From an optimization exercise on the open Yosys and OpenROAD flow, aimed at small area, a short achievable clock period and few clock cycles per item; shortcuts taken in it are not production practice.
The RTL was checked by simulation tests, not by an equivalence proof against the original design.
Some runs may be left out. An edit can pass the tests and still lose a function that they never use.

==> design/flow/design.v <==
`timescale 1ns / 1ps
module phase_lut(theta_i, base_o, slope_o, res_o);
  input [10:0] theta_i;
  wire [10:0] theta_i;
  output [14:0] base_o;
  wire [14:0] base_o;
  output [10:0] slope_o;
  wire [10:0] slope_o;
  output [8:0] res_o;
  wire [8:0] res_o;
  wire _0000_;
  wire _0001_;
  wire _0002_;
  wire _0003_;
  wire _0004_;
  wire _0005_;
  wire _0006_;
  wire _0007_;
  wire _0008_;
  wire _0009_;
  wire _0010_;
  wire _0011_;
  wire _0012_;
  wire _0013_;
  wire _0014_;
  wire _0015_;
  wire _0016_;
  wire _0017_;
  wire _0018_;
  wire _0019_;
  wire _0020_;
  wire _0021_;
  wire _0022_;
  wire _0023_;
  wire _0024_;
  wire _0025_;
  wire _0026_;
  wire _0027_;
  wire _0028_;
  wire _0029_;
  wire _0030_;
  wire _0031_;
  wire _0032_;
  wire _0033_;
  wire _0034_;
  wire _0035_;
  wire _0036_;
  wire _0037_;
  wire _0038_;
  wire _0039_;
  wire _0040_;
  wire _0041_;
  wire _0042_;
  wire _0043_;
  wire _0044_;
  wire _0045_;
  wire _0046_;
  wire _0047_;
  wire _0048_;
  wire _0049_;
  wire _0050_;
  wire _0051_;
  wire _0052_;
  wire _0053_;
  wire _0054_;
  wire _0055_;
  wire _0056_;
  wire _0057_;
  wire _0058_;
  wire _0059_;
  wire _0060_;
  wire _0061_;
  wire _0062_;
  wire _0063_;
  wire _0064_;
  wire _0065_;
  wire _0066_;
  wire _0067_;
  wire _0068_;
  wire _0069_;
  wire _0070_;
  wire _0071_;
  wire _0072_;
  wire _0073_;
  wire _0074_;
  wire _0075_;
  wire _0076_;
  wire _0077_;
  wire _0078_;
  wire _0079_;
  wire _0080_;
  wire _0081_;
  wire _0082_;
  wire _0083_;
  wire _0084_;
  wire _0085_;
  wire _0086_;
  wire _0087_;
  wire _0088_;
  wire _0089_;
  wire _0090_;
  wire _0091_;
  wire _0092_;
  wire _0093_;
  wire _0094_;
  wire _0095_;
  wire _0096_;
  wire _0097_;
  wire _0098_;
  wire _0099_;
  wire _0100_;
  wire _0101_;
  wire _0102_;
  wire _0103_;
  wire _0104_;
  wire _0105_;
  wire _0106_;
  wire _0107_;
  wire _0108_;
  wire _0109_;
  wire _0110_;
  wire _0111_;
  wire _0112_;
  wire _0113_;
  wire _0114_;
  wire _0115_;
  wire _0116_;
  wire _0117_;
  wire _0118_;
  wire _0119_;
  wire _0120_;
  wire _0121_;
  wire _0122_;
  wire _0123_;
  wire _0124_;
  wire _0125_;
  wire _0126_;
  wire _0127_;
  wire _0128_;
  wire _0129_;
  wire _0130_;
  wire _0131_;
  wire _0132_;
  wire _0133_;
  wire _0134_;
  wire _0135_;
  wire _0136_;
  wire _0137_;
  wire _0138_;
  wire _0139_;
  wire _0140_;
  wire _0141_;
  wire _0142_;
  wire _0143_;
  wire _0144_;
  wire _0145_;
  wire _0146_;
  wire _0147_;
  wire _0148_;
  wire _0149_;
  wire _0150_;
  wire _0151_;
  wire _0152_;
  wire _0153_;
  wire _0154_;
  wire _0155_;
  wire _0156_;
  wire _0157_;
  wire _0158_;
  wire _0159_;
  wire _0160_;
  wire _0161_;
  wire _0162_;
  wire _0163_;
  wire _0164_;
  wire _0165_;
  wire _0166_;
  wire _0167_;
  wire _0168_;
  wire _0169_;
  wire _0170_;
  wire _0171_;
  wire _0172_;
  wire _0173_;
  wire _0174_;
  wire _0175_;
  wire _0176_;
  wire _0177_;
  wire _0178_;
  wire _0179_;
  wire _0180_;
  wire _0181_;
  wire _0182_;
  wire _0183_;
  wire _0184_;
  wire _0185_;
  wire _0186_;
  wire _0187_;
  wire _0188_;
  wire _0189_;
  wire _0190_;
  wire _0191_;
  wire _0192_;
  wire _0193_;
  wire _0194_;
  wire _0195_;
  wire _0196_;
  wire _0197_;
  wire _0198_;
  wire _0199_;
  wire _0200_;
  wire _0201_;
  wire _0202_;
  wire _0203_;
  wire _0204_;
  wire _0205_;
  wire _0206_;
  wire _0207_;
  wire _0208_;
  wire _0209_;
  wire _0210_;
  wire _0211_;
  wire _0212_;
  wire _0213_;
  wire _0214_;
  wire _0215_;
  wire _0216_;
  wire _0217_;
  wire _0218_;
  wire _0219_;
  wire _0220_;
  wire _0221_;
  wire _0222_;
  wire _0223_;
  wire _0224_;
  wire _0225_;
  wire _0226_;
  wire _0227_;
  wire _0228_;
  wire _0229_;
  wire _0230_;
  wire _0231_;
  wire _0232_;
  wire _0233_;
  wire _0234_;
  wire _0235_;
  wire _0236_;
  wire _0237_;
  wire _0238_;
  wire _0239_;
  wire _0240_;
  wire _0241_;
  wire _0242_;
  wire _0243_;
  wire _0244_;
  wire _0245_;
  wire _0246_;
  wire _0247_;
  wire _0248_;
  wire _0249_;
  wire _0250_;
  wire _0251_;
  wire _0252_;
  wire _0253_;
  wire _0254_;
  wire _0255_;
  wire _0256_;
  wire _0257_;
  wire _0258_;
  wire _0259_;
  wire _0260_;
  wire _0261_;
  wire _0262_;
  wire _0263_;
  wire _0264_;
  wire _0265_;
  wire _0266_;
  wire _0267_;
  wire _0268_;
  wire _0269_;
  wire _0270_;
  wire _0271_;
  wire _0272_;
  wire _0273_;
  wire _0274_;
  wire _0275_;
  wire _0276_;
  wire _0277_;
  wire _0278_;
  wire _0279_;
  wire _0280_;
  wire _0281_;
  wire _0282_;
  wire _0283_;
  wire _0284_;
  wire _0285_;
  wire _0286_;
  wire _0287_;
  wire _0288_;
  wire _0289_;
  wire _0290_;
  wire _0291_;
  wire _0292_;
  wire _0293_;
  wire _0294_;
  wire _0295_;
  wire _0296_;
  wire _0297_;
  wire _0298_;
  wire _0299_;
  wire _0300_;
  wire _0301_;
  wire _0302_;
  wire _0303_;
  wire _0304_;
  wire _0305_;
  wire _0306_;
  wire _0307_;
  wire _0308_;
  wire _0309_;
  wire _0310_;
  wire _0311_;
  wire _0312_;
  wire _0313_;
  wire _0314_;
  wire _0315_;
  wire _0316_;
  wire _0317_;
  wire _0318_;
  wire _0319_;
  wire _0320_;
  wire _0321_;
  wire _0322_;
  wire _0323_;
  wire _0324_;
  wire _0325_;
  wire _0326_;
  wire _0327_;
  wire _0328_;
  wire _0329_;
  wire _0330_;
  wire _0331_;
  wire _0332_;
  wire _0333_;
  wire _0334_;
  wire _0335_;
  wire _0336_;
  wire _0337_;
  wire _0338_;
  wire _0339_;
  wire _0340_;
  wire _0341_;
  wire _0342_;
  wire _0343_;
  wire _0344_;
  wire _0345_;
  wire _0346_;
  wire _0347_;
  wire _0348_;
  wire _0349_;
  wire _0350_;
  wire _0351_;
  wire _0352_;
  wire _0353_;
  wire _0354_;
  wire _0355_;
  wire _0356_;
  wire _0357_;
  wire _0358_;
  wire _0359_;
  wire _0360_;
  wire _0361_;
  wire _0362_;
  wire _0363_;
  wire _0364_;
  wire _0365_;
  wire _0366_;
  wire _0367_;
  wire _0368_;
  wire _0369_;
  wire _0370_;
  wire _0371_;
  wire _0372_;
  wire _0373_;
  wire _0374_;
  wire _0375_;
  wire _0376_;
  wire _0377_;
  wire _0378_;
  wire _0379_;
  wire _0380_;
  wire _0381_;
  wire _0382_;
  wire _0383_;
  wire _0384_;
  wire _0385_;
  wire _0386_;
  wire _0387_;
  wire _0388_;
  wire _0389_;
  wire _0390_;
  wire _0391_;
  wire _0392_;
  wire _0393_;
  wire _0394_;
  wire _0395_;
  wire _0396_;
  wire _0397_;
  wire _0398_;
  wire _0399_;
  wire _0400_;
  wire _0401_;
  wire _0402_;
  wire _0403_;
  wire _0404_;
  wire _0405_;
  wire _0406_;
  wire _0407_;
  wire _0408_;
  wire _0409_;
  wire _0410_;
  wire _0411_;
  wire _0412_;
  wire _0413_;
  wire _0414_;
  wire _0415_;
  wire _0416_;
  wire _0417_;
  wire _0418_;
  wire _0419_;
  wire _0420_;
  wire _0421_;
  wire _0422_;
  wire _0423_;
  wire _0424_;
  wire _0425_;
  wire _0426_;
  wire _0427_;
  wire _0428_;
  wire _0429_;
  wire _0430_;
  wire _0431_;
  wire _0432_;
  wire _0433_;
  wire _0434_;
  wire _0435_;
  wire _0436_;
  wire _0437_;
  wire _0438_;
  wire _0439_;
  wire _0440_;
  wire _0441_;
  wire _0442_;
  wire _0443_;
  wire _0444_;
  wire _0445_;
  wire _0446_;
  wire _0447_;
  wire _0448_;
  wire _0449_;
  wire _0450_;
  wire _0451_;
  wire _0452_;
  wire _0453_;
  wire _0454_;
  wire _0455_;
  wire _0456_;
  wire _0457_;
  wire _0458_;
  wire _0459_;
  wire _0460_;
  wire _0461_;
  wire _0462_;
  wire _0463_;
  wire _0464_;
  wire _0465_;
  wire _0466_;
  wire _0467_;
  wire _0468_;
  wire _0469_;
  wire _0470_;
  wire _0471_;
  wire _0472_;
  wire _0473_;
  wire _0474_;
  wire _0475_;
  wire _0476_;
  wire _0477_;
  wire _0478_;
  wire _0479_;
  wire _0480_;
  wire _0481_;
  wire _0482_;
  wire _0483_;
  wire _0484_;
  wire _0485_;
  wire _0486_;
  wire _0487_;
  wire _0488_;
  wire _0489_;
  wire _0490_;
  wire _0491_;
  wire _0492_;
  wire _0493_;
  wire _0494_;
  wire _0495_;
  wire _0496_;
  wire _0497_;
  wire _0498_;
  wire _0499_;
  wire _0500_;
  wire _0501_;
  wire _0502_;
  wire _0503_;
  wire _0504_;
  wire _0505_;
  wire _0506_;
  wire _0507_;
  wire _0508_;
  wire _0509_;
  wire _0510_;
  wire _0511_;
  wire _0512_;
  wire _0513_;
  wire _0514_;
  wire _0515_;
  wire _0516_;
  wire _0517_;
  wire _0518_;
  wire _0519_;
  wire _0520_;
  wire _0521_;
  wire _0522_;
  wire _0523_;
  wire _0524_;
  wire _0525_;
  wire _0526_;
  wire _0527_;
  wire _0528_;
  wire _0529_;
  wire _0530_;
  wire _0531_;
  wire _0532_;
  wire _0533_;
  wire _0534_;
  wire _0535_;
  wire _0536_;
  wire _0537_;
  wire _0538_;
  wire _0539_;
  wire _0540_;
  wire _0541_;
  wire _0542_;
  wire _0543_;
  wire _0544_;
  wire _0545_;
  wire _0546_;
  wire _0547_;
  wire _0548_;
  wire _0549_;
  wire _0550_;
  wire _0551_;
  wire _0552_;
  wire _0553_;
  wire _0554_;
  wire _0555_;
  wire _0556_;
  wire _0557_;
  wire _0558_;
  wire _0559_;
  wire _0560_;
  wire _0561_;
  wire _0562_;
  wire _0563_;
  wire _0564_;
  wire _0565_;
  wire _0566_;
  wire _0567_;
  wire _0568_;
  wire _0569_;
  wire _0570_;
  wire _0571_;
  wire _0572_;
  wire _0573_;
  wire _0574_;
  wire _0575_;
  wire _0576_;
  wire _0577_;
  wire _0578_;
  wire _0579_;
  wire _0580_;
  wire _0581_;
  wire _0582_;
  wire _0583_;
  wire _0584_;
  wire _0585_;
  wire _0586_;
  wire _0587_;
  wire _0588_;
  wire _0589_;
  wire _0590_;
  wire _0591_;
  wire _0592_;
  wire _0593_;
  wire _0594_;
  wire _0595_;
  wire _0596_;
  wire _0597_;
  wire _0598_;
  wire _0599_;
  wire _0600_;
  wire _0601_;
  wire _0602_;
  wire _0603_;
  wire _0604_;
  wire _0605_;
  wire _0606_;
  wire _0607_;
  wire _0608_;
  wire _0609_;
  wire _0610_;
  wire _0611_;
  wire _0612_;
  wire _0613_;
  wire _0614_;
  wire _0615_;
  wire _0616_;
  wire _0617_;
  wire _0618_;
  wire _0619_;
  wire _0620_;
  wire _0621_;
  wire _0622_;
  wire _0623_;
  wire _0624_;
  wire _0625_;
  wire _0626_;
  wire _0627_;
  wire _0628_;
  wire _0629_;
  wire _0630_;
  wire _0631_;
  wire _0632_;
  wire _0633_;
  wire _0634_;
  wire _0635_;
  wire _0636_;
  wire _0637_;
  wire _0638_;
  wire _0639_;
  wire _0640_;
  wire _0641_;
  wire _0642_;
  wire _0643_;
  wire _0644_;
  wire _0645_;
  wire _0646_;
  wire _0647_;
  wire _0648_;
  wire _0649_;
  wire _0650_;
  wire _0651_;
  wire _0652_;
  wire _0653_;
  wire _0654_;
  wire _0655_;
  wire _0656_;
  wire _0657_;
  wire _0658_;
  wire _0659_;
  wire _0660_;
  wire _0661_;
  wire _0662_;
  wire _0663_;
  wire _0664_;
  wire _0665_;
  wire _0666_;
  wire _0667_;
  wire _0668_;
  wire _0669_;
  wire _0670_;
  wire _0671_;
  wire _0672_;
  wire _0673_;
  wire _0674_;
  wire _0675_;
  wire _0676_;
  wire _0677_;
  wire _0678_;
  wire _0679_;
  wire _0680_;
  wire _0681_;
  wire _0682_;
  wire _0683_;
  wire _0684_;
  wire _0685_;
  wire _0686_;
  wire _0687_;
  wire _0688_;
  wire _0689_;
  wire _0690_;
  wire _0691_;
  wire _0692_;
  wire _0693_;
  wire _0694_;
  wire _0695_;
  wire _0696_;
  wire _0697_;
  wire _0698_;
  wire _0699_;
  wire _0700_;
  wire _0701_;
  wire _0702_;
  wire _0703_;
  wire _0704_;
  wire _0705_;
  wire _0706_;
  wire _0707_;
  wire _0708_;
  wire _0709_;
  wire _0710_;
  wire _0711_;
  wire _0712_;
  wire _0713_;
  wire _0714_;
  wire _0715_;
  wire _0716_;
  wire _0717_;
  wire _0718_;
  wire _0719_;
  wire _0720_;
  wire _0721_;
  wire _0722_;
  wire _0723_;
  wire _0724_;
  wire _0725_;
  wire _0726_;
  wire _0727_;
  wire _0728_;
  wire _0729_;
  wire _0730_;
  wire _0731_;
  wire _0732_;
  wire _0733_;
  wire _0734_;
  wire _0735_;
  wire _0736_;
  wire _0737_;
  wire _0738_;
  wire _0739_;
  wire _0740_;
  wire _0741_;
  wire _0742_;
  wire _0743_;
  wire _0744_;
  wire _0745_;
  wire _0746_;
  wire _0747_;
  wire _0748_;
  wire _0749_;
  wire _0750_;
  wire _0751_;
  wire _0752_;
  wire _0753_;
  wire _0754_;
  wire _0755_;
  wire _0756_;
  wire _0757_;
  wire _0758_;
  wire _0759_;
  wire _0760_;
  wire _0761_;
  wire _0762_;
  wire _0763_;
  wire _0764_;
  wire _0765_;
  wire _0766_;
  wire _0767_;
  wire _0768_;
  wire _0769_;
  wire _0770_;
  wire _0771_;
  wire _0772_;
  wire _0773_;
  wire _0774_;
  wire _0775_;
  wire _0776_;
  wire _0777_;
  wire _0778_;
  wire _0779_;
  wire _0780_;
  wire _0781_;
  wire _0782_;
  wire _0783_;
  wire _0784_;
  wire _0785_;
  wire _0786_;
  wire _0787_;
  wire _0788_;
  wire _0789_;
  wire _0790_;
  wire _0791_;
  wire _0792_;
  wire _0793_;
  wire _0794_;
  wire _0795_;
  wire _0796_;
  wire _0797_;
  wire _0798_;
  wire _0799_;
  wire _0800_;
  wire _0801_;
  wire _0802_;
  wire _0803_;
  wire _0804_;
  wire _0805_;
  wire _0806_;
  wire _0807_;
  wire _0808_;
  wire _0809_;
  wire _0810_;
  wire _0811_;
  wire _0812_;
  wire _0813_;
  wire _0814_;
  wire _0815_;
  wire _0816_;
  wire _0817_;
  wire _0818_;
  wire _0819_;
  wire _0820_;
  wire _0821_;
  wire _0822_;
  wire _0823_;
  wire _0824_;
  wire _0825_;
  wire _0826_;
  wire _0827_;
  wire _0828_;
  wire _0829_;
  wire _0830_;
  wire _0831_;
  wire _0832_;
  wire _0833_;
  wire _0834_;
  wire _0835_;
  wire _0836_;
  wire _0837_;
  wire _0838_;
  wire _0839_;
  wire _0840_;
  wire _0841_;
  wire _0842_;
  wire _0843_;
  wire _0844_;
  wire _0845_;
  wire _0846_;
  wire _0847_;
  wire _0848_;
  wire _0849_;
  wire _0850_;
  wire _0851_;
  wire _0852_;
  wire _0853_;
  wire _0854_;
  wire _0855_;
  wire _0856_;
  wire _0857_;
  wire _0858_;
  wire _0859_;
  wire _0860_;
  wire _0861_;
  wire _0862_;
  wire _0863_;
  wire _0864_;
  wire _0865_;
  wire _0866_;
  wire _0867_;
  wire _0868_;
  wire _0869_;
  wire _0870_;
  wire _0871_;
  wire _0872_;
  wire _0873_;
  wire _0874_;
  wire _0875_;
  wire _0876_;
  wire _0877_;
  wire _0878_;
  wire _0879_;
  wire _0880_;
  wire _0881_;
  wire _0882_;
  wire _0883_;
  wire _0884_;
  wire _0885_;
  wire _0886_;
  wire _0887_;
  wire _0888_;
  wire _0889_;
  wire _0890_;
  wire _0891_;
  wire _0892_;
  wire _0893_;
  wire _0894_;
  wire _0895_;
  wire _0896_;
  wire _0897_;
  wire _0898_;
  wire _0899_;
  wire _0900_;
  wire _0901_;
  wire _0902_;
  wire _0903_;
  wire _0904_;
  wire _0905_;
  wire _0906_;
  wire _0907_;
  wire _0908_;
  wire _0909_;
  wire _0910_;
  wire _0911_;
  wire _0912_;
  wire _0913_;
  wire _0914_;
  wire _0915_;
  wire _0916_;
  wire _0917_;
  wire _0918_;
  wire _0919_;
  wire _0920_;
  wire _0921_;
  wire _0922_;
  wire _0923_;
  wire _0924_;
  wire _0925_;
  wire _0926_;
  wire _0927_;
  wire _0928_;
  wire _0929_;
  wire _0930_;
  wire _0931_;
  wire _0932_;
  wire _0933_;
  wire _0934_;
  wire _0935_;
  wire _0936_;
  wire _0937_;
  wire _0938_;
  wire _0939_;
  wire _0940_;
  wire _0941_;
  wire _0942_;
  wire _0943_;
  wire _0944_;
  wire _0945_;
  wire _0946_;
  wire _0947_;
  wire _0948_;
  wire _0949_;
  wire _0950_;
  wire _0951_;
  wire _0952_;
  wire _0953_;
  wire _0954_;
  wire _0955_;
  wire _0956_;
  wire _0957_;
  wire _0958_;
  wire _0959_;
  wire _0960_;
  wire _0961_;
  wire _0962_;
  wire _0963_;
  wire _0964_;
  wire _0965_;
  wire _0966_;
  wire _0967_;
  wire _0968_;
  wire _0969_;
  wire _0970_;
  wire _0971_;
  wire _0972_;
  wire _0973_;
  wire _0974_;
  wire _0975_;
  wire _0976_;
  wire _0977_;
  wire _0978_;
  wire _0979_;
  wire _0980_;
  wire _0981_;
  wire _0982_;
  wire _0983_;
  wire _0984_;
  wire _0985_;
  wire _0986_;
  wire _0987_;
  wire _0988_;
  wire _0989_;
  wire _0990_;
  wire _0991_;
  wire _0992_;
  wire _0993_;
  wire _0994_;
  wire _0995_;
  wire _0996_;
  wire _0997_;
  wire _0998_;
  wire _0999_;
  wire _1000_;
  wire _1001_;
  wire _1002_;
  wire _1003_;
  wire _1004_;
  wire _1005_;
  wire _1006_;
  wire _1007_;
  wire _1008_;
  wire _1009_;
  wire _1010_;
  wire _1011_;
  wire _1012_;
  wire _1013_;
  wire _1014_;
  wire _1015_;
  wire _1016_;
  wire _1017_;
  wire _1018_;
  wire _1019_;
  wire _1020_;
  wire _1021_;
  wire _1022_;
  wire _1023_;
  wire _1024_;
  wire _1025_;
  wire _1026_;
  wire _1027_;
  wire _1028_;
  wire _1029_;
  wire _1030_;
  wire _1031_;
  wire _1032_;
  wire _1033_;
  wire _1034_;
  wire _1035_;
  wire _1036_;
  wire _1037_;
  wire _1038_;
  wire _1039_;
  wire _1040_;
  wire _1041_;
  wire _1042_;
  wire _1043_;
  wire _1044_;
  wire _1045_;
  wire _1046_;
  wire _1047_;
  wire _1048_;
  wire _1049_;
  wire _1050_;
  wire _1051_;
  wire _1052_;
  wire _1053_;
  wire _1054_;
  wire _1055_;
  wire _1056_;
  wire _1057_;
  wire _1058_;
  wire _1059_;
  wire _1060_;
  wire _1061_;
  wire _1062_;
  wire _1063_;
  wire _1064_;
  wire _1065_;
  wire _1066_;
  wire _1067_;
  wire _1068_;
  wire _1069_;
  wire _1070_;
  wire _1071_;
  wire _1072_;
  wire _1073_;
  wire _1074_;
  wire _1075_;
  wire _1076_;
  wire _1077_;
  wire _1078_;
  wire _1079_;
  wire _1080_;
  wire _1081_;
  wire _1082_;
  wire _1083_;
  wire _1084_;
  wire _1085_;
  wire _1086_;
  wire _1087_;
  wire _1088_;
  wire _1089_;
  wire _1090_;
  wire _1091_;
  wire _1092_;
  wire _1093_;
  wire _1094_;
  wire _1095_;
  wire _1096_;
  wire _1097_;
  wire _1098_;
  wire _1099_;
  wire _1100_;
  wire _1101_;
  wire _1102_;
  wire _1103_;
  wire _1104_;
  wire _1105_;
  wire _1106_;
  wire _1107_;
  wire _1108_;
  wire _1109_;
  wire _1110_;
  wire _1111_;
  wire _1112_;
  wire _1113_;
  wire _1114_;
  wire _1115_;
  wire _1116_;
  wire _1117_;
  wire _1118_;
  wire _1119_;
  wire _1120_;
  wire _1121_;
  wire _1122_;
  wire _1123_;
  wire _1124_;
  wire _1125_;
  wire _1126_;
  wire _1127_;
  wire _1128_;
  wire _1129_;
  wire _1130_;
  wire _1131_;
  wire _1132_;
  wire _1133_;
  wire _1134_;
  wire _1135_;
  wire _1136_;
  wire _1137_;
  wire _1138_;
  wire _1139_;
  wire _1140_;
  wire _1141_;
  wire _1142_;
  wire _1143_;
  wire _1144_;
  wire _1145_;
  wire _1146_;
  wire _1147_;
  wire _1148_;
  wire _1149_;
  wire _1150_;
  wire _1151_;
  wire _1152_;
  wire _1153_;
  wire _1154_;
  wire _1155_;
  wire _1156_;
  wire _1157_;
  wire _1158_;
  wire _1159_;
  wire _1160_;
  wire _1161_;
  wire _1162_;
  wire _1163_;
  wire _1164_;
  wire _1165_;
  wire _1166_;
  wire _1167_;
  wire _1168_;
  wire _1169_;
  wire _1170_;
  wire _1171_;
  wire _1172_;
  wire _1173_;
  wire _1174_;
  wire _1175_;
  wire _1176_;
  wire _1177_;
  wire _1178_;
  wire _1179_;
  wire _1180_;
  wire _1181_;
  wire _1182_;
  wire _1183_;
  wire _1184_;
  wire _1185_;
  wire _1186_;
  wire _1187_;
  wire _1188_;
  wire _1189_;
  wire _1190_;
  wire _1191_;
  wire _1192_;
  wire _1193_;
  wire _1194_;
  wire _1195_;
  wire _1196_;
  wire _1197_;
  wire _1198_;
  wire _1199_;
  wire _1200_;
  wire _1201_;
  wire _1202_;
  wire _1203_;
  wire _1204_;
  wire _1205_;
  wire _1206_;
  wire _1207_;
  wire _1208_;
  wire _1209_;
  wire _1210_;
  wire _1211_;
  wire _1212_;
  wire _1213_;
  wire _1214_;
  wire _1215_;
  wire _1216_;
  wire _1217_;
  wire _1218_;
  wire _1219_;
  wire _1220_;
  wire _1221_;
  wire _1222_;
  wire _1223_;
  wire _1224_;
  wire _1225_;
  wire _1226_;
  wire _1227_;
  wire _1228_;
  wire _1229_;
  wire _1230_;
  wire _1231_;
  wire _1232_;
  wire _1233_;
  wire _1234_;
  wire _1235_;
  wire _1236_;
  wire _1237_;
  wire _1238_;
  wire _1239_;
  wire _1240_;
  wire _1241_;
  wire _1242_;
  wire _1243_;
  wire _1244_;
  wire _1245_;
  wire _1246_;
  wire _1247_;
  wire _1248_;
  wire _1249_;
  wire _1250_;
  wire _1251_;
  wire _1252_;
  wire _1253_;
  wire _1254_;
  wire _1255_;
  wire _1256_;
  wire _1257_;
  wire _1258_;
  wire _1259_;
  wire _1260_;
  wire _1261_;
  wire _1262_;
  wire _1263_;
  wire _1264_;
  wire _1265_;
  wire _1266_;
  wire _1267_;
  wire _1268_;
  wire _1269_;
  wire _1270_;
  wire _1271_;
  wire _1272_;
  wire _1273_;
  wire _1274_;
  wire _1275_;
  wire _1276_;
  wire _1277_;
  wire _1278_;
  wire _1279_;
  wire _1280_;
  wire _1281_;
  wire _1282_;
  wire _1283_;
  wire _1284_;
  wire _1285_;
  wire _1286_;
  wire _1287_;
  wire _1288_;
  wire _1289_;
  wire _1290_;
  wire _1291_;
  wire _1292_;
  wire _1293_;
  wire _1294_;
  wire _1295_;
  wire _1296_;
  wire _1297_;
  wire _1298_;
  wire _1299_;
  wire _1300_;
  wire _1301_;
  wire _1302_;
  wire _1303_;
  wire _1304_;
  wire _1305_;
  wire _1306_;
  wire _1307_;
  wire _1308_;
  wire _1309_;
  wire _1310_;
  wire _1311_;
  wire _1312_;
  wire _1313_;
  wire _1314_;
  wire _1315_;
  wire _1316_;
  wire _1317_;
  wire _1318_;
  wire _1319_;
  wire _1320_;
  wire _1321_;
  wire _1322_;
  wire _1323_;
  wire _1324_;
  wire _1325_;
  wire _1326_;
  wire _1327_;
  wire _1328_;
  wire _1329_;
  wire _1330_;
  wire _1331_;
  wire _1332_;
  wire _1333_;
  wire _1334_;
  wire _1335_;
  wire _1336_;
  wire _1337_;
  wire _1338_;
  wire _1339_;
  wire _1340_;
  wire _1341_;
  wire _1342_;
  wire _1343_;
  wire _1344_;
  wire _1345_;
  wire _1346_;
  wire _1347_;
  wire _1348_;
  wire _1349_;
  wire _1350_;
  wire _1351_;
  wire _1352_;
  wire _1353_;
  wire _1354_;
  wire _1355_;
  wire _1356_;
  wire _1357_;
  wire _1358_;
  wire _1359_;
  wire _1360_;
  wire _1361_;
  wire _1362_;
  wire _1363_;
  wire _1364_;
  wire _1365_;
  wire _1366_;
  wire _1367_;
  wire _1368_;
  wire _1369_;
  wire _1370_;
  wire _1371_;
  wire _1372_;
  wire _1373_;
  wire _1374_;
  wire _1375_;
  wire _1376_;
  wire _1377_;
  wire _1378_;
  wire _1379_;
  wire _1380_;
  wire _1381_;
  wire _1382_;
  wire _1383_;
  wire _1384_;
  wire _1385_;
  wire _1386_;
  wire _1387_;
  wire _1388_;
  wire _1389_;
  wire _1390_;
  wire _1391_;
  wire _1392_;
  wire _1393_;
  wire _1394_;
  wire _1395_;
  wire _1396_;
  wire _1397_;
  wire _1398_;
  wire _1399_;
  wire _1400_;
  wire _1401_;
  wire _1402_;
  wire _1403_;
  wire _1404_;
  wire _1405_;
  wire _1406_;
  wire _1407_;
  wire _1408_;
  wire _1409_;
  wire _1410_;
  wire _1411_;
  wire _1412_;
  wire _1413_;
  wire _1414_;
  wire _1415_;
  wire _1416_;
  wire _1417_;
  wire _1418_;
  wire _1419_;
  wire _1420_;
  wire _1421_;
  wire _1422_;
  wire _1423_;
  wire _1424_;
  wire _1425_;
  wire _1426_;
  wire _1427_;
  wire _1428_;
  wire _1429_;
  wire _1430_;
  wire _1431_;
  wire _1432_;
  wire _1433_;
  wire _1434_;
  wire _1435_;
  wire _1436_;
  wire _1437_;
  wire _1438_;
  wire _1439_;
  wire _1440_;
  wire _1441_;
  wire _1442_;
  wire _1443_;
  wire _1444_;
  wire _1445_;
  wire _1446_;
  wire _1447_;
  wire _1448_;
  wire _1449_;
  wire _1450_;
  wire _1451_;
  wire _1452_;
  wire _1453_;
  wire _1454_;
  wire _1455_;
  wire _1456_;
  wire _1457_;
  wire _1458_;
  wire _1459_;
  wire _1460_;
  wire _1461_;
  wire _1462_;
  wire _1463_;
  wire _1464_;
  wire _1465_;
  wire _1466_;
  wire _1467_;
  wire _1468_;
  wire _1469_;
  wire _1470_;
  wire _1471_;
  wire _1472_;
  wire _1473_;
  wire _1474_;
  wire _1475_;
  wire _1476_;
  wire _1477_;
  wire _1478_;
  wire _1479_;
  wire _1480_;
  wire _1481_;
  wire _1482_;
  wire _1483_;
  wire _1484_;
  wire _1485_;
  wire _1486_;
  wire _1487_;
  wire _1488_;
  wire _1489_;
  wire _1490_;
  wire _1491_;
  wire _1492_;
  wire _1493_;
  wire _1494_;
  wire _1495_;
  wire _1496_;
  wire _1497_;
  wire _1498_;
  wire _1499_;
  wire _1500_;
  wire _1501_;
  wire _1502_;
  wire _1503_;
  wire _1504_;
  wire _1505_;
  wire _1506_;
  wire _1507_;
  wire _1508_;
  wire _1509_;
  wire _1510_;
  wire _1511_;
  wire _1512_;
  wire _1513_;
  wire _1514_;
  wire _1515_;
  wire _1516_;
  wire _1517_;
  wire _1518_;
  wire _1519_;
  wire _1520_;
  wire _1521_;
  wire _1522_;
  wire _1523_;
  wire _1524_;
  wire _1525_;
  wire _1526_;
  wire _1527_;
  wire _1528_;
  wire _1529_;
  wire _1530_;
  wire _1531_;
  wire _1532_;
  wire _1533_;
  wire _1534_;
  wire _1535_;
  wire _1536_;
  wire _1537_;
  wire _1538_;
  wire _1539_;
  wire _1540_;
  wire _1541_;
  wire _1542_;
  wire _1543_;
  wire _1544_;
  wire _1545_;
  wire _1546_;
  wire _1547_;
  wire _1548_;
  wire _1549_;
  wire _1550_;
  wire _1551_;
  wire _1552_;
  wire _1553_;
  wire _1554_;
  wire _1555_;
  wire _1556_;
  wire _1557_;
  wire _1558_;
  wire _1559_;
  wire _1560_;
  wire _1561_;
  wire _1562_;
  wire _1563_;
  wire _1564_;
  wire _1565_;
  wire _1566_;
  wire _1567_;
  wire _1568_;
  wire _1569_;
  wire _1570_;
  wire _1571_;
  wire _1572_;
  wire _1573_;
  wire _1574_;
  wire _1575_;
  wire _1576_;
  wire _1577_;
  wire _1578_;
  wire _1579_;
  wire _1580_;
  wire _1581_;
  wire _1582_;
  wire _1583_;
  wire _1584_;
  wire _1585_;
  wire _1586_;
  wire _1587_;
  wire _1588_;
  wire _1589_;
  wire _1590_;
  wire _1591_;
  wire _1592_;
  wire _1593_;
  wire _1594_;
  wire _1595_;
  wire _1596_;
  wire _1597_;
  wire _1598_;
  wire _1599_;
  wire _1600_;
  wire _1601_;
  wire _1602_;
  wire _1603_;
  wire _1604_;
  wire _1605_;
  wire _1606_;
  wire _1607_;
  wire _1608_;
  wire _1609_;
  wire _1610_;
  wire _1611_;
  wire _1612_;
  wire _1613_;
  wire _1614_;
  wire _1615_;
  wire _1616_;
  wire _1617_;
  wire _1618_;
  wire _1619_;
  wire _1620_;
  wire _1621_;
  wire _1622_;
  wire _1623_;
  wire _1624_;
  wire _1625_;
  wire _1626_;
  wire _1627_;
  wire _1628_;
  wire _1629_;
  wire _1630_;
  wire _1631_;
  wire _1632_;
  wire _1633_;
  wire _1634_;
  wire _1635_;
  wire _1636_;
  wire _1637_;
  wire _1638_;
  wire _1639_;
  wire _1640_;
  wire _1641_;
  wire _1642_;
  wire _1643_;
  wire _1644_;
  wire _1645_;
  wire _1646_;
  wire _1647_;
  wire _1648_;
  wire _1649_;
  wire _1650_;
  wire _1651_;
  wire _1652_;
  wire _1653_;
  wire _1654_;
  wire _1655_;
  wire _1656_;
  wire _1657_;
  wire _1658_;
  wire _1659_;
  wire _1660_;
  wire _1661_;
  wire _1662_;
  wire _1663_;
  wire _1664_;
  wire _1665_;
  wire _1666_;
  wire _1667_;
  wire _1668_;
  wire _1669_;
  wire _1670_;
  wire _1671_;
  wire _1672_;
  wire _1673_;
  wire _1674_;
  wire _1675_;
  wire _1676_;
  wire _1677_;
  wire _1678_;
  wire _1679_;
  wire _1680_;
  wire _1681_;
  wire _1682_;
  wire _1683_;
  wire _1684_;
  wire _1685_;
  wire _1686_;
  wire _1687_;
  wire _1688_;
  wire _1689_;
  wire _1690_;
  wire _1691_;
  wire _1692_;
  wire _1693_;
  wire _1694_;
  wire _1695_;
  wire _1696_;
  wire _1697_;
  wire _1698_;
  wire _1699_;
  wire _1700_;
  wire _1701_;
  wire _1702_;
  wire _1703_;
  wire _1704_;
  wire _1705_;
  wire _1706_;
  wire _1707_;
  wire _1708_;
  wire _1709_;
  wire _1710_;
  wire _1711_;
  wire _1712_;
  wire _1713_;
  wire _1714_;
  wire _1715_;
  wire _1716_;
  wire _1717_;
  wire _1718_;
  wire _1719_;
  wire _1720_;
  wire _1721_;
  wire _1722_;
  wire _1723_;
  wire _1724_;
  wire _1725_;
  wire _1726_;
  wire _1727_;
  wire _1728_;
  wire _1729_;
  wire _1730_;
  wire _1731_;
  wire _1732_;
  wire _1733_;
  wire _1734_;
  wire _1735_;
  wire _1736_;
  wire _1737_;
  wire _1738_;
  wire _1739_;
  wire _1740_;
  wire _1741_;
  wire _1742_;
  wire _1743_;
  wire _1744_;
  wire _1745_;
  wire _1746_;
  wire _1747_;
  wire _1748_;
  wire _1749_;
  wire _1750_;
  wire _1751_;
  wire _1752_;
  wire _1753_;
  wire _1754_;
  wire _1755_;
  wire _1756_;
  wire _1757_;
  wire _1758_;
  wire _1759_;
  wire _1760_;
  wire _1761_;
  wire _1762_;
  wire _1763_;
  wire _1764_;
  wire _1765_;
  wire _1766_;
  wire _1767_;
  wire _1768_;
  wire _1769_;
  wire _1770_;
  wire _1771_;
  wire _1772_;
  wire _1773_;
  wire _1774_;
  wire _1775_;
  wire _1776_;
  wire _1777_;
  wire _1778_;
  wire _1779_;
  wire _1780_;
  wire _1781_;
  wire _1782_;
  wire _1783_;
  wire _1784_;
  wire _1785_;
  wire _1786_;
  wire _1787_;
  wire _1788_;
  wire _1789_;
  wire _1790_;
  wire _1791_;
  wire _1792_;
  wire _1793_;
  wire _1794_;
  wire _1795_;
  wire _1796_;
  wire _1797_;
  wire _1798_;
  wire _1799_;
  wire _1800_;
  wire _1801_;
  wire _1802_;
  wire _1803_;
  wire _1804_;
  wire _1805_;
  wire _1806_;
  wire _1807_;
  wire _1808_;
  wire _1809_;
  wire _1810_;
  wire _1811_;
  wire _1812_;
  wire _1813_;
  wire _1814_;
  wire _1815_;
  wire _1816_;
  wire _1817_;
  wire _1818_;
  wire _1819_;
  wire _1820_;
  wire _1821_;
  wire _1822_;
  wire _1823_;
  wire _1824_;
  wire _1825_;
  wire _1826_;
  wire _1827_;
  wire _1828_;
  wire _1829_;
  wire _1830_;
  wire _1831_;
  wire _1832_;
  wire _1833_;
  wire _1834_;
  wire _1835_;
  wire _1836_;
  wire _1837_;
  wire _1838_;
  wire _1839_;
  wire _1840_;
  wire _1841_;
  wire _1842_;
  wire _1843_;
  wire _1844_;
  wire _1845_;
  wire _1846_;
  wire _1847_;
  wire _1848_;
  wire _1849_;
  wire _1850_;
  wire _1851_;
  wire _1852_;
  wire _1853_;
  wire _1854_;
  wire _1855_;
  wire _1856_;
  wire _1857_;
  wire _1858_;
  wire _1859_;
  wire _1860_;
  wire _1861_;
  wire _1862_;
  wire _1863_;
  wire _1864_;
  wire _1865_;
  wire _1866_;
  wire _1867_;
  wire _1868_;
  wire _1869_;
  wire _1870_;
  wire _1871_;
  wire _1872_;
  wire _1873_;
  wire _1874_;
  wire _1875_;
  wire _1876_;
  wire _1877_;
  wire _1878_;
  wire _1879_;
  wire _1880_;
  wire _1881_;
  wire _1882_;
  wire _1883_;
  wire _1884_;
  wire _1885_;
  wire _1886_;
  wire _1887_;
  wire _1888_;
  wire _1889_;
  wire _1890_;
  wire _1891_;
  wire _1892_;
  wire _1893_;
  wire _1894_;
  wire _1895_;
  wire _1896_;
  wire _1897_;
  wire _1898_;
  wire _1899_;
  wire _1900_;
  wire _1901_;
  wire _1902_;
  wire _1903_;
  wire _1904_;
  wire _1905_;
  wire _1906_;
  wire _1907_;
  wire _1908_;
  wire _1909_;
  wire _1910_;
  wire _1911_;
  wire _1912_;
  wire _1913_;
  wire _1914_;
  wire _1915_;
  wire _1916_;
  wire _1917_;
  wire _1918_;
  wire _1919_;
  wire _1920_;
  wire _1921_;
  wire _1922_;
  wire _1923_;
  wire _1924_;
  wire _1925_;
  wire _1926_;
  wire _1927_;
  wire _1928_;
  wire _1929_;
  wire _1930_;
  wire _1931_;
  wire _1932_;
  wire _1933_;
  wire _1934_;
  wire _1935_;
  wire _1936_;
  wire _1937_;
  wire _1938_;
  wire _1939_;
  wire _1940_;
  wire _1941_;
  wire _1942_;
  wire _1943_;
  wire _1944_;
  wire _1945_;
  wire _1946_;
  wire _1947_;
  wire _1948_;
  wire _1949_;
  wire _1950_;
  wire _1951_;
  wire _1952_;
  wire _1953_;
  wire _1954_;
  wire _1955_;
  wire _1956_;
  wire _1957_;
  wire _1958_;
  wire _1959_;
  wire _1960_;
  wire _1961_;
  wire _1962_;
  wire _1963_;
  wire _1964_;
  wire _1965_;
  wire _1966_;
  wire _1967_;
  wire _1968_;
  wire _1969_;
  wire _1970_;
  wire _1971_;
  wire _1972_;
  wire _1973_;
  wire _1974_;
  wire _1975_;
  wire _1976_;
  wire _1977_;
  wire _1978_;
  wire _1979_;
  wire _1980_;
  wire _1981_;
  wire _1982_;
  wire _1983_;
  wire _1984_;
  wire _1985_;
  wire _1986_;
  wire _1987_;
  wire _1988_;
  wire _1989_;
  wire _1990_;
  wire _1991_;
  wire _1992_;
  wire _1993_;
  wire _1994_;
  wire _1995_;
  wire _1996_;
  wire _1997_;
  wire _1998_;
  wire _1999_;
  wire _2000_;
  wire _2001_;
  wire _2002_;
  wire _2003_;
  wire _2004_;
  wire _2005_;
  wire _2006_;
  wire _2007_;
  wire _2008_;
  wire _2009_;
  wire _2010_;
  wire _2011_;
  wire _2012_;
  wire _2013_;
  wire _2014_;
  wire _2015_;
  wire _2016_;
  wire _2017_;
  wire _2018_;
  wire _2019_;
  wire _2020_;
  wire _2021_;
  wire _2022_;
  wire _2023_;
  wire _2024_;
  wire _2025_;
  wire _2026_;
  wire _2027_;
  wire _2028_;
  wire _2029_;
  wire _2030_;
  wire _2031_;
  wire _2032_;
  wire _2033_;
  wire _2034_;
  wire _2035_;
  wire _2036_;
  wire _2037_;
  wire _2038_;
  wire _2039_;
  wire _2040_;
  wire _2041_;
  wire _2042_;
  wire _2043_;
  wire _2044_;
  wire _2045_;
  wire _2046_;
  wire _2047_;
  wire _2048_;
  wire _2049_;
  wire _2050_;
  wire _2051_;
  wire _2052_;
  wire _2053_;
  wire _2054_;
  wire _2055_;
  wire _2056_;
  wire _2057_;
  wire _2058_;
  wire _2059_;
  wire _2060_;
  wire _2061_;
  wire _2062_;
  wire _2063_;
  wire _2064_;
  wire _2065_;
  wire _2066_;
  wire _2067_;
  wire _2068_;
  wire _2069_;
  wire _2070_;
  wire _2071_;
  wire _2072_;
  wire _2073_;
  wire _2074_;
  wire _2075_;
  wire _2076_;
  wire _2077_;
  wire _2078_;
  wire _2079_;
  wire _2080_;
  wire _2081_;
  wire _2082_;
  wire _2083_;
  wire _2084_;
  wire _2085_;
  wire _2086_;
  wire _2087_;
  wire _2088_;
  wire _2089_;
  wire _2090_;
  wire _2091_;
  wire _2092_;
  wire _2093_;
  wire _2094_;
  wire _2095_;
  wire _2096_;
  wire _2097_;
  wire _2098_;
  wire _2099_;
  wire _2100_;
  wire _2101_;
  wire _2102_;
  wire _2103_;
  wire _2104_;
  wire _2105_;
  wire _2106_;
  wire _2107_;
  wire _2108_;
  wire _2109_;
  wire _2110_;
  wire _2111_;
  wire _2112_;
  wire _2113_;
  wire _2114_;
  wire _2115_;
  wire _2116_;
  wire _2117_;
  wire _2118_;
  wire _2119_;
  wire _2120_;
  wire _2121_;
  wire _2122_;
  wire _2123_;
  wire _2124_;
  wire _2125_;
  wire _2126_;
  wire _2127_;
  wire _2128_;
  wire _2129_;
  wire _2130_;
  wire _2131_;
  wire _2132_;
  wire _2133_;
  wire _2134_;
  wire _2135_;
  wire _2136_;
  wire _2137_;
  wire _2138_;
  wire _2139_;
  wire _2140_;
  wire _2141_;
  wire _2142_;
  wire _2143_;
  wire _2144_;
  wire _2145_;
  wire _2146_;
  wire _2147_;
  wire _2148_;
  wire _2149_;
  wire _2150_;
  wire _2151_;
  wire _2152_;
  wire _2153_;
  wire _2154_;
  wire _2155_;
  wire _2156_;
  wire _2157_;
  wire _2158_;
  wire _2159_;
  wire _2160_;
  wire _2161_;
  wire _2162_;
  wire _2163_;
  wire _2164_;
  wire _2165_;
  wire _2166_;
  wire _2167_;
  wire _2168_;
  wire _2169_;
  wire _2170_;
  wire _2171_;
  wire _2172_;
  wire _2173_;
  wire _2174_;
  wire _2175_;
  wire _2176_;
  wire _2177_;
  wire _2178_;
  wire _2179_;
  wire _2180_;
  wire _2181_;
  wire _2182_;
  wire _2183_;
  wire _2184_;
  wire _2185_;
  wire _2186_;
  wire _2187_;
  wire _2188_;
  wire _2189_;
  wire _2190_;
  wire _2191_;
  wire _2192_;
  wire _2193_;
  wire _2194_;
  wire _2195_;
  wire _2196_;
  wire _2197_;
  wire _2198_;
  wire _2199_;
  wire _2200_;
  wire _2201_;
  wire _2202_;
  wire _2203_;
  wire _2204_;
  wire _2205_;
  wire _2206_;
  wire _2207_;
  wire _2208_;
  wire _2209_;
  wire _2210_;
  wire _2211_;
  wire _2212_;
  wire _2213_;
  wire _2214_;
  wire _2215_;
  wire _2216_;
  wire _2217_;
  wire _2218_;
  wire _2219_;
  wire _2220_;
  wire _2221_;
  wire _2222_;
  wire _2223_;
  wire _2224_;
  wire _2225_;
  wire _2226_;
  wire _2227_;
  wire _2228_;
  wire _2229_;
  wire _2230_;
  wire _2231_;
  wire _2232_;
  wire _2233_;
  wire _2234_;
  wire _2235_;
  wire _2236_;
  wire _2237_;
  wire _2238_;
  wire _2239_;
  wire _2240_;
  wire _2241_;
  wire _2242_;
  wire _2243_;
  wire _2244_;
  wire _2245_;
  wire _2246_;
  wire _2247_;
  wire _2248_;
  wire _2249_;
  wire _2250_;
  wire _2251_;
  wire _2252_;
  wire _2253_;
  wire _2254_;
  wire _2255_;
  wire _2256_;
  wire _2257_;
  wire _2258_;
  wire _2259_;
  wire _2260_;
  wire _2261_;
  wire _2262_;
  wire _2263_;
  wire _2264_;
  wire _2265_;
  wire _2266_;
  wire _2267_;
  wire _2268_;
  wire _2269_;
  wire _2270_;
  wire _2271_;
  wire _2272_;
  wire _2273_;
  wire _2274_;
  wire _2275_;
  wire _2276_;
  wire _2277_;
  wire _2278_;
  wire _2279_;
  wire _2280_;
  wire _2281_;
  wire _2282_;
  wire _2283_;
  wire _2284_;
  wire _2285_;
  wire _2286_;
  wire _2287_;
  wire _2288_;
  wire _2289_;
  wire _2290_;
  wire _2291_;
  wire _2292_;
  wire _2293_;
  wire _2294_;
  wire _2295_;
  wire _2296_;
  wire _2297_;
  wire _2298_;
  wire _2299_;
  wire _2300_;
  wire _2301_;
  wire _2302_;
  wire _2303_;
  wire _2304_;
  wire _2305_;
  wire _2306_;
  wire _2307_;
  wire _2308_;
  wire _2309_;
  wire _2310_;
  wire _2311_;
  wire _2312_;
  wire _2313_;
  wire _2314_;
  wire _2315_;
  wire _2316_;
  wire _2317_;
  wire _2318_;
  wire _2319_;
  wire _2320_;
  wire _2321_;
  wire _2322_;
  wire _2323_;
  wire _2324_;
  wire _2325_;
  wire _2326_;
  wire _2327_;
  wire _2328_;
  wire _2329_;
  wire _2330_;
  wire _2331_;
  wire _2332_;
  wire _2333_;
  wire _2334_;
  wire _2335_;
  wire _2336_;
  wire _2337_;
  wire _2338_;
  wire _2339_;
  wire _2340_;
  wire _2341_;
  wire _2342_;
  wire _2343_;
  wire _2344_;
  wire _2345_;
  wire _2346_;
  wire _2347_;
  wire _2348_;
  wire _2349_;
  wire _2350_;
  wire _2351_;
  wire _2352_;
  wire _2353_;
  wire _2354_;
  wire _2355_;
  wire _2356_;
  wire _2357_;
  wire _2358_;
  wire _2359_;
  wire _2360_;
  wire _2361_;
  wire _2362_;
  wire _2363_;
  wire _2364_;
  wire _2365_;
  wire _2366_;
  wire _2367_;
  wire _2368_;
  wire _2369_;
  wire _2370_;
  wire _2371_;
  wire _2372_;
  wire _2373_;
  wire _2374_;
  wire _2375_;
  wire _2376_;
  wire _2377_;
  wire _2378_;
  wire _2379_;
  wire _2380_;
  wire _2381_;
  wire _2382_;
  wire _2383_;
  wire _2384_;
  wire _2385_;
  wire _2386_;
  wire _2387_;
  wire _2388_;
  wire _2389_;
  wire _2390_;
  wire _2391_;
  wire _2392_;
  wire _2393_;
  wire _2394_;
  wire _2395_;
  wire _2396_;
  wire _2397_;
  wire _2398_;
  wire _2399_;
  wire _2400_;
  wire _2401_;
  wire _2402_;
  wire _2403_;
  wire _2404_;
  wire _2405_;
  wire _2406_;
  wire _2407_;
  wire _2408_;
  wire _2409_;
  wire _2410_;
  wire _2411_;
  wire _2412_;
  wire _2413_;
  wire _2414_;
  wire _2415_;
  wire _2416_;
  wire _2417_;
  wire _2418_;
  wire _2419_;
  wire _2420_;
  wire _2421_;
  wire _2422_;
  wire _2423_;
  wire _2424_;
  wire _2425_;
  wire _2426_;
  wire _2427_;
  wire _2428_;
  wire _2429_;
  wire _2430_;
  wire _2431_;
  wire _2432_;
  wire _2433_;
  wire _2434_;
  wire _2435_;
  wire _2436_;
  wire _2437_;
  wire _2438_;
  wire _2439_;
  wire _2440_;
  wire _2441_;
  wire _2442_;
  wire _2443_;
  wire _2444_;
  wire _2445_;
  wire _2446_;
  wire _2447_;
  wire _2448_;
  wire _2449_;
  wire _2450_;
  wire _2451_;
  wire _2452_;
  wire _2453_;
  wire _2454_;
  wire _2455_;
  wire _2456_;
  wire _2457_;
  wire _2458_;
  wire _2459_;
  wire _2460_;
  wire _2461_;
  wire _2462_;
  wire _2463_;
  wire _2464_;
  wire _2465_;
  wire _2466_;
  wire _2467_;
  wire _2468_;
  wire _2469_;
  assign _1881_ = theta_i[7] & theta_i[8];
  assign _1892_ = ~_1881_;
  assign _1903_ = ~theta_i[3];
  assign _1914_ = ~theta_i[4];
  assign _1924_ = ~theta_i[5];
  assign _1935_ = _1924_ & _1914_;
  assign _1946_ = _1935_ & _1903_;
  assign _1957_ = ~_1946_;
  assign _1968_ = ~theta_i[7];
  assign _1979_ = _1968_ & theta_i[8];
  assign _1990_ = _1979_ & theta_i[6];
  assign _2001_ = _1990_ & _1957_;
  assign _2012_ = ~_2001_;
  assign _2023_ = _2012_ & _1892_;
  assign _2034_ = ~_2023_;
  assign _2045_ = _2034_ & theta_i[9];
  assign _2056_ = ~_2045_;
  assign _2067_ = ~theta_i[10];
  assign _2078_ = ~theta_i[9];
  assign _2088_ = ~theta_i[6];
  assign _2099_ = _2088_ & _1924_;
  assign _2110_ = ~_2099_;
  assign _2121_ = _2110_ & theta_i[7];
  assign _2132_ = _2121_ & theta_i[8];
  assign _2143_ = ~_2132_;
  assign _2154_ = _2143_ & _2078_;
  assign _2165_ = ~_2154_;
  assign _2176_ = _2165_ & _2067_;
  assign _2187_ = ~_2176_;
  assign _2198_ = theta_i[6] & theta_i[5];
  assign _2208_ = _2198_ & theta_i[4];
  assign _2219_ = ~_2208_;
  assign _2230_ = _2219_ & _1968_;
  assign _2241_ = ~theta_i[8];
  assign _2252_ = _2067_ & _2078_;
  assign _2263_ = _2252_ & _2241_;
  assign _2274_ = _2263_ & _2230_;
  assign _2285_ = ~_2274_;
  assign _2296_ = _2285_ & _2187_;
  assign _2306_ = ~_2296_;
  assign _2317_ = _2306_ & _2056_;
  assign _2328_ = ~_2317_;
  assign _2339_ = theta_i[9] & theta_i[8];
  assign _2350_ = _2088_ & _1968_;
  assign _2361_ = _2350_ & _1946_;
  assign _2372_ = _2361_ & _2339_;
  assign _2383_ = ~_2372_;
  assign _2393_ = _2383_ & theta_i[10];
  assign _2404_ = _1924_ & _1903_;
  assign _2415_ = ~_2404_;
  assign _2426_ = ~_1935_;
  assign _2437_ = _2426_ & theta_i[6];
  assign _2448_ = _2437_ & _2415_;
  assign _2459_ = ~_2448_;
  assign _0000_ = _2459_ & _1968_;
  assign _0011_ = _0000_ & theta_i[9];
  assign _0022_ = ~_0011_;
  assign _0032_ = _0022_ & _2241_;
  assign _0043_ = ~_0032_;
  assign _0054_ = _0043_ & _2393_;
  assign _0065_ = ~_0054_;
  assign base_o[12] = _0065_ & _2328_;
  assign _0086_ = theta_i[9] & _2241_;
  assign _0097_ = ~_0000_;
  assign _0108_ = theta_i[6] & theta_i[7];
  assign _0119_ = _0108_ & _1957_;
  assign _0130_ = ~_0119_;
  assign _0140_ = _0130_ & _0097_;
  assign _0151_ = ~_0140_;
  assign _0162_ = _0151_ & _0086_;
  assign _0173_ = ~_0162_;
  assign _0184_ = theta_i[5] & theta_i[4];
  assign _0195_ = ~_0184_;
  assign _0206_ = theta_i[5] & theta_i[3];
  assign _0217_ = ~_0206_;
  assign _0228_ = _0217_ & _0195_;
  assign _0239_ = _0228_ & _2350_;
  assign _0249_ = ~_0239_;
  assign _0260_ = ~_0108_;
  assign _0271_ = _2078_ & theta_i[8];
  assign _0282_ = _0271_ & _0260_;
  assign _0293_ = ~_0282_;
  assign _0304_ = _0293_ & _2078_;
  assign _0315_ = _0304_ & _0249_;
  assign _0326_ = ~_0315_;
  assign _0337_ = _0326_ & _2393_;
  assign _0347_ = _0337_ & _0173_;
  assign _0357_ = ~_0347_;
  assign _0367_ = _1914_ & _1903_;
  assign _0377_ = ~_0367_;
  assign _0388_ = _0377_ & _2198_;
  assign _0398_ = ~_0388_;
  assign _0409_ = _0398_ & _1968_;
  assign _0420_ = _0409_ & _2241_;
  assign _0430_ = ~_0420_;
  assign _0441_ = _0430_ & theta_i[9];
  assign _0452_ = _0441_ & _2023_;
  assign _0462_ = ~_0452_;
  assign _0473_ = _0184_ & _0108_;
  assign _0484_ = ~_0473_;
  assign _0495_ = _0484_ & _2241_;
  assign _0505_ = ~_0495_;
  assign _0516_ = theta_i[4] & _1903_;
  assign _0527_ = _0516_ & _2198_;
  assign _0538_ = _0527_ & _2241_;
  assign _0549_ = ~_0538_;
  assign _0560_ = _0549_ & _0505_;
  assign _0571_ = ~_0560_;
  assign _0581_ = _2230_ & _2110_;
  assign _0592_ = ~_0581_;
  assign _0603_ = _0592_ & _0571_;
  assign _0614_ = ~_0603_;
  assign _0625_ = _0614_ & _2154_;
  assign _0636_ = ~_0625_;
  assign _0647_ = _0636_ & _2067_;
  assign _0658_ = _0647_ & _0462_;
  assign _0668_ = ~_0658_;
  assign base_o[11] = _0668_ & _0357_;
  assign _0689_ = _2426_ & _2088_;
  assign _0700_ = _0689_ & _2415_;
  assign _0711_ = ~_0700_;
  assign _0722_ = _0377_ & _1924_;
  assign _0733_ = ~_0722_;
  assign _0743_ = theta_i[5] & _1914_;
  assign _0753_ = _0743_ & _1903_;
  assign _0763_ = ~_0753_;
  assign _0773_ = _0763_ & _0733_;
  assign _0784_ = _0773_ & theta_i[6];
  assign _0794_ = ~_0784_;
  assign _0804_ = _0794_ & theta_i[7];
  assign _0815_ = _0804_ & _0711_;
  assign _0826_ = ~_0815_;
  assign _0836_ = ~_0689_;
  assign _0847_ = theta_i[4] & theta_i[3];
  assign _0858_ = ~_0847_;
  assign _0869_ = theta_i[6] & _1924_;
  assign _0879_ = _0869_ & _0858_;
  assign _0890_ = ~_0879_;
  assign _0901_ = _0890_ & _1968_;
  assign _0912_ = _0901_ & _0836_;
  assign _0923_ = ~_0912_;
  assign _0934_ = _0923_ & _0086_;
  assign _0945_ = _0934_ & _0826_;
  assign _0956_ = ~_0945_;
  assign _0965_ = _0228_ & _2088_;
  assign _0976_ = ~_0965_;
  assign _0987_ = _0976_ & _1968_;
  assign _0998_ = ~_0987_;
  assign _1009_ = _0858_ & theta_i[7];
  assign _1020_ = _1009_ & _2099_;
  assign _1031_ = ~_1020_;
  assign _1042_ = _2078_ & _2241_;
  assign _1053_ = _1042_ & _1031_;
  assign _1064_ = _1053_ & _0998_;
  assign _1075_ = ~_1064_;
  assign _1086_ = ~_2198_;
  assign _1097_ = _1086_ & _1979_;
  assign _1108_ = ~_1097_;
  assign _1119_ = _1108_ & _0282_;
  assign _1130_ = ~_1119_;
  assign _1141_ = _1130_ & _2393_;
  assign _1152_ = _1141_ & _1075_;
  assign _1163_ = _1152_ & _0956_;
  assign _1174_ = ~_1163_;
  assign _1185_ = _0108_ & _2426_;
  assign _1196_ = _1185_ & _2415_;
  assign _1207_ = ~_1196_;
  assign _1218_ = ~_0409_;
  assign _1229_ = _1218_ & _2241_;
  assign _1240_ = _1229_ & _1207_;
  assign _1251_ = ~_1240_;
  assign _1262_ = _0858_ & _2088_;
  assign _1273_ = ~_1262_;
  assign _1284_ = _1273_ & _2121_;
  assign _1295_ = ~_1284_;
  assign _1306_ = _1295_ & _2034_;
  assign _1317_ = ~_1306_;
  assign _1328_ = _1317_ & theta_i[9];
  assign _1339_ = _1328_ & _1251_;
  assign _1350_ = ~_1339_;
  assign _1361_ = theta_i[6] & _1903_;
  assign _1372_ = ~_1361_;
  assign _1383_ = _2088_ & theta_i[5];
  assign _1394_ = _1383_ & theta_i[4];
  assign _1405_ = ~_1394_;
  assign _1416_ = _1405_ & _1372_;
  assign _1427_ = ~_1416_;
  assign _1438_ = _1427_ & theta_i[7];
  assign _1449_ = ~_1438_;
  assign _1460_ = _0195_ & theta_i[6];
  assign _1471_ = ~_1460_;
  assign _1482_ = _0722_ & _2350_;
  assign _1493_ = ~_1482_;
  assign _1504_ = _1493_ & _1471_;
  assign _1515_ = _1504_ & _1449_;
  assign _1526_ = ~_1515_;
  assign _1537_ = _1526_ & _1042_;
  assign _1548_ = ~_1537_;
  assign _1559_ = _2154_ & _2034_;
  assign _1570_ = ~_1559_;
  assign _1581_ = _1570_ & _2067_;
  assign _1592_ = _1581_ & _1548_;
  assign _1603_ = _1592_ & _1350_;
  assign _1614_ = ~_1603_;
  assign base_o[10] = _1614_ & _1174_;
  assign _1635_ = ~_0743_;
  assign _1646_ = _1924_ & theta_i[4];
  assign _1657_ = ~_1646_;
  assign _1668_ = _1657_ & _1635_;
  assign _1677_ = _1668_ & _2088_;
  assign _1678_ = ~_1677_;
  assign _1679_ = theta_i[5] & _1903_;
  assign _1680_ = ~_1679_;
  assign _1681_ = _1680_ & theta_i[6];
  assign _1682_ = _1681_ & _1668_;
  assign _1683_ = ~_1682_;
  assign _1684_ = _1683_ & theta_i[7];
  assign _1685_ = _1684_ & _1678_;
  assign _1686_ = ~_1685_;
  assign _1687_ = _1635_ & theta_i[6];
  assign _1688_ = _1646_ & theta_i[3];
  assign _1689_ = ~_1688_;
  assign _1690_ = _1689_ & _1687_;
  assign _1691_ = ~_1690_;
  assign _1692_ = _2088_ & _1914_;
  assign _1693_ = ~_1692_;
  assign _1694_ = _1693_ & _1968_;
  assign _1695_ = _1694_ & _1691_;
  assign _1696_ = ~_1695_;
  assign _1697_ = _1696_ & _1686_;
  assign _1698_ = ~_1697_;
  assign _1699_ = _1698_ & _1042_;
  assign _1700_ = ~_1699_;
  assign _1701_ = _2459_ & _2121_;
  assign _1702_ = ~_1701_;
  assign _1703_ = theta_i[6] & _1968_;
  assign _1704_ = _1703_ & _0228_;
  assign _1705_ = ~_1704_;
  assign _1706_ = _2088_ & theta_i[3];
  assign _1707_ = _1706_ & _0184_;
  assign _1708_ = ~_1707_;
  assign _1709_ = _1708_ & _1705_;
  assign _1710_ = _1709_ & _1702_;
  assign _1711_ = ~_1710_;
  assign _1712_ = _1711_ & _0086_;
  assign _1713_ = ~_1712_;
  assign _1714_ = _0869_ & _0367_;
  assign _1715_ = ~_1714_;
  assign _1716_ = _1715_ & _1968_;
  assign _1717_ = _1716_ & _0836_;
  assign _1718_ = ~_1717_;
  assign _1719_ = _1284_ & _0484_;
  assign _1720_ = ~_1719_;
  assign _1721_ = _1720_ & _2339_;
  assign _1722_ = _1721_ & _1718_;
  assign _1723_ = ~_1722_;
  assign _1724_ = _1687_ & _0733_;
  assign _1725_ = ~_1724_;
  assign _1726_ = ~_1383_;
  assign _1727_ = _1726_ & _1968_;
  assign _1728_ = _1727_ & _1725_;
  assign _1729_ = ~_1728_;
  assign _1730_ = ~_2437_;
  assign _1731_ = _1730_ & _2121_;
  assign _1732_ = ~_1731_;
  assign _1733_ = _1732_ & _0271_;
  assign _1734_ = _1733_ & _1729_;
  assign _1735_ = ~_1734_;
  assign _1736_ = _1735_ & _2067_;
  assign _1737_ = _1736_ & _1723_;
  assign _1738_ = _1737_ & _1713_;
  assign _1739_ = _1738_ & _1700_;
  assign _1740_ = ~_1739_;
  assign _1741_ = _0858_ & _0377_;
  assign _1742_ = _1741_ & theta_i[6];
  assign _1743_ = ~_1742_;
  assign _1744_ = _1743_ & theta_i[7];
  assign _1745_ = ~_1668_;
  assign _1746_ = _1745_ & _2415_;
  assign _1747_ = _1746_ & _2088_;
  assign _1748_ = ~_1747_;
  assign _1749_ = _1748_ & _1744_;
  assign _1750_ = ~_1749_;
  assign _1751_ = ~_1746_;
  assign _1752_ = _1751_ & _1680_;
  assign _1753_ = _2088_ & theta_i[4];
  assign _1754_ = _1753_ & _1903_;
  assign _1755_ = ~_1754_;
  assign _1756_ = _1755_ & _1968_;
  assign _1757_ = _1756_ & _1752_;
  assign _1758_ = ~_1757_;
  assign _1759_ = _1758_ & _1750_;
  assign _1760_ = ~_1759_;
  assign _1761_ = _1760_ & _0086_;
  assign _1762_ = ~_1761_;
  assign _1763_ = ~_0869_;
  assign _1764_ = _1763_ & _1968_;
  assign _1765_ = _1383_ & _0377_;
  assign _1766_ = ~_1765_;
  assign _1767_ = _1766_ & _1764_;
  assign _1768_ = ~_1767_;
  assign _1769_ = _1031_ & _0130_;
  assign _1770_ = _1769_ & _1768_;
  assign _1771_ = ~_1770_;
  assign _1772_ = _1771_ & _1042_;
  assign _1773_ = ~_1772_;
  assign _1774_ = _0398_ & theta_i[7];
  assign _1775_ = _1774_ & _0836_;
  assign _1776_ = ~_1775_;
  assign _1777_ = _1764_ & _1405_;
  assign _1778_ = ~_1777_;
  assign _1779_ = _1778_ & _0271_;
  assign _1780_ = _1779_ & _1776_;
  assign _1781_ = ~_1780_;
  assign _1782_ = _1781_ & _2393_;
  assign _1783_ = _1782_ & _1773_;
  assign _1784_ = _1783_ & _1762_;
  assign _1785_ = ~_1784_;
  assign base_o[9] = _1785_ & _1740_;
  assign _1786_ = _1745_ & _2088_;
  assign _1787_ = _1786_ & _0217_;
  assign _1788_ = ~_1787_;
  assign _1789_ = _1788_ & _1968_;
  assign _1790_ = _0722_ & theta_i[6];
  assign _1791_ = ~_1790_;
  assign _1792_ = _1791_ & _1789_;
  assign _1793_ = ~_1792_;
  assign _1794_ = _1680_ & _2088_;
  assign _1795_ = _1794_ & _1635_;
  assign _1796_ = ~_1795_;
  assign _1797_ = _1691_ & theta_i[7];
  assign _1798_ = _1797_ & _1796_;
  assign _1799_ = ~_1798_;
  assign _1800_ = _1799_ & theta_i[8];
  assign _1801_ = _1800_ & _1793_;
  assign _1802_ = ~_1801_;
  assign _1803_ = _1802_ & theta_i[9];
  assign _1804_ = ~_1803_;
  assign _1805_ = _1924_ & theta_i[3];
  assign _1806_ = ~_1805_;
  assign _1807_ = _1806_ & _1914_;
  assign _1808_ = ~_1807_;
  assign _1809_ = _1808_ & _2088_;
  assign _1810_ = ~_1809_;
  assign _1811_ = _1807_ & theta_i[6];
  assign _1812_ = ~_1811_;
  assign _1813_ = _1812_ & _1968_;
  assign _1814_ = _1813_ & _1810_;
  assign _1815_ = ~_1814_;
  assign _1816_ = _0869_ & _1914_;
  assign _1817_ = ~_1816_;
  assign _1818_ = _1817_ & _0398_;
  assign _1819_ = _1808_ & _1794_;
  assign _1820_ = ~_1819_;
  assign _1821_ = _1820_ & theta_i[7];
  assign _1822_ = _1821_ & _1818_;
  assign _1823_ = ~_1822_;
  assign _1824_ = _1823_ & _0271_;
  assign _1825_ = _1824_ & _1815_;
  assign _1826_ = ~_1825_;
  assign _1827_ = _1826_ & _1804_;
  assign _1828_ = ~_1827_;
  assign _1829_ = _1683_ & _0733_;
  assign _1830_ = ~_1829_;
  assign _1831_ = _0869_ & _0847_;
  assign _1832_ = ~_1831_;
  assign _1833_ = _1832_ & theta_i[7];
  assign _1834_ = _1833_ & _1830_;
  assign _1835_ = ~_1834_;
  assign _1836_ = _1796_ & _1968_;
  assign _1837_ = _1836_ & _1818_;
  assign _1838_ = ~_1837_;
  assign _1839_ = _1838_ & _2241_;
  assign _1840_ = _1839_ & _1835_;
  assign _1841_ = ~_1840_;
  assign _1842_ = _1841_ & _1828_;
  assign _1843_ = ~_1842_;
  assign _1844_ = _1806_ & _1680_;
  assign _1845_ = _1844_ & theta_i[6];
  assign _1846_ = _1845_ & _1745_;
  assign _1847_ = ~_1846_;
  assign _1848_ = _1847_ & _1968_;
  assign _1849_ = _1706_ & _2426_;
  assign _1850_ = ~_1849_;
  assign _1851_ = _1850_ & _1848_;
  assign _1852_ = ~_1851_;
  assign _1853_ = theta_i[7] & theta_i[4];
  assign _1854_ = _2198_ & _1903_;
  assign _1855_ = ~_1854_;
  assign _1856_ = _1855_ & _1853_;
  assign _1857_ = ~_1856_;
  assign _1858_ = _1857_ & _1042_;
  assign _1859_ = _1858_ & _1852_;
  assign _1860_ = ~_1859_;
  assign _1861_ = _1860_ & _2067_;
  assign _1862_ = _1861_ & _1843_;
  assign _1863_ = ~_1862_;
  assign _1864_ = _1792_ & _1683_;
  assign _1865_ = ~_1864_;
  assign _1866_ = _1751_ & _2088_;
  assign _1867_ = ~_1866_;
  assign _1868_ = _1867_ & _0804_;
  assign _1869_ = ~_1868_;
  assign _1870_ = _1869_ & _2241_;
  assign _1871_ = _1870_ & _1865_;
  assign _1872_ = ~_1871_;
  assign _1873_ = _1745_ & _0217_;
  assign _1874_ = ~_1873_;
  assign _1875_ = _1874_ & _0858_;
  assign _1876_ = _1875_ & theta_i[6];
  assign _1877_ = ~_1876_;
  assign _1878_ = _1788_ & _1881_;
  assign _1879_ = _1878_ & _1877_;
  assign _1880_ = ~_1879_;
  assign _1882_ = _1855_ & _1812_;
  assign _1883_ = _1867_ & _1979_;
  assign _1884_ = _1883_ & _1882_;
  assign _1885_ = ~_1884_;
  assign _1886_ = _1885_ & _1880_;
  assign _1887_ = _1886_ & _1872_;
  assign _1888_ = ~_1887_;
  assign _1889_ = _1888_ & _2078_;
  assign _1890_ = ~_1889_;
  assign _1891_ = ~_0516_;
  assign _1893_ = _1383_ & _1891_;
  assign _1894_ = ~_1893_;
  assign _1895_ = _1894_ & _0763_;
  assign _1896_ = _1741_ & _2099_;
  assign _1897_ = ~_1896_;
  assign _1898_ = _1897_ & theta_i[7];
  assign _1899_ = _1898_ & _1895_;
  assign _1900_ = _1899_ & _1372_;
  assign _1901_ = ~_1900_;
  assign _1902_ = _2099_ & _1968_;
  assign _1904_ = ~_1902_;
  assign _1905_ = ~_1741_;
  assign _1906_ = _1905_ & _1968_;
  assign _1907_ = ~_1906_;
  assign _1908_ = _1907_ & _1904_;
  assign _1909_ = ~_1908_;
  assign _1910_ = _1909_ & _1693_;
  assign _1911_ = ~_1910_;
  assign _1912_ = _1911_ & _0086_;
  assign _1913_ = _1912_ & _1901_;
  assign _1915_ = ~_1913_;
  assign _1916_ = _1915_ & _2393_;
  assign _1917_ = _1916_ & _1890_;
  assign _1918_ = ~_1917_;
  assign base_o[8] = _1918_ & _1863_;
  assign _1919_ = _1914_ & theta_i[3];
  assign _1920_ = _1919_ & _1924_;
  assign _1921_ = ~_1920_;
  assign _1922_ = ~_1875_;
  assign _1923_ = _1905_ & _1924_;
  assign _1925_ = ~_1923_;
  assign _1926_ = _1925_ & _1922_;
  assign _1927_ = ~_1926_;
  assign _1928_ = _1927_ & _1921_;
  assign _1929_ = _1928_ & _1687_;
  assign _1930_ = ~_1929_;
  assign _1931_ = _1930_ & _1836_;
  assign _1932_ = ~_1931_;
  assign _1933_ = _1926_ & theta_i[6];
  assign _1934_ = ~_1933_;
  assign _1936_ = _1934_ & theta_i[7];
  assign _1937_ = _1936_ & _1755_;
  assign _1938_ = _1937_ & _0377_;
  assign _1939_ = ~_1938_;
  assign _1940_ = _1939_ & _1932_;
  assign _1941_ = ~_1940_;
  assign _1942_ = _1941_ & _2241_;
  assign _1943_ = ~_1942_;
  assign _1944_ = ~_1706_;
  assign _1945_ = _1944_ & _1372_;
  assign _1947_ = ~_1945_;
  assign _1948_ = _1947_ & _1405_;
  assign _1949_ = ~_1948_;
  assign _1950_ = _1894_ & _1635_;
  assign _1951_ = ~_1950_;
  assign _1952_ = _1951_ & _1949_;
  assign _1953_ = ~_1952_;
  assign _1954_ = _1953_ & _1897_;
  assign _1955_ = _1687_ & _1903_;
  assign _1956_ = ~_1955_;
  assign _1958_ = _1894_ & _1832_;
  assign _1959_ = _1958_ & _1881_;
  assign _1960_ = _1959_ & _1956_;
  assign _1961_ = _1960_ & _1954_;
  assign _1962_ = ~_1961_;
  assign _1963_ = _0206_ & _1914_;
  assign _1964_ = ~_1963_;
  assign _1965_ = _1964_ & _1657_;
  assign _1966_ = _1965_ & _2415_;
  assign _1967_ = ~_1966_;
  assign _1969_ = _1967_ & _1979_;
  assign _1970_ = ~_1969_;
  assign _1971_ = _1970_ & _2078_;
  assign _1972_ = _1971_ & _1962_;
  assign _1973_ = _1972_ & _1943_;
  assign _1974_ = ~_1973_;
  assign _1975_ = ~_1919_;
  assign _1976_ = _1944_ & _1678_;
  assign _1977_ = ~_1976_;
  assign _1978_ = _1977_ & _1975_;
  assign _1980_ = ~_1978_;
  assign _1981_ = _1980_ & _1744_;
  assign _1982_ = ~_1981_;
  assign _1983_ = _1964_ & _2088_;
  assign _1984_ = _1983_ & _1891_;
  assign _1985_ = ~_1984_;
  assign _1986_ = _1921_ & _1681_;
  assign _1987_ = ~_1986_;
  assign _1988_ = _1987_ & _2219_;
  assign _1989_ = _1988_ & _1985_;
  assign _1991_ = ~_1989_;
  assign _1992_ = _0847_ & _2198_;
  assign _1993_ = ~_1992_;
  assign _1994_ = _1993_ & _1968_;
  assign _1995_ = _2099_ & theta_i[4];
  assign _1996_ = ~_1995_;
  assign _1997_ = _1996_ & _1994_;
  assign _1998_ = _1997_ & _1991_;
  assign _1999_ = ~_1998_;
  assign _2000_ = _1999_ & _1982_;
  assign _2002_ = ~_2000_;
  assign _2003_ = _2002_ & _0086_;
  assign _2004_ = ~_2003_;
  assign _2005_ = _1925_ & _1460_;
  assign _2006_ = ~_2005_;
  assign _2007_ = _1753_ & _0217_;
  assign _2008_ = ~_2007_;
  assign _2009_ = _1706_ & _1745_;
  assign _2010_ = ~_2009_;
  assign _2011_ = _2010_ & _2008_;
  assign _2013_ = _2011_ & _2006_;
  assign _2014_ = _2013_ & _1968_;
  assign _2015_ = ~_2014_;
  assign _2016_ = ~_2013_;
  assign _2017_ = _2016_ & theta_i[7];
  assign _2018_ = ~_2017_;
  assign _2019_ = _2018_ & _2339_;
  assign _2020_ = _2019_ & _2015_;
  assign _2021_ = ~_2020_;
  assign _2022_ = _2021_ & _2004_;
  assign _2024_ = _2022_ & _1974_;
  assign _2025_ = ~_2024_;
  assign _2026_ = _2025_ & _2067_;
  assign _2027_ = ~_2026_;
  assign _2028_ = _0271_ & _1968_;
  assign _2029_ = _1925_ & _2088_;
  assign _2030_ = _2029_ & _0195_;
  assign _2031_ = ~_2030_;
  assign _2032_ = _2031_ & _1930_;
  assign _2033_ = ~_2032_;
  assign _2035_ = _2033_ & _2028_;
  assign _2036_ = ~_2035_;
  assign _2037_ = _1741_ & _1681_;
  assign _2038_ = ~_2037_;
  assign _2039_ = _2038_ & theta_i[6];
  assign _2040_ = ~_2039_;
  assign _2041_ = _2040_ & theta_i[7];
  assign _2042_ = _2041_ & _2031_;
  assign _2043_ = ~_2042_;
  assign _2044_ = _1985_ & _1968_;
  assign _2046_ = theta_i[6] & theta_i[4];
  assign _2047_ = _2046_ & _0217_;
  assign _2048_ = ~_2047_;
  assign _2049_ = _2048_ & _2044_;
  assign _2050_ = ~_2049_;
  assign _2051_ = _2050_ & _1042_;
  assign _2052_ = _2051_ & _2043_;
  assign _2053_ = ~_2052_;
  assign _2054_ = _1844_ & _1262_;
  assign _2055_ = ~_2054_;
  assign _2057_ = _2055_ & _2041_;
  assign _2058_ = ~_2057_;
  assign _2059_ = ~_1727_;
  assign _2060_ = _0184_ & _1903_;
  assign _2061_ = ~_2060_;
  assign _2062_ = _2061_ & _2350_;
  assign _2063_ = ~_2062_;
  assign _2064_ = _2063_ & _2059_;
  assign _2065_ = ~_2064_;
  assign _2066_ = _2065_ & _1949_;
  assign _2068_ = ~_2066_;
  assign _2069_ = ~_1844_;
  assign _2070_ = _2069_ & _0108_;
  assign _2071_ = ~_2070_;
  assign _2072_ = _2071_ & _0086_;
  assign _2073_ = _2072_ & _2068_;
  assign _2074_ = _2073_ & _2058_;
  assign _2075_ = ~_2074_;
  assign _2076_ = _1987_ & theta_i[7];
  assign _2077_ = _2055_ & _0271_;
  assign _2079_ = _2077_ & _2076_;
  assign _2080_ = ~_2079_;
  assign _2081_ = _2080_ & _2393_;
  assign _2082_ = _2081_ & _2075_;
  assign _2083_ = _2082_ & _2053_;
  assign _2084_ = _2083_ & _2036_;
  assign _2085_ = ~_2084_;
  assign base_o[7] = _2085_ & _2027_;
  assign _2086_ = _1741_ & _1635_;
  assign _2087_ = ~_2086_;
  assign _2089_ = _2087_ & _2088_;
  assign _2090_ = _2089_ & _1680_;
  assign _2091_ = ~_2090_;
  assign _2092_ = _2091_ & _2088_;
  assign _2093_ = ~_2092_;
  assign _2094_ = _1927_ & _0377_;
  assign _2095_ = _2094_ & theta_i[6];
  assign _2096_ = ~_2095_;
  assign _2097_ = _2096_ & _1968_;
  assign _2098_ = _2097_ & _2093_;
  assign _2100_ = ~_2098_;
  assign _2101_ = ~_1845_;
  assign _2102_ = _0743_ & theta_i[6];
  assign _2103_ = ~_2102_;
  assign _2104_ = _2103_ & theta_i[7];
  assign _2105_ = _2104_ & _2101_;
  assign _2106_ = _1921_ & _1794_;
  assign _2107_ = ~_2106_;
  assign _2108_ = _2107_ & _2105_;
  assign _2109_ = ~_2108_;
  assign _2111_ = _2109_ & _1042_;
  assign _2112_ = _2111_ & _2100_;
  assign _2113_ = ~_2112_;
  assign _2114_ = _1743_ & _2219_;
  assign _2115_ = _2114_ & _2008_;
  assign _2116_ = ~_2115_;
  assign _2117_ = _2116_ & theta_i[7];
  assign _2118_ = ~_2117_;
  assign _2119_ = _1975_ & _0869_;
  assign _2120_ = ~_2119_;
  assign _2122_ = _2120_ & _1968_;
  assign _2123_ = _1741_ & _2198_;
  assign _2124_ = ~_2123_;
  assign _2125_ = _2124_ & _2122_;
  assign _2126_ = _1844_ & _0689_;
  assign _2127_ = ~_2126_;
  assign _2128_ = _2127_ & _2125_;
  assign _2129_ = ~_2128_;
  assign _2130_ = _2129_ & _0271_;
  assign _2131_ = _2130_ & _2118_;
  assign _2133_ = ~_2131_;
  assign _2134_ = _1678_ & _0901_;
  assign _2135_ = ~_2134_;
  assign _2136_ = _2087_ & _2121_;
  assign _2137_ = ~_2136_;
  assign _2138_ = _2137_ & _0086_;
  assign _2139_ = _2138_ & _2135_;
  assign _2140_ = ~_2139_;
  assign _2141_ = _2140_ & _2133_;
  assign _2142_ = _2141_ & _2113_;
  assign _2144_ = ~_2142_;
  assign _2145_ = _2144_ & theta_i[10];
  assign _2146_ = ~_2145_;
  assign _2147_ = _2252_ & theta_i[8];
  assign _2148_ = _1845_ & _2426_;
  assign _2149_ = ~_2148_;
  assign _2150_ = _2149_ & _1687_;
  assign _2151_ = ~_2150_;
  assign _2152_ = _2151_ & _2011_;
  assign _2153_ = ~_2152_;
  assign _2155_ = _2153_ & theta_i[7];
  assign _2156_ = ~_2155_;
  assign _2157_ = _2156_ & _1907_;
  assign _2158_ = ~_2157_;
  assign _2159_ = _2158_ & _2147_;
  assign _2160_ = ~_2159_;
  assign _2161_ = _2067_ & theta_i[9];
  assign _2162_ = _2069_ & _2088_;
  assign _2163_ = ~_2162_;
  assign _2164_ = _2163_ & _1968_;
  assign _2166_ = _2164_ & _2151_;
  assign _2167_ = ~_2166_;
  assign _2168_ = _1372_ & theta_i[7];
  assign _2169_ = _2168_ & _2219_;
  assign _2170_ = _2169_ & _2107_;
  assign _2171_ = ~_2170_;
  assign _2172_ = _2171_ & _2241_;
  assign _2173_ = _2172_ & _2167_;
  assign _2174_ = ~_2173_;
  assign _2175_ = _2163_ & _2076_;
  assign _2177_ = ~_2175_;
  assign _2178_ = _2162_ & _1635_;
  assign _2179_ = ~_2178_;
  assign _2180_ = _2101_ & _1968_;
  assign _2181_ = _2180_ & _2179_;
  assign _2182_ = ~_2181_;
  assign _2183_ = _2182_ & theta_i[8];
  assign _2184_ = _2183_ & _2177_;
  assign _2185_ = ~_2184_;
  assign _2186_ = _2185_ & _2174_;
  assign _2188_ = ~_2186_;
  assign _2189_ = _2188_ & _2161_;
  assign _2190_ = ~_2189_;
  assign _2191_ = _2069_ & _1460_;
  assign _2192_ = ~_2191_;
  assign _2193_ = _1706_ & _1635_;
  assign _2194_ = ~_2193_;
  assign _2195_ = _2194_ & _1968_;
  assign _2196_ = _2195_ & _2192_;
  assign _2197_ = ~_2196_;
  assign _2199_ = _1745_ & _0108_;
  assign _2200_ = ~_2199_;
  assign _2201_ = _2200_ & _2263_;
  assign _2202_ = _2201_ & _2197_;
  assign _2203_ = ~_2202_;
  assign _2204_ = _2203_ & _2190_;
  assign _2205_ = _2204_ & _2160_;
  assign _2206_ = _2205_ & _2146_;
  assign base_o[6] = ~_2206_;
  assign _2207_ = ~_2094_;
  assign _2209_ = _2207_ & _2088_;
  assign _2210_ = ~_2209_;
  assign _2211_ = _2210_ & _2096_;
  assign _2212_ = ~_2211_;
  assign _2213_ = _0271_ & theta_i[7];
  assign _2214_ = _2213_ & _2212_;
  assign _2215_ = ~_2214_;
  assign _2216_ = _2032_ & _2028_;
  assign _2217_ = ~_2216_;
  assign _2218_ = _1680_ & _1914_;
  assign _2220_ = _2218_ & _2163_;
  assign _2221_ = ~_2220_;
  assign _2222_ = _2069_ & _1786_;
  assign _2223_ = ~_2222_;
  assign _2224_ = ~_0527_;
  assign _2225_ = _2224_ & theta_i[7];
  assign _2226_ = _2225_ & _2223_;
  assign _2227_ = _2226_ & _2221_;
  assign _2228_ = ~_2227_;
  assign _2229_ = _1789_ & _1691_;
  assign _2231_ = ~_2229_;
  assign _2232_ = _2231_ & _2228_;
  assign _2233_ = ~_2232_;
  assign _2234_ = _2233_ & _1042_;
  assign _2235_ = ~_2234_;
  assign _2236_ = _1975_ & _2088_;
  assign _2237_ = _2236_ & _1635_;
  assign _2238_ = ~_2237_;
  assign _2239_ = _2238_ & _0000_;
  assign _2240_ = ~_2239_;
  assign _2242_ = _1383_ & _1914_;
  assign _2243_ = ~_2242_;
  assign _2244_ = _2243_ & _1657_;
  assign _2245_ = ~_2244_;
  assign _2246_ = _2245_ & theta_i[3];
  assign _2247_ = ~_2246_;
  assign _2248_ = _1817_ & theta_i[7];
  assign _2249_ = _2248_ & _1996_;
  assign _2250_ = _2249_ & _2247_;
  assign _2251_ = ~_2250_;
  assign _2253_ = _2251_ & _0086_;
  assign _2254_ = _2253_ & _2240_;
  assign _2255_ = ~_2254_;
  assign _2256_ = _2255_ & theta_i[10];
  assign _2257_ = _2256_ & _2235_;
  assign _2258_ = _2257_ & _2217_;
  assign _2259_ = _2258_ & _2215_;
  assign _2260_ = ~_2259_;
  assign _2261_ = _2114_ & _1693_;
  assign _2262_ = ~_2261_;
  assign _2264_ = _2262_ & _1968_;
  assign _2265_ = ~_2264_;
  assign _2266_ = _1844_ & _1786_;
  assign _2267_ = ~_2266_;
  assign _2268_ = _2267_ & _1678_;
  assign _2269_ = _2104_ & _1855_;
  assign _2270_ = _2269_ & _1832_;
  assign _2271_ = _2270_ & _2268_;
  assign _2272_ = ~_2271_;
  assign _2273_ = _2272_ & _2241_;
  assign _2275_ = _2273_ & _2265_;
  assign _2276_ = ~_2275_;
  assign _2277_ = _2161_ & _1802_;
  assign _2278_ = _2277_ & _2276_;
  assign _2279_ = ~_2278_;
  assign _2280_ = _1968_ & _1903_;
  assign _2281_ = ~_2280_;
  assign _2282_ = _2281_ & _2058_;
  assign _2283_ = ~_2282_;
  assign _2284_ = _2283_ & _2147_;
  assign _2286_ = ~_2284_;
  assign _2287_ = _1706_ & _1646_;
  assign _2288_ = ~_2287_;
  assign _2289_ = _2288_ & _1968_;
  assign _2290_ = ~_2289_;
  assign _2291_ = _2048_ & theta_i[7];
  assign _2292_ = _2291_ & _2243_;
  assign _2293_ = ~_2292_;
  assign _2294_ = _2293_ & _2290_;
  assign _2295_ = ~_2294_;
  assign _2297_ = _1965_ & _1703_;
  assign _2298_ = ~_2297_;
  assign _2299_ = _2298_ & _2263_;
  assign _2300_ = _2299_ & _2295_;
  assign _2301_ = ~_2300_;
  assign _2302_ = _2301_ & _2286_;
  assign _2303_ = _2302_ & _2279_;
  assign base_o[5] = _2303_ & _2260_;
  assign _2304_ = _1983_ & _1806_;
  assign _2305_ = ~_2304_;
  assign _2307_ = _2305_ & _2097_;
  assign _2308_ = ~_2307_;
  assign _2309_ = _2046_ & _1903_;
  assign _2310_ = ~_2309_;
  assign _2311_ = _2310_ & _1954_;
  assign _2312_ = ~_2311_;
  assign _2313_ = _2312_ & theta_i[7];
  assign _2314_ = ~_2313_;
  assign _2315_ = _2314_ & _2241_;
  assign _2316_ = _2315_ & _2308_;
  assign _2318_ = ~_2316_;
  assign _2319_ = _2016_ & _1979_;
  assign _2320_ = ~_2319_;
  assign _2321_ = _2038_ & _1881_;
  assign _2322_ = _2321_ & _2011_;
  assign _2323_ = ~_2322_;
  assign _2324_ = _2323_ & _2320_;
  assign _2325_ = _2324_ & _2318_;
  assign _2326_ = ~_2325_;
  assign _2327_ = _2326_ & _2161_;
  assign _2329_ = ~_2327_;
  assign _2330_ = _2267_ & _1968_;
  assign _2331_ = _2330_ & _2151_;
  assign _2332_ = ~_2331_;
  assign _2333_ = _2332_ & _2177_;
  assign _2334_ = ~_2333_;
  assign _2335_ = _2334_ & _1042_;
  assign _2336_ = ~_2335_;
  assign _2337_ = _1806_ & _1795_;
  assign _2338_ = ~_2337_;
  assign _2340_ = _2338_ & _2291_;
  assign _2341_ = ~_2340_;
  assign _2342_ = _1741_ & _0869_;
  assign _2343_ = ~_2342_;
  assign _2344_ = _2343_ & _1968_;
  assign _2345_ = _2344_ & _2091_;
  assign _2346_ = ~_2345_;
  assign _2347_ = _2346_ & _2341_;
  assign _2348_ = ~_2347_;
  assign _2349_ = _2348_ & _0086_;
  assign _2351_ = ~_2349_;
  assign _2352_ = _2107_ & _1848_;
  assign _2353_ = ~_2352_;
  assign _2354_ = _1471_ & theta_i[7];
  assign _2355_ = _2354_ & _1678_;
  assign _2356_ = ~_2355_;
  assign _2357_ = _2356_ & _0271_;
  assign _2358_ = _2357_ & _2353_;
  assign _2359_ = ~_2358_;
  assign _2360_ = _2359_ & theta_i[10];
  assign _2362_ = _2360_ & _2351_;
  assign _2363_ = _2362_ & _2336_;
  assign _2364_ = ~_2363_;
  assign _2365_ = _1936_ & _1810_;
  assign _2366_ = ~_2365_;
  assign _2367_ = theta_i[6] & _1914_;
  assign _2368_ = ~_2367_;
  assign _2369_ = _2368_ & _2110_;
  assign _2370_ = _2369_ & _1844_;
  assign _2371_ = ~_2370_;
  assign _2373_ = _2371_ & _1968_;
  assign _2374_ = ~_2373_;
  assign _2375_ = _2374_ & _2241_;
  assign _2376_ = _2375_ & _2366_;
  assign _2377_ = ~_2376_;
  assign _2378_ = _2008_ & _1881_;
  assign _2379_ = _2378_ & _2096_;
  assign _2380_ = ~_2379_;
  assign _2381_ = _1705_ & _0711_;
  assign _2382_ = ~_2381_;
  assign _2384_ = _2382_ & _1979_;
  assign _2385_ = ~_2384_;
  assign _2386_ = _2385_ & _2252_;
  assign _2387_ = _2386_ & _2380_;
  assign _2388_ = _2387_ & _2377_;
  assign _2389_ = ~_2388_;
  assign _2390_ = _2389_ & _2364_;
  assign base_o[4] = _2390_ & _2329_;
  assign _2391_ = _1966_ & _0108_;
  assign _2392_ = ~_2391_;
  assign _2394_ = _1273_ & _1968_;
  assign _2395_ = _2394_ & _1751_;
  assign _2396_ = ~_2395_;
  assign _2397_ = _2396_ & theta_i[9];
  assign _2398_ = _2397_ & _2392_;
  assign _2399_ = ~_2398_;
  assign _2400_ = _1725_ & theta_i[7];
  assign _2401_ = ~_2400_;
  assign _2402_ = _2103_ & _1847_;
  assign _2403_ = _2402_ & _1968_;
  assign _2405_ = ~_2403_;
  assign _2406_ = _2405_ & _2401_;
  assign _2407_ = ~_2406_;
  assign _2408_ = _1922_ & _2350_;
  assign _2409_ = ~_2408_;
  assign _2410_ = _2409_ & _2078_;
  assign _2411_ = _2410_ & _2407_;
  assign _2412_ = ~_2411_;
  assign _2413_ = _2412_ & _2399_;
  assign _2414_ = ~_2413_;
  assign _2416_ = _2007_ & theta_i[7];
  assign _2417_ = ~_2416_;
  assign _2418_ = _2417_ & _2241_;
  assign _2419_ = _2418_ & _2414_;
  assign _2420_ = ~_2419_;
  assign _2421_ = _2210_ & theta_i[7];
  assign _2422_ = ~_2421_;
  assign _2423_ = _2415_ & theta_i[6];
  assign _2424_ = ~_2423_;
  assign _2425_ = _2424_ & _2110_;
  assign _2427_ = ~_2425_;
  assign _2428_ = _2427_ & _1906_;
  assign _2429_ = ~_2428_;
  assign _2430_ = _2429_ & _2422_;
  assign _2431_ = ~_2430_;
  assign _2432_ = _1196_ & _0195_;
  assign _2433_ = ~_2432_;
  assign _2434_ = _2433_ & _0271_;
  assign _2435_ = _2434_ & _2431_;
  assign _2436_ = ~_2435_;
  assign _2438_ = ~_2164_;
  assign _2439_ = _2179_ & theta_i[7];
  assign _2440_ = _2439_ & _2103_;
  assign _2441_ = ~_2440_;
  assign _2442_ = _2441_ & _2438_;
  assign _2443_ = ~_2442_;
  assign _2444_ = _2101_ & _2339_;
  assign _2445_ = _2444_ & _2443_;
  assign _2446_ = ~_2445_;
  assign _2447_ = _2446_ & _2436_;
  assign _2449_ = _2447_ & _2420_;
  assign _2450_ = ~_2449_;
  assign _2451_ = _2450_ & _2067_;
  assign _2452_ = ~_2451_;
  assign _2453_ = _1866_ & _1680_;
  assign _2454_ = ~_2453_;
  assign _2455_ = _2454_ & _1930_;
  assign _2456_ = ~_2455_;
  assign _2457_ = _2456_ & _1979_;
  assign _2458_ = ~_2457_;
  assign _2460_ = _1657_ & _2088_;
  assign _2461_ = _2460_ & _1009_;
  assign _2462_ = ~_2461_;
  assign _2463_ = _2462_ & _1207_;
  assign _2464_ = ~_2046_;
  assign _2465_ = _2464_ & theta_i[3];
  assign _2466_ = ~_2465_;
  assign _2467_ = _2466_ & _2244_;
  assign _2468_ = ~_2467_;
  assign _2469_ = _2247_ & _1968_;
  assign _0001_ = _2469_ & _2468_;
  assign _0002_ = ~_0001_;
  assign _0003_ = _0002_ & _2463_;
  assign _0004_ = ~_0003_;
  assign _0005_ = _0004_ & _2241_;
  assign _0006_ = ~_0005_;
  assign _0007_ = ~_1687_;
  assign _0008_ = _0007_ & theta_i[7];
  assign _0009_ = _1692_ & _2415_;
  assign _0010_ = ~_0009_;
  assign _0012_ = _0010_ & theta_i[8];
  assign _0013_ = _0012_ & _0008_;
  assign _0014_ = ~_0013_;
  assign _0015_ = _0014_ & _0006_;
  assign _0016_ = _0015_ & _2458_;
  assign _0017_ = ~_0016_;
  assign _0018_ = _0017_ & _2078_;
  assign _0019_ = ~_0018_;
  assign _0020_ = _1945_ & _1924_;
  assign _0021_ = ~_0020_;
  assign _0023_ = _0021_ & _2230_;
  assign _0024_ = ~_0023_;
  assign _0025_ = ~_1684_;
  assign _0026_ = _0025_ & _0086_;
  assign _0027_ = _0026_ & _0024_;
  assign _0028_ = ~_0027_;
  assign _0029_ = _0028_ & theta_i[10];
  assign _0030_ = _0029_ & _0019_;
  assign _0031_ = ~_0030_;
  assign base_o[3] = _0031_ & _2452_;
  assign _0033_ = _1741_ & _2437_;
  assign _0034_ = ~_0033_;
  assign _0035_ = _0034_ & _2421_;
  assign _0036_ = ~_0035_;
  assign _0037_ = _2149_ & theta_i[6];
  assign _0038_ = ~_0037_;
  assign _0039_ = _1708_ & _1968_;
  assign _0040_ = _0039_ & _1897_;
  assign _0041_ = _0040_ & _0038_;
  assign _0042_ = ~_0041_;
  assign _0044_ = _0042_ & _0036_;
  assign _0045_ = ~_0044_;
  assign _0046_ = _0045_ & _2241_;
  assign _0047_ = ~_0046_;
  assign _0048_ = _0773_ & _2121_;
  assign _0049_ = ~_0048_;
  assign _0050_ = _1764_ & _1657_;
  assign _0051_ = ~_0050_;
  assign _0052_ = _0051_ & _0049_;
  assign _0053_ = ~_0052_;
  assign _0055_ = _0053_ & theta_i[8];
  assign _0056_ = ~_0055_;
  assign _0057_ = _0056_ & _2161_;
  assign _0058_ = _0057_ & _0047_;
  assign _0059_ = ~_0058_;
  assign _0060_ = _2151_ & _1693_;
  assign _0061_ = ~_0060_;
  assign _0062_ = _0061_ & _1968_;
  assign _0063_ = ~_0062_;
  assign _0064_ = _2439_ & _2343_;
  assign _0066_ = ~_0064_;
  assign _0067_ = _0066_ & _2241_;
  assign _0068_ = _0067_ & _0063_;
  assign _0069_ = ~_0068_;
  assign _0070_ = _2269_ & _1850_;
  assign _0071_ = ~_0070_;
  assign _0072_ = _1905_ & _0689_;
  assign _0073_ = ~_0072_;
  assign _0074_ = _2192_ & _1968_;
  assign _0075_ = _0074_ & _0073_;
  assign _0076_ = ~_0075_;
  assign _0077_ = _0076_ & theta_i[8];
  assign _0078_ = _0077_ & _0071_;
  assign _0079_ = ~_0078_;
  assign _0080_ = _0079_ & _2078_;
  assign _0081_ = _0080_ & _0069_;
  assign _0082_ = ~_0081_;
  assign _0083_ = _2149_ & theta_i[7];
  assign _0084_ = _0083_ & _1980_;
  assign _0085_ = ~_0084_;
  assign _0087_ = ~_2180_;
  assign _0088_ = _2281_ & _0087_;
  assign _0089_ = ~_0088_;
  assign _0090_ = _2367_ & _1903_;
  assign _0091_ = ~_0090_;
  assign _0092_ = _0091_ & _1996_;
  assign _0093_ = _0092_ & _0089_;
  assign _0094_ = ~_0093_;
  assign _0095_ = _0094_ & _0086_;
  assign _0096_ = _0095_ & _0085_;
  assign _0098_ = ~_0096_;
  assign _0099_ = _0098_ & _2383_;
  assign _0100_ = _0099_ & _0082_;
  assign _0101_ = ~_0100_;
  assign _0102_ = _0101_ & theta_i[10];
  assign _0103_ = ~_0102_;
  assign _0104_ = ~_1753_;
  assign _0105_ = _2371_ & _1681_;
  assign _0106_ = ~_0105_;
  assign _0107_ = _0106_ & _0104_;
  assign _0109_ = ~_0107_;
  assign _0110_ = _0109_ & _1968_;
  assign _0111_ = ~_0110_;
  assign _0112_ = _2400_ & _1958_;
  assign _0113_ = ~_0112_;
  assign _0114_ = _0113_ & _0111_;
  assign _0115_ = ~_0114_;
  assign _0116_ = _0115_ & _2147_;
  assign _0117_ = ~_0116_;
  assign _0118_ = ~_2350_;
  assign _0120_ = _2103_ & _2087_;
  assign _0121_ = ~_0120_;
  assign _0122_ = _0121_ & _1968_;
  assign _0123_ = ~_0122_;
  assign _0124_ = _0123_ & _0118_;
  assign _0125_ = ~_0124_;
  assign _0126_ = _0125_ & _0010_;
  assign _0127_ = ~_0126_;
  assign _0128_ = _2168_ & _1708_;
  assign _0129_ = _0128_ & _1925_;
  assign _0131_ = ~_0129_;
  assign _0132_ = _0131_ & _2263_;
  assign _0133_ = _0132_ & _0127_;
  assign _0134_ = ~_0133_;
  assign _0135_ = _0134_ & _0117_;
  assign _0136_ = _0135_ & _0103_;
  assign _0137_ = _0136_ & _0059_;
  assign base_o[2] = ~_0137_;
  assign _0138_ = _0106_ & theta_i[7];
  assign _0139_ = ~_0138_;
  assign _0141_ = _1975_ & _1383_;
  assign _0142_ = ~_0141_;
  assign _0143_ = _0142_ & _2125_;
  assign _0144_ = ~_0143_;
  assign _0145_ = _0144_ & _0139_;
  assign _0146_ = ~_0145_;
  assign _0147_ = _0146_ & _1897_;
  assign _0148_ = ~_0147_;
  assign _0149_ = _0148_ & _0271_;
  assign _0150_ = ~_0149_;
  assign _0152_ = _1944_ & _1968_;
  assign _0153_ = _0152_ & _2114_;
  assign _0154_ = ~_0153_;
  assign _0155_ = ~_2236_;
  assign _0156_ = _0155_ & _1806_;
  assign _0157_ = _0156_ & _2104_;
  assign _0158_ = ~_0157_;
  assign _0159_ = _0158_ & _1042_;
  assign _0160_ = _0159_ & _0154_;
  assign _0161_ = ~_0160_;
  assign _0163_ = ~_1681_;
  assign _0164_ = _0163_ & theta_i[7];
  assign _0165_ = _0164_ & _2008_;
  assign _0166_ = ~_0165_;
  assign _0167_ = _1806_ & _0377_;
  assign _0168_ = ~_0167_;
  assign _0169_ = _0168_ & _1817_;
  assign _0170_ = ~_0169_;
  assign _0171_ = _0170_ & _1968_;
  assign _0172_ = ~_0171_;
  assign _0174_ = _0172_ & _0086_;
  assign _0175_ = _0174_ & _0166_;
  assign _0176_ = ~_0175_;
  assign _0177_ = _0176_ & _2383_;
  assign _0178_ = _0177_ & _0161_;
  assign _0179_ = _0178_ & _0150_;
  assign _0180_ = ~_0179_;
  assign _0181_ = _0180_ & theta_i[10];
  assign _0182_ = ~_0181_;
  assign _0183_ = _0073_ & _2040_;
  assign _0185_ = ~_0183_;
  assign _0186_ = _0185_ & _1881_;
  assign _0187_ = ~_0186_;
  assign _0188_ = _1786_ & _0858_;
  assign _0189_ = ~_0188_;
  assign _0190_ = _1813_ & theta_i[8];
  assign _0191_ = _0190_ & _0189_;
  assign _0192_ = ~_0191_;
  assign _0193_ = _0192_ & _0187_;
  assign _0194_ = ~_0193_;
  assign _0196_ = _0194_ & theta_i[9];
  assign _0197_ = ~_0196_;
  assign _0198_ = _1964_ & theta_i[6];
  assign _0199_ = ~_0198_;
  assign _0200_ = _1894_ & theta_i[7];
  assign _0201_ = _0200_ & _0199_;
  assign _0202_ = ~_0201_;
  assign _0203_ = _2122_ & _1976_;
  assign _0204_ = ~_0203_;
  assign _0205_ = _0204_ & _0202_;
  assign _0207_ = ~_0205_;
  assign _0208_ = _0207_ & _1042_;
  assign _0209_ = ~_0208_;
  assign _0210_ = _2427_ & _1987_;
  assign _0211_ = ~_0210_;
  assign _0212_ = _2425_ & theta_i[4];
  assign _0213_ = ~_0212_;
  assign _0214_ = _0213_ & theta_i[7];
  assign _0215_ = _0214_ & _0211_;
  assign _0216_ = ~_0215_;
  assign _0218_ = _0123_ & _0086_;
  assign _0219_ = _0218_ & _0216_;
  assign _0220_ = ~_0219_;
  assign _0221_ = _0220_ & _0209_;
  assign _0222_ = _0221_ & _0197_;
  assign _0223_ = ~_0222_;
  assign _0224_ = _0223_ & _2067_;
  assign _0225_ = ~_0224_;
  assign _0226_ = _2061_ & _2437_;
  assign _0227_ = ~_0226_;
  assign _0229_ = _0227_ & _2330_;
  assign _0230_ = ~_0229_;
  assign _0231_ = ~_0164_;
  assign _0232_ = _0231_ & _1732_;
  assign _0233_ = ~_0232_;
  assign _0234_ = _0233_ & _0142_;
  assign _0235_ = ~_0234_;
  assign _0236_ = _0235_ & _2147_;
  assign _0237_ = _0236_ & _0230_;
  assign _0238_ = ~_0237_;
  assign _0240_ = _0238_ & _0225_;
  assign _0241_ = _0240_ & _0182_;
  assign base_o[1] = ~_0241_;
  assign _0242_ = ~_1937_;
  assign _0243_ = _1832_ & _1968_;
  assign _0244_ = _1897_ & _0217_;
  assign _0245_ = _0244_ & _0243_;
  assign _0246_ = ~_0245_;
  assign _0247_ = _0246_ & _2339_;
  assign _0248_ = _0247_ & _0242_;
  assign _0250_ = ~_0248_;
  assign _0251_ = _2245_ & _1903_;
  assign _0252_ = ~_0251_;
  assign _0253_ = _2008_ & _1808_;
  assign _0254_ = ~_0253_;
  assign _0255_ = _0254_ & _0252_;
  assign _0256_ = ~_0255_;
  assign _0257_ = _0256_ & _1968_;
  assign _0258_ = ~_0257_;
  assign _0259_ = _2105_ & _1964_;
  assign _0261_ = ~_0259_;
  assign _0262_ = _0261_ & _0258_;
  assign _0263_ = ~_0262_;
  assign _0264_ = _0263_ & _1042_;
  assign _0265_ = ~_0264_;
  assign _0266_ = _2297_ & _2061_;
  assign _0267_ = ~_0266_;
  assign _0268_ = _1907_ & _1794_;
  assign _0269_ = ~_0268_;
  assign _0270_ = ~_1185_;
  assign _0272_ = _0270_ & _0086_;
  assign _0273_ = _0272_ & _0269_;
  assign _0274_ = _0273_ & _0267_;
  assign _0275_ = ~_0274_;
  assign _0276_ = _0010_ & _2310_;
  assign _0277_ = _0276_ & _1950_;
  assign _0278_ = ~_0277_;
  assign _0279_ = _0278_ & _2213_;
  assign _0280_ = ~_0279_;
  assign _0281_ = _2162_ & _0195_;
  assign _0283_ = ~_0281_;
  assign _0284_ = _1460_ & _0377_;
  assign _0285_ = ~_0284_;
  assign _0286_ = _0285_ & _2028_;
  assign _0287_ = _0286_ & _0283_;
  assign _0288_ = ~_0287_;
  assign _0289_ = _0288_ & _2067_;
  assign _0290_ = _0289_ & _0280_;
  assign _0291_ = _0290_ & _0275_;
  assign _0292_ = _0291_ & _0265_;
  assign _0294_ = _0292_ & _0250_;
  assign _0295_ = ~_0294_;
  assign _0296_ = _2103_ & _1009_;
  assign _0297_ = ~_0296_;
  assign _0298_ = _0297_ & _2063_;
  assign _0299_ = ~_0298_;
  assign _0300_ = _0299_ & _2415_;
  assign _0301_ = ~_0300_;
  assign _0302_ = _0301_ & theta_i[8];
  assign _0303_ = ~_0302_;
  assign _0305_ = _1926_ & _1703_;
  assign _0306_ = ~_0305_;
  assign _0307_ = _0073_ & _0008_;
  assign _0308_ = ~_0307_;
  assign _0309_ = _2350_ & _1957_;
  assign _0310_ = ~_0309_;
  assign _0311_ = _0310_ & _2241_;
  assign _0312_ = _0311_ & _0308_;
  assign _0313_ = _0312_ & _0306_;
  assign _0314_ = ~_0313_;
  assign _0316_ = _0314_ & _0303_;
  assign _0317_ = ~_0316_;
  assign _0318_ = _1955_ & _1979_;
  assign _0319_ = ~_0318_;
  assign _0320_ = _0319_ & _2078_;
  assign _0321_ = _0320_ & _0317_;
  assign _0322_ = ~_0321_;
  assign _0323_ = _1460_ & _1957_;
  assign _0324_ = ~_0323_;
  assign _0325_ = _0324_ & _2044_;
  assign _0327_ = ~_0325_;
  assign _0328_ = ~_1853_;
  assign _0329_ = ~_2121_;
  assign _0330_ = _0329_ & _2241_;
  assign _0331_ = _0330_ & _0328_;
  assign _0332_ = ~_0331_;
  assign _0333_ = _0332_ & _0549_;
  assign _0334_ = ~_0333_;
  assign _0335_ = _0334_ & theta_i[9];
  assign _0336_ = _0335_ & _0327_;
  assign _0338_ = ~_0336_;
  assign _0339_ = _0338_ & _2393_;
  assign _0340_ = _0339_ & _0322_;
  assign _0341_ = ~_0340_;
  assign base_o[0] = _0341_ & _0295_;
  assign _0342_ = _2372_ & theta_i[10];
  assign _0343_ = ~_0342_;
  assign _0344_ = _2350_ & _2263_;
  assign _0345_ = _0344_ & _1946_;
  assign _0346_ = ~_0345_;
  assign _0348_ = _0346_ & _0343_;
  assign slope_o[10] = ~_0348_;
  assign _0349_ = ~_0773_;
  assign _0350_ = _0344_ & _0349_;
  assign _0351_ = ~_0350_;
  assign _0352_ = _0086_ & theta_i[10];
  assign _0353_ = _0108_ & theta_i[5];
  assign _0354_ = _0353_ & _0352_;
  assign _0355_ = ~_0354_;
  assign _0356_ = _0355_ & _0351_;
  assign slope_o[8] = ~_0356_;
  assign _0358_ = ~_1789_;
  assign _0359_ = _2099_ & theta_i[7];
  assign _0360_ = ~_0359_;
  assign _0361_ = _0360_ & _0358_;
  assign _0362_ = ~_0361_;
  assign _0363_ = _0362_ & _2263_;
  assign _0364_ = ~_0363_;
  assign _0365_ = _0441_ & theta_i[10];
  assign _0366_ = ~_2361_;
  assign _0368_ = _0366_ & _2339_;
  assign _0369_ = ~_0368_;
  assign _0370_ = _1009_ & _2198_;
  assign _0371_ = ~_0370_;
  assign _0372_ = _0371_ & _0369_;
  assign _0373_ = _0372_ & _0365_;
  assign _0374_ = ~_0373_;
  assign _0375_ = _0374_ & _0364_;
  assign slope_o[7] = ~_0375_;
  assign _0376_ = _1766_ & _1716_;
  assign _0378_ = _0376_ & _1897_;
  assign _0379_ = ~_0378_;
  assign _0380_ = _0379_ & _0360_;
  assign _0381_ = ~_0380_;
  assign _0382_ = _0381_ & _2263_;
  assign _0383_ = ~_0382_;
  assign _0384_ = _0108_ & _2241_;
  assign _0385_ = _0384_ & _1808_;
  assign _0386_ = ~_0385_;
  assign _0387_ = _0386_ & _0365_;
  assign _0389_ = ~_0387_;
  assign slope_o[6] = _0389_ & _0383_;
  assign _0390_ = _2063_ & _0271_;
  assign _0391_ = ~_0390_;
  assign _0392_ = _0391_ & _2067_;
  assign _0393_ = _1983_ & _1657_;
  assign _0394_ = ~_0393_;
  assign _0395_ = _0794_ & _1968_;
  assign _0396_ = _0395_ & _0394_;
  assign _0397_ = ~_0396_;
  assign _0399_ = _0397_ & _0330_;
  assign _0400_ = ~_0399_;
  assign _0401_ = _0400_ & _0392_;
  assign _0402_ = ~_0401_;
  assign _0403_ = ~_1042_;
  assign _0404_ = _0403_ & theta_i[10];
  assign _0405_ = _0404_ & _1185_;
  assign _0406_ = ~_0405_;
  assign _0407_ = _0406_ & _0402_;
  assign _0408_ = ~_0407_;
  assign _0410_ = _0408_ & _2078_;
  assign _0411_ = ~_0410_;
  assign _0412_ = _0198_ & _1925_;
  assign _0413_ = ~_0412_;
  assign _0414_ = _2121_ & _2241_;
  assign _0415_ = _0414_ & _0413_;
  assign _0416_ = ~_0415_;
  assign _0417_ = _0416_ & _0430_;
  assign _0418_ = ~_0417_;
  assign _0419_ = _0418_ & _0404_;
  assign _0421_ = ~_0419_;
  assign _0422_ = _0421_ & _0411_;
  assign slope_o[5] = ~_0422_;
  assign _0423_ = _1956_ & _1821_;
  assign _0424_ = ~_0423_;
  assign _0425_ = _0976_ & _0398_;
  assign _0426_ = ~_0425_;
  assign _0427_ = _0426_ & _1968_;
  assign _0428_ = ~_0427_;
  assign _0429_ = _0428_ & _0086_;
  assign _0431_ = _0429_ & _0424_;
  assign _0432_ = ~_0431_;
  assign _0433_ = _1185_ & theta_i[8];
  assign _0434_ = ~_0433_;
  assign _0435_ = _0505_ & _2078_;
  assign _0436_ = _0435_ & _0434_;
  assign _0437_ = ~_0436_;
  assign _0438_ = _0437_ & _2393_;
  assign _0439_ = _0438_ & _0432_;
  assign _0440_ = ~_0439_;
  assign _0442_ = _1975_ & _1460_;
  assign _0443_ = ~_0442_;
  assign _0444_ = _0152_ & _1788_;
  assign _0445_ = _0444_ & _0443_;
  assign _0446_ = ~_0445_;
  assign _0447_ = _0446_ & _1702_;
  assign _0448_ = ~_0447_;
  assign _0449_ = _0448_ & _1042_;
  assign _0450_ = ~_0449_;
  assign _0451_ = _1902_ & _1905_;
  assign _0453_ = _0451_ & _0086_;
  assign _0454_ = ~_0453_;
  assign _0455_ = _0454_ & _0392_;
  assign _0456_ = _0455_ & _0450_;
  assign _0457_ = ~_0456_;
  assign slope_o[4] = _0457_ & _0440_;
  assign _0458_ = ~_1994_;
  assign _0459_ = _0458_ & _0270_;
  assign _0460_ = ~_0459_;
  assign _0461_ = _0460_ & _0505_;
  assign _0463_ = ~_0461_;
  assign _0464_ = _0463_ & _2078_;
  assign _0465_ = ~_0464_;
  assign _0466_ = ~_1899_;
  assign _0467_ = _0376_ & _2124_;
  assign _0468_ = ~_0467_;
  assign _0469_ = _0468_ & _0466_;
  assign _0470_ = ~_0469_;
  assign _0471_ = _0470_ & _0086_;
  assign _0472_ = ~_0471_;
  assign _0474_ = _0472_ & _0465_;
  assign _0475_ = ~_0474_;
  assign _0476_ = _0475_ & theta_i[10];
  assign _0477_ = ~_0476_;
  assign _0478_ = _0007_ & theta_i[3];
  assign _0479_ = ~_0478_;
  assign _0480_ = _0479_ & _0213_;
  assign _0481_ = ~_0480_;
  assign _0482_ = _0481_ & _1968_;
  assign _0483_ = ~_0482_;
  assign _0485_ = _2463_ & _2241_;
  assign _0486_ = _0485_ & _0483_;
  assign _0487_ = ~_0486_;
  assign _0488_ = ~_0444_;
  assign _0489_ = _1031_ & theta_i[8];
  assign _0490_ = _0489_ & _0488_;
  assign _0491_ = ~_0490_;
  assign _0492_ = _0491_ & _2252_;
  assign _0493_ = _0492_ & _0487_;
  assign _0494_ = ~_0493_;
  assign _0496_ = _2088_ & theta_i[7];
  assign _0497_ = _0496_ & theta_i[8];
  assign _0498_ = _0497_ & _1946_;
  assign _0499_ = ~_0498_;
  assign _0500_ = _0499_ & _2161_;
  assign _0501_ = _0500_ & _0454_;
  assign _0502_ = ~_0501_;
  assign _0503_ = _0502_ & _0494_;
  assign _0504_ = _0503_ & _0477_;
  assign slope_o[3] = ~_0504_;
  assign _0506_ = _1752_ & _0733_;
  assign _0507_ = ~_0506_;
  assign _0508_ = _0507_ & _1990_;
  assign _0509_ = ~_0508_;
  assign _0510_ = _0458_ & _0495_;
  assign _0511_ = ~_0510_;
  assign _0512_ = _1693_ & _1881_;
  assign _0513_ = _0512_ & _1874_;
  assign _0514_ = ~_0513_;
  assign _0515_ = _0514_ & _0511_;
  assign _0517_ = _0515_ & _0509_;
  assign _0518_ = ~_0517_;
  assign _0519_ = _0518_ & _2078_;
  assign _0520_ = ~_0519_;
  assign _0521_ = _1681_ & _1957_;
  assign _0522_ = ~_0521_;
  assign _0523_ = _0522_ & _2268_;
  assign _0524_ = ~_0523_;
  assign _0525_ = _0524_ & _1968_;
  assign _0526_ = ~_0525_;
  assign _0528_ = _0773_ & _2088_;
  assign _0529_ = ~_0528_;
  assign _0530_ = _0529_ & _2041_;
  assign _0531_ = ~_0530_;
  assign _0532_ = _0531_ & _0086_;
  assign _0533_ = _0532_ & _0526_;
  assign _0534_ = ~_0533_;
  assign _0535_ = _0534_ & _0520_;
  assign _0536_ = ~_0535_;
  assign _0537_ = _0536_ & theta_i[10];
  assign _0539_ = ~_0537_;
  assign _0540_ = _1925_ & _1687_;
  assign _0541_ = ~_0540_;
  assign _0542_ = _0541_ & _2439_;
  assign _0543_ = ~_0542_;
  assign _0544_ = _0254_ & _2243_;
  assign _0545_ = ~_0544_;
  assign _0546_ = _0545_ & _0089_;
  assign _0547_ = ~_0546_;
  assign _0548_ = _0547_ & _0543_;
  assign _0550_ = ~_0548_;
  assign _0551_ = _0550_ & _2241_;
  assign _0552_ = ~_0551_;
  assign _0553_ = ~_2089_;
  assign _0554_ = _0553_ & _1097_;
  assign _0555_ = ~_0554_;
  assign _0556_ = _1919_ & _0869_;
  assign _0557_ = ~_0556_;
  assign _0558_ = _0557_ & _0711_;
  assign _0559_ = ~_0558_;
  assign _0561_ = _0559_ & _1881_;
  assign _0562_ = ~_0561_;
  assign _0563_ = _0562_ & _2078_;
  assign _0564_ = _0563_ & _0555_;
  assign _0565_ = _0564_ & _0552_;
  assign _0566_ = ~_0565_;
  assign _0567_ = ~_0451_;
  assign _0568_ = _0567_ & _0331_;
  assign _0569_ = ~_0568_;
  assign _0570_ = _0499_ & theta_i[9];
  assign _0572_ = _0570_ & _0569_;
  assign _0573_ = ~_0572_;
  assign _0574_ = _0573_ & _2067_;
  assign _0575_ = _0574_ & _0566_;
  assign _0576_ = ~_0575_;
  assign _0577_ = _0576_ & _0539_;
  assign slope_o[2] = ~_0577_;
  assign _0578_ = _0506_ & _0104_;
  assign _0579_ = ~_0578_;
  assign _0580_ = _0579_ & _1881_;
  assign _0582_ = ~_0580_;
  assign _0583_ = ~_2029_;
  assign _0584_ = _1646_ & theta_i[6];
  assign _0585_ = ~_0584_;
  assign _0586_ = _0585_ & _0583_;
  assign _0587_ = ~_0586_;
  assign _0588_ = _0587_ & _1968_;
  assign _0589_ = ~_0588_;
  assign _0590_ = _0589_ & _0331_;
  assign _0591_ = ~_0590_;
  assign _0593_ = _0091_ & _1979_;
  assign _0594_ = _0593_ & _2010_;
  assign _0595_ = ~_0594_;
  assign _0596_ = _0595_ & _0591_;
  assign _0597_ = _0596_ & _0582_;
  assign _0598_ = ~_0597_;
  assign _0599_ = _0598_ & _2161_;
  assign _0600_ = ~_0599_;
  assign _0601_ = _2120_ & _1689_;
  assign _0602_ = _0601_ & _2269_;
  assign _0604_ = ~_0602_;
  assign _0605_ = _2164_ & _1882_;
  assign _0606_ = ~_0605_;
  assign _0607_ = _0606_ & theta_i[8];
  assign _0608_ = _0607_ & _0604_;
  assign _0609_ = ~_0608_;
  assign _0610_ = _0283_ & _0243_;
  assign _0611_ = ~_0610_;
  assign _0612_ = _2236_ & _2415_;
  assign _0613_ = ~_0612_;
  assign _0615_ = _0613_ & theta_i[7];
  assign _0616_ = ~_0615_;
  assign _0617_ = _0616_ & _2241_;
  assign _0618_ = _0617_ & _0611_;
  assign _0619_ = ~_0618_;
  assign _0620_ = _0386_ & _2252_;
  assign _0621_ = _0620_ & _0619_;
  assign _0622_ = _0621_ & _0609_;
  assign _0623_ = ~_0622_;
  assign _0624_ = _1748_ & _1745_;
  assign _0626_ = ~_0624_;
  assign _0627_ = _0626_ & _0039_;
  assign _0628_ = ~_0627_;
  assign _0629_ = _0890_ & theta_i[7];
  assign _0630_ = _0629_ & _1996_;
  assign _0631_ = _0630_ & _2124_;
  assign _0632_ = ~_0631_;
  assign _0633_ = _0632_ & _0086_;
  assign _0634_ = _0633_ & _0628_;
  assign _0635_ = ~_0634_;
  assign _0637_ = _1882_ & _0711_;
  assign _0638_ = ~_0637_;
  assign _0639_ = _0638_ & _2028_;
  assign _0640_ = ~_0639_;
  assign _0641_ = _2213_ & _1832_;
  assign _0642_ = _0641_ & _1678_;
  assign _0643_ = _0642_ & _2124_;
  assign _0644_ = ~_0643_;
  assign _0645_ = _1921_ & _1460_;
  assign _0646_ = ~_0645_;
  assign _0648_ = _0646_ & _0458_;
  assign _0649_ = ~_0648_;
  assign _0650_ = _0649_ & _1042_;
  assign _0651_ = ~_0650_;
  assign _0652_ = _0651_ & _2393_;
  assign _0653_ = _0652_ & _0644_;
  assign _0654_ = _0653_ & _0640_;
  assign _0655_ = _0654_ & _0635_;
  assign _0656_ = ~_0655_;
  assign _0657_ = _0656_ & _0623_;
  assign slope_o[1] = _0657_ & _0600_;
  assign _0659_ = _2069_ & _1753_;
  assign _0660_ = ~_0659_;
  assign _0661_ = _0660_ & _2402_;
  assign _0662_ = ~_0661_;
  assign _0663_ = _0662_ & _1979_;
  assign _0664_ = ~_0663_;
  assign _0665_ = _2086_ & _1703_;
  assign _0666_ = ~_0665_;
  assign _0667_ = _2288_ & _2071_;
  assign _0669_ = _0667_ & _0666_;
  assign _0670_ = ~_0669_;
  assign _0671_ = _0670_ & _2241_;
  assign _0672_ = ~_0671_;
  assign _0673_ = _2423_ & _1657_;
  assign _0674_ = ~_0673_;
  assign _0675_ = _1796_ & _1881_;
  assign _0676_ = _0675_ & _0674_;
  assign _0677_ = ~_0676_;
  assign _0678_ = _0677_ & _2078_;
  assign _0679_ = _0678_ & _0672_;
  assign _0680_ = _0679_ & _0664_;
  assign _0681_ = ~_0680_;
  assign _0682_ = ~_1928_;
  assign _0683_ = _0682_ & _2088_;
  assign _0684_ = ~_0683_;
  assign _0685_ = _1817_ & _2224_;
  assign _0686_ = _0685_ & _1968_;
  assign _0687_ = _0686_ & _0684_;
  assign _0688_ = ~_0687_;
  assign _0690_ = _0557_ & theta_i[7];
  assign _0691_ = _0690_ & _0189_;
  assign _0692_ = ~_0691_;
  assign _0693_ = _0692_ & _2241_;
  assign _0694_ = _0693_ & _0688_;
  assign _0695_ = ~_0694_;
  assign _0696_ = _0695_ & _0570_;
  assign _0697_ = ~_0696_;
  assign _0698_ = _0697_ & _0681_;
  assign _0699_ = ~_0698_;
  assign _0701_ = _0699_ & _2067_;
  assign _0702_ = ~_0701_;
  assign _0703_ = _1882_ & _1764_;
  assign _0704_ = ~_0703_;
  assign _0705_ = _0690_ & _1895_;
  assign _0706_ = ~_0705_;
  assign _0707_ = _0706_ & _1042_;
  assign _0708_ = _0707_ & _0704_;
  assign _0709_ = ~_0708_;
  assign _0710_ = _0709_ & _2393_;
  assign _0712_ = _2122_ & _1766_;
  assign _0713_ = ~_0712_;
  assign _0714_ = _0685_ & _0200_;
  assign _0715_ = ~_0714_;
  assign _0716_ = _0715_ & _0271_;
  assign _0717_ = _0716_ & _0713_;
  assign _0718_ = ~_0717_;
  assign _0719_ = _1844_ & _1753_;
  assign _0720_ = ~_0719_;
  assign _0721_ = _0720_ & _0243_;
  assign _0723_ = ~_0721_;
  assign _0724_ = _0496_ & _0168_;
  assign _0725_ = ~_0724_;
  assign _0726_ = _1963_ & _0108_;
  assign _0727_ = ~_0726_;
  assign _0728_ = _0727_ & _0086_;
  assign _0729_ = _0728_ & _0725_;
  assign _0730_ = _0729_ & _0723_;
  assign _0731_ = ~_0730_;
  assign _0732_ = _0731_ & _0718_;
  assign _0734_ = _0732_ & _0710_;
  assign _0735_ = ~_0734_;
  assign slope_o[0] = _0735_ & _0702_;
  assign _0736_ = theta_i[0] & theta_i[2];
  assign _0737_ = _0736_ & theta_i[1];
  assign _0738_ = ~_0737_;
  assign _0739_ = ~theta_i[1];
  assign _0740_ = ~theta_i[2];
  assign _0741_ = ~theta_i[0];
  assign _0742_ = _0741_ & _0740_;
  assign _0744_ = _0742_ & _0739_;
  assign _0745_ = ~_0744_;
  assign _0746_ = _0745_ & _0738_;
  assign _0747_ = ~_0746_;
  assign res_o[8] = _0747_ & _0342_;
  assign _0748_ = theta_i[0] & _0740_;
  assign _0749_ = _0748_ & _0739_;
  assign _0750_ = _0749_ & _0342_;
  assign _0751_ = ~_0750_;
  assign _0752_ = theta_i[1] & theta_i[2];
  assign _0754_ = ~_0752_;
  assign _0755_ = _0754_ & _0745_;
  assign _0756_ = _0755_ & _0345_;
  assign _0757_ = ~_0756_;
  assign _0758_ = _0757_ & _0751_;
  assign res_o[7] = ~_0758_;
  assign _0759_ = ~_0736_;
  assign _0760_ = _0741_ & _0739_;
  assign _0761_ = ~_0760_;
  assign _0762_ = _0761_ & _0759_;
  assign _0764_ = _0762_ & _0345_;
  assign _0765_ = ~_0764_;
  assign _0766_ = theta_i[1] & _0740_;
  assign _0767_ = _0766_ & _0342_;
  assign _0768_ = ~_0767_;
  assign _0769_ = _0768_ & _0765_;
  assign res_o[6] = ~_0769_;
  assign _0770_ = _0761_ & _0740_;
  assign _0771_ = ~_0770_;
  assign _0772_ = _0739_ & _0740_;
  assign _0774_ = ~_0772_;
  assign _0775_ = _0774_ & _0754_;
  assign _0776_ = _0775_ & _0741_;
  assign _0777_ = ~_0776_;
  assign _0778_ = _0777_ & _0771_;
  assign _0779_ = ~_0778_;
  assign _0780_ = _0779_ & _0345_;
  assign _0781_ = ~_0780_;
  assign _0782_ = theta_i[0] & theta_i[1];
  assign _0783_ = ~_0782_;
  assign _0785_ = _0770_ & _0342_;
  assign _0786_ = _0785_ & _0783_;
  assign _0787_ = ~_0786_;
  assign _0788_ = _0787_ & _0781_;
  assign res_o[5] = ~_0788_;
  assign _0789_ = ~_0749_;
  assign _0790_ = _0777_ & _0789_;
  assign _0791_ = ~_0790_;
  assign _0792_ = _0791_ & slope_o[10];
  assign _0793_ = ~_0792_;
  assign _0795_ = _0354_ & _0847_;
  assign _0796_ = _0795_ & _0737_;
  assign _0797_ = ~_0796_;
  assign _0798_ = _0782_ & _0740_;
  assign _0799_ = _0798_ & _1920_;
  assign _0800_ = _0799_ & _0344_;
  assign _0801_ = ~_0800_;
  assign _0802_ = _0801_ & _0797_;
  assign _0803_ = _0802_ & _0793_;
  assign res_o[4] = ~_0803_;
  assign _0805_ = _0783_ & _0761_;
  assign _0806_ = ~_0805_;
  assign _0807_ = _0806_ & _0740_;
  assign _0808_ = ~_0807_;
  assign _0809_ = _0808_ & _0759_;
  assign _0810_ = _0809_ & _0342_;
  assign _0811_ = ~_0810_;
  assign _0812_ = _0752_ & _0741_;
  assign _0813_ = ~_0812_;
  assign _0814_ = _0813_ & _0774_;
  assign _0816_ = ~_0814_;
  assign _0817_ = _0816_ & _0795_;
  assign _0818_ = ~_0817_;
  assign _0819_ = _0808_ & _1919_;
  assign _0820_ = _0738_ & _1924_;
  assign _0821_ = _0820_ & _0344_;
  assign _0822_ = _0821_ & _0819_;
  assign _0823_ = ~_0822_;
  assign _0824_ = _0776_ & _0345_;
  assign _0825_ = ~_0824_;
  assign _0827_ = _0825_ & _0823_;
  assign _0828_ = _0827_ & _0818_;
  assign _0829_ = _0828_ & _0811_;
  assign res_o[3] = ~_0829_;
  assign _0830_ = theta_i[1] & _1903_;
  assign _0831_ = ~_0830_;
  assign _0832_ = _0739_ & theta_i[2];
  assign _0833_ = ~_0832_;
  assign _0834_ = _0833_ & _0831_;
  assign _0835_ = _0834_ & _0771_;
  assign _0837_ = ~_0835_;
  assign _0838_ = _0837_ & _1646_;
  assign _0839_ = theta_i[0] & _0739_;
  assign _0840_ = _0839_ & theta_i[3];
  assign _0841_ = ~_0840_;
  assign _0842_ = _0841_ & _0838_;
  assign _0843_ = ~_0842_;
  assign _0844_ = _0741_ & theta_i[1];
  assign _0845_ = _0844_ & _0740_;
  assign _0846_ = ~_0845_;
  assign _0848_ = _0846_ & _0834_;
  assign _0849_ = ~_0848_;
  assign _0850_ = _0849_ & _1935_;
  assign _0851_ = ~_0850_;
  assign _0852_ = _0851_ & _0843_;
  assign _0853_ = ~_0852_;
  assign _0854_ = _0738_ & _0344_;
  assign _0855_ = _0854_ & _0853_;
  assign _0856_ = ~_0855_;
  assign _0857_ = _0812_ & _0342_;
  assign _0859_ = ~_0857_;
  assign _0860_ = _0754_ & _0741_;
  assign _0861_ = ~_0860_;
  assign _0862_ = _0861_ & _0847_;
  assign _0863_ = ~_0862_;
  assign _0864_ = _0863_ & _0747_;
  assign _0865_ = _0354_ & _0377_;
  assign _0866_ = _0865_ & _0864_;
  assign _0867_ = ~_0866_;
  assign _0868_ = _0867_ & _0859_;
  assign _0870_ = _0868_ & _0856_;
  assign res_o[2] = ~_0870_;
  assign _0871_ = _0777_ & _1919_;
  assign _0872_ = ~_0871_;
  assign _0873_ = ~_0798_;
  assign _0874_ = _0783_ & theta_i[2];
  assign _0875_ = ~_0874_;
  assign _0876_ = _0875_ & _0873_;
  assign _0877_ = ~_0876_;
  assign _0878_ = _0877_ & _0761_;
  assign _0880_ = ~_0878_;
  assign _0881_ = _0880_ & _0367_;
  assign _0882_ = ~_0881_;
  assign _0883_ = _0882_ & _0872_;
  assign _0884_ = ~_0883_;
  assign _0885_ = _0884_ & _1924_;
  assign _0886_ = ~_0885_;
  assign _0887_ = _0746_ & _1903_;
  assign _0888_ = ~_0887_;
  assign _0889_ = _0877_ & theta_i[3];
  assign _0891_ = ~_0889_;
  assign _0892_ = _0891_ & _0743_;
  assign _0893_ = _0892_ & _0888_;
  assign _0894_ = ~_0893_;
  assign _0895_ = _0774_ & _1903_;
  assign _0896_ = ~_0895_;
  assign _0897_ = _0896_ & _0184_;
  assign _0898_ = _0889_ & theta_i[0];
  assign _0899_ = ~_0898_;
  assign _0900_ = _0899_ & _0897_;
  assign _0902_ = ~_0900_;
  assign _0903_ = _0775_ & _1903_;
  assign _0904_ = ~_0903_;
  assign _0905_ = _0904_ & _0841_;
  assign _0906_ = _0905_ & _1646_;
  assign _0907_ = ~_0906_;
  assign _0908_ = _0907_ & _0344_;
  assign _0909_ = _0908_ & _0902_;
  assign _0910_ = _0909_ & _0894_;
  assign _0911_ = _0910_ & _0886_;
  assign _0913_ = ~_0911_;
  assign _0914_ = ~_0742_;
  assign _0915_ = _0839_ & theta_i[2];
  assign _0916_ = ~_0915_;
  assign _0917_ = _0916_ & _0914_;
  assign _0918_ = _0917_ & theta_i[3];
  assign _0919_ = ~_0918_;
  assign _0920_ = _0919_ & _0904_;
  assign _0921_ = ~_0920_;
  assign _0922_ = _0921_ & _0184_;
  assign _0924_ = ~_0922_;
  assign _0925_ = ~_0755_;
  assign _0926_ = _0925_ & _1903_;
  assign _0927_ = ~_0926_;
  assign _0928_ = _0749_ & _1919_;
  assign _0929_ = ~_0928_;
  assign _0930_ = _0813_ & _0743_;
  assign _0931_ = _0930_ & _0929_;
  assign _0932_ = _0931_ & _0927_;
  assign _0933_ = ~_0932_;
  assign _0935_ = ~_0820_;
  assign _0936_ = _0352_ & _0119_;
  assign _0937_ = _0936_ & _0935_;
  assign _0938_ = _0937_ & _0933_;
  assign _0939_ = _0938_ & _0924_;
  assign _0940_ = ~_0939_;
  assign _0941_ = ~_0785_;
  assign _0942_ = _0741_ & theta_i[2];
  assign _0943_ = ~_0942_;
  assign _0944_ = _0943_ & theta_i[1];
  assign _0946_ = ~_0944_;
  assign _0947_ = _0946_ & _0761_;
  assign _0948_ = _1042_ & theta_i[10];
  assign _0949_ = _1831_ & theta_i[7];
  assign _0950_ = _0949_ & _0948_;
  assign _0951_ = _0950_ & _0947_;
  assign _0952_ = ~_0951_;
  assign _0953_ = _0877_ & _0556_;
  assign _0954_ = _0953_ & _2274_;
  assign _0955_ = ~_0954_;
  assign _0957_ = _0955_ & _0952_;
  assign _0958_ = _0957_ & _0941_;
  assign _0959_ = _0958_ & _0940_;
  assign _0960_ = _0959_ & _0913_;
  assign res_o[1] = ~_0960_;
  assign _0961_ = ~_0948_;
  assign _0962_ = _0961_ & _2187_;
  assign base_o[13] = ~_0962_;
  assign _0963_ = _0783_ & _0740_;
  assign _0964_ = ~_0963_;
  assign _0966_ = ~_0917_;
  assign _0967_ = _0966_ & _0739_;
  assign _0968_ = ~_0967_;
  assign _0969_ = _0968_ & _1903_;
  assign _0970_ = _0969_ & _0964_;
  assign _0971_ = ~_0970_;
  assign _0972_ = _0971_ & _0754_;
  assign _0973_ = ~_0972_;
  assign _0974_ = _0973_ & _1935_;
  assign _0975_ = ~_0974_;
  assign _0977_ = _0914_ & theta_i[3];
  assign _0978_ = ~_0977_;
  assign _0979_ = _0761_ & _1903_;
  assign _0980_ = _0979_ & theta_i[2];
  assign _0981_ = ~_0980_;
  assign _0982_ = _0981_ & _0978_;
  assign _0983_ = ~_0982_;
  assign _0984_ = _0946_ & _0831_;
  assign _0985_ = ~_0984_;
  assign _0986_ = _0985_ & _1646_;
  assign _0988_ = _0986_ & _0983_;
  assign _0989_ = ~_0988_;
  assign _0990_ = _0989_ & _0975_;
  assign _0991_ = ~_0990_;
  assign _0992_ = _0991_ & _2088_;
  assign _0993_ = ~_0992_;
  assign _0994_ = ~_0766_;
  assign _0995_ = _0994_ & theta_i[0];
  assign _0996_ = ~_0995_;
  assign _0997_ = _0996_ & _0846_;
  assign _0999_ = ~_0997_;
  assign _1000_ = _0999_ & _1919_;
  assign _1001_ = ~_1000_;
  assign _1002_ = ~_0844_;
  assign _1003_ = _1002_ & _0740_;
  assign _1004_ = ~_1003_;
  assign _1005_ = _0846_ & _0759_;
  assign _1006_ = _0977_ & _0739_;
  assign _1007_ = ~_1006_;
  assign _1008_ = _1007_ & _1005_;
  assign _1010_ = ~_1008_;
  assign _1011_ = _1010_ & _1004_;
  assign _1012_ = _1011_ & theta_i[4];
  assign _1013_ = ~_1012_;
  assign _1014_ = _1013_ & _1001_;
  assign _1015_ = _0367_ & theta_i[1];
  assign _1016_ = ~_1015_;
  assign _1017_ = _1016_ & _1014_;
  assign _1018_ = ~_1017_;
  assign _1019_ = _1018_ & _1383_;
  assign _1021_ = ~_1019_;
  assign _1022_ = _0845_ & _1903_;
  assign _1023_ = ~_1022_;
  assign _1024_ = _1023_ & _1646_;
  assign _1025_ = _1023_ & _1007_;
  assign _1026_ = _1025_ & _0966_;
  assign _1027_ = ~_1026_;
  assign _1028_ = _1027_ & _1024_;
  assign _1029_ = ~_1028_;
  assign _1030_ = _0996_ & _1903_;
  assign _1032_ = ~_1030_;
  assign _1033_ = _0761_ & theta_i[3];
  assign _1034_ = ~_1033_;
  assign _1035_ = _1034_ & _0963_;
  assign _1036_ = ~_1035_;
  assign _1037_ = _1036_ & _1032_;
  assign _1038_ = _1037_ & _1935_;
  assign _1039_ = ~_1038_;
  assign _1040_ = _1039_ & _1029_;
  assign _1041_ = ~_1040_;
  assign _1043_ = _1041_ & theta_i[6];
  assign _1044_ = ~_1043_;
  assign _1045_ = _0874_ & _0367_;
  assign _1046_ = ~_1045_;
  assign _1047_ = _0914_ & _0516_;
  assign _1048_ = ~_1047_;
  assign _1049_ = _0873_ & _1919_;
  assign _1050_ = ~_1049_;
  assign _1051_ = _1050_ & _1048_;
  assign _1052_ = _1051_ & _1046_;
  assign _1054_ = ~_1052_;
  assign _1055_ = _0761_ & _2198_;
  assign _1056_ = _1055_ & _1054_;
  assign _1057_ = ~_1056_;
  assign _1058_ = _1057_ & _1044_;
  assign _1059_ = _1058_ & _1021_;
  assign _1060_ = _1059_ & _0993_;
  assign _1061_ = ~_1060_;
  assign _1062_ = _1061_ & _1968_;
  assign _1063_ = ~_1062_;
  assign _1065_ = _0926_ & _0759_;
  assign _1066_ = ~_1065_;
  assign _1067_ = ~_0839_;
  assign _1068_ = _0740_ & theta_i[3];
  assign _1069_ = _1068_ & _1067_;
  assign _1070_ = ~_1069_;
  assign _1071_ = _1070_ & _0743_;
  assign _1072_ = _1071_ & _1066_;
  assign _1073_ = _1072_ & _1004_;
  assign _1074_ = ~_1073_;
  assign _1076_ = theta_i[0] & _1903_;
  assign _1077_ = ~_1076_;
  assign _1078_ = _1077_ & _0966_;
  assign _1079_ = _1078_ & _0739_;
  assign _1080_ = ~_1079_;
  assign _1081_ = _1080_ & _1032_;
  assign _1082_ = _1081_ & _0184_;
  assign _1083_ = ~_1082_;
  assign _1084_ = _0736_ & theta_i[3];
  assign _1085_ = ~_1084_;
  assign _1087_ = theta_i[1] & theta_i[3];
  assign _1088_ = ~_1087_;
  assign _1089_ = _1088_ & _1085_;
  assign _1090_ = _1089_ & _0783_;
  assign _1091_ = ~_1090_;
  assign _1092_ = _1091_ & _1646_;
  assign _1093_ = ~_1092_;
  assign _1094_ = _1085_ & _0754_;
  assign _1095_ = ~_1094_;
  assign _1096_ = _1095_ & _1935_;
  assign _1098_ = ~_1096_;
  assign _1099_ = _1098_ & _1093_;
  assign _1100_ = _1099_ & _1083_;
  assign _1101_ = _1100_ & _1074_;
  assign _1102_ = ~_1101_;
  assign _1103_ = _1102_ & _0496_;
  assign _1104_ = ~_1103_;
  assign _1105_ = ~_0819_;
  assign _1106_ = _0762_ & _0516_;
  assign _1107_ = ~_1106_;
  assign _1109_ = _1107_ & _1105_;
  assign _1110_ = ~_1109_;
  assign _1111_ = _1110_ & _1924_;
  assign _1112_ = ~_1111_;
  assign _1113_ = _1085_ & _0929_;
  assign _1114_ = ~_1113_;
  assign _1115_ = _1114_ & theta_i[5];
  assign _1116_ = ~_1115_;
  assign _1117_ = _0752_ & _1745_;
  assign _1118_ = _1117_ & _2069_;
  assign _1120_ = ~_1118_;
  assign _1121_ = _1120_ & _1116_;
  assign _1122_ = _1121_ & _1112_;
  assign _1123_ = ~_1122_;
  assign _1124_ = _1123_ & _0108_;
  assign _1125_ = ~_1124_;
  assign _1126_ = _1125_ & theta_i[8];
  assign _1127_ = _1126_ & _1104_;
  assign _1128_ = _1127_ & _1063_;
  assign _1129_ = ~_1128_;
  assign _1131_ = ~_1014_;
  assign _1132_ = _1131_ & _0869_;
  assign _1133_ = ~_1132_;
  assign _1134_ = ~_1965_;
  assign _1135_ = _0782_ & _1134_;
  assign _1136_ = ~_1135_;
  assign _1137_ = _0739_ & _1903_;
  assign _1138_ = ~_1137_;
  assign _1139_ = _1946_ & _0739_;
  assign _1140_ = ~_1139_;
  assign _1142_ = _1140_ & _0195_;
  assign _1143_ = ~_1142_;
  assign _1144_ = _1143_ & _0774_;
  assign _1145_ = _1144_ & _1138_;
  assign _1146_ = ~_1145_;
  assign _1147_ = _1146_ & _1136_;
  assign _1148_ = ~_1147_;
  assign _1149_ = _1148_ & _2088_;
  assign _1150_ = ~_1149_;
  assign _1151_ = _0979_ & _0873_;
  assign _1153_ = ~_1151_;
  assign _1154_ = _0774_ & theta_i[3];
  assign _1155_ = ~_1154_;
  assign _1156_ = _1155_ & _1153_;
  assign _1157_ = ~_1156_;
  assign _1158_ = _1157_ & _1914_;
  assign _1159_ = ~_1158_;
  assign _1160_ = ~_0762_;
  assign _1161_ = _1047_ & _1160_;
  assign _1162_ = ~_1161_;
  assign _1164_ = _0862_ & _0754_;
  assign _1165_ = ~_1164_;
  assign _1166_ = _1165_ & _1162_;
  assign _1167_ = _1166_ & _1159_;
  assign _1168_ = ~_1167_;
  assign _1169_ = _1168_ & _2198_;
  assign _1170_ = ~_1169_;
  assign _1171_ = ~_0748_;
  assign _1172_ = _1171_ & _0739_;
  assign _1173_ = ~_1172_;
  assign _1175_ = _1706_ & _1935_;
  assign _1176_ = _1175_ & _1173_;
  assign _1177_ = ~_1176_;
  assign _1178_ = _1177_ & _1170_;
  assign _1179_ = _1178_ & _1150_;
  assign _1180_ = _1179_ & _1133_;
  assign _1181_ = ~_1180_;
  assign _1182_ = _1181_ & _1968_;
  assign _1183_ = ~_1182_;
  assign _1184_ = _0996_ & _0971_;
  assign _1186_ = ~_1184_;
  assign _1187_ = _1186_ & _1646_;
  assign _1188_ = ~_1187_;
  assign _1189_ = _0966_ & _0831_;
  assign _1190_ = ~_1189_;
  assign _1191_ = _1190_ & _0743_;
  assign _1192_ = ~_1191_;
  assign _1193_ = _1935_ & theta_i[0];
  assign _1194_ = _1193_ & _1157_;
  assign _1195_ = ~_1194_;
  assign _1197_ = _0983_ & _0184_;
  assign _1198_ = ~_1197_;
  assign _1199_ = _1198_ & _1195_;
  assign _1200_ = _1199_ & _1192_;
  assign _1201_ = _1200_ & _1188_;
  assign _1202_ = ~_1201_;
  assign _1203_ = _1202_ & _0496_;
  assign _1204_ = ~_1203_;
  assign _1205_ = theta_i[2] & theta_i[3];
  assign _1206_ = _1205_ & _0805_;
  assign _1208_ = ~_1206_;
  assign _1209_ = _1208_ & _1024_;
  assign _1210_ = _1209_ & _1157_;
  assign _1211_ = ~_1210_;
  assign _1212_ = ~_1072_;
  assign _1213_ = _0964_ & _1920_;
  assign _1214_ = ~_1213_;
  assign _1215_ = _1214_ & _1212_;
  assign _1216_ = _1215_ & _1211_;
  assign _1217_ = ~_1216_;
  assign _1219_ = _1217_ & _0108_;
  assign _1220_ = ~_1219_;
  assign _1221_ = _1220_ & _2241_;
  assign _1222_ = _1221_ & _1204_;
  assign _1223_ = _1222_ & _1183_;
  assign _1224_ = ~_1223_;
  assign _1225_ = _1224_ & _2078_;
  assign _1226_ = _1225_ & _1129_;
  assign _1227_ = ~_1226_;
  assign _1228_ = _0944_ & _2372_;
  assign _1230_ = ~_1228_;
  assign _1231_ = _0752_ & _1919_;
  assign _1232_ = ~_1231_;
  assign _1233_ = _0830_ & _1171_;
  assign _1234_ = _0943_ & theta_i[4];
  assign _1235_ = _1234_ & _1233_;
  assign _1236_ = ~_1235_;
  assign _1237_ = _1236_ & _1232_;
  assign _1238_ = ~_1237_;
  assign _1239_ = _1238_ & _1902_;
  assign _1241_ = ~_1239_;
  assign _1242_ = ~_0809_;
  assign _1243_ = _1242_ & _1646_;
  assign _1244_ = _1243_ & _1081_;
  assign _1245_ = ~_1244_;
  assign _1246_ = _0833_ & _0184_;
  assign _1247_ = _1077_ & _0740_;
  assign _1248_ = ~_1247_;
  assign _1249_ = _1248_ & _1246_;
  assign _1250_ = ~_1249_;
  assign _1252_ = _0918_ & _0743_;
  assign _1253_ = ~_1252_;
  assign _1254_ = _1253_ & _1250_;
  assign _1255_ = _1254_ & _1245_;
  assign _1256_ = ~_1255_;
  assign _1257_ = _1256_ & _2088_;
  assign _1258_ = ~_1257_;
  assign _1259_ = _1153_ & _1070_;
  assign _1260_ = ~_1259_;
  assign _1261_ = _1260_ & theta_i[4];
  assign _1263_ = ~_1261_;
  assign _1264_ = _0882_ & _0846_;
  assign _1265_ = ~_1264_;
  assign _1266_ = _0860_ & _0367_;
  assign _1267_ = ~_1266_;
  assign _1268_ = _1267_ & _1265_;
  assign _1269_ = ~_1268_;
  assign _1270_ = _1269_ & _1263_;
  assign _1271_ = ~_1270_;
  assign _1272_ = _1271_ & _2198_;
  assign _1274_ = ~_1272_;
  assign _1275_ = _0806_ & _0774_;
  assign _1276_ = ~_1275_;
  assign _1277_ = _1276_ & _2342_;
  assign _1278_ = ~_1277_;
  assign _1279_ = _1278_ & theta_i[7];
  assign _1280_ = _0994_ & _1714_;
  assign _1281_ = _1280_ & _0916_;
  assign _1282_ = ~_1281_;
  assign _1283_ = _0816_ & _1831_;
  assign _1285_ = ~_1283_;
  assign _1286_ = _1285_ & _1282_;
  assign _1287_ = _1286_ & _1279_;
  assign _1288_ = _1287_ & _1274_;
  assign _1289_ = _1288_ & _1258_;
  assign _1290_ = ~_1289_;
  assign _1291_ = ~_0947_;
  assign _1292_ = _1291_ & _1903_;
  assign _1293_ = ~_1292_;
  assign _1294_ = _1007_ & _0743_;
  assign _1296_ = _1294_ & _1293_;
  assign _1297_ = ~_1296_;
  assign _1298_ = _0861_ & _0367_;
  assign _1299_ = ~_1298_;
  assign _1300_ = _1299_ & _0759_;
  assign _1301_ = ~_1300_;
  assign _1302_ = _1301_ & _1923_;
  assign _1303_ = ~_1302_;
  assign _1304_ = _1138_ & _0995_;
  assign _1305_ = _1304_ & _1246_;
  assign _1307_ = ~_1305_;
  assign _1308_ = _1307_ & _1303_;
  assign _1309_ = _1308_ & _1297_;
  assign _1310_ = ~_1309_;
  assign _1311_ = _1310_ & theta_i[6];
  assign _1312_ = ~_1311_;
  assign _1313_ = _1298_ & _0774_;
  assign _1314_ = ~_1313_;
  assign _1315_ = _1314_ & _0929_;
  assign _1316_ = ~_1005_;
  assign _1318_ = _1316_ & _0847_;
  assign _1319_ = ~_1318_;
  assign _1320_ = _1161_ & _1067_;
  assign _1321_ = ~_1320_;
  assign _1322_ = _1321_ & _1319_;
  assign _1323_ = _1322_ & _1315_;
  assign _1324_ = ~_1323_;
  assign _1325_ = _1324_ & _1383_;
  assign _1326_ = ~_1325_;
  assign _1327_ = _1326_ & _1968_;
  assign _1329_ = _1327_ & _1312_;
  assign _1330_ = ~_1329_;
  assign _1331_ = _1330_ & _1290_;
  assign _1332_ = ~_1331_;
  assign _1333_ = _1332_ & _1241_;
  assign _1334_ = ~_1333_;
  assign _1335_ = _1334_ & _0086_;
  assign _1336_ = ~_1335_;
  assign _1337_ = _1336_ & _1230_;
  assign _1338_ = _1337_ & _1227_;
  assign _1340_ = ~_1338_;
  assign _1341_ = _1340_ & theta_i[10];
  assign _1342_ = ~_1341_;
  assign _1343_ = _1088_ & _1003_;
  assign _1344_ = ~_1343_;
  assign _1345_ = _1344_ & _1646_;
  assign _1346_ = _0981_ & _0875_;
  assign _1347_ = ~_1346_;
  assign _1348_ = _1347_ & _1138_;
  assign _1349_ = ~_1348_;
  assign _1351_ = _1349_ & _0971_;
  assign _1352_ = ~_1351_;
  assign _1353_ = _1352_ & _1345_;
  assign _1354_ = ~_1353_;
  assign _1355_ = ~_1068_;
  assign _1356_ = _0761_ & _1935_;
  assign _1357_ = _1356_ & _1355_;
  assign _1358_ = ~_1357_;
  assign _1359_ = _0745_ & _0753_;
  assign _1360_ = ~_1359_;
  assign _1362_ = _0737_ & _0743_;
  assign _1363_ = ~_1362_;
  assign _1364_ = _1363_ & _1360_;
  assign _1365_ = _1364_ & _1358_;
  assign _1366_ = _1365_ & _1354_;
  assign _1367_ = ~_1366_;
  assign _1368_ = _1367_ & _0496_;
  assign _1369_ = ~_1368_;
  assign _1370_ = _1007_ & _1806_;
  assign _1371_ = _1370_ & _1037_;
  assign _1373_ = ~_1371_;
  assign _1374_ = _1373_ & _0754_;
  assign _1375_ = ~_1374_;
  assign _1376_ = _1375_ & theta_i[4];
  assign _1377_ = ~_1376_;
  assign _1378_ = _1173_ & _1946_;
  assign _1379_ = ~_1378_;
  assign _1380_ = _0772_ & _1903_;
  assign _1381_ = ~_1380_;
  assign _1382_ = _1381_ & _0743_;
  assign _1384_ = _1382_ & _0745_;
  assign _1385_ = ~_1384_;
  assign _1386_ = _1385_ & _1379_;
  assign _1387_ = _1386_ & _1377_;
  assign _1388_ = ~_1387_;
  assign _1389_ = _1388_ & _0108_;
  assign _1390_ = ~_1389_;
  assign _1391_ = _1090_ & _0740_;
  assign _1392_ = ~_1391_;
  assign _1393_ = _1392_ & _0184_;
  assign _1395_ = ~_1393_;
  assign _1396_ = _0944_ & _0847_;
  assign _1397_ = ~_1396_;
  assign _1398_ = _1397_ & _0981_;
  assign _1399_ = ~_1398_;
  assign _1400_ = _1399_ & _1924_;
  assign _1401_ = ~_1400_;
  assign _1402_ = _0752_ & _1903_;
  assign _1403_ = _1402_ & _0743_;
  assign _1404_ = ~_1403_;
  assign _1406_ = _1214_ & _2088_;
  assign _1407_ = _1406_ & _1404_;
  assign _1408_ = _1407_ & _1401_;
  assign _1409_ = _1408_ & _1395_;
  assign _1410_ = ~_1409_;
  assign _1411_ = ~_1205_;
  assign _1412_ = _1411_ & _0760_;
  assign _1413_ = ~_1412_;
  assign _1414_ = _1413_ & _0184_;
  assign _1415_ = _1414_ & _1347_;
  assign _1417_ = ~_1415_;
  assign _1418_ = _0963_ & _0831_;
  assign _1419_ = ~_1418_;
  assign _1420_ = _1419_ & _1646_;
  assign _1421_ = ~_1420_;
  assign _1422_ = _0752_ & _1963_;
  assign _1423_ = ~_1422_;
  assign _1424_ = _1423_ & theta_i[6];
  assign _1425_ = _1424_ & _1421_;
  assign _1426_ = _1425_ & _1417_;
  assign _1428_ = ~_1426_;
  assign _1429_ = _1428_ & _1968_;
  assign _1430_ = _1429_ & _1410_;
  assign _1431_ = ~_1430_;
  assign _1432_ = _1431_ & theta_i[8];
  assign _1433_ = _1432_ & _1390_;
  assign _1434_ = _1433_ & _1369_;
  assign _1435_ = ~_1434_;
  assign _1436_ = _1186_ & _0743_;
  assign _1437_ = ~_1436_;
  assign _1439_ = ~_0969_;
  assign _1440_ = _1439_ & _0899_;
  assign _1441_ = ~_1440_;
  assign _1442_ = _1441_ & _0184_;
  assign _1443_ = ~_1442_;
  assign _1444_ = ~_1078_;
  assign _1445_ = _1444_ & _1935_;
  assign _1446_ = ~_1445_;
  assign _1447_ = _0738_ & _1646_;
  assign _1448_ = _1447_ & _0979_;
  assign _1450_ = ~_1448_;
  assign _1451_ = _1450_ & _1703_;
  assign _1452_ = _1451_ & _1446_;
  assign _1453_ = _1452_ & _1443_;
  assign _1454_ = _1453_ & _1437_;
  assign _1455_ = ~_1454_;
  assign _1456_ = _1011_ & _0743_;
  assign _1457_ = ~_1456_;
  assign _1458_ = ~_1402_;
  assign _1459_ = _0754_ & theta_i[3];
  assign _1461_ = ~_1459_;
  assign _1462_ = _1461_ & _1458_;
  assign _1463_ = ~_1462_;
  assign _1464_ = _1463_ & _0741_;
  assign _1465_ = ~_1464_;
  assign _1466_ = _1465_ & _1345_;
  assign _1467_ = ~_1466_;
  assign _1468_ = ~_1144_;
  assign _1469_ = _1193_ & _0833_;
  assign _1470_ = ~_1469_;
  assign _1472_ = _1470_ & _0496_;
  assign _1473_ = _1472_ & _1468_;
  assign _1474_ = _1473_ & _1467_;
  assign _1475_ = _1474_ & _1457_;
  assign _1476_ = ~_1475_;
  assign _1477_ = _1090_ & _0790_;
  assign _1478_ = ~_1477_;
  assign _1479_ = _1478_ & _0743_;
  assign _1480_ = ~_1479_;
  assign _1481_ = _1233_ & _1935_;
  assign _1483_ = ~_1481_;
  assign _1484_ = _1214_ & _2350_;
  assign _1485_ = _1484_ & _1483_;
  assign _1486_ = _1411_ & _1646_;
  assign _1487_ = _1486_ & _0808_;
  assign _1488_ = ~_1487_;
  assign _1489_ = _1414_ & _1085_;
  assign _1490_ = ~_1489_;
  assign _1491_ = _1490_ & _1488_;
  assign _1492_ = _1491_ & _1485_;
  assign _1494_ = _1492_ & _1480_;
  assign _1495_ = ~_1494_;
  assign _1496_ = ~_0979_;
  assign _1497_ = _1496_ & _0783_;
  assign _1498_ = ~_1497_;
  assign _1499_ = _1498_ & _1246_;
  assign _1500_ = ~_1499_;
  assign _1501_ = _1016_ & _0108_;
  assign _1502_ = _1501_ & _1500_;
  assign _1503_ = _1004_ & _0813_;
  assign _1505_ = _1503_ & _1920_;
  assign _1506_ = ~_1505_;
  assign _1507_ = ~_1089_;
  assign _1508_ = _1507_ & _1745_;
  assign _1509_ = ~_1508_;
  assign _1510_ = _1509_ & _1506_;
  assign _1511_ = _1510_ & _1502_;
  assign _1512_ = ~_1511_;
  assign _1513_ = _1512_ & _1495_;
  assign _1514_ = _1513_ & _1476_;
  assign _1516_ = _1514_ & _1455_;
  assign _1517_ = ~_1516_;
  assign _1518_ = _1517_ & _2241_;
  assign _1519_ = ~_1518_;
  assign _1520_ = _1519_ & _2161_;
  assign _1521_ = _1520_ & _1435_;
  assign _1522_ = ~_1521_;
  assign _1523_ = _1066_ & _2060_;
  assign _1524_ = ~_1523_;
  assign _1525_ = _1459_ & _1005_;
  assign _1527_ = ~_1525_;
  assign _1528_ = _0742_ & _1903_;
  assign _1529_ = ~_1528_;
  assign _1530_ = _1529_ & _1935_;
  assign _1531_ = _1530_ & _1527_;
  assign _1532_ = ~_1531_;
  assign _1533_ = _0745_ & _1688_;
  assign _1534_ = _1533_ & _0738_;
  assign _1535_ = ~_1534_;
  assign _1536_ = _1535_ & theta_i[6];
  assign _1538_ = _1536_ & _1532_;
  assign _1539_ = _1538_ & _1524_;
  assign _1540_ = ~_1539_;
  assign _1541_ = _1034_ & _1935_;
  assign _1542_ = _1541_ & _0755_;
  assign _1543_ = ~_1542_;
  assign _1544_ = ~_0838_;
  assign _1545_ = ~_1414_;
  assign _1546_ = _1545_ & _2088_;
  assign _1547_ = _1546_ & _1544_;
  assign _1549_ = _1547_ & _1543_;
  assign _1550_ = ~_1549_;
  assign _1551_ = _1550_ & _1540_;
  assign _1552_ = ~_1551_;
  assign _1553_ = _1552_ & _1360_;
  assign _1554_ = ~_1553_;
  assign _1555_ = _1554_ & theta_i[7];
  assign _1556_ = ~_1555_;
  assign _1557_ = _1465_ & _1646_;
  assign _1558_ = _1557_ & _1352_;
  assign _1560_ = ~_1558_;
  assign _1561_ = _0946_ & _0905_;
  assign _1562_ = ~_1561_;
  assign _1563_ = _1562_ & _0743_;
  assign _1564_ = ~_1563_;
  assign _1565_ = ~_1025_;
  assign _1566_ = _1565_ & _1935_;
  assign _1567_ = ~_1566_;
  assign _1568_ = _0897_ & _0809_;
  assign _1569_ = ~_1568_;
  assign _1571_ = _1569_ & _1567_;
  assign _1572_ = _1571_ & _1564_;
  assign _1573_ = _1572_ & _1560_;
  assign _1574_ = ~_1573_;
  assign _1575_ = _1574_ & _2350_;
  assign _1576_ = ~_1575_;
  assign _1577_ = _0831_ & _0807_;
  assign _1578_ = ~_1577_;
  assign _1579_ = _1578_ & _1935_;
  assign _1580_ = _1579_ & _1349_;
  assign _1582_ = ~_1580_;
  assign _1583_ = _1155_ & _0888_;
  assign _1584_ = ~_1583_;
  assign _1585_ = _1584_ & _0743_;
  assign _1586_ = ~_1585_;
  assign _1587_ = _1447_ & _1036_;
  assign _1588_ = ~_1587_;
  assign _1589_ = ~_0864_;
  assign _1590_ = _1589_ & _0184_;
  assign _1591_ = ~_1590_;
  assign _1593_ = _1591_ & _1588_;
  assign _1594_ = _1593_ & _1586_;
  assign _1595_ = _1594_ & _1582_;
  assign _1596_ = ~_1595_;
  assign _1597_ = _1596_ & _1703_;
  assign _1598_ = ~_1597_;
  assign _1599_ = _1598_ & _2241_;
  assign _1600_ = _1599_ & _1576_;
  assign _1601_ = _1600_ & _1556_;
  assign _1602_ = ~_1601_;
  assign _1604_ = _0844_ & theta_i[3];
  assign _1605_ = ~_1604_;
  assign _1606_ = _1605_ & _1145_;
  assign _1607_ = ~_1606_;
  assign _1608_ = _1010_ & _0743_;
  assign _1609_ = ~_1608_;
  assign _1610_ = ~_1533_;
  assign _1611_ = _1358_ & _1214_;
  assign _1612_ = _1611_ & _1610_;
  assign _1613_ = _1612_ & _1609_;
  assign _1615_ = _1613_ & _1607_;
  assign _1616_ = ~_1615_;
  assign _1617_ = _1616_ & _1703_;
  assign _1618_ = ~_1617_;
  assign _1619_ = ~_1503_;
  assign _1620_ = _1619_ & _0905_;
  assign _1621_ = ~_1620_;
  assign _1622_ = _1621_ & _0584_;
  assign _1623_ = ~_1622_;
  assign _1624_ = _0985_ & _2102_;
  assign _1625_ = ~_1624_;
  assign _1626_ = _0808_ & _1714_;
  assign _1627_ = ~_1626_;
  assign _1628_ = _1004_ & _1992_;
  assign _1629_ = ~_1628_;
  assign _1630_ = _1629_ & _1627_;
  assign _1631_ = _1630_ & _1625_;
  assign _1632_ = _1631_ & _1623_;
  assign _1633_ = ~_1632_;
  assign _1634_ = _1633_ & theta_i[7];
  assign _1636_ = ~_1634_;
  assign _1637_ = _1636_ & theta_i[8];
  assign _1638_ = _1496_ & _1905_;
  assign _1639_ = ~_1638_;
  assign _1640_ = _1419_ & theta_i[5];
  assign _1641_ = _1640_ & _1639_;
  assign _1642_ = ~_1641_;
  assign _1643_ = _0745_ & _1920_;
  assign _1644_ = ~_1643_;
  assign _1645_ = _1578_ & _1024_;
  assign _1647_ = ~_1645_;
  assign _1648_ = _1647_ & _1644_;
  assign _1649_ = _1648_ & _1642_;
  assign _1650_ = ~_1649_;
  assign _1651_ = _1650_ & _2350_;
  assign _1652_ = ~_1651_;
  assign _1653_ = _1027_ & _0184_;
  assign _1654_ = ~_1653_;
  assign _1655_ = _1382_ & _1444_;
  assign _1656_ = ~_1655_;
  assign _1658_ = _0845_ & _0516_;
  assign _1659_ = ~_1658_;
  assign _1660_ = _1046_ & _0863_;
  assign _1661_ = _1660_ & _1659_;
  assign _1662_ = _1661_ & _1656_;
  assign _1663_ = _1662_ & _1654_;
  assign _1664_ = ~_1663_;
  assign _1665_ = _1664_ & _0496_;
  assign _1666_ = ~_1665_;
  assign _1667_ = _1666_ & _1652_;
  assign _1669_ = _1667_ & _1637_;
  assign _1670_ = _1669_ & _1618_;
  assign _1671_ = ~_1670_;
  assign _1672_ = _1671_ & _2252_;
  assign _1673_ = _1672_ & _1602_;
  assign _1674_ = ~_1673_;
  assign _1675_ = _1674_ & _1522_;
  assign _1676_ = _1675_ & _1342_;
  assign res_o[0] = ~_1676_;
  assign base_o[14] = _0404_ & _0369_;
  assign slope_o[9] = 1'h0;
endmodule
`timescale 1ns / 1ps
module cordicManager (
  input           clk_i,
  input           nrst_i,
  input   [23:0]  freq_i,
  input           theta_iteration_valid_i,
  input   [11:0]  theta_iteration_i,
  output          dt_Ticks_valid_o,
  output          next_dt_Ticks_o,
  output  [15:0]  dt_Ticks_o
);
localparam [26:0] C1 = 27'd6588397;
reg         busy_r, fin_r, vo_r;
reg [3:0]   cnt_r;
wire start_w = theta_iteration_valid_i & ~busy_r & ~fin_r;
always @(posedge clk_i or negedge nrst_i) begin
  if (~nrst_i) begin
    busy_r <= 1'b0;
    fin_r  <= 1'b0;
    vo_r   <= 1'b0;
    cnt_r  <= 4'd0;
  end else begin
    vo_r <= 1'b0;
    if (start_w) begin
      busy_r <= 1'b1;
      cnt_r  <= 4'd0;
    end else if (busy_r) begin
      cnt_r <= cnt_r + 4'd1;
      if (cnt_r == 4'd7) begin
        busy_r <= 1'b0;
        fin_r  <= 1'b1;
        vo_r   <= 1'b1;
      end
    end else if (fin_r & ~theta_iteration_valid_i) begin
      fin_r <= 1'b0;
    end
  end
end
assign dt_Ticks_valid_o = vo_r;
assign next_dt_Ticks_o  = fin_r & ~theta_iteration_valid_i;
wire [14:0] base_w;
wire [10:0] slope_w;
wire [8:0]  res_w;
phase_lut lut_uut (.theta_i(theta_iteration_i[10:0]), .base_o(base_w), .slope_o(slope_w), .res_o(res_w));
reg  [14:0] base_r;
reg  [10:0] slope_r;
reg  [8:0]  res_r;
reg  [2:0]  tlo_r;
always @(posedge clk_i) begin
  base_r  <= base_w;
  slope_r <= slope_w;
  res_r   <= res_w;
  tlo_r   <= theta_iteration_i[2:0];
end
function [35:0] csa;                 
  input [17:0] x, y, z;
  begin
    csa = {x ^ y ^ z, (x[16:0] & y[16:0]) | (x[16:0] & z[16:0]) | (y[16:0] & z[16:0]), 1'b0};
  end
endfunction
wire [17:0] pp0_w = tlo_r[0] ? {7'd0, slope_r}       : 18'd0;
wire [17:0] pp1_w = tlo_r[1] ? {6'd0, slope_r, 1'b0} : 18'd0;
wire [17:0] pp2_w = tlo_r[2] ? {5'd0, slope_r, 2'b0} : 18'd0;
wire [35:0] cs1_w = csa({base_r, 3'd0}, {6'd0, res_r, 3'd0}, pp0_w);
wire [35:0] cs2_w = csa(cs1_w[35:18], cs1_w[17:0], pp1_w);
wire [35:0] cs3_w = csa(cs2_w[35:18], cs2_w[17:0], pp2_w);
wire [17:0] phx_w;
pfx_add #(18) add_ph (.a_i(cs3_w[35:18]), .b_i(cs3_w[17:0]), .c_i(1'b0), .s_o(phx_w));
wire [14:0] phn_w = phx_w[17:3];
wire [19:0] fp_w = {1'b0, freq_i[17:0], 1'b0};
function [3:0] fbits;                
  input [3:0]  cnt;
  input [19:0] fp;
  begin
    case (cnt)
      4'd1:    fbits = fp[15:12];
      4'd2:    fbits = fp[12:9];
      4'd3:    fbits = fp[9:6];
      4'd4:    fbits = fp[6:3];
      4'd5:    fbits = fp[3:0];
      default: fbits = fp[18:15];
    endcase
  end
endfunction
wire [3:0]  bd_w   = fbits(cnt_r, fp_w);
wire        bneg_w = bd_w[3] & ~(bd_w[2] & bd_w[1] & bd_w[0]);
wire [2:0]  bsum_w = {1'b0, bd_w[2], 1'b0} + {2'b00, bd_w[1]} + {2'b00, bd_w[0]};   
wire [2:0]  bmag_w = bd_w[3] ? 3'd4 - bsum_w : bsum_w;
reg  [14:0] ph_r;
always @(posedge clk_i) ph_r <= phn_w;
wire [16:0] ph3_w;
pfx_add #(17) add_ph3 (.a_i({2'b00, ph_r}), .b_i({1'b0, ph_r, 1'b0}), .c_i(1'b0), .s_o(ph3_w));
wire        first_w = (cnt_r == 4'd0);
wire        bm3_w   = (bmag_w == 3'd3);
wire [27:0] mag0_w  = (bmag_w == 3'd1)            ? {6'd0, phn_w, 7'd0} :
                      (bmag_w == 3'd2 || (bm3_w & ~bneg_w)) ? {5'd0, phn_w, 8'd0} :
                      (bmag_w == 3'd4 || (bm3_w &  bneg_w)) ? {4'd0, phn_w, 9'd0} : 28'd0;
wire [27:0] magn_w  = (bmag_w == 3'd1) ? {6'd0, ph_r, 7'd0} :
                      (bmag_w == 3'd2) ? {5'd0, ph_r, 8'd0} :
                      (bmag_w == 3'd3) ? {4'd0, ph3_w, 7'd0} :
                      (bmag_w == 3'd4) ? {4'd0, ph_r, 9'd0} : 28'd0;
wire [27:0] mag_w   = first_w ? mag0_w : magn_w;
reg  [27:0] db_r;
reg         dneg_r;
always @(posedge clk_i) begin
  db_r   <= bneg_w ? ~mag_w : mag_w;
  dneg_r <= bneg_w;
end
function [27:0] qc_vec;              
  input [4:0] q;
  begin
    case (q)
      5'd1:    qc_vec = ~(C1 * 1);
      5'd2:    qc_vec = ~(C1 * 2);
      5'd3:    qc_vec = ~(C1 * 3);
      5'd4:    qc_vec = ~(C1 * 4);
      5'd5:    qc_vec = ~(C1 * 5);
      5'd6:    qc_vec = ~(C1 * 6);
      5'd7:    qc_vec = ~(C1 * 7);
      5'd8:    qc_vec = ~(C1 * 8);
      5'd9:    qc_vec = ~(C1 * 9);
      5'd31:   qc_vec = C1 * 1;
      5'd30:   qc_vec = C1 * 2;
      5'd29:   qc_vec = C1 * 3;
      5'd28:   qc_vec = C1 * 4;
      5'd27:   qc_vec = C1 * 5;
      5'd26:   qc_vec = C1 * 6;
      5'd25:   qc_vec = C1 * 7;
      5'd24:   qc_vec = C1 * 8;
      5'd23:   qc_vec = C1 * 9;
      default: qc_vec = 28'd0;
    endcase
  end
endfunction
function sum_neg;
  input [6:0] x, y, k;
  reg   [6:0] hs, hc, g, p;
  reg         c6;
  begin
    hs = x ^ y ^ k;
    hc = {(x[5:0] & y[5:0]) | (x[5:0] & k[5:0]) | (y[5:0] & k[5:0]), 1'b0};
    g  = hs & hc;
    p  = hs | hc;
    c6 = g[5] | (p[5] & g[4]) | (p[5] & p[4] & g[3]) | (p[5] & p[4] & p[3] & g[2]) |
         (p[5] & p[4] & p[3] & p[2] & g[1]) | (p[5] & p[4] & p[3] & p[2] & p[1] & g[0]);
    sum_neg = hs[6] ^ hc[6] ^ c6;
  end
endfunction
function [4:0] qsel;
  input [6:0] x, y;
  reg [17:0] t;                      
  begin
    t[0] = ~sum_neg(x, y, 7'd28);
    t[1] = ~sum_neg(x, y, 7'd25);
    t[2] = ~sum_neg(x, y, 7'd21);
    t[3] = ~sum_neg(x, y, 7'd18);
    t[4] = ~sum_neg(x, y, 7'd15);
    t[5] = ~sum_neg(x, y, 7'd12);
    t[6] = ~sum_neg(x, y, 7'd9);
    t[7] = ~sum_neg(x, y, 7'd6);
    t[8] = ~sum_neg(x, y, 7'd3);
    t[9] = ~sum_neg(x, y, 7'd127);
    t[10] = ~sum_neg(x, y, 7'd124);
    t[11] = ~sum_neg(x, y, 7'd121);
    t[12] = ~sum_neg(x, y, 7'd118);
    t[13] = ~sum_neg(x, y, 7'd115);
    t[14] = ~sum_neg(x, y, 7'd112);
    t[15] = ~sum_neg(x, y, 7'd109);
    t[16] = ~sum_neg(x, y, 7'd106);
    t[17] = ~sum_neg(x, y, 7'd102);
    qsel = t[17] ? 5'd9 :
           t[16] ? 5'd8 :
           t[15] ? 5'd7 :
           t[14] ? 5'd6 :
           t[13] ? 5'd5 :
           t[12] ? 5'd4 :
           t[11] ? 5'd3 :
           t[10] ? 5'd2 :
           t[9] ? 5'd1 :
           t[8] ? 5'd0 :
           t[7] ? 5'd31 :
           t[6] ? 5'd30 :
           t[5] ? 5'd29 :
           t[4] ? 5'd28 :
           t[3] ? 5'd27 :
           t[2] ? 5'd26 :
           t[1] ? 5'd25 :
           t[0] ? 5'd24 :
           5'd23;
  end
endfunction
reg  [24:0] ws_r, wc_r;
reg  [17:0] qa_r;                    
reg  [4:0]  qd_r;                    
wire [27:0] a_w   = {ws_r, 3'b000};
wire [27:0] c_w   = {wc_r, 2'b00, dneg_r};
wire [27:0] s1_w  = a_w ^ c_w ^ db_r;
wire [27:0] c1_w  = {(a_w[26:0] & c_w[26:0]) | (a_w[26:0] & db_r[26:0]) | (c_w[26:0] & db_r[26:0]), 1'b0};
wire [4:0]  q_w   = qsel(s1_w[27:21], c1_w[27:21]);
wire [27:0] kc_w  = qc_vec(q_w);
wire [27:0] s2_w  = s1_w ^ c1_w ^ kc_w;
wire [27:0] c2_w  = {(s1_w[26:0] & c1_w[26:0]) | (s1_w[26:0] & kc_w[26:0]) | (c1_w[26:0] & kc_w[26:0]),
                     ~q_w[4] & (q_w != 5'd0)};
wire [17:0] qsum_w;
pfx_add #(18) add_qs (.a_i({qa_r[14:0], 3'b000}), .b_i({{13{qd_r[4]}}, qd_r}), .c_i(1'b0), .s_o(qsum_w));
always @(posedge clk_i) begin
  if (cnt_r == 4'd0) begin
    ws_r <= freq_i[17] ? {3'd0, phn_w, 7'd0} : 25'd0;
    wc_r <= bm3_w ? {6'd0, phn_w, 4'd0} : 25'd0;    
    qa_r <= 18'd0;
    qd_r <= 5'd0;
  end else begin
    ws_r <= s2_w[24:0];
    wc_r <= c2_w[24:0];
    qa_r <= qsum_w;
    qd_r <= q_w;
  end
end
wire [24:0] w_w;
pfx_add #(25) add_w (.a_i(ws_r), .b_i(wc_r), .c_i(1'b0), .s_o(w_w));
wire signed [24:0] ws_s = w_w;
wire f0_w = ~w_w[24];
wire a1_w = ws_s >= 25'sd3395707;
wire a2_w = ws_s >= 25'sd203017;
wire a3_w = ws_s >= 25'sd3598724;
wire b1_w = ws_s >= -25'sd3192690;
wire b2_w = ws_s >= -25'sd6385380;
wire b3_w = ws_s >= -25'sd2989673;
wire s1_sel = (qsum_w >= 18'd41723)  | ((qsum_w == 18'd41722)  & b1_w) | ((qsum_w == 18'd41721)  & a1_w);
wire s2_sel = (qsum_w >= 18'd83445)  | ((qsum_w == 18'd83444)  & b2_w) | ((qsum_w == 18'd83443)  & a2_w);
wire s3_sel = (qsum_w >= 18'd125166) | ((qsum_w == 18'd125165) & b3_w) | ((qsum_w == 18'd125164) & a3_w);
wire [15:0] kj_w = s3_sel ? (a3_w ? 16'd5908  : b3_w ? 16'd5907  : 16'd5906)  :
                   s2_sel ? (a2_w ? 16'd47629 : b2_w ? 16'd47628 : 16'd47627) :
                   s1_sel ? (a1_w ? 16'd23815 : b1_w ? 16'd23814 : 16'd23813) :
                            (f0_w ? 16'd0     : 16'd65535);
wire [15:0] dt_w;
pfx_add #(16) add_dt (.a_i(qsum_w[15:0]), .b_i(kj_w), .c_i(1'b0), .s_o(dt_w));
reg  [15:0] dt_r;
always @(posedge clk_i) dt_r <= dt_w;
assign dt_Ticks_o = dt_r;
endmodule
module pfx_add #(parameter W = 8) (
  input  [W-1:0] a_i,
  input  [W-1:0] b_i,
  input          c_i,
  output [W-1:0] s_o
);
function [W-1:0] carries;            
  input [W-1:0] a, b;
  input         c;
  reg   [W-1:0] gg, pp;
  integer d, i;
  begin
    gg = a & b;
    pp = a ^ b;
    gg[0] = gg[0] | (pp[0] & c);
    for (d = 1; d < W; d = d * 2)
      for (i = W - 1; i >= d; i = i - 1) begin
        gg[i] = gg[i] | (pp[i] & gg[i-d]);
        pp[i] = pp[i] & pp[i-d];
      end
    carries = {gg[W-2:0], c};
  end
endfunction
assign s_o = a_i ^ b_i ^ carries(a_i, b_i, c_i);
endmodule
==> design/flow/run.sh <==
#!/bin/bash
# synth_recipe.tcl (not shown) runs the flow's synth.tcl, then flattens the netlist and writes it again
# the make line also repeats each setting of config.mk as NAME=value (left out here)
make -C /OpenROAD-flow-scripts/flow DESIGN_CONFIG=/design/flow/config.mk WORK_HOME=/design/flow/orfs CLKGATE_MAP_FILE= SYNTH_SCRIPT=/design/flow/synth_recipe.tcl finish
==> design/flow/config.mk <==
export PLATFORM = sky130hd
export DESIGN_NAME = cordicManager
export DESIGN_NICKNAME = cordicManager
export VERILOG_FILES = /design/flow/design.v
export SDC_FILE = /design/flow/constraint.sdc
export NUM_CORES = 4
export LEC_CHECK = 0
export ABC_AREA = 1
export CAP_MARGIN = 20
export CORE_MARGIN = 2
export CORE_UTILIZATION = 50
export SETUP_SLACK_MARGIN = 2.5
export SLEW_MARGIN = 20
export SYNTH_MEMORY_MAX_BITS = 65536
==> design/flow/constraint.sdc <==
create_clock -name core_clock -period 8.0 [get_ports {clk_i}]
set_input_delay 1.6000 -clock core_clock [delete_from_list [all_inputs] [get_ports {clk_i}]]
set_output_delay 1.6000 -clock core_clock [all_outputs]
set_load 0.01 [all_outputs]
==> qor.txt, run 1 <==
Max Fanout on Critical Path - 5
Nets - 3,387
Pre-Repair DR Iteration Count - 15
Levels on crit path - 33
Antenna violations before repair - 1
Worst Hold Path EP - cnt_r[2]
Slew headroom - 0.375
GR peak layer - met2
Iter 0 DRT Violations - 3,363
Sequential cell area share - 0.151
Worst Max-Slew Pin Slew - 935 ps
Post-route ant nets - 0
Cell kind with the greatest summed area - multi-input combinational cells
First-pass GRT wire length - 129 mm
CP bufs+invs - 1
Reg area - 3310 um^2
Final non-filler cell area - 22,000 um^2
H-tree level count - 4
Critical Path RT - 8380 ps
Gr usage total - 0.418
Netlist cell types - 71
# setup viols final - 0
Hold Path Origin - cnt_r[2]
Die area - 40,400 um^2
Synthesis-to-layout area growth - 13.2%
Sequential cell count - 163
Dpl cells - 3,607
FMAX - 0.180 GHz
Most used DFF post-synth - dfxtp_1
CP startpoint - ws_r[12]
Chip Width - 201 um
Clock buffer count from CTS - 17
Metal-1 WL - 31.5 mm
Fill cells - 3,548
Setup total negative slack - 0 ps
Crit Path Category - flop to flop
Row Count - 72
CP dominant cell by count - nand2_1
Hold path cells - 1
CP Launch Type - flop
Initial core utilization - 0.505
Post-cts hold buffer count - 0
CP arrival - 5940 ps
Async SR Flop Fraction - 0.0429
Inverters - 540
CP max-delay cell - dfxtp_1
Finished Layout Cells - 3,660
Worst path max stage delay - 400 ps
Tap cell count - 518
DR top layer - met5
Outcome - complete, no violations
Met2 wire length - 40.1 mm
Cell family with most CP delay - compound AO/OA/AOI/OAI gates
Type of the worst min-delay path - flop to flop
Die Y-Extent - 201 um
Critical Path End - dt_r[14]
M1 GR Usage - 0.478
N_diodes - 2
Multi-input combinational area share - 0.654
Period utilisation layout - 0.694
GRT met3 Usage - 0.0974
Core area - 38,500 um^2
Clk latency of the worst-skew pair - 460 ps
Max Slew Vio Count - 0
End of the worst register-to-register path - dt_r[14]
CLK BUF - 18
Register-to-Register Path Depth - 33
Total wire length - 89.4 mm
Post-synthesis sequential area ratio - 0.170
Residual DRC count - 0
DP Worst Slack - 2060 ps
Setup slack, reg-to-reg - 2440 ps
EDFF count, synth - 0
RSZ-0062 raised after global routing - true
Vias in the first global route - 22,400
Syn_nets - 3,332
DR WL/cell - 24.4 um
RD Place Congestion - 1.15
Max clock buf depth - 2
Setup crit end kind - flop
Largest net degree at the start of global routing - 63
Non-clock buffer share - 0.0456
Grt met2 use - 0.682
Met3 WL - 9.59 mm
R2r startpoint - ws_r[12]
Multi-In Gates - 2,289
CTS root buf - clkbuf_16
CTS clock-pin slew for the worst setup and hold paths - 80 ps
WHS - 518 ps
Max cap viols - 0
Seq cells post-synth - 163
Final core occ - 0.571
GRT overflow - 0
DR vias - 23,500
Share of layout cells above drive strength 1 - 0.0933
Syn_area_per_cell - 6.32 um^2
Clock-cell share - 0.0274
Mapped Cells - 3,073
HPWL Detailed - 65.6 mm
Non-CTS buffers - 117
CTS tree - built
Fin crit period - 5560 ps
Testbench counts for the RTL of run 1, summed over its fixed seeds: cycles 5,624, items 512.
==> run 1: cell usage in the layout, fill, tap and decap left out, drive strengths merged, types with 49 or more instances in the layout <==
| master | count |
|---|---|
| o21ai | 285 |
| inv | 538 |
| dfxtp | 156 |
| clkdlybuf4s50 | 49 |
| nor2 | 332 |
| xor2 | 79 |
| fa | 70 |
| nand2 | 639 |
| buf | 68 |
| nand3 | 169 |
| nor3 | 56 |
| a21oi | 207 |
| ha | 150 |
==> run 1: repair_timing <==
item                       in CTS  in global routing
resized for setup              24                120
pin swaps                       5                 34
buffers inserted                4                 16
setup endpoints to repair       6                 41
==> run 1: logic make-up (layout without fill, tap and decap cells) <==
logic type	after synthesis	in the layout	share of synthesized area
compound gates	720	720	0.222
fa+ha+maj	220	220	0.169
buf+inv	621	688	0.121
flops	163	163	0.170
other cells	0	2	0
xor+xnor	98	98	0.0467
simple gates	1251	1251	0.271
==> run 1: cell usage after synthesis, types with 6 or more instances <==
cell	count	area, um^2
nand2_1	623	2340
inv_1	500	1880
nor2_1	325	1220
o21ai_0	239	1200
a21oi_1	200	1000
nand3_1	168	841
dfxtp_1	156	3120
ha_1	150	1880
xor2_1	75	657
fa_1	70	1400
clkbuf_1	60	225
nor3_1	52	260
o21ai_1	39	195
o211ai_1	35	263
a31oi_1	30	188
inv_2	30	113
nand4_1	30	188
xnor2_1	18	158
o22ai_1	17	106
a22oi_1	16	120
o221ai_1	16	140
o21bai_1	14	105
a221oi_1	13	114
nand2_2	12	75.1
buf_1	11	41.3
o311ai_0	10	87.6
o31ai_1	10	75.1
clkinv_1	9	33.8
o2111ai_1	9	78.8
buf_2	8	40.0
nor4_1	8	50.1
a32oi_1	7	61.3
dfrtp_1	7	175
nand3b_1	7	52.6
a211oi_1	6	45.0
a311oi_1	6	52.6
o21ai_2	6	52.6
==> run 1: flip-flops by register name, summed over array words and instances, names as in the netlist, 4 cells and up <==
name,cells
base_r,15
cnt_r,4
db_r,19
dt_r,16
ph_r,15
qa_r,15
qd_r,5
res_r,9
slope_r,10
wc_r,24
ws_r,25
==> run_1/metal_density.png <==
Drawn at 2 px/um. The die is cut into 20 by 20 equal tiles; white is low, dark blue is high, scaled to the fullest tile. Values are wire area over tile area, all layers added.
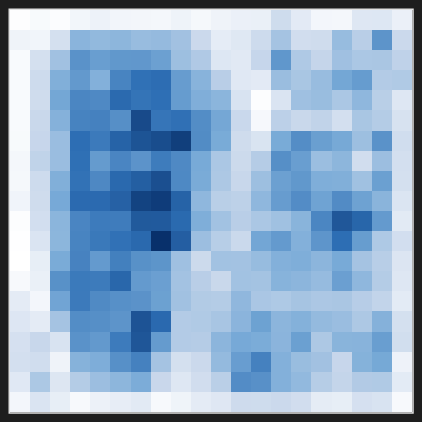
fullest tile	1.0
mean over tiles	0.40
nearly empty tiles	1.5%
tiles over half the peak	33%

==> run_1/clk_routes.png <==
Drawn at 3 px/um.
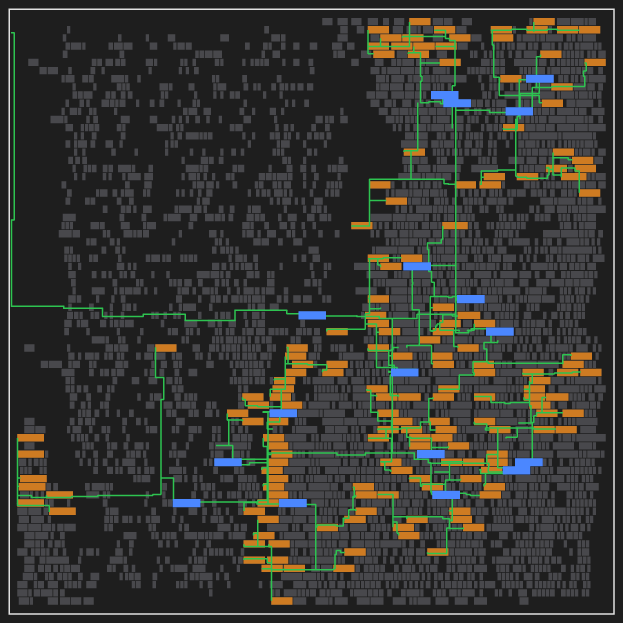
[clock wires] green | length: 2,390 um
[clock drivers] blue | count: 17
[flip-flops] orange | count: 163
routed clock nets	18
clock skew: 12.3 ps

==> run_1/io_fan.png <==
Drawn at 2 px/um.
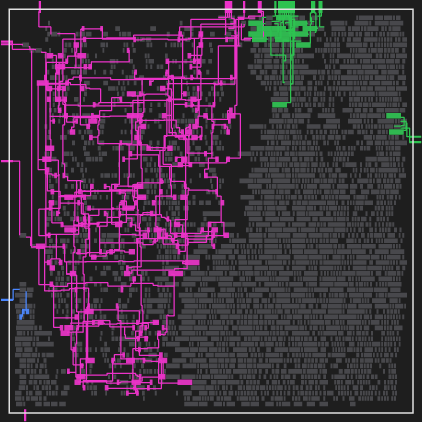
port	color	bits	direction	edge	end cells	buffers	wire
`theta_iteration_i`	magenta	12	input	8 top, 3 left, 1 bottom	238	21	5,070 um
`theta_iteration_valid_i`	blue	1	input	left	3	1	25.5 um
`dt_Ticks_o`	green	16	output	14 top, 2 right	16	16	387 um
I/O Buffers: 49
IO Pins: 57

==> run 2: changes to the inputs <==
--- a/design/flow/config.mk
+++ b/design/flow/config.mk
@@ -9,5 +9,5 @@
 export CAP_MARGIN = 20
 export CORE_MARGIN = 2
-export CORE_UTILIZATION = 50
+export CORE_UTILIZATION = 40
 export SETUP_SLACK_MARGIN = 2.5
 export SLEW_MARGIN = 20
==> run_2/clk_routes.png <==
Drawn at 2 px/um.
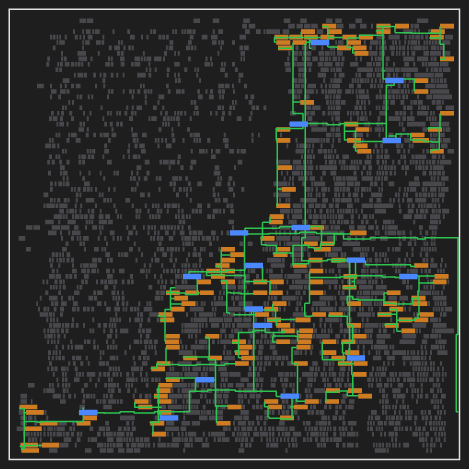
[clock wires] green | length: 2,400 um
[flip-flops] orange | count: 163
[clock drivers] blue | count: 17
routed clock nets	18

==> run_2/placement.png <==
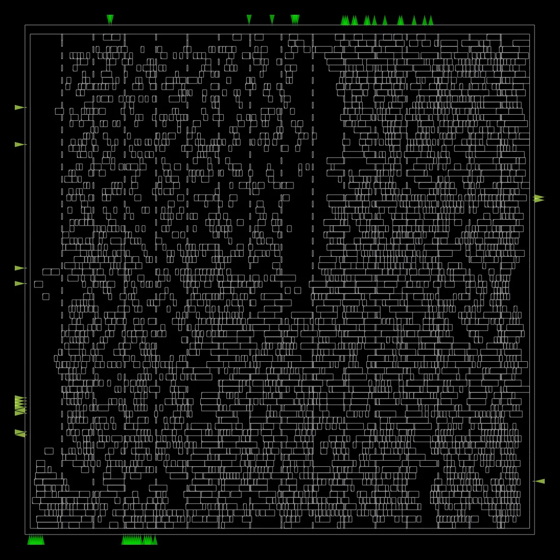
sequential cell count: 163
core area: 47,800 um^2
Fill cells: 5,019

==> run_2/io_fan.png <==
Drawn at 1.5 px/um.
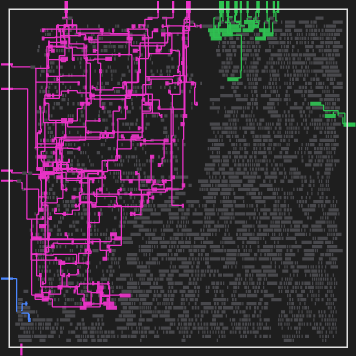
port	color	bits	direction	edge	end cells	buffers	wire
`theta_iteration_valid_i`	blue	1	input	left	3	1	43.3 um
`theta_iteration_i`	magenta	12	input	7 top, 4 left, 1 bottom	238	21	4,780 um
`dt_Ticks_o`	green	16	output	14 top, 2 right	16	16	310 um

==> run 2 against run 1 <==
Against the previous run: setup slack gained 150 ps; count of clock-buffer cells in the layout grew 1; still clean; die area grew 24%; critical path depth shrank 21.
==> qor.txt, run 2 <==
Slew headroom - 0.299 (-0.0754)
Share of the synthesized area in the top cell type - 0.161 (unchanged)
Adder-cell share of the synthesized area - 0.169 (unchanged)
Most common cell in the netlist - nand2_1
Setup total negative slack - 0 ps (unchanged)
CP Launch Type - input port
Hold Path Origin - cnt_r[2]
CTS root buf - clkbuf_16
Period utilisation layout - 0.676 (-0.0182)
Netlist cell types - 71 (unchanged)
Async SR Flop Fraction - 0.0429 (unchanged)
Setup bufs post-CTS - 3 (-1)
RD Place Congestion - 1.08 (-5.7%)
Die area - 50,300 um^2 (+24%)
Mux contribution to synthesized area - 0 (unchanged)
# setup viols final - 0 (unchanged)
Synth cell count leaders - nand2_1 (623), inv_1 (500), nor2_1 (325), o21ai_0 (239), a21oi_1 (200)
Crit Path Category - input port to flop
I/O Buffers - 49 (unchanged)
EDFF count, synth - 0 (unchanged)
GRT overflow - 0 (unchanged)
Post-cts hold buffer count - 0 (unchanged)
Worst Max-Slew Pin Slew - 1040 ps (+103 ps)
R2r startpoint - ws_r[16]
Most common cell after layout, fill and taps aside - nand2_1
Setup crit end kind - flop
Max cap viols - 0 (unchanged)
Type of the worst min-delay path - flop to flop
Post-route ant nets - 0 (unchanged)
Synthesis-to-layout area growth - 15.0%
Reg area - 3310 um^2 (about the same)
Fin crit period - 5410 ps (-146 ps)
Residual DRC count - 0 (unchanged)
Syn_nets - 3,332 (unchanged)
Iter 0 DRT Violations - 2,410 (-28%)
Largest net degree at the start of global routing - 63 (unchanged)
CTS clock-pin slew for the worst setup and hold paths - 60 ps (-20 ps)
CP arrival - 5720 ps (-220 ps)
Clock skew - 14.4 ps (+2.10 ps)
IO Pins - 57 (unchanged)
Post-synthesis sequential area ratio - 0.170 (unchanged)
Die Y-Extent - 224 um (+12%)
Outcome - complete, no violations
RSZ-0062 raised after global routing - true
Clock buffer count from CTS - 17 (unchanged)
Synth Area in Compound Gates - 0.222 (unchanged)
Gr usage total - 0.337 (-0.0816)
First-pass GRT wire length - 128 mm (-1.4%)
Worst path max stage delay - 650 ps (+250 ps)
Largest family of logic cells by synthesized area - simple AND/OR/NAND/NOR gates
CP max-delay cell - clkdlybuf4s50_1
Total wire length - 86.0 mm (-3.8%)
CP startpoint - theta_iteration_i[3]
CTS tree - built
Share of layout cells above drive strength 1 - 0.104 (+0.0102)
Post-cts sizing count - 18 (-25%)
Max Slew Vio Count - 0 (unchanged)
DR vias - 22,100 (-5.9%)
Synth area leader - dfxtp_1
H-tree level count - 4 (unchanged)
DR WL/cell - 22.8 um (-6.7%)
Antenna violations before repair - 4 (+3)
Vias in the first global route - 21,400 (-4.5%)
Nets - 3,404 (+0.50%)
Mapped Cells - 3,073 (unchanged)
Initial core utilization - 0.406 (-0.0990)
Top Registers - ws_r x25, wc_r x24, db_r x19
Max Fanout on Critical Path - 33 (+28)
Post-Synth XOR/XNOR Area - 0.0467 (unchanged)
Cell family with most CP delay - buffers and inverters
FMAX - 0.185 GHz (+2.7%)
Synth top area cells - dfxtp_1 (16%), nand2_1 (12%), ha_1 (9.7%), inv_1 (9.7%), fa_1 (7.2%)
Max FFs per register - 25 (unchanged)
Max clock buf depth - 2 (unchanged)
Pre-Repair DR Iteration Count - 6 (-9)
Simple-gate share of the synthesized area - 0.271 (unchanged)
HPWL Detailed - 67.2 mm (+2.5%)
Row Count - 80 (+11%)
Commonest non-fill, non-tap cells in the layout - nand2_1 (605), inv_1 (495), nor2_1 (313), o21ai_0 (231), a21oi_1 (178)
Most used DFF post-synth - dfxtp_1
Clk latency of the worst-skew pair - 470 ps (about the same)
Chip Width - 224 um (+12%)
CP bufs+invs - 5 (+4)
run 2: changes by cell type in the layout (fill, tap and decap cells not counted), sizes merged:
cell | before | now
buf | 68 | 85
bufinv | 2 | 1
clkbuf | 18 | 19
clkinv | 12 | 13
clkinvlp | 1 | 4
diode | 2 | 1
inv | 538 | 535
run 2: cell families (layout without fill, tap and decap cells):
family / Yosys count / after routing
compound gates: 720 / 720
flops: 163 / 163
fa+ha+maj: 220 / 220
simple gates: 1251 / 1251
buf+inv: 621 / 706
other cells: 0 / 1
xor+xnor: 98 / 98
run 2: per-stage QoR:
| stage | cell area, um^2 | std cells | hold slack, ps | setup slack (ps) | utilization |
|---|---|---|---|---|---|
| after floorplan | 19400 | 3073 | 474 | 3020 | - |
| after global placement | 20800 | 3712 | 497 | 2090 | 0.435 |
| after detailed placement | 20800 | 3712 | 501 | 1940 | 0.435 |
| after CTS | 21500 | 3747 | 514 | 2500 | 0.449 |
| after global routing | 22300 | 3773 | 568 | 2360 | 0.467 |
| final | 22300 | 3774 | 517 | 2590 | 0.467 |
run 2: per-layer routing:
layer,share of wire,vias up,wire length (um),global-route usage
li1,-,10300,-,-
met1,0.39,10400,33900,0.405
met2,0.46,1097,39600,0.558
met3,0.077,316,6630,0.0670
met4,0.067,4,5760,0.198
met5,0.00071,-,61,0
run 2: final cells by class:
| class | instances | area share |
|---|---|---|
| flip-flops and latches | 163 | 0.148 |
| well taps | 615 | 0.0344 |
| diodes | 1 | 0.000112 |
| repair buffers | 134 | 0.0511 |
| clock inverters | 13 | 0.00566 |
| inverters | 540 | 0.0909 |
| multi-input cells | 2289 | 0.650 |
| clock buffers | 19 | 0.0198 |
run 2: worst paths after layout:
kind | slack (ps) | depth (start not counted) | to
setup / recovery | 2590 | 12 | slope_r[1]
hold / removal | 520 | 1 | cnt_r[2]
setup reg to reg | 2730 | 35 | dt_r[15]
hold reg to reg | 520 | 1 | cnt_r[2]
max in group asynchronous | 6380 | 1 | cnt_r[1]
min in group asynchronous | 1390 | 1 | vo_r
==> run 3: changes to the inputs <==
--- a/design/flow/config.mk
+++ b/design/flow/config.mk
@@ -10,5 +10,5 @@
 export CORE_MARGIN = 2
 export CORE_UTILIZATION = 40
-export SETUP_SLACK_MARGIN = 2.5
+export SETUP_SLACK_MARGIN = 3
 export SLEW_MARGIN = 20
 export SYNTH_MEMORY_MAX_BITS = 65536
==> run_3/metal_density.png <==
Drawn at 1.5 px/um. The die is cut into 22 by 22 equal tiles; white is low, dark blue is high, scaled to the fullest tile. Values are wire area over tile area, all layers added.
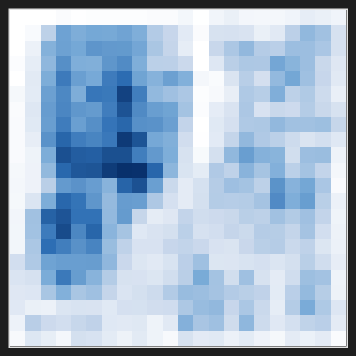
tiles over half the peak	21%
mean over tiles	0.30
densest ninth of the die	left middle
nearly empty tiles	3.9%
fullest tile	0.94
DR WL/cell: 23.0 um
DR vias: 22,700
gr usage total: 0.342
total wire length: 88.6 mm

==> run_3/io_fan.png <==
Drawn at 1.5 px/um.
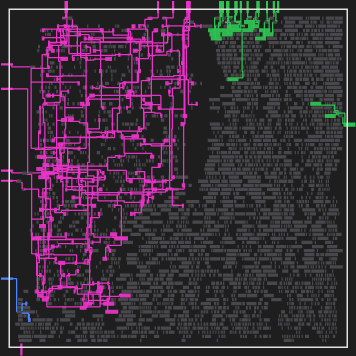
port	color	bits	direction	edge	end cells	buffers	wire
`theta_iteration_valid_i`	blue	1	input	left	3	1	43.3 um
`dt_Ticks_o`	green	16	output	14 top, 2 right	16	16	314 um
`theta_iteration_i`	magenta	12	input	7 top, 4 left, 1 bottom	238	21	4,830 um

==> run 3 against run 2 <==
Against the previous run: still clean; sequential share of layout area shrank 0.87 points; cell count grew 1.9%; register-to-register slack gained 130 ps; global-route usage grew 0.55 points; critical path type is now flop to flop.
==> qor.txt, run 3 <==
Outcome - complete, no violations
Most common cell after layout, fill and taps aside - nand2_1
GRT overflow - 0 (unchanged)
Nets - 3,476 (+2.1%)
IO Pins - 57 (unchanged)
Setup slack, reg-to-reg - 2860 ps (+130 ps)
Share of the synthesized area in the top cell type - 0.161 (unchanged)
RD Place Congestion - 1.08 (unchanged)
CTS clock-pin slew for the worst setup and hold paths - 70 ps (about the same)
First-pass GRT wire length - 130 mm (+1.8%)
Share of layout cells above drive strength 1 - 0.185 (+0.0810)
# setup viols final - 0 (unchanged)
Mapped Area - 19,400 um^2
Max FFs per register - 25 (unchanged)
Largest net degree at the start of global routing - 63 (unchanged)
Antenna violations before repair - 4 (unchanged)
CTS root buf - clkbuf_16
Post-cts hold buffer count - 0 (unchanged)
I/O Buffers - 49 (unchanged)
Post-synthesis sequential area ratio - 0.170 (unchanged)
Initial core utilization - 0.406 (unchanged)
CP bufs+invs - 6 (+1)
Synthesis-to-layout area growth - 23.6%
Type of the worst min-delay path - flop to flop
Residual DRC count - 0 (unchanged)
Die Y-Extent - 224 um (unchanged)
Setup total negative slack - 0 ps (unchanged)
Synth top area cells - dfxtp_1 (16%), nand2_1 (12%), ha_1 (9.7%), inv_1 (9.7%), fa_1 (7.2%)
Commonest non-fill, non-tap cells in the layout - nand2_1 (556), inv_1 (475), nor2_1 (297), o21ai_0 (223), a21oi_1 (164)
Post-route ant nets - 0 (unchanged)
Top Registers - ws_r x25, wc_r x24, db_r x19
Final non-filler cell area - 24,000 um^2 (+7.4%)
Die area - 50,300 um^2 (unchanged)
Cell family with most CP delay - compound AO/OA/AOI/OAI gates
Mapped Cells - 3,073 (unchanged)
Worst Hold Path EP - cnt_r[2]
Iter 0 DRT Violations - 2,235 (-7.3%)
Max Slew Vio Count - 0 (unchanged)
R2r startpoint - qd_r[4]
CP Launch Type - flop
Most used DFF post-synth - dfxtp_1
Crit Path Category - flop to flop
CP max-delay cell - ha_2
Clock skew - 12.3 ps (-2.08 ps)
Worst Max-Slew Pin Slew - 1030 ps (-9.74 ps)
Chip Width - 224 um (unchanged)
Synth cell count leaders - nand2_1 (623), inv_1 (500), nor2_1 (325), o21ai_0 (239), a21oi_1 (200)
Dpl cells - 3,712 (unchanged)
Async SR Flop Fraction - 0.0429 (unchanged)
Slew headroom - 0.306 (+0.00658)
Finished Layout Cells - 3,846 (+1.9%)
Synth area leader - dfxtp_1
Worst path max stage delay - 410 ps (-240 ps)
End of the worst register-to-register path - dt_r[14]
HPWL Detailed - 67.2 mm (unchanged)
Hold Path Origin - cnt_r[2]
CTS tree - built
FMAX - 0.194 GHz (+5.2%)
Max Fanout on Critical Path - 6 (-82%)
H-tree level count - 4 (unchanged)
RSZ-0062 raised after global routing - true
Core area - 47,800 um^2 (unchanged)
Fill cells - 4,791 (-4.5%)
Hold path cells - 1 (unchanged)
Fin crit period - 5140 ps (-266 ps)
Vias in the first global route - 21,700 (+1.8%)
Syn_nets - 3,332 (unchanged)
Period utilisation layout - 0.643 (-0.0332)
Pre-Repair DR Iteration Count - 6 (unchanged)
Clk latency of the worst-skew pair - 470 ps (about the same)
Setup crit end kind - flop
==> run_3/placement.png <==
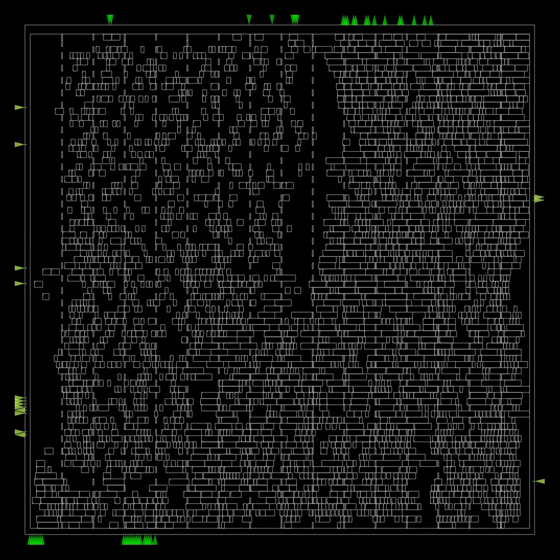
Row Count: 80
tap cell count: 615

==> run 3: what timing repair did <==
action | CTS | global route
cloned | 0 | 2
setup buffers | 40 | 59
gates resized for setup | 160 | 285
pin swaps | 48 | 114
setup endpoints to repair | 36 | 74
==> run 3: per-layer routing <==
| metal | track usage | part of all wire |
|---|---|---|
| met5 | 0 | 0.00088 |
| met4 | 0.200 | 0.067 |
| met3 | 0.0675 | 0.081 |
| met2 | 0.572 | 0.46 |
| met1 | 0.408 | 0.39 |
==> run 3: logic make-up after synthesis <==
family,count (synthesis),share of synthesized area
buffers and inverters,621,0.121
flip-flops,163,0.170
AND/OR/NAND/NOR,1251,0.271
XOR/XNOR,98,0.0467
AO/OA/AOI/OAI,720,0.222
adder cells (fa/ha/maj),220,0.169
==> run 3: worst max path at each step <==
stage | end | depth (start not counted) | startpoint
detailed placement | dt_r[15] | 34 | qd_r[4]
global placement | dt_r[15] | 29 | qd_r[4]
finish | dt_r[14] | 34 | qd_r[4]
CTS | dt_r[15] | 33 | qd_r[4]
floorplan | dt_r[15] | 34 | qd_r[4]
global route | dt_r[14] | 34 | ws_r[2]
==> run 3: stage by stage <==
stage                     setup slack, ps  utilization  hold slack, ps
after global routing                 2560        0.502             578
after global placement               2090        0.435             497
final                                2860        0.502             517
after CTS                            2930        0.468             514
after floorplan                      3020            -             474
after detailed placement             1940        0.435             501
==> run 3: cell type report <==
type / instances / area [um^2] / area share
Clock buffer: 19 / 443 / 0.0185
Sequential cell: 163 / 3350 / 0.140
Multi-Input combinational cell: 2289 / 15500 / 0.646
Antenna cell: 1 / 2.50 / 0.000104
Timing Repair inverter: 2 / 12.5 / 0.000521
Inverter: 540 / 2060 / 0.0860
Tap cell: 615 / 769 / 0.0321
Timing Repair Buffer: 204 / 1730 / 0.0721
Clock inverter: 13 / 126 / 0.00527
==> run 4: changes to the inputs <==
--- a/design/flow/config.mk
+++ b/design/flow/config.mk
@@ -10,5 +10,5 @@
 export CORE_MARGIN = 2
 export CORE_UTILIZATION = 40
-export SETUP_SLACK_MARGIN = 3
+export SETUP_SLACK_MARGIN = 1.5
 export SLEW_MARGIN = 20
 export SYNTH_MEMORY_MAX_BITS = 65536
==> run_4/io_fan.png <==
Drawn at 1.5 px/um.
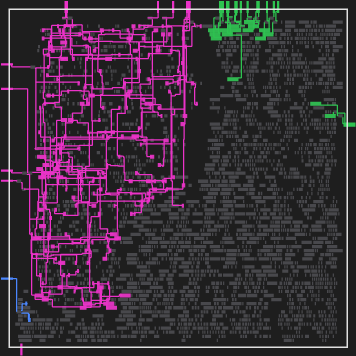
port	color	bits	direction	edge	end cells	buffers	wire
`theta_iteration_i`	magenta	12	input	7 top, 4 left, 1 bottom	238	21	4,870 um
`dt_Ticks_o`	green	16	output	14 top, 2 right	16	16	310 um
`theta_iteration_valid_i`	blue	1	input	left	3	1	43.3 um

==> run_4/cell_density.png <==
Drawn at 1.5 px/um. The die is cut into 22 by 22 equal tiles; white is low, dark blue is high, 0 to 100% covered.
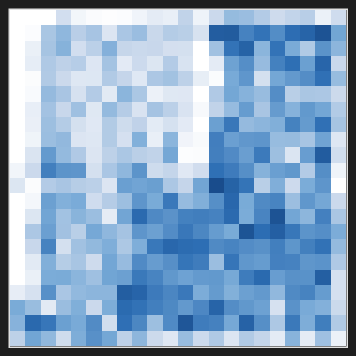
fullest tile	89%
nearly empty tiles	6.0%
tiles over 75% full	6.0%
mean over tiles	41%

==> run_4/placement.png <==
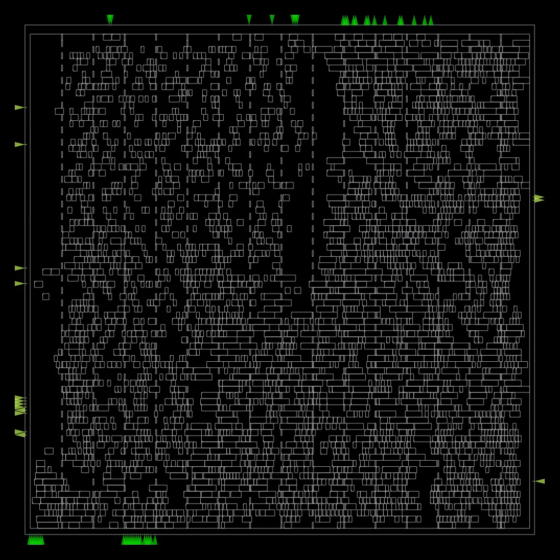
sequential cell area share: 0.154
final core occ: 0.447
Finished Layout Cells: 3,746
Fill cells: 5,101

==> run 4 against run 3 <==
Against the previous run: cell count down 2.6%; highest routed layer unchanged; sequential cell count is the same; synthesized cell count did not move; critical path depth decreased by 4; hold slack is essentially flat; die area did not move; non-clock buffer count is 99 lower; global-route usage down 0.64 points; final area is 11% lower; sequential share of layout area increased by 1.5 points.
==> qor.txt, run 4 <==
Outcome - complete, no violations
Synth top area cells - dfxtp_1 (16%), nand2_1 (12%), ha_1 (9.7%), inv_1 (9.7%), fa_1 (7.2%)
Max Fanout on Critical Path - 6 (unchanged)
Syn_nets - 3,332 (unchanged)
Synthesis-to-layout area growth - 10.1%
H-tree level count - 4 (unchanged)
Clock skew - 12.0 ps (-0.280 ps)
Total wire length - 84.8 mm (-4.3%)
Period utilisation layout - 0.732 (+0.0886)
First-pass GRT wire length - 127 mm (-2.1%)
Type of the worst min-delay path - flop to flop
Nets - 3,375 (-2.9%)
Share of the synthesized area in the top cell type - 0.161 (unchanged)
Slew headroom - 0.290 (-0.0161)
HPWL Detailed - 67.2 mm (unchanged)
Clk latency of the worst-skew pair - 470 ps (about the same)
Metal-1 WL - 33.3 mm (-2.9%)
Dpl cells - 3,712 (unchanged)
Synth area leader - dfxtp_1
IO Pins - 57 (unchanged)
FMAX - 0.171 GHz (-12%)
GRT overflow - 0 (unchanged)
Met3 WL - 7.04 mm (-2.1%)
WHS - 517 ps (+0.0100 ps)
Residual DRC count - 0 (unchanged)
Die area - 50,300 um^2 (unchanged)
CP Launch Type - flop
Crit Path Category - flop to flop
Final worst slack - 2150 ps (-709 ps)
DP Worst Slack - 1940 ps (unchanged)
Max FFs per register - 25 (unchanged)
CTS tree - built
Commonest non-fill, non-tap cells in the layout - nand2_1 (622), inv_1 (499), nor2_1 (323), o21ai_0 (239), a21oi_1 (199)
Max Slew Vio Count - 0 (unchanged)
CP max-delay cell - fa_1
Fin crit period - 5850 ps (+709 ps)
Vias in the first global route - 21,300 (-2.1%)
Antenna violations before repair - 4 (unchanged)
Worst path max stage delay - 480 ps (+70 ps)
Async SR Flop Fraction - 0.0429 (unchanged)
Post-route ant nets - 0 (unchanged)
Gr usage total - 0.336 (-0.00638)
CTS root buf - clkbuf_16
Setup crit end kind - flop
# setup viols final - 0 (unchanged)
Met2 wire length - 38.7 mm (-6.1%)
RSZ-0062 raised after global routing - false
Mapped Area - 19,400 um^2 (unchanged)
run 4: cell count changes in the layout (fill, tap and decap cells not counted), moves of 28 or more:
| cell | delta |
|---|---|
| nand2_1 | +66 |
| a21oi_1 | +35 |
| buf_4 | -89 |
| dfxtp_1 | +28 |
| ha_1 | +42 |
| nand2_2 | -54 |
| ha_4 | -32 |
run 4: area by class of cell:
cell class	instances	area (um^2)
clock buffers	19	443
inverters	540	2030
diodes	2	5.00
repair buffers	105	923
flip-flops and latches	163	3300
well taps	615	769
multi-input cells	2289	13800
fillers	5101	26500
clock inverters	13	126
run 4: cell families after synthesis:
kind of cell / Yosys count / share of synthesized area
AOI/OAI and AO/OA: 720 / 0.222
xor gates and xnor gates: 98 / 0.0467
adders and majority gates: 220 / 0.169
buffers and inverters: 621 / 0.121
DFF: 163 / 0.170
and+or+nand+nor: 1251 / 0.271
run 4: critical path: cells and delay by family, from the launching register on:
kind	cells	cell delay [ps]
buf+inv	2	190
flops	1	310
fa+ha+maj	3	1070
simple gates	9	990
compound gates	14	2540
xor+xnor	2	650
run 4: final timing paths:
path / start / end / slack, ps / cells after the start
setup / recovery: qd_r[3] / dt_r[15] / 2150 / 30
min in group asynchronous: nrst_i / vo_r / 1390 / 1
max in group asynchronous: nrst_i / cnt_r[1] / 6380 / 1
hold / removal: cnt_r[2] / cnt_r[2] / 520 / 1
setup reg to reg: qd_r[3] / dt_r[15] / 2150 / 30
hold reg to reg: cnt_r[2] / cnt_r[2] / 520 / 1
run 4: what timing repair did:
action / CTS / global route
resized for setup: 0 / 3
hold buffers: 0 / 0
setup endpoints to repair: 0 / 2
setup buffers: 0 / 0
run 4: per-layer routing:
metal | global-route usage | vias to the layer above
met5 | 0 | -
met4 | 0.198 | 4
met3 | 0.0670 | 318
met2 | 0.556 | 1126
met1 | 0.404 | 10300
li1 | - | 10200
==> run 5: changes to the inputs <==
--- a/design/flow/config.mk
+++ b/design/flow/config.mk
@@ -10,5 +10,5 @@
 export CORE_MARGIN = 2
 export CORE_UTILIZATION = 40
-export SETUP_SLACK_MARGIN = 1.5
+export SETUP_SLACK_MARGIN = 2
 export SLEW_MARGIN = 20
 export SYNTH_MEMORY_MAX_BITS = 65536
==> run 5 against run 4 <==
Against the previous run: first-iteration DRC count is 2.7% lower; highest routed layer unchanged; routed wire length is 0.52% higher; setup slack better by 380 ps; register-to-register slack better by 380 ps; clock skew hardly changed; global-route usage unchanged.
==> qor.txt, run 5 <==
Final non-filler cell area - 21,600 um^2
Reg area - 3300 um^2 (about the same)
DP Worst Slack - 1940 ps (unchanged)
IO Pins - 57 (unchanged)
Setup crit end kind - flop
Die area - 50,300 um^2 (unchanged)
Vias in the first global route - 21,300 (-0.085%)
Register-to-Register Path Depth - 37 (+23%)
Slew headroom - 0.287 (-0.00293)
Fin crit period - 5470 ps (-383 ps)
Clock sinks - 163
Post-synthesis sequential area ratio - 0.170
Post-route ant nets - 0 (unchanged)
Worst path max stage delay - 400 ps (-80 ps)
CTS tree - built
Clock buffer count from CTS - 17
Max Fanout on Critical Path - 4 (-2)
Synth top area cells - dfxtp_1 (16%), nand2_1 (12%), ha_1 (9.7%), inv_1 (9.7%), fa_1 (7.2%)
RSZ-0062 raised after global routing - false
Nets - 3,379 (+0.12%)
CTS root buf - clkbuf_16
N_diodes - 0 (-2)
Max FFs per register - 25 (unchanged)
Synthesis-to-layout area growth - 11.1%
Commonest non-fill, non-tap cells in the layout - nand2_1 (620), inv_1 (499), nor2_1 (321), o21ai_0 (235), a21oi_1 (195)
Crit Path Category - flop to flop
FMAX - 0.183 GHz (+7.0%)
Syn_nets - 3,332 (unchanged)
CTS clock-pin slew for the worst setup and hold paths - 70 ps
CP max-delay cell - dfxtp_1
Residual DRC count - 0 (unchanged)
Multi-input gate area - 13,900 um^2 (+1.2%)
Synth area leader - dfxtp_1
GRT overflow - 0 (unchanged)
Async SR Flop Fraction - 0.0429 (unchanged)
Vias per inst - 5.86
CP arrival - 5820 ps
Core area - 47,800 um^2
First-pass GRT wire length - 127 mm (unchanged)
Period utilisation layout - 0.684 (-0.0479)
Finished Layout Cells - 3,748 (+0.053%)
Final worst slack - 2530 ps (+383 ps)
Type of the worst min-delay path - flop to flop
Outcome - complete, no violations
Dpl cells - 3,712 (unchanged)
Antenna violations before repair - 4 (unchanged)
Total wire length - 85.2 mm (+0.52%)
H-tree level count - 4 (unchanged)
# setup viols final - 0 (unchanged)
Max Slew Vio Count - 0 (unchanged)
Gr usage total - 0.336 (unchanged)
Post-cts hold buffer count - 0 (unchanged)
Mapped Cells - 3,073
Yosys warnings - 5
Share of the synthesized area in the top cell type - 0.161 (unchanged)
CP Launch Type - flop
Hold path cells - 1 (unchanged)
Most common cell in the netlist - nand2_1
Mapped Area - 19,400 um^2 (unchanged)
HPWL Detailed - 67.2 mm (unchanged)
Largest register by flop count - ws_r
## run 5: area by class of cell
type | count | share of cell area
clock inverters | 13 | 0.00586
multi-input cells | 2289 | 0.647
inverters | 540 | 0.0941
clock buffers | 19 | 0.0205
well taps | 615 | 0.0357
flip-flops and latches | 163 | 0.153
repair buffers | 109 | 0.0442
## run 5: what timing repair did
item	CTS	global route
gates resized for setup	1	37
endpoints found under the setup margin	1	3
buffers inserted	0	4
pin swaps	0	5
cloned	0	0
## run 5: worst max-delay path, delay by kind of cell, from the launching register on
family                   cells  cell delay (ps)
AO/OA/AOI/OAI               14             1900
XOR/XNOR                     2              490
adder cells (fa/ha/maj)      3              760
buffers and inverters        3              290
flip-flops                   1              400
AND/OR/NAND/NOR             15             1480
## run 5: kinds of logic (layout without fill, tap and decap cells)
logic type,count (synthesis),after routing,synth area share
adders and majority gates,220,220,0.169
xor gates and xnor gates,98,98,0.0467
and+or+nand+nor,1251,1251,0.271
DFF,163,163,0.170
buffers and inverters,621,681,0.121
AOI/OAI and AO/OA,720,720,0.222
## run 5: worst paths after layout
check | start | slack, ps | endpoint
max | wc_r[0] | 2530 | dt_r[15]
min | cnt_r[2] | 520 | cnt_r[2]
max reg2reg | wc_r[0] | 2530 | dt_r[15]
min reg2reg | cnt_r[2] | 520 | cnt_r[2]
max in group asynchronous | nrst_i | 6380 | cnt_r[1]
min in group asynchronous | nrst_i | 1390 | vo_r
## run 5: stage by stage
step / hold slack (ps)
floorplan: 474
global placement: 497
detailed placement: 501
CTS: 514
global route: 566
finish: 517
## run 5: layer usage
| metal | wire (um) | vias up | GRT usage | part of all wire |
|---|---|---|---|---|
| met5 | 93 | - | 0 | 0.0011 |
| met3 | 7100 | 318 | 0.0670 | 0.083 |
| met4 | 5700 | 8 | 0.198 | 0.067 |
| met2 | 39100 | 1131 | 0.555 | 0.46 |
| met1 | 33200 | 10200 | 0.405 | 0.39 |
| li1 | - | 10200 | - | - |
==> run_5/metal_density.png <==
Drawn at 1.5 px/um. The die is cut into 22 by 22 equal tiles; white is low, dark blue is high, scaled to the fullest tile. Values are wire area over tile area, all layers added.
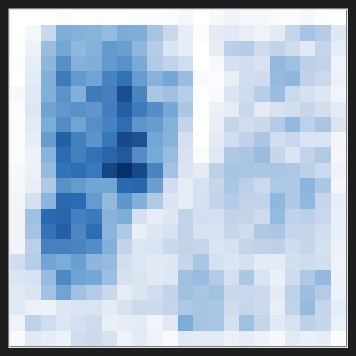
fullest tile	0.99
densest ninth of the die	left middle
mean over tiles	0.29

==> run_5/placement.png <==
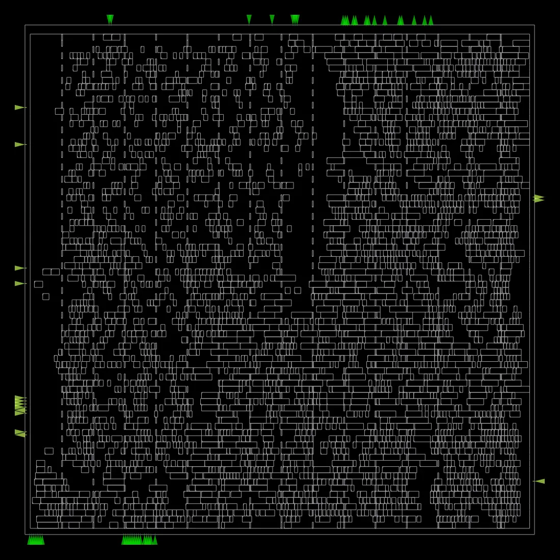
final core occ: 0.451
Fill cells: 5,080
sequential cell area share: 0.153

==> run_5/clk_routes.png <==
Drawn at 2 px/um.
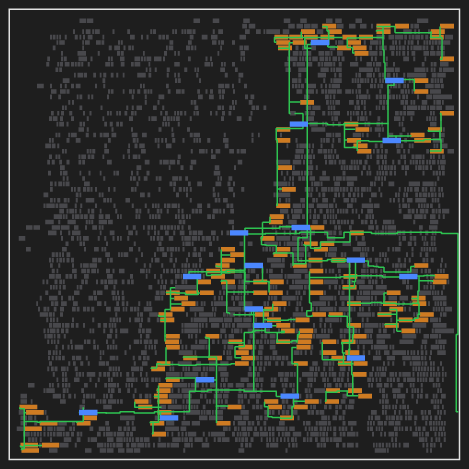
[clock drivers] blue | count: 17
[clock wires] green | length: 2,420 um
[flip-flops] orange | count: 163
routed clock nets	18
clk latency of the worst-skew pair: 470 ps
clock skew: 12.2 ps

==> run 6: changes to the inputs <==
--- a/design/flow/config.mk
+++ b/design/flow/config.mk
@@ -7,8 +7,8 @@
 export LEC_CHECK = 0
 export ABC_AREA = 1
-export CAP_MARGIN = 20
+export CAP_MARGIN = 0
 export CORE_MARGIN = 2
 export CORE_UTILIZATION = 40
 export SETUP_SLACK_MARGIN = 2
-export SLEW_MARGIN = 20
+export SLEW_MARGIN = 0
 export SYNTH_MEMORY_MAX_BITS = 65536
==> run 6 against run 5 <==
Against the previous run: maximum frequency unchanged; die area unchanged; largest cell class unchanged; sequential share of layout area unchanged; non-clock buffer count unchanged; final area unchanged; register-to-register slack about the same; via count unchanged; sequential cell count unchanged; critical path depth unchanged; clock skew unchanged.
==> qor.txt, run 6 <==
Outcome - complete, no violations
HPWL Detailed - 67.2 mm (unchanged)
# setup viols final - 0 (unchanged)
Synth top area cells - dfxtp_1 (16%), nand2_1 (12%), ha_1 (9.7%), inv_1 (9.7%), fa_1 (7.2%)
Slew headroom - 0.287 (unchanged)
CTS tree - built
CP dominant cell by count - nand2_1
Clk latency of the worst-skew pair - 470 ps (about the same)
Share of the synthesized area in the top cell type - 0.161 (unchanged)
Mapped Area - 19,400 um^2 (unchanged)
Residual DRC count - 0 (unchanged)
Syn_area_per_cell - 6.32 um^2
Type of the worst min-delay path - flop to flop
Vias per inst - 5.86 (unchanged)
Crit Path Category - flop to flop
Seq cells post-synth - 163
First-pass GRT wire length - 127 mm (unchanged)
Finished Layout Cells - 3,748 (unchanged)
Synthesis-to-layout area growth - 11.1% (unchanged)
Clock skew - 12.2 ps (unchanged)
WHS - 517 ps (unchanged)
Synth cell count leaders - nand2_1 (623), inv_1 (500), nor2_1 (325), o21ai_0 (239), a21oi_1 (200)
Row Count - 80
Setup crit end kind - flop
RSZ-0062 raised after global routing - false
Commonest non-fill, non-tap cells in the layout - nand2_1 (620), inv_1 (499), nor2_1 (321), o21ai_0 (235), a21oi_1 (195)
Clock buffer count from CTS - 17 (unchanged)
Max clock buf depth - 2
CP max-delay cell - dfxtp_1
Yosys warnings - 5 (unchanged)
Vias in the first global route - 21,300 (unchanged)
IO Pins - 57 (unchanged)
Max Slew Vio Count - 0 (unchanged)
Fin crit period - 5470 ps (unchanged)
CTS clock-pin slew for the worst setup and hold paths - 70 ps (about the same)
GRT overflow - 0 (unchanged)
CP bufs+invs - 3 (unchanged)
H-tree level count - 4 (unchanged)
Max Fanout on Critical Path - 4 (unchanged)
Max cap viols - 0
Cell family with most CP delay - compound AO/OA/AOI/OAI gates
Clock sinks - 163 (unchanged)
Max FFs per register - 25 (unchanged)
CP Launch Type - flop
I/O Buffers - 49
Setup total negative slack - 0 ps
Post-route ant nets - 0 (unchanged)
Synth area leader - dfxtp_1
Largest register by flop count - ws_r
Syn_nets - 3,332 (unchanged)
RD Place Congestion - 1.08
Chip Width - 224 um
DR vias - 21,900
Die area - 50,300 um^2 (unchanged)
Nets - 3,379 (unchanged)
Fill cells - 5,080 (unchanged)
Most common cell after layout, fill and taps aside - nand2_1
Most common cell in the netlist - nand2_1
Largest net degree at the start of global routing - 63
Gr usage total - 0.336 (unchanged)
Dpl cells - 3,712 (unchanged)
FMAX - 0.183 GHz (unchanged)
CP arrival - 5820 ps (about the same)
Total wire length - 85.2 mm (unchanged)
Post-synthesis sequential area ratio - 0.170 (unchanged)
Period utilisation layout - 0.684 (unchanged)
Core area - 47,800 um^2 (unchanged)
Most used DFF post-synth - dfxtp_1
Antenna violations before repair - 4 (unchanged)
DR WL/cell - 22.7 um
N_diodes - 0 (unchanged)
EDFF count, synth - 0
Netlist cell types - 71
Async SR Flop Fraction - 0.0429 (unchanged)
Worst Max-Slew Pin Slew - 1060 ps
CTS root buf - clkbuf_16
Mapped Cells - 3,073 (unchanged)
Worst path max stage delay - 400 ps (about the same)
run 6: cell counts after synthesis:
No cell type changed its count.
run 6: layer usage:
layer | vias up | wire length, um | track usage
met1 | 10200 | 33200 | 0.405
met3 | 318 | 7100 | 0.0670
met5 | - | 93 | 0
li1 | 10200 | - | -
met2 | 1131 | 39100 | 0.555
met4 | 8 | 5700 | 0.198
run 6: through the flow:
stage	utilization	worst slack, ps	cell area, um^2
after floorplan	-	3020	19400
after global placement	0.435	2090	20800
after detailed placement	0.435	1940	20800
after CTS	0.447	2120	21400
after global routing	0.451	1950	21600
final	0.451	2530	21600
run 6: logic make-up (layout without fill, tap and decap cells):
| family | after synthesis | after routing | share of synthesized area |
|---|---|---|---|
| simple gates | 1251 | 1251 | 0.271 |
| compound gates | 720 | 720 | 0.222 |
| buf+inv | 621 | 681 | 0.121 |
| fa+ha+maj | 220 | 220 | 0.169 |
| flops | 163 | 163 | 0.170 |
| xor+xnor | 98 | 98 | 0.0467 |
run 6: final timing paths:
check | from | end | cells past startpoint | slack, ps
worst max register to register | wc_r[0] | dt_r[15] | 37 | 2530
min in group asynchronous | nrst_i | vo_r | 1 | 1390
worst min-delay path | cnt_r[2] | cnt_r[2] | 1 | 520
max in group asynchronous | nrst_i | cnt_r[1] | 1 | 6380
worst max-delay path | wc_r[0] | dt_r[15] | 37 | 2530
worst min register to register | cnt_r[2] | cnt_r[2] | 1 | 520
run 6: cell type report:
| class | instances | area, um^2 | area share |
|---|---|---|---|
| Clock inverter | 13 | 126 | 0.00586 |
| Timing Repair Buffer | 109 | 953 | 0.0442 |
| Multi-Input combinational cell | 2289 | 13900 | 0.647 |
| Inverter | 540 | 2030 | 0.0941 |
| Tap cell | 615 | 769 | 0.0357 |
| Clock buffer | 19 | 443 | 0.0205 |
| Sequential cell | 163 | 3300 | 0.153 |
run 6: timing repair:
item                                   4_1_cts  5_1_grt
hold buffers                                 0        0
endpoints found under the hold margin        0        0
gates resized for setup                      1       37
setup buffers                                0        4
setup endpoints to repair                    1        3
pin swaps                                    0        5
run 6: worst reg2reg max path, delay by kind of cell, from the launching register on:
kind	cells	cell delay, ps
adders and majority gates	3	770
and+or+nand+nor	15	1490
xor gates and xnor gates	2	490
buffers and inverters	3	290
AOI/OAI and AO/OA	14	1900
DFF	1	400
==> run_6/cell_density.png <==
Drawn at 1.5 px/um. The die is cut into 22 by 22 equal tiles; white is low, dark blue is high, 0 to 100% covered.
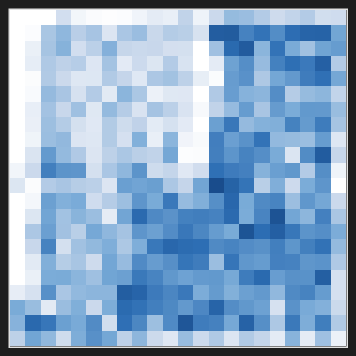
fullest tile	89%
mean over tiles	41%
emptiest ninth of the die	top left
tiles over 75% full	6.2%
initial core utilization: 0.406

==> run_6/io_fan.png <==
Drawn at 1.5 px/um.
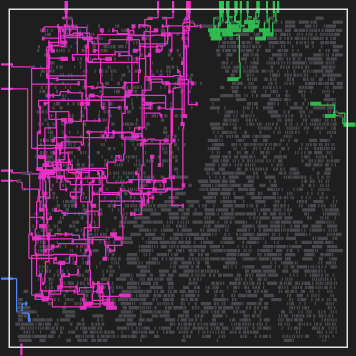
port	color	bits	direction	edge	end cells	buffers	wire
`theta_iteration_valid_i`	blue	1	input	left	3	1	43.3 um
`dt_Ticks_o`	green	16	output	14 top, 2 right	16	16	308 um
`theta_iteration_i`	magenta	12	input	7 top, 4 left, 1 bottom	238	21	4,890 um

==> run 7: changes to the inputs <==
--- a/design/flow/config.mk
+++ b/design/flow/config.mk
@@ -7,8 +7,8 @@
 export LEC_CHECK = 0
 export ABC_AREA = 1
-export CAP_MARGIN = 0
+export CAP_MARGIN = 20
 export CORE_MARGIN = 2
-export CORE_UTILIZATION = 40
+export CORE_UTILIZATION = 35
 export SETUP_SLACK_MARGIN = 2
-export SLEW_MARGIN = 0
+export SLEW_MARGIN = 20
 export SYNTH_MEMORY_MAX_BITS = 65536
==> run 7 against run 6 <==
Against the previous run: synthesized cell count did not move; register-to-register slack worse by 70 ps; global-route usage shrank 5.9 points; synthesized area did not move; setup slack worse by 67 ps; highest routed layer unchanged; still clean on timing, DRC and antenna.
==> qor.txt, run 7 <==
Outcome - complete, no violations
Largest family of logic cells by synthesized area - simple AND/OR/NAND/NOR gates
Setup crit end kind - flop
Row Count - 86 (+7.5%)
FMAX - 0.181 GHz (-1.2%)
Max FFs per register - 25 (unchanged)
Crit Path Category - flop to flop
IO Pins - 57 (unchanged)
Die Y-Extent - 240 um
Synth top area cells - dfxtp_1 (16%), nand2_1 (12%), ha_1 (9.7%), inv_1 (9.7%), fa_1 (7.2%)
Antenna violations before repair - 4 (unchanged)
Clk latency of the worst-skew pair - 460 ps (about the same)
GRT overflow - 0 (unchanged)
Die area - 57,400 um^2 (+14%)
Most common cell after layout, fill and taps aside - nand2_1
Post-Synth XOR/XNOR Area - 0.0467 (unchanged)
Syn_area_per_cell - 6.32 um^2 (unchanged)
Worst Max-Slew Pin Slew - 1230 ps (+174 ps)
End of the worst register-to-register path - dt_r[14]
Post-cts sizing count - 1 (unchanged)
Mapped Area - 19,400 um^2 (unchanged)
CP startpoint - qd_r[3]
CTS root buf - clkbuf_16
Clock skew - 23.3 ps (+11.1 ps)
I/O Buffers - 49 (unchanged)
DP Worst Slack - 1900 ps (-41.3 ps)
CTS tree - built
Initial core utilization - 0.353 (-0.0527)
Mapped Cells - 3,073 (unchanged)
Syn_nets - 3,332 (unchanged)
Mux contribution to synthesized area - 0 (unchanged)
Simple-gate share of the synthesized area - 0.271 (unchanged)
H-tree level count - 4 (unchanged)
Final worst slack - 2460 ps (-66.5 ps)
Dpl cells - 3,832 (+3.2%)
Post-route ant nets - 0 (unchanged)
Commonest non-fill, non-tap cells in the layout - nand2_1 (622), inv_1 (499), nor2_1 (323), o21ai_0 (237), a21oi_1 (197)
Residual DRC count - 0 (unchanged)
Synth area leader - dfxtp_1
CP max-delay cell - fa_1
Vias per inst - 5.54 (-5.4%)
Worst path max stage delay - 470 ps (+70 ps)
First-pass GRT wire length - 121 mm (-4.5%)
Register-to-Register Path Depth - 35 (-5.4%)
Vias in the first global route - 20,800 (-2.0%)
Post-Place Cell Area - 20,900 um^2 (+0.27%)
Max Slew Vio Count - 0 (unchanged)
CP arrival - 5920 ps (+100 ps)
RSZ-0062 raised after global routing - false
Post-synthesis sequential area ratio - 0.170 (unchanged)
Post-cts hold buffer count - 0 (unchanged)
Largest register by flop count - ws_r
Share of the synthesized area in the top cell type - 0.161 (unchanged)
CTS clock-pin slew for the worst setup and hold paths - 70 ps (about the same)
Clock sinks - 163 (unchanged)
Fin crit period - 5540 ps (+66.5 ps)
Clock buffer count from CTS - 17 (unchanged)
Max clock buf depth - 2 (unchanged)
R2r startpoint - qd_r[3]
Seq cells post-synth - 163 (unchanged)
Type of the worst min-delay path - flop to flop
Largest net degree at the start of global routing - 61 (-3.2%)
HPWL Detailed - 62.7 mm (-6.8%)
Nets - 3,364 (-0.44%)
RD Place Congestion - 1.09 (+0.59%)
Max cap viols - 0 (unchanged)
Slew headroom - 0.171 (-0.116)
Setup total negative slack - 0 ps (unchanged)
Final hold violations - 0
Max Fanout on Critical Path - 4 (unchanged)
Netlist cell types - 71 (unchanged)
CP Launch Type - flop
Final non-filler cell area - 21,500 um^2 (-0.26%)
Setup bufs post-CTS - 0 (unchanged)
Synthesis-to-layout area growth - 10.8%
Async SR Flop Fraction - 0.0429 (unchanged)
EDFF count, synth - 0 (unchanged)
Period utilisation layout - 0.692 (+0.00831)
Yosys warnings - 5 (unchanged)
Synth cell count leaders - nand2_1 (623), inv_1 (500), nor2_1 (325), o21ai_0 (239), a21oi_1 (200)
Most used DFF post-synth - dfxtp_1
Synth Area in Compound Gates - 0.222 (unchanged)
Setup slack, reg-to-reg - 2460 ps (-70 ps)
Critical Path End - dt_r[14]
Most common cell in the netlist - nand2_1
CP dominant cell by count - nand2_1
Chip Width - 240 um (+6.8%)
==> run 7: cell count changes in the layout (fill, tap and decap cells not counted), sizes merged <==
cell      before  now
buf           60   45
bufinv         1    0
clkbuf        19   20
clkinvlp       4    1
diode          0    2
inv          535  538
==> run 7: worst min-delay path by stage <==
stage / from / endpoint / slack [ps] / depth (start not counted)
3_3_place_gp: cnt_r[2] / cnt_r[2] / 500 / 1
2_1_floorplan: qd_r[2] / qa_r[2] / 470 / 2
5_1_grt: cnt_r[2] / cnt_r[2] / 560 / 1
6_report: cnt_r[2] / cnt_r[2] / 520 / 1
3_5_place_dp: cnt_r[2] / cnt_r[2] / 510 / 1
4_1_cts: cnt_r[2] / cnt_r[2] / 530 / 1
==> run 7: stage by stage <==
| step | utilization |
|---|---|
| after CTS | 0.389 |
| after global placement | 0.379 |
| final | 0.391 |
| after floorplan | - |
| after global routing | 0.391 |
| after detailed placement | 0.379 |
==> run 7: metal layers <==
| layer | part of all wire | vias to the layer above | GRT usage |
|---|---|---|---|
| met5 | 0.00034 | - | 0 |
| met4 | 0.071 | 4 | 0.172 |
| met3 | 0.079 | 308 | 0.0484 |
| met2 | 0.45 | 1101 | 0.455 |
| met1 | 0.40 | 9822 | 0.336 |
| li1 | - | 10200 | - |
==> run 7: worst max-delay path: cells and delay by family (launching register included) <==
family	cells	cell delay (ps)
AO/OA/AOI/OAI	11	1720
adder cells (fa/ha/maj)	4	1380
AND/OR/NAND/NOR	18	1860
buffers and inverters	1	70
XOR/XNOR	1	150
flip-flops	1	300
==> run 7: area by class of cell <==
class / instances / area [um^2]
inverters: 540 / 2030
flip-flops and latches: 163 / 3300
clock inverters: 12 / 113
clock buffers: 20 / 447
diodes: 2 / 5.00
well taps: 748 / 936
multi-input cells: 2289 / 13900
fillers: 6097 / 33500
repair buffers: 94 / 828
==> run 7: logic make-up after synthesis <==
logic type,count (synthesis)
AND/OR/NAND/NOR,1251
AO/OA/AOI/OAI,720
buffers and inverters,621
adder cells (fa/ha/maj),220
flip-flops,163
XOR/XNOR,98
==> run_7/placement.png <==
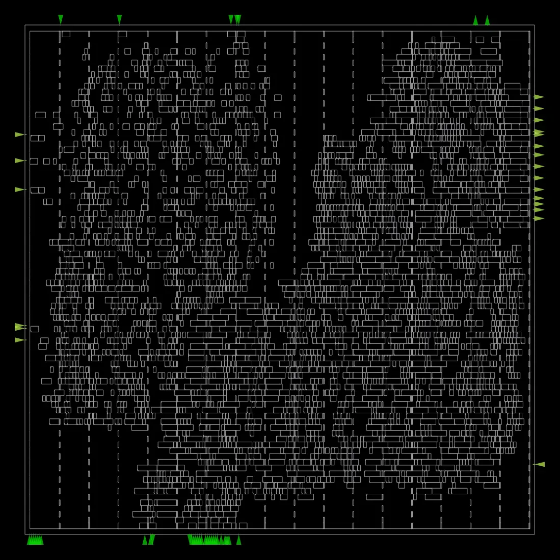
sequential cell area share: 0.153
Finished Layout Cells: 3,868

==> run_7/cell_density.png <==
Drawn at 1.5 px/um. The die is cut into 24 by 24 equal tiles; white is low, dark blue is high, 0 to 100% covered.
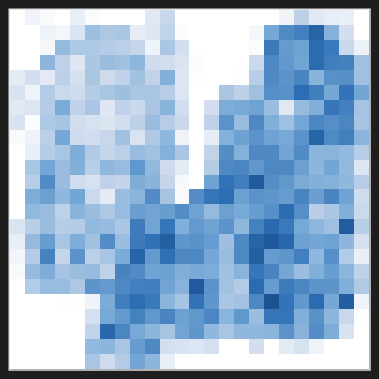
fullest tile	87%
densest ninth of the die	right middle
mean over tiles	36%
nearly empty tiles	17%
final core occ: 0.391
core area: 55,000 um^2

==> run_7/metal_density.png <==
Drawn at 1.5 px/um. The die is cut into 24 by 24 equal tiles; white is low, dark blue is high, scaled to the fullest tile. Values are wire area over tile area, all layers added.
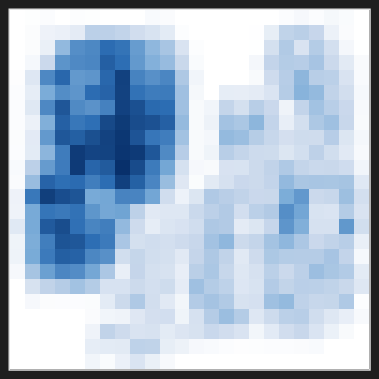
tiles over half the peak	21%
mean over tiles	0.24
fullest tile	0.83
DR WL/cell: 20.5 um
total wire length: 79.4 mm
DR vias: 21,400
gr usage total: 0.277

## separate check: timing with driven ports
No port has a modelled driver above. Below, the same layouts with a new extraction and two added sets of constraints. Step 1 (the two cells are an assumption about what drives the block):
set clk [get_ports {clk_i}]
set_driving_cell -lib_cell sky130_fd_sc_hd__clkbuf_16 $clk
set_driving_cell -lib_cell sky130_fd_sc_hd__buf_2 [delete_from_list [all_inputs] $clk]
Step 2 moves the port delays by t, midway between the first and last clock arrival at a register: inputs arrive t later, outputs are due t later. That takes back most of the time a late clock gives input paths. Slacks: ideal / step 1 / step 2; pairs: ideal / step 1.
| run | t, ns | slack for setup (ns) | clock arrival spread, ns | slew at the worst register clock pin (ns) |
|---|---|---|---|---|
| run 1 | 0.512 | 2.445 / 2.445 / 2.197 | 0.013 / 0.013 | 0.08 / 0.08 |
| run 2 | 0.520 | 2.591 / 2.617 / 2.098 | 0.015 / 0.015 | 0.07 / 0.07 |
| run 3 | 0.529 | 2.857 / 2.857 / 2.466 | 0.013 / 0.012 | 0.07 / 0.07 |
| run 4 | 0.518 | 2.148 / 2.148 / 2.077 | 0.012 / 0.012 | 0.07 / 0.07 |
| run 5 | 0.520 | 2.531 / 2.531 / 2.107 | 0.012 / 0.013 | 0.07 / 0.07 |
| run 6 | 0.520 | 2.531 / 2.531 / 2.107 | 0.012 / 0.013 | 0.07 / 0.07 |
| run 7 | 0.504 | 2.464 / 2.464 / 2.111 | 0.024 / 0.023 | 0.07 / 0.07 |
After both steps setup and hold are still met in every run listed. The setup slack of run 2, which loses most, moves by +0.026 ns with the drivers and by -0.493 ns with both steps.
